This is an optimization exercise on Yosys and OpenROAD, whose aim is small area and a short achievable clock period, not a production implementation.
Function was checked by simulation only, so behaviour that the tests miss may differ from the original.
With no activity given, the tool overestimates toggling in this design, so its power and IR-drop figures are unreliable.

Figure 1. IR drop map.
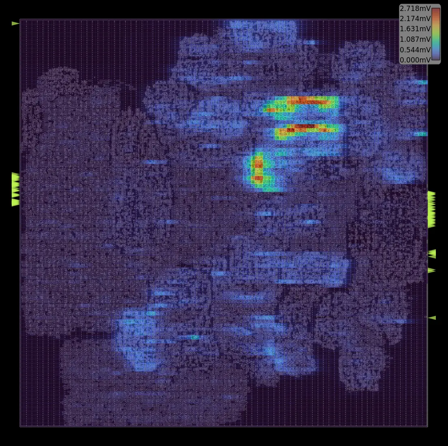
Figure 2. Sequential cells coloured by netlist name.
Bar = 200 um. Other sequential cells in the stronger grey, the rest of the logic in the fainter grey.
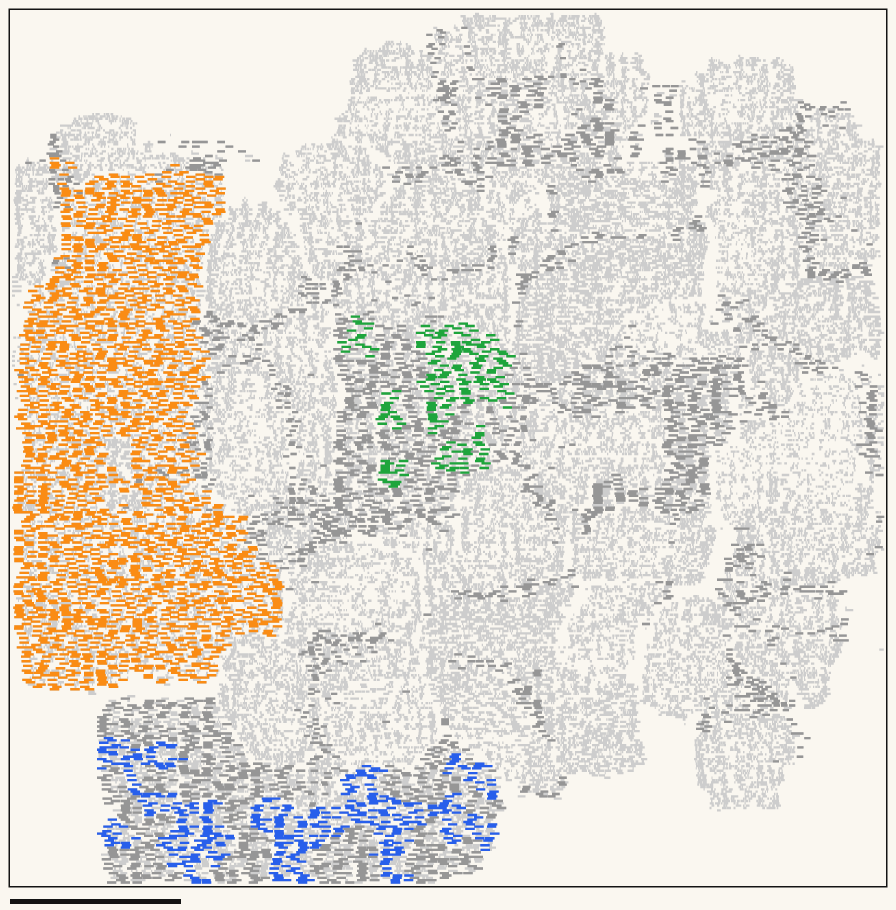
Figure 3. The worst timing path.
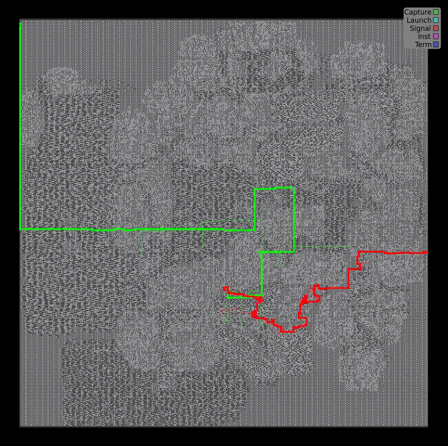
--- flow/rom_file_r4u1.mem ---
01111111111110000000000000
01111101100010001100011111
01110110010000011000011111
01101010011100100011100100
01011010100000101101010000
01000111001000110101001110
00110000111110111011001000
00011000111110111110110001
--- flow/rom_file_r4u2.mem ---
01111111111110000000000000
01111111110110000011001001
01111111011000000110010001
01111110101000001001011001
01111101100010001100011111
01111100001010001111100011
01111010100000010010100101
01111000100010010101100100
01110110010000011000011111
01110011101110011011010111
01110000111000011110001011
01101101110010100000111010
01101010011100100011100100
01100110110100100110001000
01100010111100101000100110
01011110110110101010111111
01011010100000101101010000
01010101111110101111011011
01010001001100110001011110
01001100010000110011011010
01000111001000110101001110
01000001110100110110111001
00111100010110111000011100
00110110101110111001110111
00110000111110111011001000
00101011001000111100010001
00100101001010111101010000
00011111000110111110000101
00011000111110111110110001
00010010110010111111010100
00001100100010111111101100
00000110010010111111111011
--- flow/run.sh ---
#!/bin/bash
# synth_recipe.tcl (not shown) runs the flow's synth.tcl, then flattens the netlist and writes it again
# the make line also repeats each setting of config.mk as NAME=value (left out here)
make -C /OpenROAD-flow-scripts/flow DESIGN_CONFIG=/design/flow/config.mk WORK_HOME=/design/flow/orfs CLKGATE_MAP_FILE= SYNTH_SCRIPT=/design/flow/synth_recipe.tcl finish
--- flow/config.mk ---
export PLATFORM = sky130hd
export DESIGN_NAME = fft128
export DESIGN_NICKNAME = fft128
export VERILOG_FILES = /design/flow/design.v
export SDC_FILE = /design/flow/constraint.sdc
export NUM_CORES = 8
export LEC_CHECK = 0
export ABC_CLOCK_PERIOD_IN_PS = 16000
export CAP_MARGIN = 20
export CORE_MARGIN = 2
export CORE_UTILIZATION = 40
export SLEW_MARGIN = 20
--- flow/constraint.sdc ---
create_clock -name core_clock -period 20.0 [get_ports {clk_sys}]
set_input_delay 4.0000 -clock core_clock [delete_from_list [all_inputs] [get_ports {clk_sys}]]
set_output_delay 4.0000 -clock core_clock [all_outputs]
set_load 0.01 [all_outputs]
--- flow/design.v ---
`timescale 1ns/100ps
module fixed2bfp(
  clk_sys, 
  rst_sys_n, 
  block_sync_i, 
  data_val_i, 
  data_real_i,
  data_imag_i, 
  block_sync_o, 
  data_val_o, 
  data_real_o, 
  data_imag_o, 
  data_exp_o
  );
  parameter MAX_INPUT = ((1 <<< ((16)-1))-1);
  input    clk_sys;
  input    rst_sys_n;
  input    block_sync_i;
  input    data_val_i;
  input signed [(16)-1:0] data_real_i;
  input signed [(16)-1:0] data_imag_i;
  output reg block_sync_o;
  output reg data_val_o;
  output reg signed [(13)-1:0] data_real_o;
  output reg signed [(13)-1:0] data_imag_o;
  output reg signed [(5)-1:0] data_exp_o;
  reg signed [(13)-1:0] data_real_out;
  reg signed [(13)-1:0] data_imag_out;
  reg signed [(5)-1:0] data_exp_out; 
  reg signed [(16)-1:0] abs_data_real;
  reg signed [(16)-1:0] abs_data_imag;
  reg signed [(16)-1:0] abs_max_value;
  reg signed [(16)-1:0] bits_index;
  reg signed [(16)-1:0] data_real;
  reg signed [(16)-1:0] data_imag;
  reg signed [(5)-1:0] exponent;
  reg signed [5:0] lshift_count; 
  reg signed [5:0] cutbits;
  always @(*) begin : ActComb       
    integer i;
    reg stop_shift;
    data_real = data_real_i;
    data_imag = data_imag_i;
    if (data_real > (1 << ((16)-1)) - 1) 
      data_real = (1 << ((16)-1)) - 1; 
    else if (data_real < -(1 << ((16)-1)) + 1) 
      data_real = -(1 << ((16)-1)) + 1; 
    else 
      data_real = data_real;;  
    if (data_imag > (1 << ((16)-1)) - 1) 
      data_imag = (1 << ((16)-1)) - 1; 
    else if (data_imag < -(1 << ((16)-1)) + 1) 
      data_imag = -(1 << ((16)-1)) + 1; 
    else 
      data_imag = data_imag;;    
    abs_data_real = (data_real>=0)?data_real:-data_real;
    abs_data_imag = (data_imag>=0)?data_imag:-data_imag;    
    abs_max_value = (abs_data_real >= abs_data_imag)?abs_data_real:abs_data_imag;
    bits_index = abs_max_value;
    lshift_count = 0;
    stop_shift = 0;
    for (i = (16)-2; i >= 0; i = i-1) begin
      if (bits_index[i] == 1) 
        stop_shift = 1;
      if (stop_shift == 0)
        lshift_count = lshift_count + 1;
    end
  end
  reg signed [5:0] lshift_count_z1; 
  reg block_sync_z1;
  reg data_val_z1;
  reg signed [(16)-1:0] data_real_z1;  
  reg signed [(16)-1:0] data_imag_z1;  
  always @(posedge clk_sys) begin
    lshift_count_z1 <= lshift_count; 
    block_sync_z1   <= block_sync_i;
    data_val_z1     <= data_val_i;
    data_real_z1    <= data_real_i;  
    data_imag_z1    <= data_imag_i;        
  end
  reg signed [31:0] data_real_tmp; 
  reg signed [31:0] data_imag_tmp;    
  reg signed [31:0] data_real_tmp1; 
  reg signed [31:0] data_imag_tmp1;    
  always @(*) begin
    exponent = (16) - 1 - (12) - lshift_count_z1;
    data_real_tmp = data_real_z1 <<< lshift_count_z1;
    data_imag_tmp = data_imag_z1 <<< lshift_count_z1;
    data_real_tmp1 = data_real_tmp;
    data_imag_tmp1 = data_imag_tmp;
    cutbits = (16) - (13);
    if (cutbits > 0) begin
    if (cutbits <= 0) 
      data_real_tmp1 = data_real_tmp; 
    else 
      if (data_real_tmp >= 0) data_real_tmp1 = (data_real_tmp+$signed({1'b0,(1<<(cutbits-1))}))>>>cutbits; 
      else  data_real_tmp1 = (data_real_tmp+$signed({1'b0,(1<<(cutbits-1))-1}))>>>cutbits;;
    if (cutbits <= 0) 
      data_imag_tmp1 = data_imag_tmp; 
    else 
      if (data_imag_tmp >= 0) data_imag_tmp1 = (data_imag_tmp+$signed({1'b0,(1<<(cutbits-1))}))>>>cutbits; 
      else  data_imag_tmp1 = (data_imag_tmp+$signed({1'b0,(1<<(cutbits-1))-1}))>>>cutbits;;
    end
    else if (cutbits < 0) begin
      data_real_tmp1 = data_real_tmp <<< (-cutbits);
      data_imag_tmp1 = data_imag_tmp <<< (-cutbits);
    end
    if (data_real_tmp1 > (1 << ((13)-1)) - 1) 
      data_real_tmp1 = (1 << ((13)-1)) - 1; 
    else if (data_real_tmp1 < -(1 << ((13)-1)) + 1) 
      data_real_tmp1 = -(1 << ((13)-1)) + 1; 
    else 
      data_real_tmp1 = data_real_tmp1;;  
    if (data_imag_tmp1 > (1 << ((13)-1)) - 1) 
      data_imag_tmp1 = (1 << ((13)-1)) - 1; 
    else if (data_imag_tmp1 < -(1 << ((13)-1)) + 1) 
      data_imag_tmp1 = -(1 << ((13)-1)) + 1; 
    else 
      data_imag_tmp1 = data_imag_tmp1;;        
    data_real_out = data_real_tmp1[(13)-1:0];
    data_imag_out = data_imag_tmp1[(13)-1:0];            
    data_exp_out  = exponent;
  end
  always @(posedge clk_sys or negedge rst_sys_n) begin : ActReg
    if (!rst_sys_n) begin
      block_sync_o <= 0;
      data_val_o   <= 0;
      data_real_o  <= 0;
      data_imag_o  <= 0;
      data_exp_o   <= 0;
    end
    else begin
      block_sync_o <= block_sync_z1;
      data_val_o   <= data_val_z1;
      data_real_o  <= data_real_out;
      data_imag_o  <= data_imag_out;
      data_exp_o   <= data_exp_out;
    end
  end
endmodule
module r4u2_one_ram(
  clk_sys,
  rd_addr,
  rd_data,
  wr_en,      
  wr_addr,
  wr_data     
);
  input clk_sys;
  input [5:0] rd_addr;
  output [(13)+(13)+(5)-1:0] rd_data;
  input wr_en;
  input [5:0] wr_addr;
  input [(13)+(13)+(5)-1:0] wr_data;
  reg  [(13)+(13)+(5)-1:0] ram_mem[63:0];
  reg  [(13)+(13)+(5)-1:0] rd_data; 
  always @(posedge clk_sys)
    rd_data <= ram_mem[rd_addr];
  always @(posedge clk_sys) begin
    if (!wr_en)
      ram_mem[wr_addr] <= wr_data;
  end
endmodule
module r4u2_rom(
  rom_addr,
  rom_data
);
  input  [4:0]  rom_addr;
  output [2*(13)-1:0] rom_data;
  wire [2*(13)-1:0] rom_data;
  reg  [2*(13)-1:0] rom_mem[31:0];
  reg  [2*(13)-1:0] twiddle;
  integer rom_file;
  integer bin_file;  
  integer rt_code;
  integer i;
  integer temp;
  initial
  begin   
    $readmemb("rom_file_r4u2.mem", rom_mem);
  end
  assign rom_data = rom_mem[rom_addr];
endmodule
module r4u2_bf2_one(
  clk_sys, 
  rst_sys_n,
  block_sync_i, 
  stage_sync_i, 
  data_val_i, 
  data_real_i,
	data_imag_i, 
	data_exp_i, 
	ldn_rg_i,
  block_sync_o, 
  next_sync_o, 
  data_val_o, 
  data_real_o,
  data_imag_o, 
  data_exp_o, 
  k1_o	
);
 	input clk_sys;
	input rst_sys_n;	
  input block_sync_i;
  input stage_sync_i;
  input data_val_i;
	input signed [(13)-1:0] data_real_i;
	input signed [(13)-1:0] data_imag_i;
	input signed [(5)-1:0] data_exp_i;	
	input [3:0] ldn_rg_i;
	output reg block_sync_o;
	output reg next_sync_o;
	output reg data_val_o;
	output reg signed [(13)-1:0] data_real_o;
	output reg signed [(13)-1:0] data_imag_o;
	output reg signed [(5)-1:0] data_exp_o;
  output reg k1_o;
	reg get_blk_sync_sig;            
	reg [6:0] input_pos_sig;
	reg [6:0] output_pos_sig;
  reg data_val_z1;
  reg signed [(13)-1:0] data_real_z1;
  reg signed [(13)-1:0] data_imag_z1;
  reg signed [(5)-1:0] data_exp_z1;	
	reg  [6:0] n_div_2;
	wire [7:0] data_point_m = (n_div_2 << 1);
	reg [5:0]  rd_addr;
	reg [5:0]  wr_addr;
	reg        wr_en;
	wire [(13)+(13)+(5)-1:0] rd_data;
  reg  [(13)+(13)+(5)-1:0] wr_data;
	r4u2_one_ram  r4u2_one_ram(
	  .clk_sys        (clk_sys),
	  .rd_addr        (rd_addr),
	  .rd_data        (rd_data),
	  .wr_en          (wr_en),      
	  .wr_addr        (wr_addr),
	  .wr_data        (wr_data)     
	);
	always @(*) begin
	  case(ldn_rg_i)
	    4'd11: n_div_2 = 7'd64;      
	    4'd10: n_div_2 = 7'd32;       
	    4'd9:  n_div_2 = 7'd64;      
	    4'd8:  n_div_2 = 7'd32;       
	    4'd7:  n_div_2 = 7'd64;      
	    4'd6:  n_div_2 = 7'd32;       
	    default: n_div_2 = 7'd64;
	  endcase
	end 
	wire [6:0] input_pos_p1;	
	reg  [6:0] input_pos_z1;	
	always @(posedge clk_sys or negedge rst_sys_n) begin
	  if (!rst_sys_n) begin
	    input_pos_sig <= 0;
	    input_pos_z1  <= 0;
	  end
	  else begin
	    input_pos_z1 <= input_pos_sig;
	    if (data_val_i == 1'b1)
	      input_pos_sig <= input_pos_p1;
	  end
	end
	assign input_pos_p1 = (stage_sync_i) ? 0 : input_pos_sig + 1;
  always @(posedge clk_sys or negedge rst_sys_n) begin	
    if (!rst_sys_n)
      get_blk_sync_sig <= 1'b0;
    else if (stage_sync_i == 1'b1 && block_sync_i == 1'b1)
      get_blk_sync_sig <= 1'b1;
    else if (block_sync_o == 1'b1)
      get_blk_sync_sig <= 1'b0;
  end
	always @(posedge clk_sys) begin
	  data_val_z1     <= data_val_i;
	  data_real_z1    <= data_real_i;
	  data_imag_z1    <= data_imag_i;
	  data_exp_z1     <= data_exp_i;
	end
  reg signed [(13):0] bf2_r_out1, bf2_i_out1;
  reg signed [(13):0] bf2_r_out2, bf2_i_out2;
  reg signed [(5)-1:0] bf2_exp_out1, bf2_exp_out2;
  reg  [5:0] buf_addr0;  
  reg  [5:0] buf_addr0_z1;      
  wire [5:0] buf_addr1 = output_pos_sig - n_div_2;
	always @(posedge clk_sys or negedge rst_sys_n) begin
	  if (!rst_sys_n) begin
	    wr_en <= 1'b1;
	    wr_addr <= 0;
	    wr_data <= 0;
	  end
	  else begin
	    wr_en <= 1'b1;   
	    wr_addr <= 0;
	    wr_data <= 0;
	    if (data_val_z1 == 1'b1 && input_pos_sig < n_div_2) begin
	        wr_en   <= 1'b0;
	        wr_addr <= input_pos_sig;
	        wr_data <= {data_real_z1, data_imag_z1, data_exp_z1};
	    end 
      else if(data_val_z1 == 1'b1) begin   
	      wr_en   <= 1'b0;
	      wr_addr <= buf_addr0_z1;
	      wr_data <= {bf2_r_out2[(13)-1:0], bf2_i_out2[(13)-1:0], bf2_exp_out2[(5)-1:0]};
      end
    end
  end
  reg signed [(13)-1:0] ram_real_z1;
  reg signed [(13)-1:0] ram_imag_z1;
  reg signed [(5)-1:0] ram_exp_z1;   
  always @(posedge clk_sys) begin
    ram_real_z1 <= rd_data[(13)+(13)+(5)-1:(13)+(5)];  
    ram_imag_z1 <= rd_data[(13)+(5)-1:(5)];                        
    ram_exp_z1  <= rd_data[(5)-1:0];                                             
  end
  reg [5:0]  rd_addr_z1;
  always @(posedge clk_sys)
    if(data_val_i == 1'b1) rd_addr_z1 <= rd_addr;
  always @(*) begin
    rd_addr = 0;
    if (input_pos_sig >= (n_div_2-2) && input_pos_sig < ((n_div_2<<1)-2)) begin
      if (input_pos_sig == (n_div_2-2))
        rd_addr = 0;
      else
        rd_addr = (data_val_i == 1'b1) ? buf_addr0+1 : rd_addr_z1;
    end
    else if(input_pos_sig == ((n_div_2<<1)-2) && data_val_i == 1'b0) begin
      rd_addr = rd_addr_z1;
    end
    else begin
      if (input_pos_sig == ((n_div_2<<1)-2) && data_val_i == 1'b1)
        rd_addr = 0;
      else
        rd_addr = buf_addr1+2;
    end    
  end
  reg signed [(5)-1:0] max_exp_in;
  reg signed [(5)-1:0] com_exp_in;           
  reg signed [(5)-1:0] data_exp_in1;
  reg signed [(13)-1:0] bf2_r_in1, bf2_i_in1;
  reg signed [(5)-1:0] data_exp_in2;
  reg signed [(13)-1:0] bf2_r_in2, bf2_i_in2;
  reg signed [(13):0] abs_max_man;
  reg signed [(13):0] abs_r_out1, abs_i_out1, abs_max_out1;
  reg signed [(13):0] abs_r_out2, abs_i_out2, abs_max_out2;    
  reg signed [5:0] cutbits;    
  always @(*) begin
    buf_addr0 = input_pos_p1 - n_div_2;
    bf2_r_in1 = rd_data[(13)+(13)+(5)-1:(13)+(5)]; 
    bf2_i_in1 = rd_data[(13)+(5)-1:(5)];
    data_exp_in1 = rd_data[(5)-1:0];
    data_exp_in2 = data_exp_i;
    bf2_r_in2 = data_real_i;
    bf2_i_in2 = data_imag_i;
    if (data_exp_in1 >= data_exp_in2) begin
      max_exp_in = data_exp_in1;
      cutbits = data_exp_in1 - data_exp_in2;
      if (cutbits < (13)) begin
    if (cutbits <= 0) 
      bf2_r_in2 = bf2_r_in2; 
    else 
      if (bf2_r_in2 >= 0) bf2_r_in2 = (bf2_r_in2+$signed({1'b0,(1<<(cutbits-1))}))>>>cutbits; 
      else  bf2_r_in2 = (bf2_r_in2+$signed({1'b0,(1<<(cutbits-1))-1}))>>>cutbits;;    
    if (cutbits <= 0) 
      bf2_i_in2 = bf2_i_in2; 
    else 
      if (bf2_i_in2 >= 0) bf2_i_in2 = (bf2_i_in2+$signed({1'b0,(1<<(cutbits-1))}))>>>cutbits; 
      else  bf2_i_in2 = (bf2_i_in2+$signed({1'b0,(1<<(cutbits-1))-1}))>>>cutbits;;  
      end 
      else begin
        bf2_r_in2 = 0;
        bf2_i_in2 = 0;
      end
    end
    else begin
      max_exp_in = data_exp_in2;
      cutbits = data_exp_in2 - data_exp_in1;
      if (cutbits < (13)) begin
    if (cutbits <= 0) 
      bf2_r_in1 = bf2_r_in1; 
    else 
      if (bf2_r_in1 >= 0) bf2_r_in1 = (bf2_r_in1+$signed({1'b0,(1<<(cutbits-1))}))>>>cutbits; 
      else  bf2_r_in1 = (bf2_r_in1+$signed({1'b0,(1<<(cutbits-1))-1}))>>>cutbits;;
    if (cutbits <= 0) 
      bf2_i_in1 = bf2_i_in1; 
    else 
      if (bf2_i_in1 >= 0) bf2_i_in1 = (bf2_i_in1+$signed({1'b0,(1<<(cutbits-1))}))>>>cutbits; 
      else  bf2_i_in1 = (bf2_i_in1+$signed({1'b0,(1<<(cutbits-1))-1}))>>>cutbits;; 
      end
      else begin
        bf2_r_in1 = 0;
        bf2_i_in1 = 0;
      end     
    end
  end
  reg signed [(5)-1:0] max_exp_in_z1;
  reg signed [(13)-1:0] bf2_r_in1_z1, bf2_i_in1_z1;
  reg signed [(13)-1:0] bf2_r_in2_z1, bf2_i_in2_z1;  
  always @(posedge clk_sys) begin
    max_exp_in_z1  <= max_exp_in;                  
    bf2_r_in1_z1   <= bf2_r_in1;
    bf2_i_in1_z1   <= bf2_i_in1;     
    bf2_r_in2_z1   <= bf2_r_in2; 
    bf2_i_in2_z1   <= bf2_i_in2;
    buf_addr0_z1   <= buf_addr0; 
  end
  always @(*) begin        
    com_exp_in =  max_exp_in_z1  ;              
    bf2_r_out1 = bf2_r_in1_z1 + bf2_r_in2_z1;
    bf2_i_out1 = bf2_i_in1_z1 + bf2_i_in2_z1;
    bf2_r_out2 = bf2_r_in1_z1 - bf2_r_in2_z1;
    bf2_i_out2 = bf2_i_in1_z1 - bf2_i_in2_z1;
    abs_max_man = (1 << ((13) - 1)) - 1;    
    abs_r_out1 = (bf2_r_out1 >= 0) ? bf2_r_out1 : -bf2_r_out1;
    abs_i_out1 = (bf2_i_out1 >= 0) ? bf2_i_out1 : -bf2_i_out1;      
    abs_max_out1 = (abs_r_out1 >= abs_i_out1) ? abs_r_out1 : abs_i_out1;
    if (abs_max_out1 > abs_max_man) begin  
      bf2_exp_out1 = com_exp_in + 1;
    if (1 <= 0) 
      bf2_r_out1 = bf2_r_out1; 
    else 
      if (bf2_r_out1 >= 0) bf2_r_out1 = (bf2_r_out1+$signed({1'b0,(1<<(1-1))}))>>>1; 
      else  bf2_r_out1 = (bf2_r_out1+$signed({1'b0,(1<<(1-1))-1}))>>>1;;
    if (1 <= 0) 
      bf2_i_out1 = bf2_i_out1; 
    else 
      if (bf2_i_out1 >= 0) bf2_i_out1 = (bf2_i_out1+$signed({1'b0,(1<<(1-1))}))>>>1; 
      else  bf2_i_out1 = (bf2_i_out1+$signed({1'b0,(1<<(1-1))-1}))>>>1;;
    end
    else begin
      bf2_exp_out1 = com_exp_in;
      bf2_r_out1 = bf2_r_out1;
      bf2_i_out1 = bf2_i_out1;     
    end 
    abs_r_out2 = (bf2_r_out2 >= 0) ? bf2_r_out2 : -bf2_r_out2;
    abs_i_out2 = (bf2_i_out2 >= 0) ? bf2_i_out2 : -bf2_i_out2;      
    abs_max_out2 = (abs_r_out2 >= abs_i_out2) ? abs_r_out2 : abs_i_out2;
    if (abs_max_out2 > abs_max_man) begin  
      bf2_exp_out2 = com_exp_in + 1;
    if (1 <= 0) 
      bf2_r_out2 = bf2_r_out2; 
    else 
      if (bf2_r_out2 >= 0) bf2_r_out2 = (bf2_r_out2+$signed({1'b0,(1<<(1-1))}))>>>1; 
      else  bf2_r_out2 = (bf2_r_out2+$signed({1'b0,(1<<(1-1))-1}))>>>1;;
    if (1 <= 0) 
      bf2_i_out2 = bf2_i_out2; 
    else 
      if (bf2_i_out2 >= 0) bf2_i_out2 = (bf2_i_out2+$signed({1'b0,(1<<(1-1))}))>>>1; 
      else  bf2_i_out2 = (bf2_i_out2+$signed({1'b0,(1<<(1-1))-1}))>>>1;;
    end
    else begin
      bf2_exp_out2 = com_exp_in;
      bf2_r_out2 = bf2_r_out2;
      bf2_i_out2 = bf2_i_out2;     
    end                                         
  end
  always @(posedge clk_sys or negedge rst_sys_n) begin
    if (!rst_sys_n) begin
      block_sync_o   <= 0;
      next_sync_o    <= 0;
      data_val_o     <= 0;
      data_real_o    <= 0;
      data_imag_o    <= 0;
      data_exp_o     <= 0;
      output_pos_sig <= 0;
      k1_o           <= 0;
    end
    else begin
      block_sync_o  <= 0;
      next_sync_o   <= 0;
      data_val_o    <= 0;
      data_real_o   <= 0;
      data_imag_o   <= 0;
      data_exp_o    <= 0;    
      if (data_val_z1 == 1'b1) begin
        if (input_pos_sig == n_div_2) begin
          k1_o <= 0;
          if (get_blk_sync_sig == 1'b1) begin
            block_sync_o <= 1'b1;          
          end
          next_sync_o <= 1'b1;
          data_val_o  <= 1'b1;
          data_real_o <= bf2_r_out1[(13)-1:0];
          data_imag_o <= bf2_i_out1[(13)-1:0];
          data_exp_o  <= bf2_exp_out1[(5)-1:0];  
          output_pos_sig <= output_pos_sig + 1;        
        end
        else if (input_pos_sig > n_div_2 && output_pos_sig < n_div_2) begin
          data_val_o     <= 1'b1;;
          data_real_o    <= bf2_r_out1[(13)-1:0];
          data_imag_o    <= bf2_i_out1[(13)-1:0];
          data_exp_o     <= bf2_exp_out1[(5)-1:0];  
          output_pos_sig <= output_pos_sig + 1;              
        end
      end
      if (output_pos_sig >= n_div_2) begin
        if (output_pos_sig == n_div_2) begin
          k1_o         <= 1'b1;
          next_sync_o  <= 1'b1;
        end
        data_val_o     <= 1'b1;
        data_real_o <= ram_real_z1 ; 
        data_imag_o <= ram_imag_z1 ;
        data_exp_o  <= ram_exp_z1  ;
        output_pos_sig <= output_pos_sig + 1; 
      end
      if (output_pos_sig == (data_point_m-1))
        output_pos_sig <= 0;
    end
  end
endmodule
module r4u2_bf2_two(
  clk_sys, 
  rst_sys_n,
  block_sync_i, 
  stage_sync_i, 
  data_val_i, 
  data_real_i,
	data_imag_i, 
	data_exp_i, 
	ldn_rg_i, 
	k1_i,
  block_sync_o, 
  next_sync_o, 
  data_val_o, 
  data_real_o,
  data_imag_o, 
  data_exp_o, 
  k1_o, 
  k2_o
);
 	input clk_sys;
	input rst_sys_n;	
  input block_sync_i;
  input stage_sync_i;
  input data_val_i;
	input signed [(13)-1:0] data_real_i;
	input signed [(13)-1:0] data_imag_i;
	input signed [(5)-1:0] data_exp_i;	
	input [3:0] ldn_rg_i;
	input k1_i;
	output reg block_sync_o;
	output reg next_sync_o;
	output reg data_val_o;
	output reg signed [(13)-1:0] data_real_o;
	output reg signed [(13)-1:0] data_imag_o;
	output reg signed [(5)-1:0] data_exp_o;
  output reg k1_o;
  output reg k2_o;
	reg get_blk_sync_sig;            
	reg [5:0] input_pos_sig;
	reg [5:0] output_pos_sig;
  reg k1_sig;
  reg data_val_z1;
  reg signed [(13)-1:0] data_real_z1;
  reg signed [(13)-1:0] data_imag_z1;
  reg signed [(5)-1:0] data_exp_z1;
	reg signed [(13)-1:0] x_r_m[31:0];
	reg signed [(13)-1:0] x_i_m[31:0];
	reg signed [(5)-1:0] x_exp_m[31:0]; 
	reg  [5:0] n_div_4;    
	always @(*) begin
	  case(ldn_rg_i)
	    4'd11: n_div_4 = 6'd32;      
	    4'd10: n_div_4 = 6'd16;      
	    4'd9:  n_div_4 = 6'd32;      
	    4'd8:  n_div_4 = 6'd16;      
	    4'd7:  n_div_4 = 6'd32;      
	    4'd6:  n_div_4 = 6'd16;      
	    default: n_div_4 = 6'd32;
	  endcase
	end 
	wire [5:0] input_pos_p1;	
	reg  [5:0] input_pos_z1;	
	always @(posedge clk_sys or negedge rst_sys_n) begin
	  if (!rst_sys_n) begin
	    input_pos_sig <= 0;
	    input_pos_z1  <= 0;
	  end
	  else begin
	    input_pos_z1 <= input_pos_sig;
	    if (data_val_i == 1'b1)
	      input_pos_sig <= input_pos_p1;
	  end
	end
	assign input_pos_p1 = (stage_sync_i) ? 0 : input_pos_sig + 1;	
  always @(posedge clk_sys or negedge rst_sys_n) begin	
    if (!rst_sys_n)
      get_blk_sync_sig <= 1'b0;
    else if (stage_sync_i == 1'b1 && block_sync_i == 1'b1)
      get_blk_sync_sig <= 1'b1;
    else if (block_sync_o == 1'b1)
      get_blk_sync_sig <= 1'b0;
  end
  always @(posedge clk_sys or negedge rst_sys_n) begin
    if (!rst_sys_n)
      k1_sig <= 1'b0;
    else if (input_pos_p1 == n_div_4)
      k1_sig <= k1_i;
  end
	always @(posedge clk_sys) begin
	  data_val_z1     <=  data_val_i;
	  data_real_z1    <=  data_real_i;
	  data_imag_z1    <=  data_imag_i;
	  data_exp_z1     <=  data_exp_i;
	end
  reg signed [(13):0] bf2_r_out1, bf2_i_out1;
  reg signed [(13):0] bf2_r_out2, bf2_i_out2;
  reg signed [(5)-1:0] bf2_exp_out1, bf2_exp_out2;
  reg  [4:0] buf_addr0;   
  reg  [4:0] buf_addr0_z1;        
  wire [4:0] buf_addr1 = output_pos_sig - n_div_4;
	always @(posedge clk_sys) begin 
	  if (data_val_z1 == 1'b1 && input_pos_sig < n_div_4) begin
      x_r_m[input_pos_sig]   <= data_real_z1;
      x_i_m[input_pos_sig]   <= data_imag_z1;
      x_exp_m[input_pos_sig] <= data_exp_z1;
    end
    else if(data_val_z1 == 1'b1) begin
      x_r_m[buf_addr0_z1]      <= bf2_r_out2[(13)-1:0];
      x_i_m[buf_addr0_z1]      <= bf2_i_out2[(13)-1:0];
      x_exp_m[buf_addr0_z1]    <= bf2_exp_out2[(5)-1:0];        
    end
  end 
  reg signed [(5)-1:0] max_exp_in;
  reg signed [(5)-1:0] com_exp_in;     
  reg signed [(5)-1:0] data_exp_in1;
  reg signed [(13)-1:0] bf2_r_in1, bf2_i_in1;
  reg signed [(5)-1:0] data_exp_in2;
  reg signed [(13)-1:0] bf2_r_in2, bf2_i_in2;
  reg signed [(13):0] abs_max_man;
  reg signed [(13):0] abs_r_out1, abs_i_out1, abs_max_out1;
  reg signed [(13):0] abs_r_out2, abs_i_out2, abs_max_out2;    
  reg signed [5:0] cutbits;   
  always @(*) begin     
    buf_addr0 = input_pos_p1 - n_div_4;
    bf2_r_in1 = x_r_m[buf_addr0];
    bf2_i_in1 = x_i_m[buf_addr0];
    data_exp_in1 = x_exp_m[buf_addr0];
    data_exp_in2 = data_exp_i;
    bf2_r_in2 = data_real_i;
    bf2_i_in2 = data_imag_i;
    if (data_exp_in1 >= data_exp_in2) begin
      max_exp_in = data_exp_in1;
      cutbits = data_exp_in1 - data_exp_in2;
      if (cutbits < (13)) begin
    if (cutbits <= 0) 
      bf2_r_in2 = bf2_r_in2; 
    else 
      if (bf2_r_in2 >= 0) bf2_r_in2 = (bf2_r_in2+$signed({1'b0,(1<<(cutbits-1))}))>>>cutbits; 
      else  bf2_r_in2 = (bf2_r_in2+$signed({1'b0,(1<<(cutbits-1))-1}))>>>cutbits;;    
    if (cutbits <= 0) 
      bf2_i_in2 = bf2_i_in2; 
    else 
      if (bf2_i_in2 >= 0) bf2_i_in2 = (bf2_i_in2+$signed({1'b0,(1<<(cutbits-1))}))>>>cutbits; 
      else  bf2_i_in2 = (bf2_i_in2+$signed({1'b0,(1<<(cutbits-1))-1}))>>>cutbits;;  
      end 
      else begin
        bf2_r_in2 = 0;
        bf2_i_in2 = 0;
      end
    end
    else begin
      max_exp_in = data_exp_in2;
      cutbits = data_exp_in2 - data_exp_in1;
      if (cutbits < (13)) begin
    if (cutbits <= 0) 
      bf2_r_in1 = bf2_r_in1; 
    else 
      if (bf2_r_in1 >= 0) bf2_r_in1 = (bf2_r_in1+$signed({1'b0,(1<<(cutbits-1))}))>>>cutbits; 
      else  bf2_r_in1 = (bf2_r_in1+$signed({1'b0,(1<<(cutbits-1))-1}))>>>cutbits;;
    if (cutbits <= 0) 
      bf2_i_in1 = bf2_i_in1; 
    else 
      if (bf2_i_in1 >= 0) bf2_i_in1 = (bf2_i_in1+$signed({1'b0,(1<<(cutbits-1))}))>>>cutbits; 
      else  bf2_i_in1 = (bf2_i_in1+$signed({1'b0,(1<<(cutbits-1))-1}))>>>cutbits;; 
      end
      else begin
        bf2_r_in1 = 0;
        bf2_i_in1 = 0;
      end     
    end
  end
  reg signed [(5)-1:0] max_exp_in_z1;
  reg signed [(13)-1:0] bf2_r_in1_z1, bf2_i_in1_z1;
  reg signed [(13)-1:0] bf2_r_in2_z1, bf2_i_in2_z1;  
  always @(posedge clk_sys) begin
    max_exp_in_z1  <= max_exp_in;                  
    bf2_r_in1_z1   <= bf2_r_in1;
    bf2_i_in1_z1   <= bf2_i_in1;     
    bf2_r_in2_z1   <= bf2_r_in2; 
    bf2_i_in2_z1   <= bf2_i_in2;
    buf_addr0_z1   <= buf_addr0; 
  end
  always @(*) begin   
    com_exp_in =  max_exp_in_z1  ;      
    if (k1_sig == 1'b0) begin
      bf2_r_out1 = bf2_r_in1_z1 + bf2_r_in2_z1;
      bf2_i_out1 = bf2_i_in1_z1 + bf2_i_in2_z1;
      bf2_r_out2 = bf2_r_in1_z1 - bf2_r_in2_z1;
      bf2_i_out2 = bf2_i_in1_z1 - bf2_i_in2_z1;
    end
    else begin
      bf2_r_out1 = bf2_r_in1_z1 + bf2_i_in2_z1;
      bf2_i_out1 = bf2_i_in1_z1 - bf2_r_in2_z1;
      bf2_r_out2 = bf2_r_in1_z1 - bf2_i_in2_z1;
      bf2_i_out2 = bf2_i_in1_z1 + bf2_r_in2_z1; 
    end      
    abs_max_man = (1 << ((13) - 1)) - 1;    
    abs_r_out1 = (bf2_r_out1 >= 0) ? bf2_r_out1 : -bf2_r_out1;
    abs_i_out1 = (bf2_i_out1 >= 0) ? bf2_i_out1 : -bf2_i_out1;      
    abs_max_out1 = (abs_r_out1 >= abs_i_out1) ? abs_r_out1 : abs_i_out1;
    if (abs_max_out1 > abs_max_man) begin  
      bf2_exp_out1 = com_exp_in + 1;
    if (1 <= 0) 
      bf2_r_out1 = bf2_r_out1; 
    else 
      if (bf2_r_out1 >= 0) bf2_r_out1 = (bf2_r_out1+$signed({1'b0,(1<<(1-1))}))>>>1; 
      else  bf2_r_out1 = (bf2_r_out1+$signed({1'b0,(1<<(1-1))-1}))>>>1;;
    if (1 <= 0) 
      bf2_i_out1 = bf2_i_out1; 
    else 
      if (bf2_i_out1 >= 0) bf2_i_out1 = (bf2_i_out1+$signed({1'b0,(1<<(1-1))}))>>>1; 
      else  bf2_i_out1 = (bf2_i_out1+$signed({1'b0,(1<<(1-1))-1}))>>>1;;
    end
    else begin
      bf2_exp_out1 = com_exp_in;
      bf2_r_out1 = bf2_r_out1;
      bf2_i_out1 = bf2_i_out1;     
    end 
    abs_r_out2 = (bf2_r_out2 >= 0) ? bf2_r_out2 : -bf2_r_out2;
    abs_i_out2 = (bf2_i_out2 >= 0) ? bf2_i_out2 : -bf2_i_out2;      
    abs_max_out2 = (abs_r_out2 >= abs_i_out2) ? abs_r_out2 : abs_i_out2;
    if (abs_max_out2 > abs_max_man) begin  
      bf2_exp_out2 = com_exp_in + 1;
    if (1 <= 0) 
      bf2_r_out2 = bf2_r_out2; 
    else 
      if (bf2_r_out2 >= 0) bf2_r_out2 = (bf2_r_out2+$signed({1'b0,(1<<(1-1))}))>>>1; 
      else  bf2_r_out2 = (bf2_r_out2+$signed({1'b0,(1<<(1-1))-1}))>>>1;;
    if (1 <= 0) 
      bf2_i_out2 = bf2_i_out2; 
    else 
      if (bf2_i_out2 >= 0) bf2_i_out2 = (bf2_i_out2+$signed({1'b0,(1<<(1-1))}))>>>1; 
      else  bf2_i_out2 = (bf2_i_out2+$signed({1'b0,(1<<(1-1))-1}))>>>1;;
    end
    else begin
      bf2_exp_out2 = com_exp_in;
      bf2_r_out2 = bf2_r_out2;
      bf2_i_out2 = bf2_i_out2;     
    end                                         
  end
  always @(posedge clk_sys or negedge rst_sys_n) begin
    if (!rst_sys_n) begin
      block_sync_o   <= 0;
      next_sync_o    <= 0;
      data_val_o     <= 0;
      data_real_o    <= 0;
      data_imag_o    <= 0;
      data_exp_o     <= 0;
      output_pos_sig <= 0;
      k1_o           <= 0;
      k2_o           <= 0;
    end
    else begin
      block_sync_o  <= 0;
      next_sync_o   <= 0;
      data_val_o    <= 0;
      data_real_o   <= 0;
      data_imag_o   <= 0;
      data_exp_o    <= 0;    
      if (data_val_z1 == 1'b1) begin
        if (input_pos_sig == n_div_4) begin
          k1_o <= k1_sig;
          k2_o <= 0;
          if (get_blk_sync_sig == 1'b1) begin
            block_sync_o <= 1'b1;          
          end
          next_sync_o    <= 1'b1;
          data_val_o     <= 1'b1;
          data_real_o    <= bf2_r_out1[(13)-1:0];
          data_imag_o    <= bf2_i_out1[(13)-1:0];
          data_exp_o     <= bf2_exp_out1[(5)-1:0];  
          output_pos_sig <= output_pos_sig + 1;        
        end
        else if (input_pos_sig > n_div_4 && output_pos_sig < n_div_4) begin
          data_val_o  <= 1'b1;;
          data_real_o <= bf2_r_out1[(13)-1:0];
          data_imag_o <= bf2_i_out1[(13)-1:0];
          data_exp_o  <= bf2_exp_out1[(5)-1:0];  
          output_pos_sig <= output_pos_sig + 1;      
        end
      end
      if (output_pos_sig >= n_div_4) begin
        if (output_pos_sig == n_div_4) begin
          k2_o        <= 1'b1;
          next_sync_o <= 1'b1;
        end
        data_val_o  <= 1'b1;
        data_real_o <= x_r_m[buf_addr1];
        data_imag_o <= x_i_m[buf_addr1];
        data_exp_o  <= x_exp_m[buf_addr1];
        output_pos_sig <= output_pos_sig + 1;  
      end
      if (output_pos_sig == ((n_div_4<<1)-1))
        output_pos_sig <= 0;
    end
  end
endmodule
module r4u2_twid_mul(
  clk_sys, 
  rst_sys_n,
  block_sync_i, 
  stage_sync_i, 
  data_val_i, 
  data_real_i,
	data_imag_i, 
	data_exp_i, 
	ldn_rg_i, 
	k1_i, 
	k2_i,
  block_sync_o, 
  next_sync_o, 
  data_val_o, 
  data_real_o,
  data_imag_o, 
  data_exp_o
);
 	input clk_sys;
	input rst_sys_n;	
  input block_sync_i;
  input stage_sync_i;
  input data_val_i;
	input signed [(13)-1:0] data_real_i;
	input signed [(13)-1:0] data_imag_i;
	input signed [(5)-1:0] data_exp_i;	
	input [3:0] ldn_rg_i;
	input k1_i;
	input k2_i;
	output reg block_sync_o;
	output reg next_sync_o;
	output reg data_val_o;
	output reg signed [(13)-1:0] data_real_o;
	output reg signed [(13)-1:0] data_imag_o;
	output reg signed [(5)-1:0] data_exp_o;
	reg [5:0] n3_sig;            
	reg [5:0] n_div_4;    
	reg block_sync_z1;
  reg stage_sync_z1;
  reg data_val_z1;	  
	reg addr_x2_en;
	reg  [4:0]  rom_addr;
	wire [2*(13)-1:0] rom_data;  
	r4u2_rom r4u2_rom(
	  .rom_addr      (rom_addr),
	  .rom_data      (rom_data)
	);
	always @(*) begin
	  case(ldn_rg_i)
	    4'd11: n_div_4 = 6'd32;      
	    4'd10: n_div_4 = 6'd16;      
	    4'd9:  n_div_4 = 6'd32;      
	    4'd8:  n_div_4 = 6'd16;      
	    4'd7:  n_div_4 = 6'd32;      
	    4'd6:  n_div_4 = 6'd16;      
	    default: n_div_4 = 6'd32;
	  endcase
	end 
	always @(posedge clk_sys or negedge rst_sys_n)
	  if (!rst_sys_n)
	    addr_x2_en <= 0;
	  else if (n_div_4 == 6'd16)
	    addr_x2_en <= 1;
	  else
	    addr_x2_en <= 0;
	always @(posedge clk_sys) begin
    block_sync_z1 <= block_sync_i;
    stage_sync_z1 <= stage_sync_i;
    data_val_z1 <= data_val_i;	  
	end
  always @(posedge clk_sys or negedge rst_sys_n) begin
    if (!rst_sys_n)
      n3_sig <= 0;
    else if (stage_sync_i == 1'b1)
      n3_sig <= 0;
    else if (data_val_i == 1'b1)
      n3_sig <= n3_sig + 1;
  end
  wire signed [(13)-1:0] cos_val = rom_data[2*(13)-1:(13)];
  wire signed [(13)-1:0] sin_val = rom_data[(13)-1:0];
  reg signed [(13)+(13)-1:0] temp1, temp2, temp3;
  reg signed [(13)+(13)-1:0] temp1_z1, temp2_z1, temp3_z1;  
  reg signed [(13)+(13)-1:0] tmpdat1, tmpdat2, tmpdat3;  
  reg signed [(13)-1:0] twid_real, twid_imag;
  reg signed [(13):0]   data_real, data_imag;
  reg signed [(5)-1:0] data_exp;
  reg [1:0] k_seg;
  reg [6:0] n3, n, r;
  reg m1;
  reg m2;
  reg signed [(13):0] abs_max_man;
  reg signed [(13):0] abs_x_r;
  reg signed [(13):0] abs_x_i;
  reg signed [(13):0] max_x;  
  always @(*) begin
    m1 = 0;
    m2 = 0;
    if (n3_sig == (n_div_4-1))
      n3 = 0;
    else
      n3 = n3_sig + 1;
	  k_seg = k1_i + (k2_i << 1);
    case (k_seg)
      2'b0:  n = 0;
      2'b1:  n = n3;
      2'b10: n = n3 << 1;
      2'b11: n = n3 + (n3 << 1);
    endcase   
    r = n;
	  if (r >= (n_div_4<<1)) begin
	    r = r - (n_div_4<<1);
	    m1 = 1'b1;
	  end
	  if (r >= n_div_4) begin
	    r = r - n_div_4;
	    m2 = 1'b1;
	  end  
	  rom_addr = (addr_x2_en == 1'b0) ? r[4:0] : {r[3:0],1'b0};
	  if (m1 == 0 && m2 == 0) begin
	    twid_real = cos_val;
	    twid_imag = -sin_val;
	  end
	  else if (m1 == 1 && m2 == 0) begin
	    twid_real = -cos_val;
	    twid_imag = sin_val;
	  end
	  else if (m1 == 0 && m2 == 1) begin
	    twid_real = -sin_val;
	    twid_imag = -cos_val;
	  end
	  else begin
	    twid_real = sin_val;
	    twid_imag = cos_val;
	  end
	  temp1 = (data_real_i + data_imag_i) * twid_real; 
	  temp2 = data_imag_i * (twid_imag + twid_real);
	  temp3 = data_real_i * (twid_imag - twid_real);	     
  end
  reg signed [(5)-1:0] data_exp_z1;
  always @(posedge clk_sys or negedge rst_sys_n) begin
    if (!rst_sys_n) begin
      temp1_z1 <= 0;
      temp2_z1 <= 0;
      temp3_z1 <= 0;
      data_exp_z1 <= 0;
    end
    else begin
      temp1_z1 <= temp1;
      temp2_z1 <= temp2;
      temp3_z1 <= temp3;
      data_exp_z1 <= data_exp_i;
    end
  end
  always @(*) begin
    data_exp = data_exp_z1;            
    tmpdat1 = temp1_z1;
    tmpdat2 = temp2_z1;
    tmpdat3 = temp3_z1;
    if ((13)-1 <= 0) 
      tmpdat1 = tmpdat1; 
    else 
      if (tmpdat1 >= 0) tmpdat1 = (tmpdat1+$signed({1'b0,(1<<((13)-1-1))}))>>>(13)-1; 
      else  tmpdat1 = (tmpdat1+$signed({1'b0,(1<<((13)-1-1))-1}))>>>(13)-1;;
    if ((13)-1 <= 0) 
      tmpdat2 = tmpdat2; 
    else 
      if (tmpdat2 >= 0) tmpdat2 = (tmpdat2+$signed({1'b0,(1<<((13)-1-1))}))>>>(13)-1; 
      else  tmpdat2 = (tmpdat2+$signed({1'b0,(1<<((13)-1-1))-1}))>>>(13)-1;;
    if ((13)-1 <= 0) 
      tmpdat3 = tmpdat3; 
    else 
      if (tmpdat3 >= 0) tmpdat3 = (tmpdat3+$signed({1'b0,(1<<((13)-1-1))}))>>>(13)-1; 
      else  tmpdat3 = (tmpdat3+$signed({1'b0,(1<<((13)-1-1))-1}))>>>(13)-1;;
	  data_real = tmpdat1 - tmpdat2;
	  data_imag = tmpdat1 + tmpdat3;
    abs_max_man = (1 << ((13) - 1)) - 1;    
    abs_x_r = (data_real >= 0) ? data_real : -data_real;
    abs_x_i = (data_imag >= 0) ? data_imag : -data_imag;
    max_x = (abs_x_r >= abs_x_i) ? abs_x_r : abs_x_i;
    if (max_x > abs_max_man) begin
      data_exp = data_exp + 1;
    if (1 <= 0) 
      data_real = data_real; 
    else 
      if (data_real >= 0) data_real = (data_real+$signed({1'b0,(1<<(1-1))}))>>>1; 
      else  data_real = (data_real+$signed({1'b0,(1<<(1-1))-1}))>>>1;;
    if (1 <= 0) 
      data_imag = data_imag; 
    else 
      if (data_imag >= 0) data_imag = (data_imag+$signed({1'b0,(1<<(1-1))}))>>>1; 
      else  data_imag = (data_imag+$signed({1'b0,(1<<(1-1))-1}))>>>1;;
    end 
  end
  always @(posedge clk_sys or negedge rst_sys_n) begin
    if (!rst_sys_n) begin
      block_sync_o <= 0;  
      next_sync_o <= 0;   
      data_val_o <= 0;    
      data_real_o <= 0;   
      data_imag_o <= 0;  
      data_exp_o <= 0;    
    end
    else begin   
      block_sync_o <= 0;  
      next_sync_o <= 0;   
      data_val_o <= 0;    
      data_real_o <= 0;   
      data_imag_o <= 0;  
      data_exp_o <= 0; 
	    if (stage_sync_z1 == 1'b1)
	      next_sync_o <= 1'b1;
	    if (block_sync_z1 == 1'b1) begin
	      block_sync_o <= 1'b1;  
	    end
	    if (data_val_z1 == 1'b1) begin
	      data_val_o <= 1'b1;	 
	      data_real_o <= data_real[(13)-1:0];
	      data_imag_o <= data_imag[(13)-1:0];
	      data_exp_o <= data_exp[(5)-1:0];     
	    end   
    end
  end
endmodule
module radix4_unit2(
  clk_sys, 
  rst_sys_n,
  block_sync_i, 
  stage_sync_i, 
  data_val_i, 
  data_real_i,
	data_imag_i, 
	data_exp_i, 
	ldn_rg_i, 
  block_sync_o, 
  next_sync_o, 
  data_val_o, 
  data_real_o,
  data_imag_o, 
  data_exp_o
);
 	input clk_sys;
	input rst_sys_n;	
  input block_sync_i;
  input stage_sync_i;
  input data_val_i;
	input signed [(13)-1:0] data_real_i;
	input signed [(13)-1:0] data_imag_i;
	input signed [(5)-1:0] data_exp_i;	
	input [3:0] ldn_rg_i;
	output block_sync_o;
	output next_sync_o;
	output data_val_o;
	output signed [(13)-1:0] data_real_o;
	output signed [(13)-1:0] data_imag_o;
	output signed [(5)-1:0] data_exp_o;
	wire block_sync1;
	wire next_sync1;
	wire data_val1;
	wire signed [(13)-1:0] data_real1;
	wire signed [(13)-1:0] data_imag1;
	wire signed [(5)-1:0] data_exp1;
	wire k1_1;
	wire block_sync2;                            
	wire next_sync2;                             
	wire data_val2;                              
	wire signed [(13)-1:0] data_real2;     
	wire signed [(13)-1:0] data_imag2;     
	wire signed [(5)-1:0] data_exp2;
	wire k1_2;
	wire k2_2;                                   
  r4u2_bf2_one r4u2_bf2_one(
    .clk_sys        (clk_sys), 
    .rst_sys_n      (rst_sys_n),
    .block_sync_i   (block_sync_i), 
    .stage_sync_i   (stage_sync_i), 
    .data_val_i     (data_val_i), 
    .data_real_i    (data_real_i),
  	.data_imag_i    (data_imag_i), 
  	.data_exp_i     (data_exp_i), 
  	.ldn_rg_i       (ldn_rg_i),
    .block_sync_o   (block_sync1), 
    .next_sync_o    (next_sync1), 
    .data_val_o     (data_val1), 
    .data_real_o    (data_real1),
    .data_imag_o    (data_imag1), 
    .data_exp_o     (data_exp1), 
    .k1_o           (k1_1)	
  );
  r4u2_bf2_two r4u2_bf2_two(
    .clk_sys        (clk_sys), 
    .rst_sys_n      (rst_sys_n),
    .block_sync_i   (block_sync1), 
    .stage_sync_i   (next_sync1), 
    .data_val_i     (data_val1), 
    .data_real_i    (data_real1),
  	.data_imag_i    (data_imag1), 
  	.data_exp_i     (data_exp1), 
  	.ldn_rg_i       (ldn_rg_i), 
  	.k1_i           (k1_1),
    .block_sync_o   (block_sync2), 
    .next_sync_o    (next_sync2), 
    .data_val_o     (data_val2), 
    .data_real_o    (data_real2),
    .data_imag_o    (data_imag2), 
    .data_exp_o     (data_exp2), 
    .k1_o           (k1_2), 
    .k2_o           (k2_2)
  );
  r4u2_twid_mul r4u2_twid_mul(
    .clk_sys        (clk_sys), 
    .rst_sys_n      (rst_sys_n),
    .block_sync_i   (block_sync2), 
    .stage_sync_i   (next_sync2), 
    .data_val_i     (data_val2), 
    .data_real_i    (data_real2),
  	.data_imag_i    (data_imag2), 
  	.data_exp_i     (data_exp2), 
  	.ldn_rg_i       (ldn_rg_i), 
  	.k1_i           (k1_2), 
  	.k2_i           (k2_2),
    .block_sync_o   (block_sync_o), 
    .next_sync_o    (next_sync_o), 
    .data_val_o     (data_val_o), 
    .data_real_o    (data_real_o),
    .data_imag_o    (data_imag_o), 
    .data_exp_o     (data_exp_o)
  );
endmodule
module r4u1_rom(
  rom_addr,
  rom_data
);
  input  [2:0]  rom_addr;
  output [2*(13)-1:0] rom_data;
  wire [2*(13)-1:0] rom_data;
  reg  [2*(13)-1:0] rom_mem[7:0];
  reg  [2*(13)-1:0] twiddle;
  integer rom_file;
  integer bin_file;
  integer rt_code;
  integer i;
  integer temp;
  initial
  begin     
    $readmemb("rom_file_r4u1.mem", rom_mem); 
  end
  assign rom_data = rom_mem[rom_addr];
endmodule
module r4u1_bf2_one(
  clk_sys, 
  rst_sys_n,
  block_sync_i, 
  stage_sync_i, 
  data_val_i, 
  data_real_i,
	data_imag_i, 
	data_exp_i, 
	ldn_rg_i,
  block_sync_o, 
  next_sync_o, 
  data_val_o, 
  data_real_o,
  data_imag_o, 
  data_exp_o, 
  k1_o	
);
 	input clk_sys;
	input rst_sys_n;	
  input block_sync_i;
  input stage_sync_i;
  input data_val_i;
	input signed [(13)-1:0] data_real_i;
	input signed [(13)-1:0] data_imag_i;
	input signed [(5)-1:0] data_exp_i;	
	input [3:0] ldn_rg_i;
	output reg block_sync_o;
	output reg next_sync_o;
	output reg data_val_o;
	output reg signed [(13)-1:0] data_real_o;
	output reg signed [(13)-1:0] data_imag_o;
	output reg signed [(5)-1:0] data_exp_o;
  output reg k1_o;
	reg get_blk_sync_sig;            
	reg [4:0] input_pos_sig;
	reg [4:0] output_pos_sig;	
  reg data_val_z1;
  reg signed [(13)-1:0] data_real_z1;
  reg signed [(13)-1:0] data_imag_z1;
  reg signed [(5)-1:0] data_exp_z1;
	reg signed [(13)-1:0] x_r_m[15:0];
	reg signed [(13)-1:0] x_i_m[15:0];
	reg signed [(5)-1:0] x_exp_m[15:0]; 
	reg  [4:0] n_div_2;
	wire [5:0] data_point_m = (n_div_2 << 1);
	always @(*) begin
	  case(ldn_rg_i)
	    4'd11: n_div_2 = 5'd16;      
	    4'd10: n_div_2 = 5'd8;       
	    4'd9:  n_div_2 = 5'd16;      
	    4'd8:  n_div_2 = 5'd8;       
	    4'd7:  n_div_2 = 5'd16;      
	    4'd6:  n_div_2 = 5'd8;       
	    4'd5:  n_div_2 = 5'd16;      
	    4'd4:  n_div_2 = 5'd8;       
	    default: n_div_2 = 5'd16;
	  endcase
	end 
	wire [4:0] input_pos_p1;	
	reg  [4:0] input_pos_z1;
	always @(posedge clk_sys or negedge rst_sys_n) begin
	  if (!rst_sys_n) begin
	    input_pos_sig <= 0;
	    input_pos_z1  <= 0;
	  end
	  else begin
	    input_pos_z1 <= input_pos_sig;
	    if (data_val_i == 1'b1)
	      input_pos_sig <= input_pos_p1;
	  end
	end
	assign input_pos_p1 = (stage_sync_i) ? 0 : input_pos_sig + 1;
  always @(posedge clk_sys or negedge rst_sys_n) begin	
    if (!rst_sys_n)
      get_blk_sync_sig <= 1'b0;
    else if (stage_sync_i == 1'b1 && block_sync_i == 1'b1)
      get_blk_sync_sig <= 1'b1;
    else if (block_sync_o == 1'b1)
      get_blk_sync_sig <= 1'b0;
  end
	always @(posedge clk_sys) begin
	  data_val_z1     <=  data_val_i;
	  data_real_z1    <=  data_real_i;
	  data_imag_z1    <=  data_imag_i;
	  data_exp_z1     <=  data_exp_i;
	end
  reg signed [(13):0] bf2_r_out1, bf2_i_out1;
  reg signed [(13):0] bf2_r_out2, bf2_i_out2;
  reg signed [(5)-1:0] bf2_exp_out1, bf2_exp_out2;
  reg  [3:0] buf_addr0; 
  reg  [3:0] buf_addr0_z1;    
  wire [3:0] buf_addr1 = output_pos_sig - n_div_2;   
	always @(posedge clk_sys) begin 
	  if (data_val_z1 == 1'b1 && input_pos_sig < n_div_2) begin
      x_r_m[input_pos_sig]   <= data_real_z1;
      x_i_m[input_pos_sig]   <= data_imag_z1;
      x_exp_m[input_pos_sig] <= data_exp_z1;
    end
    else if(data_val_z1 == 1'b1) begin
      x_r_m[buf_addr0_z1]      <= bf2_r_out2[(13)-1:0];
      x_i_m[buf_addr0_z1]      <= bf2_i_out2[(13)-1:0];
      x_exp_m[buf_addr0_z1]    <= bf2_exp_out2[(5)-1:0];        
    end
  end 
  reg signed [(5)-1:0] max_exp_in;
  reg signed [(5)-1:0] com_exp_in;     
  reg signed [(5)-1:0] data_exp_in1;
  reg signed [(13)-1:0] bf2_r_in1, bf2_i_in1;
  reg signed [(5)-1:0] data_exp_in2;
  reg signed [(13)-1:0] bf2_r_in2, bf2_i_in2;
  reg signed [(13):0] abs_max_man;
  reg signed [(13):0] abs_r_out1, abs_i_out1, abs_max_out1;
  reg signed [(13):0] abs_r_out2, abs_i_out2, abs_max_out2;    
  reg signed [5:0] cutbits;      
  always @(*) begin
    buf_addr0 = input_pos_p1 - n_div_2;
    bf2_r_in1 = x_r_m[buf_addr0];
    bf2_i_in1 = x_i_m[buf_addr0];
    data_exp_in1 = x_exp_m[buf_addr0];
    data_exp_in2 = data_exp_i;
    bf2_r_in2 = data_real_i;
    bf2_i_in2 = data_imag_i;
    if (data_exp_in1 >= data_exp_in2) begin
      max_exp_in = data_exp_in1;
      cutbits = data_exp_in1 - data_exp_in2;
      if (cutbits < (13)) begin
    if (cutbits <= 0) 
      bf2_r_in2 = bf2_r_in2; 
    else 
      if (bf2_r_in2 >= 0) bf2_r_in2 = (bf2_r_in2+$signed({1'b0,(1<<(cutbits-1))}))>>>cutbits; 
      else  bf2_r_in2 = (bf2_r_in2+$signed({1'b0,(1<<(cutbits-1))-1}))>>>cutbits;;    
    if (cutbits <= 0) 
      bf2_i_in2 = bf2_i_in2; 
    else 
      if (bf2_i_in2 >= 0) bf2_i_in2 = (bf2_i_in2+$signed({1'b0,(1<<(cutbits-1))}))>>>cutbits; 
      else  bf2_i_in2 = (bf2_i_in2+$signed({1'b0,(1<<(cutbits-1))-1}))>>>cutbits;;  
      end 
      else begin
        bf2_r_in2 = 0;
        bf2_i_in2 = 0;
      end
    end
    else begin
      max_exp_in = data_exp_in2;
      cutbits = data_exp_in2 - data_exp_in1;
      if (cutbits < (13)) begin
    if (cutbits <= 0) 
      bf2_r_in1 = bf2_r_in1; 
    else 
      if (bf2_r_in1 >= 0) bf2_r_in1 = (bf2_r_in1+$signed({1'b0,(1<<(cutbits-1))}))>>>cutbits; 
      else  bf2_r_in1 = (bf2_r_in1+$signed({1'b0,(1<<(cutbits-1))-1}))>>>cutbits;;
    if (cutbits <= 0) 
      bf2_i_in1 = bf2_i_in1; 
    else 
      if (bf2_i_in1 >= 0) bf2_i_in1 = (bf2_i_in1+$signed({1'b0,(1<<(cutbits-1))}))>>>cutbits; 
      else  bf2_i_in1 = (bf2_i_in1+$signed({1'b0,(1<<(cutbits-1))-1}))>>>cutbits;; 
      end
      else begin
        bf2_r_in1 = 0;
        bf2_i_in1 = 0;
      end     
    end   
  end
  reg signed [(5)-1:0] max_exp_in_z1;
  reg signed [(13)-1:0] bf2_r_in1_z1, bf2_i_in1_z1;
  reg signed [(13)-1:0] bf2_r_in2_z1, bf2_i_in2_z1;  
  always @(posedge clk_sys) begin
    max_exp_in_z1  <= max_exp_in;                  
    bf2_r_in1_z1   <= bf2_r_in1;
    bf2_i_in1_z1   <= bf2_i_in1;     
    bf2_r_in2_z1   <= bf2_r_in2; 
    bf2_i_in2_z1   <= bf2_i_in2;
    buf_addr0_z1   <= buf_addr0; 
  end
  always @(*) begin 
    com_exp_in =  max_exp_in_z1  ;    
    bf2_r_out1 = bf2_r_in1_z1 + bf2_r_in2_z1;
    bf2_i_out1 = bf2_i_in1_z1 + bf2_i_in2_z1;
    bf2_r_out2 = bf2_r_in1_z1 - bf2_r_in2_z1;
    bf2_i_out2 = bf2_i_in1_z1 - bf2_i_in2_z1;
    abs_max_man = (1 << ((13) - 1)) - 1;    
    abs_r_out1 = (bf2_r_out1 >= 0) ? bf2_r_out1 : -bf2_r_out1;
    abs_i_out1 = (bf2_i_out1 >= 0) ? bf2_i_out1 : -bf2_i_out1;      
    abs_max_out1 = (abs_r_out1 >= abs_i_out1) ? abs_r_out1 : abs_i_out1;
    if (abs_max_out1 > abs_max_man) begin  
      bf2_exp_out1 = com_exp_in + 1;
    if (1 <= 0) 
      bf2_r_out1 = bf2_r_out1; 
    else 
      if (bf2_r_out1 >= 0) bf2_r_out1 = (bf2_r_out1+$signed({1'b0,(1<<(1-1))}))>>>1; 
      else  bf2_r_out1 = (bf2_r_out1+$signed({1'b0,(1<<(1-1))-1}))>>>1;;
    if (1 <= 0) 
      bf2_i_out1 = bf2_i_out1; 
    else 
      if (bf2_i_out1 >= 0) bf2_i_out1 = (bf2_i_out1+$signed({1'b0,(1<<(1-1))}))>>>1; 
      else  bf2_i_out1 = (bf2_i_out1+$signed({1'b0,(1<<(1-1))-1}))>>>1;;
    end
    else begin
      bf2_exp_out1 = com_exp_in;
      bf2_r_out1 = bf2_r_out1;
      bf2_i_out1 = bf2_i_out1;     
    end 
    abs_r_out2 = (bf2_r_out2 >= 0) ? bf2_r_out2 : -bf2_r_out2;
    abs_i_out2 = (bf2_i_out2 >= 0) ? bf2_i_out2 : -bf2_i_out2;      
    abs_max_out2 = (abs_r_out2 >= abs_i_out2) ? abs_r_out2 : abs_i_out2;
    if (abs_max_out2 > abs_max_man) begin  
      bf2_exp_out2 = com_exp_in + 1;
    if (1 <= 0) 
      bf2_r_out2 = bf2_r_out2; 
    else 
      if (bf2_r_out2 >= 0) bf2_r_out2 = (bf2_r_out2+$signed({1'b0,(1<<(1-1))}))>>>1; 
      else  bf2_r_out2 = (bf2_r_out2+$signed({1'b0,(1<<(1-1))-1}))>>>1;;
    if (1 <= 0) 
      bf2_i_out2 = bf2_i_out2; 
    else 
      if (bf2_i_out2 >= 0) bf2_i_out2 = (bf2_i_out2+$signed({1'b0,(1<<(1-1))}))>>>1; 
      else  bf2_i_out2 = (bf2_i_out2+$signed({1'b0,(1<<(1-1))-1}))>>>1;;
    end
    else begin
      bf2_exp_out2 = com_exp_in;
      bf2_r_out2 = bf2_r_out2;
      bf2_i_out2 = bf2_i_out2;     
    end                                         
  end
  always @(posedge clk_sys or negedge rst_sys_n) begin
    if (!rst_sys_n) begin
      block_sync_o   <= 0;
      next_sync_o    <= 0;
      data_val_o     <= 0;
      data_real_o    <= 0;
      data_imag_o    <= 0;
      data_exp_o     <= 0;
      output_pos_sig <= 0;
      k1_o           <= 0;
    end
    else begin
      block_sync_o  <= 0;
      next_sync_o   <= 0;
      data_val_o    <= 0;
      data_real_o   <= 0;
      data_imag_o   <= 0;
      data_exp_o    <= 0;    
      if (data_val_z1 == 1'b1) begin
        if (input_pos_sig == n_div_2) begin
          k1_o <= 0;
          if (get_blk_sync_sig == 1'b1) begin
            block_sync_o <= 1'b1;          
          end
          next_sync_o <= 1'b1;
          data_val_o  <= 1'b1;
          data_real_o <= bf2_r_out1[(13)-1:0];
          data_imag_o <= bf2_i_out1[(13)-1:0];
          data_exp_o  <= bf2_exp_out1[(5)-1:0];  
          output_pos_sig <= output_pos_sig + 1;        
        end
        else if (input_pos_sig > n_div_2 && output_pos_sig < n_div_2) begin
          data_val_o  <= 1'b1;
          data_real_o <= bf2_r_out1[(13)-1:0];
          data_imag_o <= bf2_i_out1[(13)-1:0];
          data_exp_o  <= bf2_exp_out1[(5)-1:0];  
          output_pos_sig <= output_pos_sig + 1;       
        end
      end
      if (output_pos_sig >= n_div_2) begin
        if (output_pos_sig == n_div_2) begin
          k1_o <= 1'b1;
          next_sync_o <= 1'b1;
        end
        data_val_o <= 1'b1;
        data_real_o <= x_r_m[buf_addr1];
        data_imag_o <= x_i_m[buf_addr1];
        data_exp_o <= x_exp_m[buf_addr1];
        output_pos_sig <= output_pos_sig + 1; 
      end
      if (output_pos_sig == (data_point_m-1))
        output_pos_sig <= 0;  
    end
  end
endmodule
module r4u1_bf2_two(
  clk_sys, 
  rst_sys_n,
  block_sync_i, 
  stage_sync_i, 
  data_val_i, 
  data_real_i,
	data_imag_i, 
	data_exp_i, 
	ldn_rg_i, 
	k1_i,
  block_sync_o, 
  next_sync_o, 
  data_val_o, 
  data_real_o,
  data_imag_o, 
  data_exp_o,
  k1_o, 
  k2_o
);
 	input clk_sys;
	input rst_sys_n;	
  input block_sync_i;
  input stage_sync_i;
  input data_val_i;
	input signed [(13)-1:0] data_real_i;
	input signed [(13)-1:0] data_imag_i;
	input signed [(5)-1:0] data_exp_i;	
	input [3:0] ldn_rg_i;
	input k1_i;
	output reg block_sync_o;
	output reg next_sync_o;
	output reg data_val_o;
	output reg signed [(13)-1:0] data_real_o;
	output reg signed [(13)-1:0] data_imag_o;
	output reg signed [(5)-1:0] data_exp_o;
  output reg k1_o;
  output reg k2_o;
	reg get_blk_sync_sig;            
	reg [3:0] input_pos_sig;
	reg [3:0] output_pos_sig;	
  reg k1_sig;
  reg data_val_z1;
  reg signed [(13)-1:0] data_real_z1;
  reg signed [(13)-1:0] data_imag_z1;
  reg signed [(5)-1:0] data_exp_z1;
	reg signed [(13)-1:0] x_r_m[7:0];
	reg signed [(13)-1:0] x_i_m[7:0];
	reg signed [(5)-1:0] x_exp_m[7:0]; 
	reg  [3:0] n_div_4;    
	always @(*) begin
	  case(ldn_rg_i)
	    4'd11:   n_div_4 = 4'd8;      
	    4'd10:   n_div_4 = 4'd4;      
	    4'd9:    n_div_4 = 4'd8;      
	    4'd8:    n_div_4 = 4'd4;      
	    4'd7:    n_div_4 = 4'd8;      
	    4'd6:    n_div_4 = 4'd4;      
	    4'd5:    n_div_4 = 4'd8;      
	    4'd4:    n_div_4 = 4'd4;      
	    default: n_div_4 = 4'd8;
	  endcase
	end 
	wire [3:0] input_pos_p1;	
	reg  [3:0] input_pos_z1;	
	always @(posedge clk_sys or negedge rst_sys_n) begin
	  if (!rst_sys_n) begin
	    input_pos_sig <= 0;
	    input_pos_z1  <= 0;
	  end
	  else begin
	    input_pos_z1 <= input_pos_sig;
	    if (data_val_i == 1'b1)
	      input_pos_sig <= input_pos_p1;
	  end
	end
	assign input_pos_p1 = (stage_sync_i) ? 0 : input_pos_sig + 1;
  always @(posedge clk_sys or negedge rst_sys_n) begin	
    if (!rst_sys_n)
      get_blk_sync_sig <= 1'b0;
    else if (stage_sync_i == 1'b1 && block_sync_i == 1'b1)
      get_blk_sync_sig <= 1'b1;
    else if (block_sync_o == 1'b1)
      get_blk_sync_sig <= 1'b0;
  end
  always @(posedge clk_sys or negedge rst_sys_n) begin
    if (!rst_sys_n)
      k1_sig <= 1'b0;
    else if (input_pos_p1 == n_div_4)
      k1_sig <= k1_i;
  end
	always @(posedge clk_sys) begin
	  data_val_z1     <=  data_val_i;
	  data_real_z1    <=  data_real_i;
	  data_imag_z1    <=  data_imag_i;
	  data_exp_z1     <=  data_exp_i;
	end
  reg signed [(13):0] bf2_r_out1, bf2_i_out1;
  reg signed [(13):0] bf2_r_out2, bf2_i_out2;
  reg signed [(5)-1:0] bf2_exp_out1, bf2_exp_out2;
  reg  [2:0] buf_addr0;
  reg  [2:0] buf_addr0_z1;      
  wire [2:0] buf_addr1 = output_pos_sig - n_div_4;
	always @(posedge clk_sys) begin 
	  if (data_val_z1 == 1'b1 && input_pos_sig < n_div_4) begin
      x_r_m[input_pos_sig]   <= data_real_z1;
      x_i_m[input_pos_sig]   <= data_imag_z1;
      x_exp_m[input_pos_sig] <= data_exp_z1;
    end
    else if(data_val_z1 == 1'b1) begin
      x_r_m[buf_addr0_z1]      <= bf2_r_out2[(13)-1:0];
      x_i_m[buf_addr0_z1]      <= bf2_i_out2[(13)-1:0];
      x_exp_m[buf_addr0_z1]    <= bf2_exp_out2[(5)-1:0];        
    end
  end   
  reg signed [(5)-1:0] max_exp_in;
  reg signed [(5)-1:0] com_exp_in;       
  reg signed [(5)-1:0] data_exp_in1;
  reg signed [(13)-1:0] bf2_r_in1, bf2_i_in1;
  reg signed [(5)-1:0] data_exp_in2;
  reg signed [(13)-1:0] bf2_r_in2, bf2_i_in2;
  reg signed [(13):0] abs_max_man;
  reg signed [(13):0] abs_r_out1, abs_i_out1, abs_max_out1;
  reg signed [(13):0] abs_r_out2, abs_i_out2, abs_max_out2;    
  reg signed [5:0] cutbits;  
  always @(*) begin     
    buf_addr0 = input_pos_p1 - n_div_4;
    bf2_r_in1 = x_r_m[buf_addr0];
    bf2_i_in1 = x_i_m[buf_addr0];
    data_exp_in1 = x_exp_m[buf_addr0];
    data_exp_in2 = data_exp_i;
    bf2_r_in2 = data_real_i;
    bf2_i_in2 = data_imag_i;
    if (data_exp_in1 >= data_exp_in2) begin
      max_exp_in = data_exp_in1;
      cutbits = data_exp_in1 - data_exp_in2;
      if (cutbits < (13)) begin
    if (cutbits <= 0) 
      bf2_r_in2 = bf2_r_in2; 
    else 
      if (bf2_r_in2 >= 0) bf2_r_in2 = (bf2_r_in2+$signed({1'b0,(1<<(cutbits-1))}))>>>cutbits; 
      else  bf2_r_in2 = (bf2_r_in2+$signed({1'b0,(1<<(cutbits-1))-1}))>>>cutbits;;    
    if (cutbits <= 0) 
      bf2_i_in2 = bf2_i_in2; 
    else 
      if (bf2_i_in2 >= 0) bf2_i_in2 = (bf2_i_in2+$signed({1'b0,(1<<(cutbits-1))}))>>>cutbits; 
      else  bf2_i_in2 = (bf2_i_in2+$signed({1'b0,(1<<(cutbits-1))-1}))>>>cutbits;;  
      end 
      else begin
        bf2_r_in2 = 0;
        bf2_i_in2 = 0;
      end
    end
    else begin
      max_exp_in = data_exp_in2;
      cutbits = data_exp_in2 - data_exp_in1;
      if (cutbits < (13)) begin
    if (cutbits <= 0) 
      bf2_r_in1 = bf2_r_in1; 
    else 
      if (bf2_r_in1 >= 0) bf2_r_in1 = (bf2_r_in1+$signed({1'b0,(1<<(cutbits-1))}))>>>cutbits; 
      else  bf2_r_in1 = (bf2_r_in1+$signed({1'b0,(1<<(cutbits-1))-1}))>>>cutbits;;
    if (cutbits <= 0) 
      bf2_i_in1 = bf2_i_in1; 
    else 
      if (bf2_i_in1 >= 0) bf2_i_in1 = (bf2_i_in1+$signed({1'b0,(1<<(cutbits-1))}))>>>cutbits; 
      else  bf2_i_in1 = (bf2_i_in1+$signed({1'b0,(1<<(cutbits-1))-1}))>>>cutbits;; 
      end
      else begin
        bf2_r_in1 = 0;
        bf2_i_in1 = 0;
      end     
    end
  end
  reg signed [(5)-1:0] max_exp_in_z1;
  reg signed [(13)-1:0] bf2_r_in1_z1, bf2_i_in1_z1;
  reg signed [(13)-1:0] bf2_r_in2_z1, bf2_i_in2_z1;  
  always @(posedge clk_sys) begin
    max_exp_in_z1  <= max_exp_in;                  
    bf2_r_in1_z1   <= bf2_r_in1;
    bf2_i_in1_z1   <= bf2_i_in1;     
    bf2_r_in2_z1   <= bf2_r_in2; 
    bf2_i_in2_z1   <= bf2_i_in2;
    buf_addr0_z1   <= buf_addr0; 
  end
  always @(*) begin   
    com_exp_in =  max_exp_in_z1  ;      
    if (k1_sig == 1'b0) begin
      bf2_r_out1 = bf2_r_in1_z1 + bf2_r_in2_z1;
      bf2_i_out1 = bf2_i_in1_z1 + bf2_i_in2_z1;
      bf2_r_out2 = bf2_r_in1_z1 - bf2_r_in2_z1;
      bf2_i_out2 = bf2_i_in1_z1 - bf2_i_in2_z1;
    end
    else begin
      bf2_r_out1 = bf2_r_in1_z1 + bf2_i_in2_z1;
      bf2_i_out1 = bf2_i_in1_z1 - bf2_r_in2_z1;
      bf2_r_out2 = bf2_r_in1_z1 - bf2_i_in2_z1;
      bf2_i_out2 = bf2_i_in1_z1 + bf2_r_in2_z1; 
    end      
    abs_max_man = (1 << ((13) - 1)) - 1;    
    abs_r_out1 = (bf2_r_out1 >= 0) ? bf2_r_out1 : -bf2_r_out1;
    abs_i_out1 = (bf2_i_out1 >= 0) ? bf2_i_out1 : -bf2_i_out1;      
    abs_max_out1 = (abs_r_out1 >= abs_i_out1) ? abs_r_out1 : abs_i_out1;
    if (abs_max_out1 > abs_max_man) begin  
      bf2_exp_out1 = com_exp_in + 1;
    if (1 <= 0) 
      bf2_r_out1 = bf2_r_out1; 
    else 
      if (bf2_r_out1 >= 0) bf2_r_out1 = (bf2_r_out1+$signed({1'b0,(1<<(1-1))}))>>>1; 
      else  bf2_r_out1 = (bf2_r_out1+$signed({1'b0,(1<<(1-1))-1}))>>>1;;
    if (1 <= 0) 
      bf2_i_out1 = bf2_i_out1; 
    else 
      if (bf2_i_out1 >= 0) bf2_i_out1 = (bf2_i_out1+$signed({1'b0,(1<<(1-1))}))>>>1; 
      else  bf2_i_out1 = (bf2_i_out1+$signed({1'b0,(1<<(1-1))-1}))>>>1;;
    end
    else begin
      bf2_exp_out1 = com_exp_in;
      bf2_r_out1 = bf2_r_out1;
      bf2_i_out1 = bf2_i_out1;     
    end 
    abs_r_out2 = (bf2_r_out2 >= 0) ? bf2_r_out2 : -bf2_r_out2;
    abs_i_out2 = (bf2_i_out2 >= 0) ? bf2_i_out2 : -bf2_i_out2;      
    abs_max_out2 = (abs_r_out2 >= abs_i_out2) ? abs_r_out2 : abs_i_out2;
    if (abs_max_out2 > abs_max_man) begin  
      bf2_exp_out2 = com_exp_in + 1;
    if (1 <= 0) 
      bf2_r_out2 = bf2_r_out2; 
    else 
      if (bf2_r_out2 >= 0) bf2_r_out2 = (bf2_r_out2+$signed({1'b0,(1<<(1-1))}))>>>1; 
      else  bf2_r_out2 = (bf2_r_out2+$signed({1'b0,(1<<(1-1))-1}))>>>1;;
    if (1 <= 0) 
      bf2_i_out2 = bf2_i_out2; 
    else 
      if (bf2_i_out2 >= 0) bf2_i_out2 = (bf2_i_out2+$signed({1'b0,(1<<(1-1))}))>>>1; 
      else  bf2_i_out2 = (bf2_i_out2+$signed({1'b0,(1<<(1-1))-1}))>>>1;;
    end
    else begin
      bf2_exp_out2 = com_exp_in;
      bf2_r_out2 = bf2_r_out2;
      bf2_i_out2 = bf2_i_out2;     
    end                                         
  end
  always @(posedge clk_sys or negedge rst_sys_n) begin
    if (!rst_sys_n) begin
      block_sync_o   <= 0;
      next_sync_o    <= 0;
      data_val_o     <= 0;
      data_real_o    <= 0;
      data_imag_o    <= 0;
      data_exp_o     <= 0;
      output_pos_sig <= 0;
      k1_o           <= 0;
      k2_o           <= 0;
    end
    else begin
      block_sync_o  <= 0;
      next_sync_o   <= 0;
      data_val_o    <= 0;
      data_real_o   <= 0;
      data_imag_o   <= 0;
      data_exp_o    <= 0;    
      if (data_val_z1 == 1'b1) begin
        if (input_pos_sig == n_div_4) begin
          k1_o <= k1_sig;
          k2_o <= 0;
          if (get_blk_sync_sig == 1'b1) begin
            block_sync_o <= 1'b1;          
          end
          next_sync_o    <= 1'b1;
          data_val_o     <= 1'b1;
          data_real_o    <= bf2_r_out1[(13)-1:0];
          data_imag_o    <= bf2_i_out1[(13)-1:0];
          data_exp_o     <= bf2_exp_out1[(5)-1:0];  
          output_pos_sig <= output_pos_sig + 1;        
        end
        else if (input_pos_sig > n_div_4 && output_pos_sig < n_div_4) begin
          data_val_o  <= 1'b1;;
          data_real_o <= bf2_r_out1[(13)-1:0];
          data_imag_o <= bf2_i_out1[(13)-1:0];
          data_exp_o  <= bf2_exp_out1[(5)-1:0];  
          output_pos_sig <= output_pos_sig + 1;      
        end
      end
      if (output_pos_sig >= n_div_4) begin
        if (output_pos_sig == n_div_4) begin
          k2_o        <= 1'b1;
          next_sync_o <= 1'b1;
        end
        data_val_o  <= 1'b1;
        data_real_o <= x_r_m[buf_addr1];
        data_imag_o <= x_i_m[buf_addr1];
        data_exp_o  <= x_exp_m[buf_addr1];
        output_pos_sig <= output_pos_sig + 1;  
      end
      if (output_pos_sig == ((n_div_4<<1)-1))
        output_pos_sig <= 0;
    end
  end
endmodule
module r4u1_twid_mul(
  clk_sys, 
  rst_sys_n,
  block_sync_i, 
  stage_sync_i, 
  data_val_i, 
  data_real_i,
	data_imag_i, 
	data_exp_i, 
	ldn_rg_i, 
	k1_i, 
	k2_i,
  block_sync_o, 
  next_sync_o, 
  data_val_o, 
  data_real_o,
  data_imag_o, 
  data_exp_o
);
 	input clk_sys;
	input rst_sys_n;	
  input block_sync_i;
  input stage_sync_i;
  input data_val_i;
	input signed [(13)-1:0] data_real_i;
	input signed [(13)-1:0] data_imag_i;
	input signed [(5)-1:0] data_exp_i;	
	input [3:0] ldn_rg_i;
	input k1_i;
	input k2_i;
	output reg block_sync_o;
	output reg next_sync_o;
	output reg data_val_o;
	output reg signed [(13)-1:0] data_real_o;
	output reg signed [(13)-1:0] data_imag_o;
	output reg signed [(5)-1:0] data_exp_o;
	reg [3:0] n3_sig;            
	reg [3:0] n_div_4;    
	reg block_sync_z1;
  reg stage_sync_z1;
  reg data_val_z1;	  
	reg addr_x2_en;
	reg  [2:0]  rom_addr;
	wire [2*(13)-1:0] rom_data;  
	r4u1_rom r4u1_rom(
	  .rom_addr      (rom_addr),
	  .rom_data      (rom_data)
	);
	always @(*) begin
	  case(ldn_rg_i)
	    4'd11: n_div_4 = 4'd8;      
	    4'd10: n_div_4 = 4'd4;      
	    4'd9:  n_div_4 = 4'd8;      
	    4'd8:  n_div_4 = 4'd4;      
	    4'd7:  n_div_4 = 4'd8;      
	    4'd6:  n_div_4 = 4'd4;      
	    4'd5:  n_div_4 = 4'd8;      
	    4'd4:  n_div_4 = 4'd4;      
	    default: n_div_4 = 4'd8;
	  endcase
	end 
	always @(posedge clk_sys or negedge rst_sys_n)
	  if (!rst_sys_n)
	    addr_x2_en <= 0;
	  else if (n_div_4 == 4'd4)
	    addr_x2_en <= 1;
	  else
	    addr_x2_en <= 0;
	always @(posedge clk_sys) begin
    block_sync_z1 <= block_sync_i;
    stage_sync_z1 <= stage_sync_i;
    data_val_z1 <= data_val_i;	  
	end
  always @(posedge clk_sys or negedge rst_sys_n) begin
    if (!rst_sys_n)
      n3_sig <= 0;
    else if (stage_sync_i == 1'b1)
      n3_sig <= 0;
    else if (data_val_i == 1'b1)
      n3_sig <= n3_sig + 1;
  end
  wire signed [(13)-1:0] cos_val = rom_data[2*(13)-1:(13)];
  wire signed [(13)-1:0] sin_val = rom_data[(13)-1:0];
  reg signed [(13)+(13)-1:0] temp1, temp2, temp3;
  reg signed [(13)+(13)-1:0] temp1_z1, temp2_z1, temp3_z1;  
  reg signed [(13)+(13)-1:0] tmpdat1, tmpdat2, tmpdat3;  
  reg signed [(13)-1:0] twid_real, twid_imag;
  reg signed [(13):0]   data_real, data_imag;
  reg signed [(5)-1:0] data_exp;
  reg [1:0] k_seg;
  reg [4:0] n3, n, r;
  reg m1;
  reg m2;
  reg signed [(13):0] abs_max_man;
  reg signed [(13):0] abs_x_r;
  reg signed [(13):0] abs_x_i;
  reg signed [(13):0] max_x;  
  always @(*) begin
    m1 = 0;
    m2 = 0;
    if (n3_sig == (n_div_4-1))
      n3 = 0;
    else
      n3 = n3_sig + 1;
	  k_seg = k1_i + (k2_i << 1);
    case (k_seg)
      2'b0:  n = 0;
      2'b1:  n = n3;
      2'b10: n = n3 << 1;
      2'b11: n = n3 + (n3 << 1);
    endcase   
    r = n;
	  if (r >= (n_div_4<<1)) begin
	    r = r - (n_div_4<<1);
	    m1 = 1'b1;
	  end
	  if (r >= n_div_4) begin
	    r = r - n_div_4;
	    m2 = 1'b1;
	  end  
	  rom_addr = (addr_x2_en == 1'b0) ? r[2:0] : {r[1:0],1'b0};
	  if (m1 == 0 && m2 == 0) begin
	    twid_real = cos_val;
	    twid_imag = -sin_val;
	  end
	  else if (m1 == 1 && m2 == 0) begin
	    twid_real = -cos_val;
	    twid_imag = sin_val;
	  end
	  else if (m1 == 0 && m2 == 1) begin
	    twid_real = -sin_val;
	    twid_imag = -cos_val;
	  end
	  else begin
	    twid_real = sin_val;
	    twid_imag = cos_val;
	  end
	  temp1 = (data_real_i + data_imag_i) * twid_real; 
	  temp2 = data_imag_i * (twid_imag + twid_real);
	  temp3 = data_real_i * (twid_imag - twid_real);	     
  end
  reg signed [(5)-1:0] data_exp_z1;
  always @(posedge clk_sys or negedge rst_sys_n) begin
    if (!rst_sys_n) begin
      temp1_z1 <= 0;
      temp2_z1 <= 0;
      temp3_z1 <= 0;
      data_exp_z1 <= 0;
    end
    else begin
      temp1_z1 <= temp1;
      temp2_z1 <= temp2;
      temp3_z1 <= temp3;
      data_exp_z1 <= data_exp_i;
    end
  end
  always @(*) begin
    data_exp = data_exp_z1;
    tmpdat1 = temp1_z1;
    tmpdat2 = temp2_z1;
    tmpdat3 = temp3_z1;
    if ((13)-1 <= 0) 
      tmpdat1 = tmpdat1; 
    else 
      if (tmpdat1 >= 0) tmpdat1 = (tmpdat1+$signed({1'b0,(1<<((13)-1-1))}))>>>(13)-1; 
      else  tmpdat1 = (tmpdat1+$signed({1'b0,(1<<((13)-1-1))-1}))>>>(13)-1;;
    if ((13)-1 <= 0) 
      tmpdat2 = tmpdat2; 
    else 
      if (tmpdat2 >= 0) tmpdat2 = (tmpdat2+$signed({1'b0,(1<<((13)-1-1))}))>>>(13)-1; 
      else  tmpdat2 = (tmpdat2+$signed({1'b0,(1<<((13)-1-1))-1}))>>>(13)-1;;
    if ((13)-1 <= 0) 
      tmpdat3 = tmpdat3; 
    else 
      if (tmpdat3 >= 0) tmpdat3 = (tmpdat3+$signed({1'b0,(1<<((13)-1-1))}))>>>(13)-1; 
      else  tmpdat3 = (tmpdat3+$signed({1'b0,(1<<((13)-1-1))-1}))>>>(13)-1;;
	  data_real = tmpdat1 - tmpdat2;
	  data_imag = tmpdat1 + tmpdat3;
    abs_max_man = (1 << ((13) - 1)) - 1;    
    abs_x_r = (data_real >= 0) ? data_real : -data_real;
    abs_x_i = (data_imag >= 0) ? data_imag : -data_imag;
    max_x = (abs_x_r >= abs_x_i) ? abs_x_r : abs_x_i;
    if (max_x > abs_max_man) begin
      data_exp = data_exp + 1;
    if (1 <= 0) 
      data_real = data_real; 
    else 
      if (data_real >= 0) data_real = (data_real+$signed({1'b0,(1<<(1-1))}))>>>1; 
      else  data_real = (data_real+$signed({1'b0,(1<<(1-1))-1}))>>>1;;
    if (1 <= 0) 
      data_imag = data_imag; 
    else 
      if (data_imag >= 0) data_imag = (data_imag+$signed({1'b0,(1<<(1-1))}))>>>1; 
      else  data_imag = (data_imag+$signed({1'b0,(1<<(1-1))-1}))>>>1;;
    end 
  end
  always @(posedge clk_sys or negedge rst_sys_n) begin
    if (!rst_sys_n) begin
      block_sync_o <= 0;  
      next_sync_o  <= 0;   
      data_val_o   <= 0;    
      data_real_o  <= 0;   
      data_imag_o  <= 0;  
      data_exp_o   <= 0;   
    end
    else begin   
      block_sync_o <= 0;  
      next_sync_o  <= 0;   
      data_val_o   <= 0;    
      data_real_o  <= 0;   
      data_imag_o  <= 0;  
      data_exp_o   <= 0; 
	    if (stage_sync_z1 == 1'b1)
	      next_sync_o <= 1'b1;
	    if (block_sync_z1 == 1'b1) begin
	      block_sync_o <= 1'b1;  
	    end
	    if (data_val_z1 == 1'b1) begin
	      data_val_o  <= 1'b1;	 
	      data_real_o <= data_real[(13)-1:0];
	      data_imag_o <= data_imag[(13)-1:0];
	      data_exp_o  <= data_exp[(5)-1:0];     
	    end   
    end
  end
endmodule
module radix4_unit1(
  clk_sys, 
  rst_sys_n,
  block_sync_i, 
  stage_sync_i, 
  data_val_i, 
  data_real_i,
	data_imag_i, 
	data_exp_i, 
	ldn_rg_i, 
  block_sync_o, 
  next_sync_o, 
  data_val_o, 
  data_real_o,
  data_imag_o, 
  data_exp_o
);
 	input clk_sys;
	input rst_sys_n;	
  input block_sync_i;
  input stage_sync_i;
  input data_val_i;
	input signed [(13)-1:0] data_real_i;
	input signed [(13)-1:0] data_imag_i;
	input signed [(5)-1:0] data_exp_i;	
	input [3:0] ldn_rg_i;
	output block_sync_o;
	output next_sync_o;
	output data_val_o;
	output signed [(13)-1:0] data_real_o;
	output signed [(13)-1:0] data_imag_o;
	output signed [(5)-1:0] data_exp_o;
	wire block_sync1;
	wire next_sync1;
	wire data_val1;
	wire signed [(13)-1:0] data_real1;
	wire signed [(13)-1:0] data_imag1;
	wire signed [(5)-1:0] data_exp1;
	wire k1_1;
	wire block_sync2;                            
	wire next_sync2;                             
	wire data_val2;                              
	wire signed [(13)-1:0] data_real2;     
	wire signed [(13)-1:0] data_imag2;     
	wire signed [(5)-1:0] data_exp2;
	wire k1_2;
	wire k2_2;                                   
  r4u1_bf2_one r4u1_bf2_one(
    .clk_sys        (clk_sys), 
    .rst_sys_n      (rst_sys_n),
    .block_sync_i   (block_sync_i), 
    .stage_sync_i   (stage_sync_i), 
    .data_val_i     (data_val_i), 
    .data_real_i    (data_real_i),
  	.data_imag_i    (data_imag_i), 
  	.data_exp_i     (data_exp_i), 
  	.ldn_rg_i       (ldn_rg_i),
    .block_sync_o   (block_sync1), 
    .next_sync_o    (next_sync1), 
    .data_val_o     (data_val1), 
    .data_real_o    (data_real1),
    .data_imag_o    (data_imag1), 
    .data_exp_o     (data_exp1), 
    .k1_o           (k1_1)	
  );
  r4u1_bf2_two r4u1_bf2_two(
    .clk_sys        (clk_sys), 
    .rst_sys_n      (rst_sys_n),
    .block_sync_i   (block_sync1), 
    .stage_sync_i   (next_sync1), 
    .data_val_i     (data_val1), 
    .data_real_i    (data_real1),
  	.data_imag_i    (data_imag1), 
  	.data_exp_i     (data_exp1), 
  	.ldn_rg_i       (ldn_rg_i), 
  	.k1_i           (k1_1),
    .block_sync_o   (block_sync2), 
    .next_sync_o    (next_sync2), 
    .data_val_o     (data_val2), 
    .data_real_o    (data_real2),
    .data_imag_o    (data_imag2), 
    .data_exp_o     (data_exp2), 
    .k1_o           (k1_2), 
    .k2_o           (k2_2)
  );
  r4u1_twid_mul r4u1_twid_mul(
    .clk_sys        (clk_sys), 
    .rst_sys_n      (rst_sys_n),
    .block_sync_i   (block_sync2), 
    .stage_sync_i   (next_sync2), 
    .data_val_i     (data_val2), 
    .data_real_i    (data_real2),
  	.data_imag_i    (data_imag2), 
  	.data_exp_i     (data_exp2), 
  	.ldn_rg_i       (ldn_rg_i), 
  	.k1_i           (k1_2), 
  	.k2_i           (k2_2),
    .block_sync_o   (block_sync_o), 
    .next_sync_o    (next_sync_o), 
    .data_val_o     (data_val_o), 
    .data_real_o    (data_real_o),
    .data_imag_o    (data_imag_o), 
    .data_exp_o     (data_exp_o)
  );
endmodule
module r4u0_bf2_one(
  clk_sys, 
  rst_sys_n,
  block_sync_i, 
  stage_sync_i, 
  data_val_i, 
  data_real_i,
	data_imag_i, 
	data_exp_i, 
	ldn_rg_i,
  block_sync_o, 
  next_sync_o, 
  data_val_o, 
  data_real_o,
  data_imag_o, 
  data_exp_o, 
  k1_o	
);
 	input clk_sys;
	input rst_sys_n;	
  input block_sync_i;
  input stage_sync_i;
  input data_val_i;
	input signed [(13)-1:0] data_real_i;
	input signed [(13)-1:0] data_imag_i;
	input signed [(5)-1:0] data_exp_i;	
	input [3:0] ldn_rg_i;
	output reg block_sync_o;
	output reg next_sync_o;
	output reg data_val_o;
	output reg signed [(13)-1:0] data_real_o;
	output reg signed [(13)-1:0] data_imag_o;
	output reg signed [(5)-1:0] data_exp_o;
  output reg k1_o;
	reg get_blk_sync_sig;            
	reg [2:0] input_pos_sig;
	reg [2:0] output_pos_sig;
  reg data_val_z1;
  reg signed [(13)-1:0] data_real_z1;
  reg signed [(13)-1:0] data_imag_z1;
  reg signed [(5)-1:0] data_exp_z1;
	reg signed [(13)-1:0] x_r_m[3:0];
	reg signed [(13)-1:0] x_i_m[3:0];
	reg signed [(5)-1:0] x_exp_m[3:0]; 
	reg  [2:0] n_div_2;
	wire [3:0] data_point_m = (n_div_2 << 1);
	always @(*) begin
	  case(ldn_rg_i)
	    4'd11:   n_div_2 = 3'd4;      
	    4'd10:   n_div_2 = 3'd2;      
	    4'd9:    n_div_2 = 3'd4;      
	    4'd8:    n_div_2 = 3'd2;      
	    4'd7:    n_div_2 = 3'd4;      
	    4'd6:    n_div_2 = 3'd2;      
	    4'd5:    n_div_2 = 3'd4;      
	    4'd4:    n_div_2 = 3'd2;      
	    4'd3:    n_div_2 = 3'd4;      
	    default: n_div_2 = 3'd4;
	  endcase
	end 
	wire [2:0] input_pos_p1;
	reg  [2:0] input_pos_z1;	
	always @(posedge clk_sys or negedge rst_sys_n) begin
	  if (!rst_sys_n) begin
	    input_pos_sig <= 0;
	    input_pos_z1  <= 0;
	  end
	  else begin
	    input_pos_z1 <= input_pos_sig;
	    if (data_val_i == 1'b1)
	      input_pos_sig <= input_pos_p1;
	  end
	end
	assign input_pos_p1 = (stage_sync_i) ? 0 : input_pos_sig + 1;
  always @(posedge clk_sys or negedge rst_sys_n) begin	
    if (!rst_sys_n)
      get_blk_sync_sig <= 1'b0;
    else if (stage_sync_i == 1'b1 && block_sync_i == 1'b1)
      get_blk_sync_sig <= 1'b1;
    else if (block_sync_o == 1'b1)
      get_blk_sync_sig <= 1'b0;
  end
	always @(posedge clk_sys) begin
	  data_val_z1     <=  data_val_i;
	  data_real_z1    <=  data_real_i;
	  data_imag_z1    <=  data_imag_i;
	  data_exp_z1     <=  data_exp_i;
	end
  reg signed [(13):0] bf2_r_out1, bf2_i_out1;
  reg signed [(13):0] bf2_r_out2, bf2_i_out2;
  reg signed [(5)-1:0] bf2_exp_out1, bf2_exp_out2;
  reg  [2:0] buf_addr0; 
  reg  [2:0] buf_addr0_z1;     
  wire [2:0] buf_addr1 = output_pos_sig - n_div_2;   
	always @(posedge clk_sys) begin 
	  if (data_val_z1 == 1'b1 && input_pos_sig < n_div_2) begin
      x_r_m[input_pos_sig]   <= data_real_z1;
      x_i_m[input_pos_sig]   <= data_imag_z1;
      x_exp_m[input_pos_sig] <= data_exp_z1;
    end
    else if(data_val_z1 == 1'b1) begin
      x_r_m[buf_addr0_z1]      <= bf2_r_out2[(13)-1:0];
      x_i_m[buf_addr0_z1]      <= bf2_i_out2[(13)-1:0];
      x_exp_m[buf_addr0_z1]    <= bf2_exp_out2[(5)-1:0];        
    end
  end 
  reg signed [(5)-1:0] max_exp_in;   
  reg signed [(5)-1:0] com_exp_in;      
  reg signed [(5)-1:0] data_exp_in1;
  reg signed [(13)-1:0] bf2_r_in1, bf2_i_in1;
  reg signed [(5)-1:0] data_exp_in2;
  reg signed [(13)-1:0] bf2_r_in2, bf2_i_in2;
  reg signed [(13):0]   abs_max_man;
  reg signed [(13):0]   abs_r_out1, abs_i_out1, abs_max_out1;
  reg signed [(13):0]   abs_r_out2, abs_i_out2, abs_max_out2;    
  reg signed [5:0] cutbits;    
  always @(*) begin
    buf_addr0 = input_pos_p1 - n_div_2;
    bf2_r_in1 = x_r_m[buf_addr0];
    bf2_i_in1 = x_i_m[buf_addr0];
    data_exp_in1 = x_exp_m[buf_addr0];
    data_exp_in2 = data_exp_i;
    bf2_r_in2 = data_real_i;
    bf2_i_in2 = data_imag_i;
    if (data_exp_in1 >= data_exp_in2) begin
      max_exp_in = data_exp_in1;
      cutbits = data_exp_in1 - data_exp_in2;
      if (cutbits < (13)) begin
    if (cutbits <= 0) 
      bf2_r_in2 = bf2_r_in2; 
    else 
      if (bf2_r_in2 >= 0) bf2_r_in2 = (bf2_r_in2+$signed({1'b0,(1<<(cutbits-1))}))>>>cutbits; 
      else  bf2_r_in2 = (bf2_r_in2+$signed({1'b0,(1<<(cutbits-1))-1}))>>>cutbits;;    
    if (cutbits <= 0) 
      bf2_i_in2 = bf2_i_in2; 
    else 
      if (bf2_i_in2 >= 0) bf2_i_in2 = (bf2_i_in2+$signed({1'b0,(1<<(cutbits-1))}))>>>cutbits; 
      else  bf2_i_in2 = (bf2_i_in2+$signed({1'b0,(1<<(cutbits-1))-1}))>>>cutbits;;  
      end 
      else begin
        bf2_r_in2 = 0;
        bf2_i_in2 = 0;
      end
    end
    else begin
      max_exp_in = data_exp_in2;
      cutbits = data_exp_in2 - data_exp_in1;
      if (cutbits < (13)) begin
    if (cutbits <= 0) 
      bf2_r_in1 = bf2_r_in1; 
    else 
      if (bf2_r_in1 >= 0) bf2_r_in1 = (bf2_r_in1+$signed({1'b0,(1<<(cutbits-1))}))>>>cutbits; 
      else  bf2_r_in1 = (bf2_r_in1+$signed({1'b0,(1<<(cutbits-1))-1}))>>>cutbits;;
    if (cutbits <= 0) 
      bf2_i_in1 = bf2_i_in1; 
    else 
      if (bf2_i_in1 >= 0) bf2_i_in1 = (bf2_i_in1+$signed({1'b0,(1<<(cutbits-1))}))>>>cutbits; 
      else  bf2_i_in1 = (bf2_i_in1+$signed({1'b0,(1<<(cutbits-1))-1}))>>>cutbits;; 
      end
      else begin
        bf2_r_in1 = 0;
        bf2_i_in1 = 0;
      end     
    end   
  end
  reg signed [(5)-1:0] max_exp_in_z1;
  reg signed [(13)-1:0] bf2_r_in1_z1, bf2_i_in1_z1;
  reg signed [(13)-1:0] bf2_r_in2_z1, bf2_i_in2_z1;  
  always @(posedge clk_sys) begin
    max_exp_in_z1  <= max_exp_in;                  
    bf2_r_in1_z1   <= bf2_r_in1;
    bf2_i_in1_z1   <= bf2_i_in1;     
    bf2_r_in2_z1   <= bf2_r_in2; 
    bf2_i_in2_z1   <= bf2_i_in2;
    buf_addr0_z1   <= buf_addr0; 
  end
  always @(*) begin 
    com_exp_in =  max_exp_in_z1  ;    
    bf2_r_out1 = bf2_r_in1_z1 + bf2_r_in2_z1;
    bf2_i_out1 = bf2_i_in1_z1 + bf2_i_in2_z1;
    bf2_r_out2 = bf2_r_in1_z1 - bf2_r_in2_z1;
    bf2_i_out2 = bf2_i_in1_z1 - bf2_i_in2_z1;
    abs_max_man = (1 << ((13) - 1)) - 1;    
    abs_r_out1 = (bf2_r_out1 >= 0) ? bf2_r_out1 : -bf2_r_out1;
    abs_i_out1 = (bf2_i_out1 >= 0) ? bf2_i_out1 : -bf2_i_out1;      
    abs_max_out1 = (abs_r_out1 >= abs_i_out1) ? abs_r_out1 : abs_i_out1;
    if (abs_max_out1 > abs_max_man) begin  
      bf2_exp_out1 = com_exp_in + 1;
    if (1 <= 0) 
      bf2_r_out1 = bf2_r_out1; 
    else 
      if (bf2_r_out1 >= 0) bf2_r_out1 = (bf2_r_out1+$signed({1'b0,(1<<(1-1))}))>>>1; 
      else  bf2_r_out1 = (bf2_r_out1+$signed({1'b0,(1<<(1-1))-1}))>>>1;;
    if (1 <= 0) 
      bf2_i_out1 = bf2_i_out1; 
    else 
      if (bf2_i_out1 >= 0) bf2_i_out1 = (bf2_i_out1+$signed({1'b0,(1<<(1-1))}))>>>1; 
      else  bf2_i_out1 = (bf2_i_out1+$signed({1'b0,(1<<(1-1))-1}))>>>1;;
    end
    else begin
      bf2_exp_out1 = com_exp_in;
      bf2_r_out1 = bf2_r_out1;
      bf2_i_out1 = bf2_i_out1;     
    end 
    abs_r_out2 = (bf2_r_out2 >= 0) ? bf2_r_out2 : -bf2_r_out2;
    abs_i_out2 = (bf2_i_out2 >= 0) ? bf2_i_out2 : -bf2_i_out2;      
    abs_max_out2 = (abs_r_out2 >= abs_i_out2) ? abs_r_out2 : abs_i_out2;
    if (abs_max_out2 > abs_max_man) begin  
      bf2_exp_out2 = com_exp_in + 1;
    if (1 <= 0) 
      bf2_r_out2 = bf2_r_out2; 
    else 
      if (bf2_r_out2 >= 0) bf2_r_out2 = (bf2_r_out2+$signed({1'b0,(1<<(1-1))}))>>>1; 
      else  bf2_r_out2 = (bf2_r_out2+$signed({1'b0,(1<<(1-1))-1}))>>>1;;
    if (1 <= 0) 
      bf2_i_out2 = bf2_i_out2; 
    else 
      if (bf2_i_out2 >= 0) bf2_i_out2 = (bf2_i_out2+$signed({1'b0,(1<<(1-1))}))>>>1; 
      else  bf2_i_out2 = (bf2_i_out2+$signed({1'b0,(1<<(1-1))-1}))>>>1;;
    end
    else begin
      bf2_exp_out2 = com_exp_in;
      bf2_r_out2 = bf2_r_out2;
      bf2_i_out2 = bf2_i_out2;     
    end                                         
  end
  always @(posedge clk_sys or negedge rst_sys_n) begin
    if (!rst_sys_n) begin
      block_sync_o   <= 0;
      next_sync_o    <= 0;
      data_val_o     <= 0;
      data_real_o    <= 0;
      data_imag_o    <= 0;
      data_exp_o     <= 0;
      output_pos_sig <= 0;
      k1_o           <= 0;
    end
    else begin
      block_sync_o  <= 0;
      next_sync_o   <= 0;
      data_val_o    <= 0;
      data_real_o   <= 0;
      data_imag_o   <= 0;
      data_exp_o    <= 0;    
      if (data_val_z1 == 1'b1) begin
        if (input_pos_sig == n_div_2) begin
          k1_o <= 0;
          if (get_blk_sync_sig == 1'b1) begin
            block_sync_o <= 1'b1;          
          end
          next_sync_o <= 1'b1;
          data_val_o  <= 1'b1;
          data_real_o <= bf2_r_out1[(13)-1:0];
          data_imag_o <= bf2_i_out1[(13)-1:0];
          data_exp_o  <= bf2_exp_out1[(5)-1:0];  
          output_pos_sig <= output_pos_sig + 1;        
        end
        else if (input_pos_sig > n_div_2 && output_pos_sig < n_div_2) begin
          data_val_o  <= 1'b1;
          data_real_o <= bf2_r_out1[(13)-1:0];
          data_imag_o <= bf2_i_out1[(13)-1:0];
          data_exp_o  <= bf2_exp_out1[(5)-1:0];  
          output_pos_sig <= output_pos_sig + 1;       
        end
      end
      if (output_pos_sig >= n_div_2) begin
        if (output_pos_sig == n_div_2) begin
          k1_o <= 1'b1;
          next_sync_o <= 1'b1;
        end
        data_val_o <= 1'b1;
        data_real_o <= x_r_m[buf_addr1];
        data_imag_o <= x_i_m[buf_addr1];
        data_exp_o <= x_exp_m[buf_addr1];
        output_pos_sig <= output_pos_sig + 1; 
      end
      if (output_pos_sig == (data_point_m-1))
        output_pos_sig <= 0;  
    end
  end
endmodule
module r4u0_bf2_two(
  clk_sys, 
  rst_sys_n,
  block_sync_i, 
  stage_sync_i, 
  data_val_i, 
  data_real_i,
	data_imag_i, 
	data_exp_i, 
	ldn_rg_i, 
	k1_i,
  block_sync_o, 
  next_sync_o, 
  data_val_o, 
  data_real_o,
  data_imag_o, 
  data_exp_o,
  k1_o, 
  k2_o
);
 	input clk_sys;
	input rst_sys_n;	
  input block_sync_i;
  input stage_sync_i;
  input data_val_i;
	input signed [(13)-1:0] data_real_i;
	input signed [(13)-1:0] data_imag_i;
	input signed [(5)-1:0] data_exp_i;	
	input [3:0] ldn_rg_i;
	input k1_i;
	output reg block_sync_o;
	output reg next_sync_o;
	output reg data_val_o;
	output reg signed [(13)-1:0] data_real_o;
	output reg signed [(13)-1:0] data_imag_o;
	output reg signed [(5)-1:0] data_exp_o;
  output reg k1_o;
  output reg k2_o;
	reg get_blk_sync_sig;            
	reg [1:0] input_pos_sig;
	reg [1:0] output_pos_sig;
  reg k1_sig;
  reg data_val_z1;
  reg signed [(13)-1:0] data_real_z1;
  reg signed [(13)-1:0] data_imag_z1;
  reg signed [(5)-1:0] data_exp_z1;  
	reg signed [(13)-1:0] x_r_m[1:0];
	reg signed [(13)-1:0] x_i_m[1:0];
	reg signed [(5)-1:0] x_exp_m[1:0]; 
	reg  [1:0] n_div_4;    
	always @(*) begin
	  case(ldn_rg_i)
	    4'd11:   n_div_4 = 2'd2;      
	    4'd10:   n_div_4 = 2'd1;      
	    4'd9:    n_div_4 = 2'd2;      
	    4'd8:    n_div_4 = 2'd1;      
	    4'd7:    n_div_4 = 2'd2;      
	    4'd6:    n_div_4 = 2'd1;      
	    4'd5:    n_div_4 = 2'd2;      
	    4'd4:    n_div_4 = 2'd1;      
	    4'd3:    n_div_4 = 2'd2;      
	    default: n_div_4 = 2'd2;
	  endcase
	end 
	wire [1:0] input_pos_p1;
	reg  [1:0] input_pos_z1;	
	always @(posedge clk_sys or negedge rst_sys_n) begin
	  if (!rst_sys_n) begin
	    input_pos_sig <= 0;
	    input_pos_z1  <= 0;
	  end
	  else begin
	    input_pos_z1 <= input_pos_sig;
	    if (data_val_i == 1'b1)
	      input_pos_sig <= input_pos_p1;
	  end
	end
	assign input_pos_p1 = (stage_sync_i) ? 0 : input_pos_sig + 1;
  always @(posedge clk_sys or negedge rst_sys_n) begin	
    if (!rst_sys_n)
      get_blk_sync_sig <= 1'b0;
    else if (stage_sync_i == 1'b1 && block_sync_i == 1'b1)
      get_blk_sync_sig <= 1'b1;
    else if (block_sync_o == 1'b1)
      get_blk_sync_sig <= 1'b0;
  end
  always @(posedge clk_sys or negedge rst_sys_n) begin
    if (!rst_sys_n)
      k1_sig <= 1'b0;
    else if (input_pos_p1 == n_div_4)
      k1_sig <= k1_i;
  end
	always @(posedge clk_sys) begin
	  data_val_z1     <=  data_val_i;
	  data_real_z1    <=  data_real_i;
	  data_imag_z1    <=  data_imag_i;
	  data_exp_z1     <=  data_exp_i;
	end
  reg signed [(13):0] bf2_r_out1, bf2_i_out1;
  reg signed [(13):0] bf2_r_out2, bf2_i_out2;
  reg signed [(5)-1:0] bf2_exp_out1, bf2_exp_out2;
  reg  [1:0] buf_addr0; 
  reg  [1:0] buf_addr0_z1;     
  wire [1:0] buf_addr1 = output_pos_sig - n_div_4;
	always @(posedge clk_sys) begin 
	  if(n_div_4 == 2'd2) begin
	    if (data_val_z1 == 1'b1 && input_pos_sig < n_div_4) begin
        x_r_m[input_pos_sig]   <= data_real_z1;
        x_i_m[input_pos_sig]   <= data_imag_z1;
        x_exp_m[input_pos_sig] <= data_exp_z1;
      end
      else if(data_val_z1 == 1'b1) begin
        x_r_m[buf_addr0_z1]      <= bf2_r_out2[(13)-1:0];
        x_i_m[buf_addr0_z1]      <= bf2_i_out2[(13)-1:0];
        x_exp_m[buf_addr0_z1]    <= bf2_exp_out2[(5)-1:0];        
      end  
    end
    else begin
	    if (data_val_i == 1'b1) begin
        x_r_m[0]   <= data_real_i;
        x_i_m[0]   <= data_imag_i;
        x_exp_m[0] <= data_exp_i;
      end
      if(data_val_z1 == 1'b1) begin
        x_r_m[1]      <= bf2_r_out2[(13)-1:0];
        x_i_m[1]      <= bf2_i_out2[(13)-1:0];
        x_exp_m[1]    <= bf2_exp_out2[(5)-1:0];        
      end        
    end
  end   
  reg signed [(5)-1:0] max_exp_in;
  reg signed [(5)-1:0] com_exp_in;        
  reg signed [(5)-1:0] data_exp_in1;
  reg signed [(13)-1:0] bf2_r_in1, bf2_i_in1;
  reg signed [(5)-1:0] data_exp_in2;
  reg signed [(13)-1:0] bf2_r_in2, bf2_i_in2;
  reg signed [(13):0] abs_max_man;
  reg signed [(13):0] abs_r_out1, abs_i_out1, abs_max_out1;
  reg signed [(13):0] abs_r_out2, abs_i_out2, abs_max_out2;    
  reg signed [5:0] cutbits;   
  always @(*) begin     
    buf_addr0 = input_pos_p1 - n_div_4;
    bf2_r_in1 = x_r_m[buf_addr0];
    bf2_i_in1 = x_i_m[buf_addr0];
    data_exp_in1 = x_exp_m[buf_addr0];
    data_exp_in2 = data_exp_i;
    bf2_r_in2 = data_real_i;
    bf2_i_in2 = data_imag_i;
    if (data_exp_in1 >= data_exp_in2) begin
      max_exp_in = data_exp_in1;
      cutbits = data_exp_in1 - data_exp_in2;
      if (cutbits < (13)) begin
    if (cutbits <= 0) 
      bf2_r_in2 = bf2_r_in2; 
    else 
      if (bf2_r_in2 >= 0) bf2_r_in2 = (bf2_r_in2+$signed({1'b0,(1<<(cutbits-1))}))>>>cutbits; 
      else  bf2_r_in2 = (bf2_r_in2+$signed({1'b0,(1<<(cutbits-1))-1}))>>>cutbits;;    
    if (cutbits <= 0) 
      bf2_i_in2 = bf2_i_in2; 
    else 
      if (bf2_i_in2 >= 0) bf2_i_in2 = (bf2_i_in2+$signed({1'b0,(1<<(cutbits-1))}))>>>cutbits; 
      else  bf2_i_in2 = (bf2_i_in2+$signed({1'b0,(1<<(cutbits-1))-1}))>>>cutbits;;  
      end 
      else begin
        bf2_r_in2 = 0;
        bf2_i_in2 = 0;
      end
    end
    else begin
      max_exp_in = data_exp_in2;
      cutbits = data_exp_in2 - data_exp_in1;
      if (cutbits < (13)) begin
    if (cutbits <= 0) 
      bf2_r_in1 = bf2_r_in1; 
    else 
      if (bf2_r_in1 >= 0) bf2_r_in1 = (bf2_r_in1+$signed({1'b0,(1<<(cutbits-1))}))>>>cutbits; 
      else  bf2_r_in1 = (bf2_r_in1+$signed({1'b0,(1<<(cutbits-1))-1}))>>>cutbits;;
    if (cutbits <= 0) 
      bf2_i_in1 = bf2_i_in1; 
    else 
      if (bf2_i_in1 >= 0) bf2_i_in1 = (bf2_i_in1+$signed({1'b0,(1<<(cutbits-1))}))>>>cutbits; 
      else  bf2_i_in1 = (bf2_i_in1+$signed({1'b0,(1<<(cutbits-1))-1}))>>>cutbits;; 
      end
      else begin
        bf2_r_in1 = 0;
        bf2_i_in1 = 0;
      end     
    end
  end
  reg signed [(5)-1:0] max_exp_in_z1;
  reg signed [(13)-1:0] bf2_r_in1_z1, bf2_i_in1_z1;
  reg signed [(13)-1:0] bf2_r_in2_z1, bf2_i_in2_z1;  
  always @(posedge clk_sys) begin
    max_exp_in_z1  <= max_exp_in;                  
    bf2_r_in1_z1   <= bf2_r_in1;
    bf2_i_in1_z1   <= bf2_i_in1;     
    bf2_r_in2_z1   <= bf2_r_in2; 
    bf2_i_in2_z1   <= bf2_i_in2;
    buf_addr0_z1   <= buf_addr0; 
  end
  always @(*) begin   
    com_exp_in =  max_exp_in_z1  ;      
    if (k1_sig == 1'b0) begin
      bf2_r_out1 = bf2_r_in1_z1 + bf2_r_in2_z1;
      bf2_i_out1 = bf2_i_in1_z1 + bf2_i_in2_z1;
      bf2_r_out2 = bf2_r_in1_z1 - bf2_r_in2_z1;
      bf2_i_out2 = bf2_i_in1_z1 - bf2_i_in2_z1;
    end
    else begin
      bf2_r_out1 = bf2_r_in1_z1 + bf2_i_in2_z1;
      bf2_i_out1 = bf2_i_in1_z1 - bf2_r_in2_z1;
      bf2_r_out2 = bf2_r_in1_z1 - bf2_i_in2_z1;
      bf2_i_out2 = bf2_i_in1_z1 + bf2_r_in2_z1; 
    end      
    abs_max_man = (1 << ((13) - 1)) - 1;    
    abs_r_out1 = (bf2_r_out1 >= 0) ? bf2_r_out1 : -bf2_r_out1;
    abs_i_out1 = (bf2_i_out1 >= 0) ? bf2_i_out1 : -bf2_i_out1;      
    abs_max_out1 = (abs_r_out1 >= abs_i_out1) ? abs_r_out1 : abs_i_out1;
    if (abs_max_out1 > abs_max_man) begin  
      bf2_exp_out1 = com_exp_in + 1;
    if (1 <= 0) 
      bf2_r_out1 = bf2_r_out1; 
    else 
      if (bf2_r_out1 >= 0) bf2_r_out1 = (bf2_r_out1+$signed({1'b0,(1<<(1-1))}))>>>1; 
      else  bf2_r_out1 = (bf2_r_out1+$signed({1'b0,(1<<(1-1))-1}))>>>1;;
    if (1 <= 0) 
      bf2_i_out1 = bf2_i_out1; 
    else 
      if (bf2_i_out1 >= 0) bf2_i_out1 = (bf2_i_out1+$signed({1'b0,(1<<(1-1))}))>>>1; 
      else  bf2_i_out1 = (bf2_i_out1+$signed({1'b0,(1<<(1-1))-1}))>>>1;;
    end
    else begin
      bf2_exp_out1 = com_exp_in;
      bf2_r_out1 = bf2_r_out1;
      bf2_i_out1 = bf2_i_out1;     
    end 
    abs_r_out2 = (bf2_r_out2 >= 0) ? bf2_r_out2 : -bf2_r_out2;
    abs_i_out2 = (bf2_i_out2 >= 0) ? bf2_i_out2 : -bf2_i_out2;      
    abs_max_out2 = (abs_r_out2 >= abs_i_out2) ? abs_r_out2 : abs_i_out2;
    if (abs_max_out2 > abs_max_man) begin  
      bf2_exp_out2 = com_exp_in + 1;
    if (1 <= 0) 
      bf2_r_out2 = bf2_r_out2; 
    else 
      if (bf2_r_out2 >= 0) bf2_r_out2 = (bf2_r_out2+$signed({1'b0,(1<<(1-1))}))>>>1; 
      else  bf2_r_out2 = (bf2_r_out2+$signed({1'b0,(1<<(1-1))-1}))>>>1;;
    if (1 <= 0) 
      bf2_i_out2 = bf2_i_out2; 
    else 
      if (bf2_i_out2 >= 0) bf2_i_out2 = (bf2_i_out2+$signed({1'b0,(1<<(1-1))}))>>>1; 
      else  bf2_i_out2 = (bf2_i_out2+$signed({1'b0,(1<<(1-1))-1}))>>>1;;
    end
    else begin
      bf2_exp_out2 = com_exp_in;
      bf2_r_out2 = bf2_r_out2;
      bf2_i_out2 = bf2_i_out2;     
    end                                         
  end
  always @(posedge clk_sys or negedge rst_sys_n) begin
    if (!rst_sys_n) begin
      block_sync_o   <= 0;
      next_sync_o    <= 0;
      data_val_o     <= 0;
      data_real_o    <= 0;
      data_imag_o    <= 0;
      data_exp_o     <= 0;
      output_pos_sig <= 0;
      k1_o           <= 0;
      k2_o           <= 0;
    end
    else begin
      block_sync_o  <= 0;
      next_sync_o   <= 0;
      data_val_o    <= 0;
      data_real_o   <= 0;
      data_imag_o   <= 0;
      data_exp_o    <= 0;    
      if (data_val_z1 == 1'b1) begin
        if (input_pos_sig == n_div_4) begin
          k1_o <= k1_sig;
          k2_o <= 0;
          if (get_blk_sync_sig == 1'b1) begin
            block_sync_o <= 1'b1;          
          end
          next_sync_o    <= 1'b1;
          data_val_o     <= 1'b1;
          data_real_o    <= bf2_r_out1[(13)-1:0];
          data_imag_o    <= bf2_i_out1[(13)-1:0];
          data_exp_o     <= bf2_exp_out1[(5)-1:0];  
          output_pos_sig <= output_pos_sig + 1;        
        end
        else if (input_pos_sig > n_div_4 && output_pos_sig < n_div_4) begin
          data_val_o  <= 1'b1;;
          data_real_o <= bf2_r_out1[(13)-1:0];
          data_imag_o <= bf2_i_out1[(13)-1:0];
          data_exp_o  <= bf2_exp_out1[(5)-1:0];  
          output_pos_sig <= output_pos_sig + 1;      
        end
      end
      if (output_pos_sig >= n_div_4) begin
        if (output_pos_sig == n_div_4) begin
          k2_o        <= 1'b1;
          next_sync_o <= 1'b1;
        end
        data_val_o  <= 1'b1;
        if(n_div_4 == 2'd2) begin
          data_real_o <= x_r_m[buf_addr1];
          data_imag_o <= x_i_m[buf_addr1];
          data_exp_o  <= x_exp_m[buf_addr1];
        end 
        else begin
          data_real_o <= x_r_m[1];
          data_imag_o <= x_i_m[1];
          data_exp_o  <= x_exp_m[1];          
        end
        output_pos_sig <= output_pos_sig + 1;  
      end
      if (output_pos_sig == ((n_div_4<<1)-1))
        output_pos_sig <= 0;
    end
  end
endmodule
module r4u0_twid_mul(
  clk_sys, 
  rst_sys_n,
  block_sync_i, 
  stage_sync_i, 
  data_val_i, 
  data_real_i,
	data_imag_i, 
	data_exp_i, 
	ldn_rg_i, 
	k1_i, 
	k2_i,
  block_sync_o, 
  next_sync_o, 
  data_val_o, 
  data_real_o,
  data_imag_o, 
  data_exp_o
);
 	input clk_sys;
	input rst_sys_n;	
  input block_sync_i;
  input stage_sync_i;
  input data_val_i;
	input signed [(13)-1:0] data_real_i;
	input signed [(13)-1:0] data_imag_i;
	input signed [(5)-1:0] data_exp_i;	
	input [3:0] ldn_rg_i;
	input k1_i;
	input k2_i;
	output reg block_sync_o;
	output reg next_sync_o;
	output reg data_val_o;
	output reg signed [(13)-1:0] data_real_o;
	output reg signed [(13)-1:0] data_imag_o;
	output reg signed [(5)-1:0] data_exp_o;
	reg [1:0] n3_sig;            
	reg  [2:0] n_div_4;    
	always @(*) begin
	  case(ldn_rg_i)
	    4'd11:   n_div_4 = 3'd2;      
	    4'd10:   n_div_4 = 3'd1;      
	    4'd9:    n_div_4 = 3'd2;      
	    4'd8:    n_div_4 = 3'd1;      
	    4'd7:    n_div_4 = 3'd2;      
	    4'd6:    n_div_4 = 3'd1;      
	    4'd5:    n_div_4 = 3'd2;      
	    4'd4:    n_div_4 = 3'd1;      
	    4'd3:    n_div_4 = 3'd2;      
	    default: n_div_4 = 3'd2;
	  endcase
	end 
  always @(posedge clk_sys or negedge rst_sys_n) begin
    if (!rst_sys_n)
      n3_sig <= 0;
    else if (stage_sync_i == 1'b1)
      n3_sig <= 0;
    else if (data_val_i == 1'b1)
      n3_sig <= n3_sig + 1;
  end
  reg signed [(13)+12:0] mul_real, mul_imag;
  reg signed [(13)-1:0] temp_real, temp_imag;
  reg signed [(13)-1:0] x_r1, x_r2;
  reg signed [(13)-1:0] x_i1, x_i2;
  reg signed [(13):0]   data_real_p1, data_imag_p1;   
  reg signed [(13):0]   data_real_z1, data_imag_z1;             
  reg signed [(13):0]   data_real, data_imag;      
  reg signed [(5)-1:0] data_exp_z1;   
  reg signed [(5)-1:0] data_exp;
  reg [1:0] k_seg;
  reg [1:0] n3, n, r;
  reg m2;
  reg signed [(13):0] abs_max_man;
  reg signed [(13):0] abs_x_r;
  reg signed [(13):0] abs_x_i;
  reg signed [(13):0] max_x;
  always @(*) begin
    m2 = 1'b0;
    n3 = 0; k_seg = 0; n = 0; r = 0;
    x_r1 = 0; x_r2 = 0; x_i1 = 0; x_i2 = 0;
    mul_real = (data_real_i<<<11)+(data_real_i<<<9)+(data_real_i<<<8)+(data_real_i<<<6)+(data_real_i<<<4);
    mul_imag = (data_imag_i<<<11)+(data_imag_i<<<9)+(data_imag_i<<<8)+(data_imag_i<<<6)+(data_imag_i<<<4);
    if (12 <= 0) 
      mul_real = mul_real; 
    else 
      if (mul_real >= 0) mul_real = (mul_real+$signed({1'b0,(1<<(12-1))}))>>>12; 
      else  mul_real = (mul_real+$signed({1'b0,(1<<(12-1))-1}))>>>12;;
    if (12 <= 0) 
      mul_imag = mul_imag; 
    else 
      if (mul_imag >= 0) mul_imag = (mul_imag+$signed({1'b0,(1<<(12-1))}))>>>12; 
      else  mul_imag = (mul_imag+$signed({1'b0,(1<<(12-1))-1}))>>>12;;    
    temp_real = mul_real[(13)-1:0];
    temp_imag = mul_imag[(13)-1:0];
    data_real_p1 = 0;
    data_imag_p1 = 0;
	  if (data_val_i == 1'b1) begin
	    if (n3_sig == (n_div_4-1))
        n3 = 0;
      else
        n3 = n3_sig + 1;   
	    k_seg = k1_i + (k2_i << 1);
      case (k_seg)
        2'b0:  n = 0;
        2'b1:  n = n3;
        2'b10: n = n3 << 1;
        2'b11: n = n3 + (n3 << 1);
      endcase
      r = n;
	    if (r >= n_div_4) begin
	      r = r - n_div_4;
	      m2 = 1'b1;
      end  
	    if (m2 == 1'b0) begin 
	      x_r1 = (r == 2'b00) ? data_real_i : temp_real;   
	      x_r2 = (r == 2'b00) ? 0 : temp_imag;             
	      x_i1 = (r == 2'b00) ? 0 : (-temp_real);          
	      x_i2 = (r == 2'b00) ? data_imag_i : temp_imag;   
	    end
	    else begin
	      x_r1 = (r == 2'b00) ? 0 : (-temp_real);
	      x_r2 = (r == 2'b00) ? data_imag_i : temp_imag;
	      x_i1 = (r == 2'b00) ? (-data_real_i) : (-temp_real);
	      x_i2 = (r == 2'b00) ? 0 : (-temp_imag); 
	    end   
	    data_real_p1 = x_r1 + x_r2;
	    data_imag_p1 = x_i1 + x_i2;
    end
  end
  reg block_sync_z1;
  reg data_val_z1;
  reg stage_sync_z1;
  always @(posedge clk_sys) begin
    data_real_z1  <= data_real_p1;
    data_imag_z1  <= data_imag_p1;
    data_exp_z1   <= data_exp_i;
    block_sync_z1 <= block_sync_i;
    data_val_z1   <= data_val_i;
    stage_sync_z1 <= stage_sync_i;
  end
  always @(*) begin
    data_real = data_real_z1;
    data_imag = data_imag_z1;
    data_exp  = data_exp_z1;
    abs_max_man = (1 << ((13) - 1)) - 1;    
    abs_x_r = (data_real >= 0) ? data_real : -data_real;
    abs_x_i = (data_imag >= 0) ? data_imag : -data_imag;
    max_x = (abs_x_r >= abs_x_i) ? abs_x_r : abs_x_i;
    if (max_x > abs_max_man) begin
      data_exp = data_exp_z1 + 1;
    if (1 <= 0) 
      data_real = data_real; 
    else 
      if (data_real >= 0) data_real = (data_real+$signed({1'b0,(1<<(1-1))}))>>>1; 
      else  data_real = (data_real+$signed({1'b0,(1<<(1-1))-1}))>>>1;;
    if (1 <= 0) 
      data_imag = data_imag; 
    else 
      if (data_imag >= 0) data_imag = (data_imag+$signed({1'b0,(1<<(1-1))}))>>>1; 
      else  data_imag = (data_imag+$signed({1'b0,(1<<(1-1))-1}))>>>1;;
    end	   
  end
  always @(posedge clk_sys or negedge rst_sys_n) begin
    if (!rst_sys_n) begin
      block_sync_o <= 0;  
      next_sync_o  <= 0;   
      data_val_o   <= 0;    
      data_real_o  <= 0;   
      data_imag_o  <= 0;  
      data_exp_o   <= 0;  
    end
    else begin   
      block_sync_o <= 0;  
      next_sync_o  <= 0;   
      data_val_o   <= 0;    
      data_real_o  <= 0;   
      data_imag_o  <= 0;  
      data_exp_o   <= 0; 
	    if (stage_sync_z1 == 1'b1)
	      next_sync_o <= 1'b1;
	    if (block_sync_z1 == 1'b1) begin
	      block_sync_o <= 1'b1;  
	    end
	    if (data_val_z1 == 1'b1) begin
	      data_val_o  <= 1'b1;	 
	      data_real_o <= data_real[(13)-1:0];
	      data_imag_o <= data_imag[(13)-1:0];
	      data_exp_o  <= data_exp[(5)-1:0];     
	    end   
    end
  end
endmodule
module radix4_unit0(
  clk_sys, 
  rst_sys_n,
  block_sync_i, 
  stage_sync_i, 
  data_val_i, 
  data_real_i,
	data_imag_i, 
	data_exp_i, 
	ldn_rg_i, 
  block_sync_o, 
  next_sync_o, 
  data_val_o, 
  data_real_o,
  data_imag_o, 
  data_exp_o
);
 	input clk_sys;
	input rst_sys_n;	
  input block_sync_i;
  input stage_sync_i;
  input data_val_i;
	input signed [(13)-1:0] data_real_i;
	input signed [(13)-1:0] data_imag_i;
	input signed [(5)-1:0] data_exp_i;	
	input [3:0] ldn_rg_i;
	output  block_sync_o;
	output  next_sync_o;
	output  data_val_o;
	output  signed [(13)-1:0] data_real_o;
	output  signed [(13)-1:0] data_imag_o;
	output  signed [(5)-1:0] data_exp_o;
	wire block_sync1;
	wire next_sync1;
	wire data_val1;
	wire signed [(13)-1:0] data_real1;
	wire signed [(13)-1:0] data_imag1;
	wire signed [(5)-1:0] data_exp1;
	wire k1_1;
	wire block_sync2;                            
	wire next_sync2;                             
	wire data_val2;                              
	wire signed [(13)-1:0] data_real2;     
	wire signed [(13)-1:0] data_imag2;     
	wire signed [(5)-1:0] data_exp2;
	wire k1_2;
	wire k2_2;                                   
  r4u0_bf2_one r4u0_bf2_one(
    .clk_sys        (clk_sys), 
    .rst_sys_n      (rst_sys_n),
    .block_sync_i   (block_sync_i), 
    .stage_sync_i   (stage_sync_i), 
    .data_val_i     (data_val_i), 
    .data_real_i    (data_real_i),
  	.data_imag_i    (data_imag_i), 
  	.data_exp_i     (data_exp_i), 
  	.ldn_rg_i       (ldn_rg_i),
    .block_sync_o   (block_sync1), 
    .next_sync_o    (next_sync1), 
    .data_val_o     (data_val1), 
    .data_real_o    (data_real1),
    .data_imag_o    (data_imag1), 
    .data_exp_o     (data_exp1), 
    .k1_o           (k1_1)	
  );
  r4u0_bf2_two r4u0_bf2_two(
    .clk_sys        (clk_sys), 
    .rst_sys_n      (rst_sys_n),
    .block_sync_i   (block_sync1), 
    .stage_sync_i   (next_sync1), 
    .data_val_i     (data_val1), 
    .data_real_i    (data_real1),
  	.data_imag_i    (data_imag1), 
  	.data_exp_i     (data_exp1), 
  	.ldn_rg_i       (ldn_rg_i), 
  	.k1_i           (k1_1),
    .block_sync_o   (block_sync2), 
    .next_sync_o    (next_sync2), 
    .data_val_o     (data_val2), 
    .data_real_o    (data_real2),
    .data_imag_o    (data_imag2), 
    .data_exp_o     (data_exp2), 
    .k1_o           (k1_2), 
    .k2_o           (k2_2)
  );
  r4u0_twid_mul r4u0_twid_mul(
    .clk_sys        (clk_sys), 
    .rst_sys_n      (rst_sys_n),
    .block_sync_i   (block_sync2), 
    .stage_sync_i   (next_sync2), 
    .data_val_i     (data_val2), 
    .data_real_i    (data_real2),
  	.data_imag_i    (data_imag2), 
  	.data_exp_i     (data_exp2), 
  	.ldn_rg_i       (ldn_rg_i), 
  	.k1_i           (k1_2), 
  	.k2_i           (k2_2),
    .block_sync_o   (block_sync_o), 
    .next_sync_o    (next_sync_o), 
    .data_val_o     (data_val_o), 
    .data_real_o    (data_real_o),
    .data_imag_o    (data_imag_o), 
    .data_exp_o     (data_exp_o)
  );
endmodule
module radix2_unit(
  clk_sys, 
  rst_sys_n,
  block_sync_i, 
  stage_sync_i, 
  data_val_i, 
  data_real_i,
	data_imag_i, 
	data_exp_i, 
	ldn_rg_i,
  block_sync_o, 
  data_val_o, 
  data_real_o,
  data_imag_o, 
  data_exp_o	
);
 	input clk_sys;
	input rst_sys_n;	
  input block_sync_i;
  input stage_sync_i;
  input data_val_i;
	input signed [(13)-1:0] data_real_i;
	input signed [(13)-1:0] data_imag_i;
	input signed [(5)-1:0] data_exp_i;	
	input [3:0] ldn_rg_i;
	output reg block_sync_o;
	output reg data_val_o;
	output reg signed [(13)-1:0] data_real_o;
	output reg signed [(13)-1:0] data_imag_o;
	output reg signed [(5)-1:0] data_exp_o;
  reg data_val_z1;
  reg stage_sync_z1;
	reg get_blk_sync_sig;   
	reg freeze_work;    
	reg send_second_data;     	
	reg signed [(13)-1:0] x_r_m;
	reg signed [(13)-1:0] x_i_m;
	reg signed [(5)-1:0] x_exp_m; 
	reg signed [(13)-1:0] x_r_m1;
	reg signed [(13)-1:0] x_i_m1;
	reg signed [(5)-1:0] x_exp_m1; 	
	always @(*) begin
    if (ldn_rg_i == 4'd10 || ldn_rg_i == 4'd8 || ldn_rg_i == 4'd6 || ldn_rg_i ==4'd4)
	    freeze_work <= 1;
	  else
	    freeze_work <=0;
	end
  always @(posedge clk_sys or negedge rst_sys_n) begin	
    if (!rst_sys_n)
      get_blk_sync_sig <= 1'b0;
    else if (stage_sync_i == 1'b1 && block_sync_i == 1'b1)
      get_blk_sync_sig <= 1'b1;
    else if(block_sync_o == 1'b1)
      get_blk_sync_sig <= 1'b0;
  end
  reg signed [(13):0] bf2_r_out1, bf2_i_out1;
  reg signed [(13):0] bf2_r_out2, bf2_i_out2;
  reg signed [(5)-1:0] bf2_exp_out1, bf2_exp_out2;              	
	always @(posedge clk_sys or negedge rst_sys_n) begin
	  if (!rst_sys_n) begin
      x_r_m    <= 0;
      x_i_m    <= 0;
      x_exp_m  <= 0; 
      x_r_m1   <= 0;      
      x_i_m1   <= 0;      
      x_exp_m1 <= 0;      
	  end
	  else if (freeze_work == 1'b0) begin
	    if (data_val_i == 1'b1 && stage_sync_i == 1'b1 ) begin
       x_r_m   <= data_real_i;
       x_i_m   <= data_imag_i;
       x_exp_m <= data_exp_i;
      end
      if(data_val_z1 == 1'b1) begin
        x_r_m1   <= bf2_r_out2[(13)-1:0];
        x_i_m1   <= bf2_i_out2[(13)-1:0];
        x_exp_m1 <= bf2_exp_out2[(5)-1:0];        
      end 
    end
  end
  reg signed [(5)-1:0] max_exp_in;  
  reg signed [(5)-1:0] com_exp_in;    
  reg signed [(5)-1:0] data_exp_in1;
  reg signed [(13)-1:0] bf2_r_in1, bf2_i_in1;
  reg signed [(5)-1:0] data_exp_in2;
  reg signed [(13)-1:0] bf2_r_in2, bf2_i_in2;
  reg signed [(13):0] abs_max_man;
  reg signed [(13):0] abs_r_out1, abs_i_out1, abs_max_out1;
  reg signed [(13):0] abs_r_out2, abs_i_out2, abs_max_out2;    
  reg signed [5:0] cutbits;  
  always @(*) begin       
    bf2_r_in1    = x_r_m;
    bf2_i_in1    = x_i_m;
    data_exp_in1 = x_exp_m;
    data_exp_in2 = data_exp_i;
    bf2_r_in2    = data_real_i;
    bf2_i_in2    = data_imag_i;
    if (data_exp_in1 >= data_exp_in2) begin
      max_exp_in = data_exp_in1;
      cutbits = data_exp_in1 - data_exp_in2;
      if (cutbits < (13)) begin
    if (cutbits <= 0) 
      bf2_r_in2 = bf2_r_in2; 
    else 
      if (bf2_r_in2 >= 0) bf2_r_in2 = (bf2_r_in2+$signed({1'b0,(1<<(cutbits-1))}))>>>cutbits; 
      else  bf2_r_in2 = (bf2_r_in2+$signed({1'b0,(1<<(cutbits-1))-1}))>>>cutbits;;    
    if (cutbits <= 0) 
      bf2_i_in2 = bf2_i_in2; 
    else 
      if (bf2_i_in2 >= 0) bf2_i_in2 = (bf2_i_in2+$signed({1'b0,(1<<(cutbits-1))}))>>>cutbits; 
      else  bf2_i_in2 = (bf2_i_in2+$signed({1'b0,(1<<(cutbits-1))-1}))>>>cutbits;;  
      end 
      else begin
        bf2_r_in2 = 0;
        bf2_i_in2 = 0;
      end
    end
    else begin
      max_exp_in = data_exp_in2;
      cutbits = data_exp_in2 - data_exp_in1;
      if (cutbits < (13)) begin
    if (cutbits <= 0) 
      bf2_r_in1 = bf2_r_in1; 
    else 
      if (bf2_r_in1 >= 0) bf2_r_in1 = (bf2_r_in1+$signed({1'b0,(1<<(cutbits-1))}))>>>cutbits; 
      else  bf2_r_in1 = (bf2_r_in1+$signed({1'b0,(1<<(cutbits-1))-1}))>>>cutbits;;
    if (cutbits <= 0) 
      bf2_i_in1 = bf2_i_in1; 
    else 
      if (bf2_i_in1 >= 0) bf2_i_in1 = (bf2_i_in1+$signed({1'b0,(1<<(cutbits-1))}))>>>cutbits; 
      else  bf2_i_in1 = (bf2_i_in1+$signed({1'b0,(1<<(cutbits-1))-1}))>>>cutbits;; 
      end
      else begin
        bf2_r_in1 = 0;
        bf2_i_in1 = 0;
      end 
    end    
  end
  reg signed [(5)-1:0] max_exp_in_z1;                   
  reg signed [(13)-1:0] bf2_r_in1_z1, bf2_i_in1_z1;                      
  reg signed [(13)-1:0] bf2_r_in2_z1, bf2_i_in2_z1;   
  always @(posedge clk_sys) begin
    max_exp_in_z1   <= max_exp_in;
    bf2_r_in1_z1    <= bf2_r_in1;
    bf2_i_in1_z1    <= bf2_i_in1;
    bf2_r_in2_z1    <= bf2_r_in2;
    bf2_i_in2_z1    <= bf2_i_in2;   
    data_val_z1     <= data_val_i; 
    stage_sync_z1   <= stage_sync_i;
  end      
  always @(*) begin    
    bf2_r_out1 = bf2_r_in1_z1 + bf2_r_in2_z1;
    bf2_i_out1 = bf2_i_in1_z1 + bf2_i_in2_z1;
    bf2_r_out2 = bf2_r_in1_z1 - bf2_r_in2_z1;
    bf2_i_out2 = bf2_i_in1_z1 - bf2_i_in2_z1;
    com_exp_in = max_exp_in_z1;
    abs_max_man = (1 << ((13) - 1)) - 1;    
    abs_r_out1 = (bf2_r_out1 >= 0) ? bf2_r_out1 : -bf2_r_out1;
    abs_i_out1 = (bf2_i_out1 >= 0) ? bf2_i_out1 : -bf2_i_out1;      
    abs_max_out1 = (abs_r_out1 >= abs_i_out1) ? abs_r_out1 : abs_i_out1;
    if (abs_max_out1 > abs_max_man) begin  
      bf2_exp_out1 = com_exp_in + 1;
    if (1 <= 0) 
      bf2_r_out1 = bf2_r_out1; 
    else 
      if (bf2_r_out1 >= 0) bf2_r_out1 = (bf2_r_out1+$signed({1'b0,(1<<(1-1))}))>>>1; 
      else  bf2_r_out1 = (bf2_r_out1+$signed({1'b0,(1<<(1-1))-1}))>>>1;;
    if (1 <= 0) 
      bf2_i_out1 = bf2_i_out1; 
    else 
      if (bf2_i_out1 >= 0) bf2_i_out1 = (bf2_i_out1+$signed({1'b0,(1<<(1-1))}))>>>1; 
      else  bf2_i_out1 = (bf2_i_out1+$signed({1'b0,(1<<(1-1))-1}))>>>1;;
    end
    else begin
      bf2_exp_out1 = com_exp_in;
      bf2_r_out1 = bf2_r_out1;
      bf2_i_out1 = bf2_i_out1;     
    end 
    abs_r_out2 = (bf2_r_out2 >= 0) ? bf2_r_out2 : -bf2_r_out2;
    abs_i_out2 = (bf2_i_out2 >= 0) ? bf2_i_out2 : -bf2_i_out2;      
    abs_max_out2 = (abs_r_out2 >= abs_i_out2) ? abs_r_out2 : abs_i_out2;
    if (abs_max_out2 > abs_max_man) begin  
      bf2_exp_out2 = com_exp_in + 1;
    if (1 <= 0) 
      bf2_r_out2 = bf2_r_out2; 
    else 
      if (bf2_r_out2 >= 0) bf2_r_out2 = (bf2_r_out2+$signed({1'b0,(1<<(1-1))}))>>>1; 
      else  bf2_r_out2 = (bf2_r_out2+$signed({1'b0,(1<<(1-1))-1}))>>>1;;
    if (1 <= 0) 
      bf2_i_out2 = bf2_i_out2; 
    else 
      if (bf2_i_out2 >= 0) bf2_i_out2 = (bf2_i_out2+$signed({1'b0,(1<<(1-1))}))>>>1; 
      else  bf2_i_out2 = (bf2_i_out2+$signed({1'b0,(1<<(1-1))-1}))>>>1;;
    end
    else begin
      bf2_exp_out2 = com_exp_in;
      bf2_r_out2 = bf2_r_out2;
      bf2_i_out2 = bf2_i_out2;     
    end                                         
  end
  always @(posedge clk_sys or negedge rst_sys_n) begin
    if (!rst_sys_n) begin
      block_sync_o  <= 0;
      data_val_o    <= 0;
      data_real_o   <= 0;
      data_imag_o   <= 0;
      data_exp_o    <= 0;
    end
    else begin
      block_sync_o  <= 0;
      data_val_o    <= 0;
      data_real_o   <= 0;
      data_imag_o   <= 0;
      data_exp_o    <= 0;    
      if (data_val_z1 == 1'b1 && stage_sync_z1 == 1'b0 && freeze_work == 1'b0) begin
          if (get_blk_sync_sig == 1'b1)
            block_sync_o <= 1'b1;          
          data_val_o  <= 1'b1;
          data_real_o <= bf2_r_out1[(13)-1:0];
          data_imag_o <= bf2_i_out1[(13)-1:0];
          data_exp_o  <= bf2_exp_out1[(5)-1:0];  
      end
      else if (freeze_work == 1'b0 && send_second_data == 1'b1) begin
        data_val_o  <= 1'b1;
        data_real_o <= x_r_m1;
        data_imag_o <= x_i_m1;
        data_exp_o  <= x_exp_m1;  
      end
    end
  end
  always @(posedge clk_sys or negedge rst_sys_n)
    if (!rst_sys_n)
      send_second_data <= 0;
    else if (data_val_z1 == 1'b1 && stage_sync_z1 == 1'b0 && freeze_work == 1'b0)
      send_second_data <= 1;
    else if (freeze_work == 1'b0 && send_second_data == 1'b1)
      send_second_data <= 0;
endmodule
module bfp2fixed(
  clk_sys, 
  rst_sys_n, 
  block_sync_i, 
  data_val_i, 
  data_real_i, 
  data_imag_i,
  data_exp_i, 
  block_sync_o, 
  data_val_o, 
  data_real_o, 
  data_imag_o
  );
  input    clk_sys;
  input    rst_sys_n;
  input    block_sync_i;
  input    data_val_i;
  input signed [(13)-1:0] data_real_i;
  input signed [(13)-1:0] data_imag_i;
  input signed [(5)-1:0] data_exp_i;
  output reg block_sync_o;
  output reg data_val_o;
  output reg signed [(18)-1:0] data_real_o;
  output reg signed [(18)-1:0] data_imag_o;
  reg signed [(18)-1:0] data_real_out;
  reg signed [(18)-1:0] data_imag_out;  
  always @(*) begin : ActComb
    integer data_real;
    integer data_imag;    
    integer shift_count, cutbits;
    shift_count = (8) + data_exp_i - ((13) - 1);
    cutbits = 0;
    data_real = data_real_i;
    data_imag = data_imag_i;
    if (shift_count >=0) begin    
      data_real = data_real <<< shift_count;
      data_imag = data_imag <<< shift_count;
    if (data_real > (1 << ((18)-1)) - 1) 
      data_real = (1 << ((18)-1)) - 1; 
    else if (data_real < -(1 << ((18)-1)) + 1) 
      data_real = -(1 << ((18)-1)) + 1; 
    else 
      data_real = data_real;;  
    if (data_imag > (1 << ((18)-1)) - 1) 
      data_imag = (1 << ((18)-1)) - 1; 
    else if (data_imag < -(1 << ((18)-1)) + 1) 
      data_imag = -(1 << ((18)-1)) + 1; 
    else 
      data_imag = data_imag;;          
    end
    else begin    
      cutbits = -shift_count;
    if (cutbits <= 0) 
      data_real = data_real; 
    else 
      if (data_real >= 0) data_real = (data_real+$signed({1'b0,(1<<(cutbits-1))}))>>>cutbits; 
      else  data_real = (data_real+$signed({1'b0,(1<<(cutbits-1))-1}))>>>cutbits;;    
    if (cutbits <= 0) 
      data_imag = data_imag; 
    else 
      if (data_imag >= 0) data_imag = (data_imag+$signed({1'b0,(1<<(cutbits-1))}))>>>cutbits; 
      else  data_imag = (data_imag+$signed({1'b0,(1<<(cutbits-1))-1}))>>>cutbits;;           	  
    end
    data_real_out = data_real;
    data_imag_out = data_imag;
  end 
  always @(posedge clk_sys or negedge rst_sys_n) begin : ActReg
    if (!rst_sys_n) begin
      block_sync_o <= 0;
      data_val_o <= 0;
      data_real_o <= 0;
      data_imag_o <= 0;
    end
    else  begin
      block_sync_o <= block_sync_i;
      data_val_o <= data_val_i;
      data_real_o <= data_real_out;
      data_imag_o <= data_imag_out;
    end
  end
endmodule
module fft128(
  clk_sys, 
  rst_sys_n, 
  block_sync_i, 
  data_val_i, 
  data_real_i,
  data_imag_i,
  ldn_rg_i,
  block_sync_o, 
  data_val_o, 
  data_real_o, 
  data_imag_o
  );
  input    clk_sys;
  input    rst_sys_n;
  input    block_sync_i;
  input    data_val_i;
  input signed [(16)-1:0] data_real_i;
  input signed [(16)-1:0] data_imag_i;
  input [3:0]  ldn_rg_i;
  output block_sync_o;
  output data_val_o;
  output signed [(18)-1:0] data_real_o;
  output signed [(18)-1:0] data_imag_o;
  wire fixed2bfp_block_sync;
  wire fixed2bfp_data_val;
  wire signed [(13)-1:0] fixed2bfp_data_real;
  wire signed [(13)-1:0] fixed2bfp_data_imag;
  wire signed [(5)-1:0] fixed2bfp_data_exp;
  fixed2bfp fixed2bfp(
   .clk_sys         (clk_sys), 
   .rst_sys_n       (rst_sys_n), 
   .block_sync_i    (block_sync_i), 
   .data_val_i      (data_val_i), 
   .data_real_i     (data_real_i),
   .data_imag_i     (data_imag_i),
   .block_sync_o    (fixed2bfp_block_sync), 
   .data_val_o      (fixed2bfp_data_val), 
   .data_real_o     (fixed2bfp_data_real), 
   .data_imag_o     (fixed2bfp_data_imag),
   .data_exp_o      (fixed2bfp_data_exp)
   );
  reg  mux2_block_sync;
  reg  mux2_stage_sync;
  reg  mux2_data_val;
  reg  signed [(13)-1:0] mux2_data_real;
  reg  signed [(13)-1:0] mux2_data_imag;
  reg  signed [(5)-1:0] mux2_data_exp;   
  wire r4u2_block_sync;
  wire r4u2_next_sync;
  wire r4u2_data_val;
  wire signed [(13)-1:0] r4u2_data_real;
  wire signed [(13)-1:0] r4u2_data_imag;
  wire signed [(5)-1:0] r4u2_data_exp;     
  always @(*) begin
    if (ldn_rg_i == 4'd7 || ldn_rg_i == 4'd6) begin
      mux2_block_sync = fixed2bfp_block_sync;
      mux2_stage_sync = fixed2bfp_block_sync;
      mux2_data_val   = fixed2bfp_data_val;
      mux2_data_real  = fixed2bfp_data_real;
      mux2_data_imag  = fixed2bfp_data_imag;
      mux2_data_exp   = fixed2bfp_data_exp;   
    end
    else begin
      mux2_block_sync = 1'b0;
      mux2_stage_sync = 1'b0;
      mux2_data_val   = 1'b0;
      mux2_data_real  = 0;
      mux2_data_imag  = 0;
      mux2_data_exp   = 0;   
    end
  end
  radix4_unit2 radix4_unit2(
    .clk_sys        (clk_sys),         
    .rst_sys_n      (rst_sys_n),      
    .block_sync_i   (mux2_block_sync), 
    .stage_sync_i   (mux2_stage_sync),  
    .data_val_i     (mux2_data_val),   
    .data_real_i    (mux2_data_real), 
  	.data_imag_i    (mux2_data_imag),  
  	.data_exp_i     (mux2_data_exp),   
  	.ldn_rg_i       (ldn_rg_i),     
    .block_sync_o   (r4u2_block_sync), 
    .next_sync_o    (r4u2_next_sync),  
    .data_val_o     (r4u2_data_val),   
    .data_real_o    (r4u2_data_real), 
    .data_imag_o    (r4u2_data_imag),  
    .data_exp_o     (r4u2_data_exp) 
  );  
  reg  mux1_block_sync;
  reg  mux1_stage_sync;
  reg  mux1_data_val;
  reg  signed [(13)-1:0] mux1_data_real;
  reg  signed [(13)-1:0] mux1_data_imag;
  reg  signed [(5)-1:0] mux1_data_exp;   
  wire r4u1_block_sync;
  wire r4u1_next_sync;
  wire r4u1_data_val;
  wire signed [(13)-1:0] r4u1_data_real;
  wire signed [(13)-1:0] r4u1_data_imag;
  wire signed [(5)-1:0] r4u1_data_exp;     
  always @(*) begin
    if (ldn_rg_i == 4'd5 || ldn_rg_i == 4'd4) begin
      mux1_block_sync = fixed2bfp_block_sync;
      mux1_stage_sync = fixed2bfp_block_sync;
      mux1_data_val   = fixed2bfp_data_val;
      mux1_data_real  = fixed2bfp_data_real;
      mux1_data_imag  = fixed2bfp_data_imag;
      mux1_data_exp   = fixed2bfp_data_exp;   
    end
    else begin
      mux1_block_sync = r4u2_block_sync;
      mux1_stage_sync = r4u2_next_sync;
      mux1_data_val   = r4u2_data_val;
      mux1_data_real  = r4u2_data_real;
      mux1_data_imag  = r4u2_data_imag;
      mux1_data_exp   = r4u2_data_exp;   
    end
  end
  radix4_unit1 radix4_unit1(
    .clk_sys        (clk_sys),         
    .rst_sys_n      (rst_sys_n),      
    .block_sync_i   (mux1_block_sync), 
    .stage_sync_i   (mux1_stage_sync),  
    .data_val_i     (mux1_data_val),   
    .data_real_i    (mux1_data_real), 
  	.data_imag_i    (mux1_data_imag),  
  	.data_exp_i     (mux1_data_exp),   
  	.ldn_rg_i       (ldn_rg_i),     
    .block_sync_o   (r4u1_block_sync), 
    .next_sync_o    (r4u1_next_sync),  
    .data_val_o     (r4u1_data_val),   
    .data_real_o    (r4u1_data_real), 
    .data_imag_o    (r4u1_data_imag),  
    .data_exp_o     (r4u1_data_exp)
  );    
  reg  mux0_block_sync;
  reg  mux0_stage_sync;
  reg  mux0_data_val;
  reg  signed [(13)-1:0] mux0_data_real;
  reg  signed [(13)-1:0] mux0_data_imag;
  reg  signed [(5)-1:0] mux0_data_exp;   
  wire r4u0_block_sync;
  wire r4u0_next_sync;
  wire r4u0_data_val;
  wire signed [(13)-1:0] r4u0_data_real;
  wire signed [(13)-1:0] r4u0_data_imag;
  wire signed [(5)-1:0] r4u0_data_exp;     
  always @(*) begin
    if (ldn_rg_i == 4'd3 || ldn_rg_i == 4'd2) begin
      mux0_block_sync = fixed2bfp_block_sync;
      mux0_stage_sync = fixed2bfp_block_sync;
      mux0_data_val   = fixed2bfp_data_val;
      mux0_data_real  = fixed2bfp_data_real;
      mux0_data_imag  = fixed2bfp_data_imag;
      mux0_data_exp   = fixed2bfp_data_exp;   
    end
    else begin
      mux0_block_sync = r4u1_block_sync;
      mux0_stage_sync = r4u1_next_sync;
      mux0_data_val   = r4u1_data_val;
      mux0_data_real  = r4u1_data_real;
      mux0_data_imag  = r4u1_data_imag;
      mux0_data_exp   = r4u1_data_exp;   
    end
  end
  radix4_unit0 radix4_unit0(
    .clk_sys        (clk_sys),         
    .rst_sys_n      (rst_sys_n),      
    .block_sync_i   (mux0_block_sync), 
    .stage_sync_i   (mux0_stage_sync),  
    .data_val_i     (mux0_data_val),   
    .data_real_i    (mux0_data_real), 
  	.data_imag_i    (mux0_data_imag),  
  	.data_exp_i     (mux0_data_exp),   
  	.ldn_rg_i       (ldn_rg_i),     
    .block_sync_o   (r4u0_block_sync), 
    .next_sync_o    (r4u0_next_sync),  
    .data_val_o     (r4u0_data_val),   
    .data_real_o    (r4u0_data_real), 
    .data_imag_o    (r4u0_data_imag),  
    .data_exp_o     (r4u0_data_exp)
  );     
  wire r2u_block_sync;
  wire r2u_data_val;
  wire signed [(13)-1:0] r2u_data_real;
  wire signed [(13)-1:0] r2u_data_imag;
  wire signed [(5)-1:0] r2u_data_exp;           
  radix2_unit radix2_unit(
    .clk_sys        (clk_sys), 
    .rst_sys_n      (rst_sys_n),
    .block_sync_i   (r4u0_block_sync), 
    .stage_sync_i   (r4u0_next_sync), 
    .data_val_i     (r4u0_data_val), 
    .data_real_i    (r4u0_data_real),
  	.data_imag_i    (r4u0_data_imag), 
  	.data_exp_i     (r4u0_data_exp), 
  	.ldn_rg_i       (ldn_rg_i),
    .block_sync_o   (r2u_block_sync), 
    .data_val_o     (r2u_data_val), 
    .data_real_o    (r2u_data_real),
    .data_imag_o    (r2u_data_imag), 
    .data_exp_o     (r2u_data_exp)	
  ); 
  reg muxout_block_sync;
  reg muxout_data_val;
  reg signed [(13)-1:0] muxout_data_real;
  reg signed [(13)-1:0] muxout_data_imag;
  reg signed [(5)-1:0] muxout_data_exp;  
  always @(*) begin
    if (ldn_rg_i == 4'd11 || ldn_rg_i == 4'd9 || ldn_rg_i == 4'd7 || ldn_rg_i == 4'd5 || ldn_rg_i == 4'd3 ) begin
      muxout_block_sync = r2u_block_sync;
      muxout_data_val   = r2u_data_val;
      muxout_data_real  = r2u_data_real;
      muxout_data_imag  = r2u_data_imag;
      muxout_data_exp   = r2u_data_exp;        
    end
    else begin
      muxout_block_sync = r4u0_block_sync;
      muxout_data_val   = r4u0_data_val;
      muxout_data_real  = r4u0_data_real;
      muxout_data_imag  = r4u0_data_imag;
      muxout_data_exp   = r4u0_data_exp;            
    end
  end  
  bfp2fixed bfp2fixed(
    .clk_sys        (clk_sys), 
    .rst_sys_n      (rst_sys_n), 
    .block_sync_i   (muxout_block_sync), 
    .data_val_i     (muxout_data_val), 
    .data_real_i    (muxout_data_real), 
    .data_imag_i    (muxout_data_imag),
    .data_exp_i     (muxout_data_exp), 
    .block_sync_o   (block_sync_o), 
    .data_val_o     (data_val_o), 
    .data_real_o    (data_real_o), 
    .data_imag_o    (data_imag_o)
    );  
endmodule
==> results.cfg <==
[synthesis]
synth_ff_type = edfxtp_1
seq_area_frac_synth_pct = 36.5
synthTopCellsByCount = nand2_1, edfxtp_1, nor2_1, a21oi_1, o21ai_0
synth_compound_area_share_pct = 16.3
syn_inst = 44200
netlist_area_um2 = 416000
ys_ff_latch = 5434
yosys.area_share.adder_pct = 12.6
synth_most_common_cell = nand2_1
synth.distinct_cells = 127
synth_warnings = 16
yosysTopAreaCell = edfxtp_1
synth_top_area_share_pct = 28.3
synth_mux_area_share_pct = 8.59
synth_xor_area_share_pct = 5.35
async_reset_ff_share_pct = 14.1
synth_edf_count = 3912
synth.area.top_cells = edfxtp_1, ha_1, nand2_1, fa_1, mux4_2
yosys.area_share.simple_pct = 16.1
synth_top_family_by_area = compound AO/OA/AOI/OAI gates
syn_nets = 47800
avgSynthCellArea_um2 = 9.39

[placed_design]
dpl-instance-area_um2 = 434000
place_ws_ns = -0.0299
portBuffers = 77
gp_congestion = 0.972
hpwl_mm = 1080
dp_cells = 56500

[clocking]
cts.repair.resized = 0
cts.sinks = 5434
ctsRootBufferMaster = clkbuf_16
path_clk_slew_ns = 0.06
clk_latency_ns = 1.19
cts_tree = built
htree_levels = 6
clockBufferDepth = 5
cts_buffers = 625

[detailed_routing]
viasPerCell = 6.12
wl_per_cell_um = 26.4
ant_nets = 0
drt_iter0_drc = 38800
firstDrtPassIters = 7
totalWireLength_mm = 1520
drc_errors = 0
vias = 353000

[global_route]
grt_start_max_net_pins = 152
grt_pass1_vias = 340000
overflow = 0
antenna_found_initial = 93
grt_pass1_wl_mm = 2240
grt_util_all_layers_pct = 28.0

[min_path]
holdPathStages = 0
min_path_type = reg2reg
holdCritStartpoint = radix4_unit0.r4u0_bf2_two.data_exp_o[1]

[worst_setup_path]
crit_top_cell = a21oi_1
r2r_cells = 62
crit_start = ldn_rg_i[3]
reg2reg_from = radix4_unit2.r4u2_twid_mul.n3_sig[0]
cp_top_family = compound AO/OA/AOI/OAI gates
path_buf_inv = 5
slowest_stage = clkdlybuf4s50_1
critical_path.startpoint_type = primary input
end_kind = flip-flop
worst-path-stages = 61
worstPathMaxFanout = 13
critical_path_required_ns = 20.97
arrival_ns = 19.85
worstSetupPathType = in2reg
cpPeakStageDelay_ns = 0.75

[floorplan]
die-area_um2 = 1050000
core_um2 = 1040000
die_w_mm = 1.02
num_rows = 374
ios = 78
initial_utilization_pct = 40.1
chipHeight_mm = 1.02

[sta]
finalSetupViolCount = 0
hold_viol = 0
rsz0062_at_grt = no
fmax_ghz = 0.0530
worst_pin_slew_ns = 1.27
period_share_pct = 94.4
period_needed_ns = 18.89
final-max-slew-violation-count = 0
hold_slack_ns = 0.324
max-slew-margin-rel_pct = 15.1
skew_ns = 0.129

[finish]
final_common_cell = nand2_1
fin_util_pct = 43.9
layout_common_cells = nand2_1, edfxtp_1, nor2_1
fin_area_um2 = 455000
multi_input_area_um2 = 247000
fillers = 98800
layout-drive-gt1-share_pct = 8.89
nets = 46900
area_growth_pct = 9.54

[flow_run]
cap_violations = 0

[run_status]
run_status = timing/DRC/antenna clean
-- Figure 1 (at the start) --

-- Figure 2 (at the start) --
| signal | colour | sequential cells |
|---|---|---|
| `radix4_unit2.r4u2_bf2_two.x_i_m` | blue | 416 |
| `radix4_unit1.r4u1_bf2_one.x_r_m` | green | 208 |
| `radix4_unit2.r4u2_bf2_one.r4u2_one_ram.ram_mem` | orange | 1984 |
not coloured: 2826
Register Area: 152000 um2

-- Figure 3 (at the start) --
Post-Route Setup TNS: 0 ns
Post-Layout Cell Count: 57.7k
final worst setup slack: 1.11 ns

routing by layer:
layer / GRT usage [%] / vias up / wire length (um)
li1: - / 159000 / -
met1: 37.8 / 175000 / 629000
met2: 44.5 / 16300 / 688000
met3: 4.14 / 2838 / 124000
met4: 12.9 / 42 / 80700
met5: 0 / - / 261
layout make-up:
type	instances	share of cell area, %
diodes	40	0.0220
clock buffers	773	3.68
clock inverters	357	0.885
inverters	2411	2.00
multi-input cells	33900	54.4
flip-flops and latches	5434	33.4
well taps	13700	3.77
repair buffers	1093	1.92
path summary, 6_finish.rpt:
check / to / slack, ns
min in group asynchronous: radix2_unit.x_exp_m1[2] / 2.89
worst min-delay path: radix4_unit0.r4u0_twid_mul.data_exp_z1[1] / 0.32
max in group asynchronous: radix4_unit2.r4u2_bf2_one.wr_data[9] / 13.59
worst max register to register: radix4_unit2.r4u2_twid_mul.temp3_z1[25] / 4.56
worst min register to register: radix4_unit0.r4u0_twid_mul.data_exp_z1[1] / 0.32
worst max-delay path: radix4_unit2.r4u2_twid_mul.temp3_z1[25] / 1.11
flip-flops by register name, indices dropped and copies added, names as in the netlist, 31 cells and up:
| signal | cells |
|---|---|
| radix4_unit1.r4u1_bf2_one.x_exp_m | 80 |
| radix4_unit2.r4u2_bf2_two.x_exp_m | 160 |
| radix4_unit0.r4u0_bf2_one.x_i_m | 52 |
| radix4_unit1.r4u1_bf2_two.x_exp_m | 40 |
| radix4_unit1.r4u1_bf2_one.x_r_m | 208 |
| radix4_unit2.r4u2_bf2_two.x_i_m | 416 |
| radix4_unit2.r4u2_bf2_one.wr_data | 31 |
| radix4_unit1.r4u1_bf2_two.x_r_m | 104 |
| radix4_unit1.r4u1_bf2_one.x_i_m | 208 |
| radix4_unit2.r4u2_bf2_one.r4u2_one_ram.rd_data | 31 |
| radix4_unit2.r4u2_bf2_one.r4u2_one_ram.ram_mem | 1984 |
| radix4_unit1.r4u1_bf2_two.x_i_m | 104 |
| radix4_unit2.r4u2_bf2_two.x_r_m | 416 |
| radix4_unit0.r4u0_bf2_one.x_r_m | 52 |
what timing repair did:
action / CTS / global route
endpoints found under the setup margin: 0 / 3
hold buffers: 0 / 0
hold endpoints to repair: 0 / 0
setup buffers: 0 / 3

what the ideal ports hide:
How much do the figures lean on ideal ports? The routed layout below was timed once more, with nothing changed but the port constraints.
Step 1, drivers: a clkbuf_16 drives clk_sys and a buf_2 each remaining input, both assumed.
Step 2 times the ports against the registers' clock, not the clock port: input delays grow and output delays shrink by t, the midpoint of the rising clock arrivals with the driver on.
Three values: ideal, step 1, step 2; two values: the first two.
shift t [ns]: 1.283
setup slack, ns: 1.115 / 1.249 / -0.034
worst setup path after step 2: input to register
With both steps, setup timing fails in this run, where it was met with ideal ports. For this run, drivers alone change the setup slack by +0.134 ns; drivers and shift together by -1.149 ns.
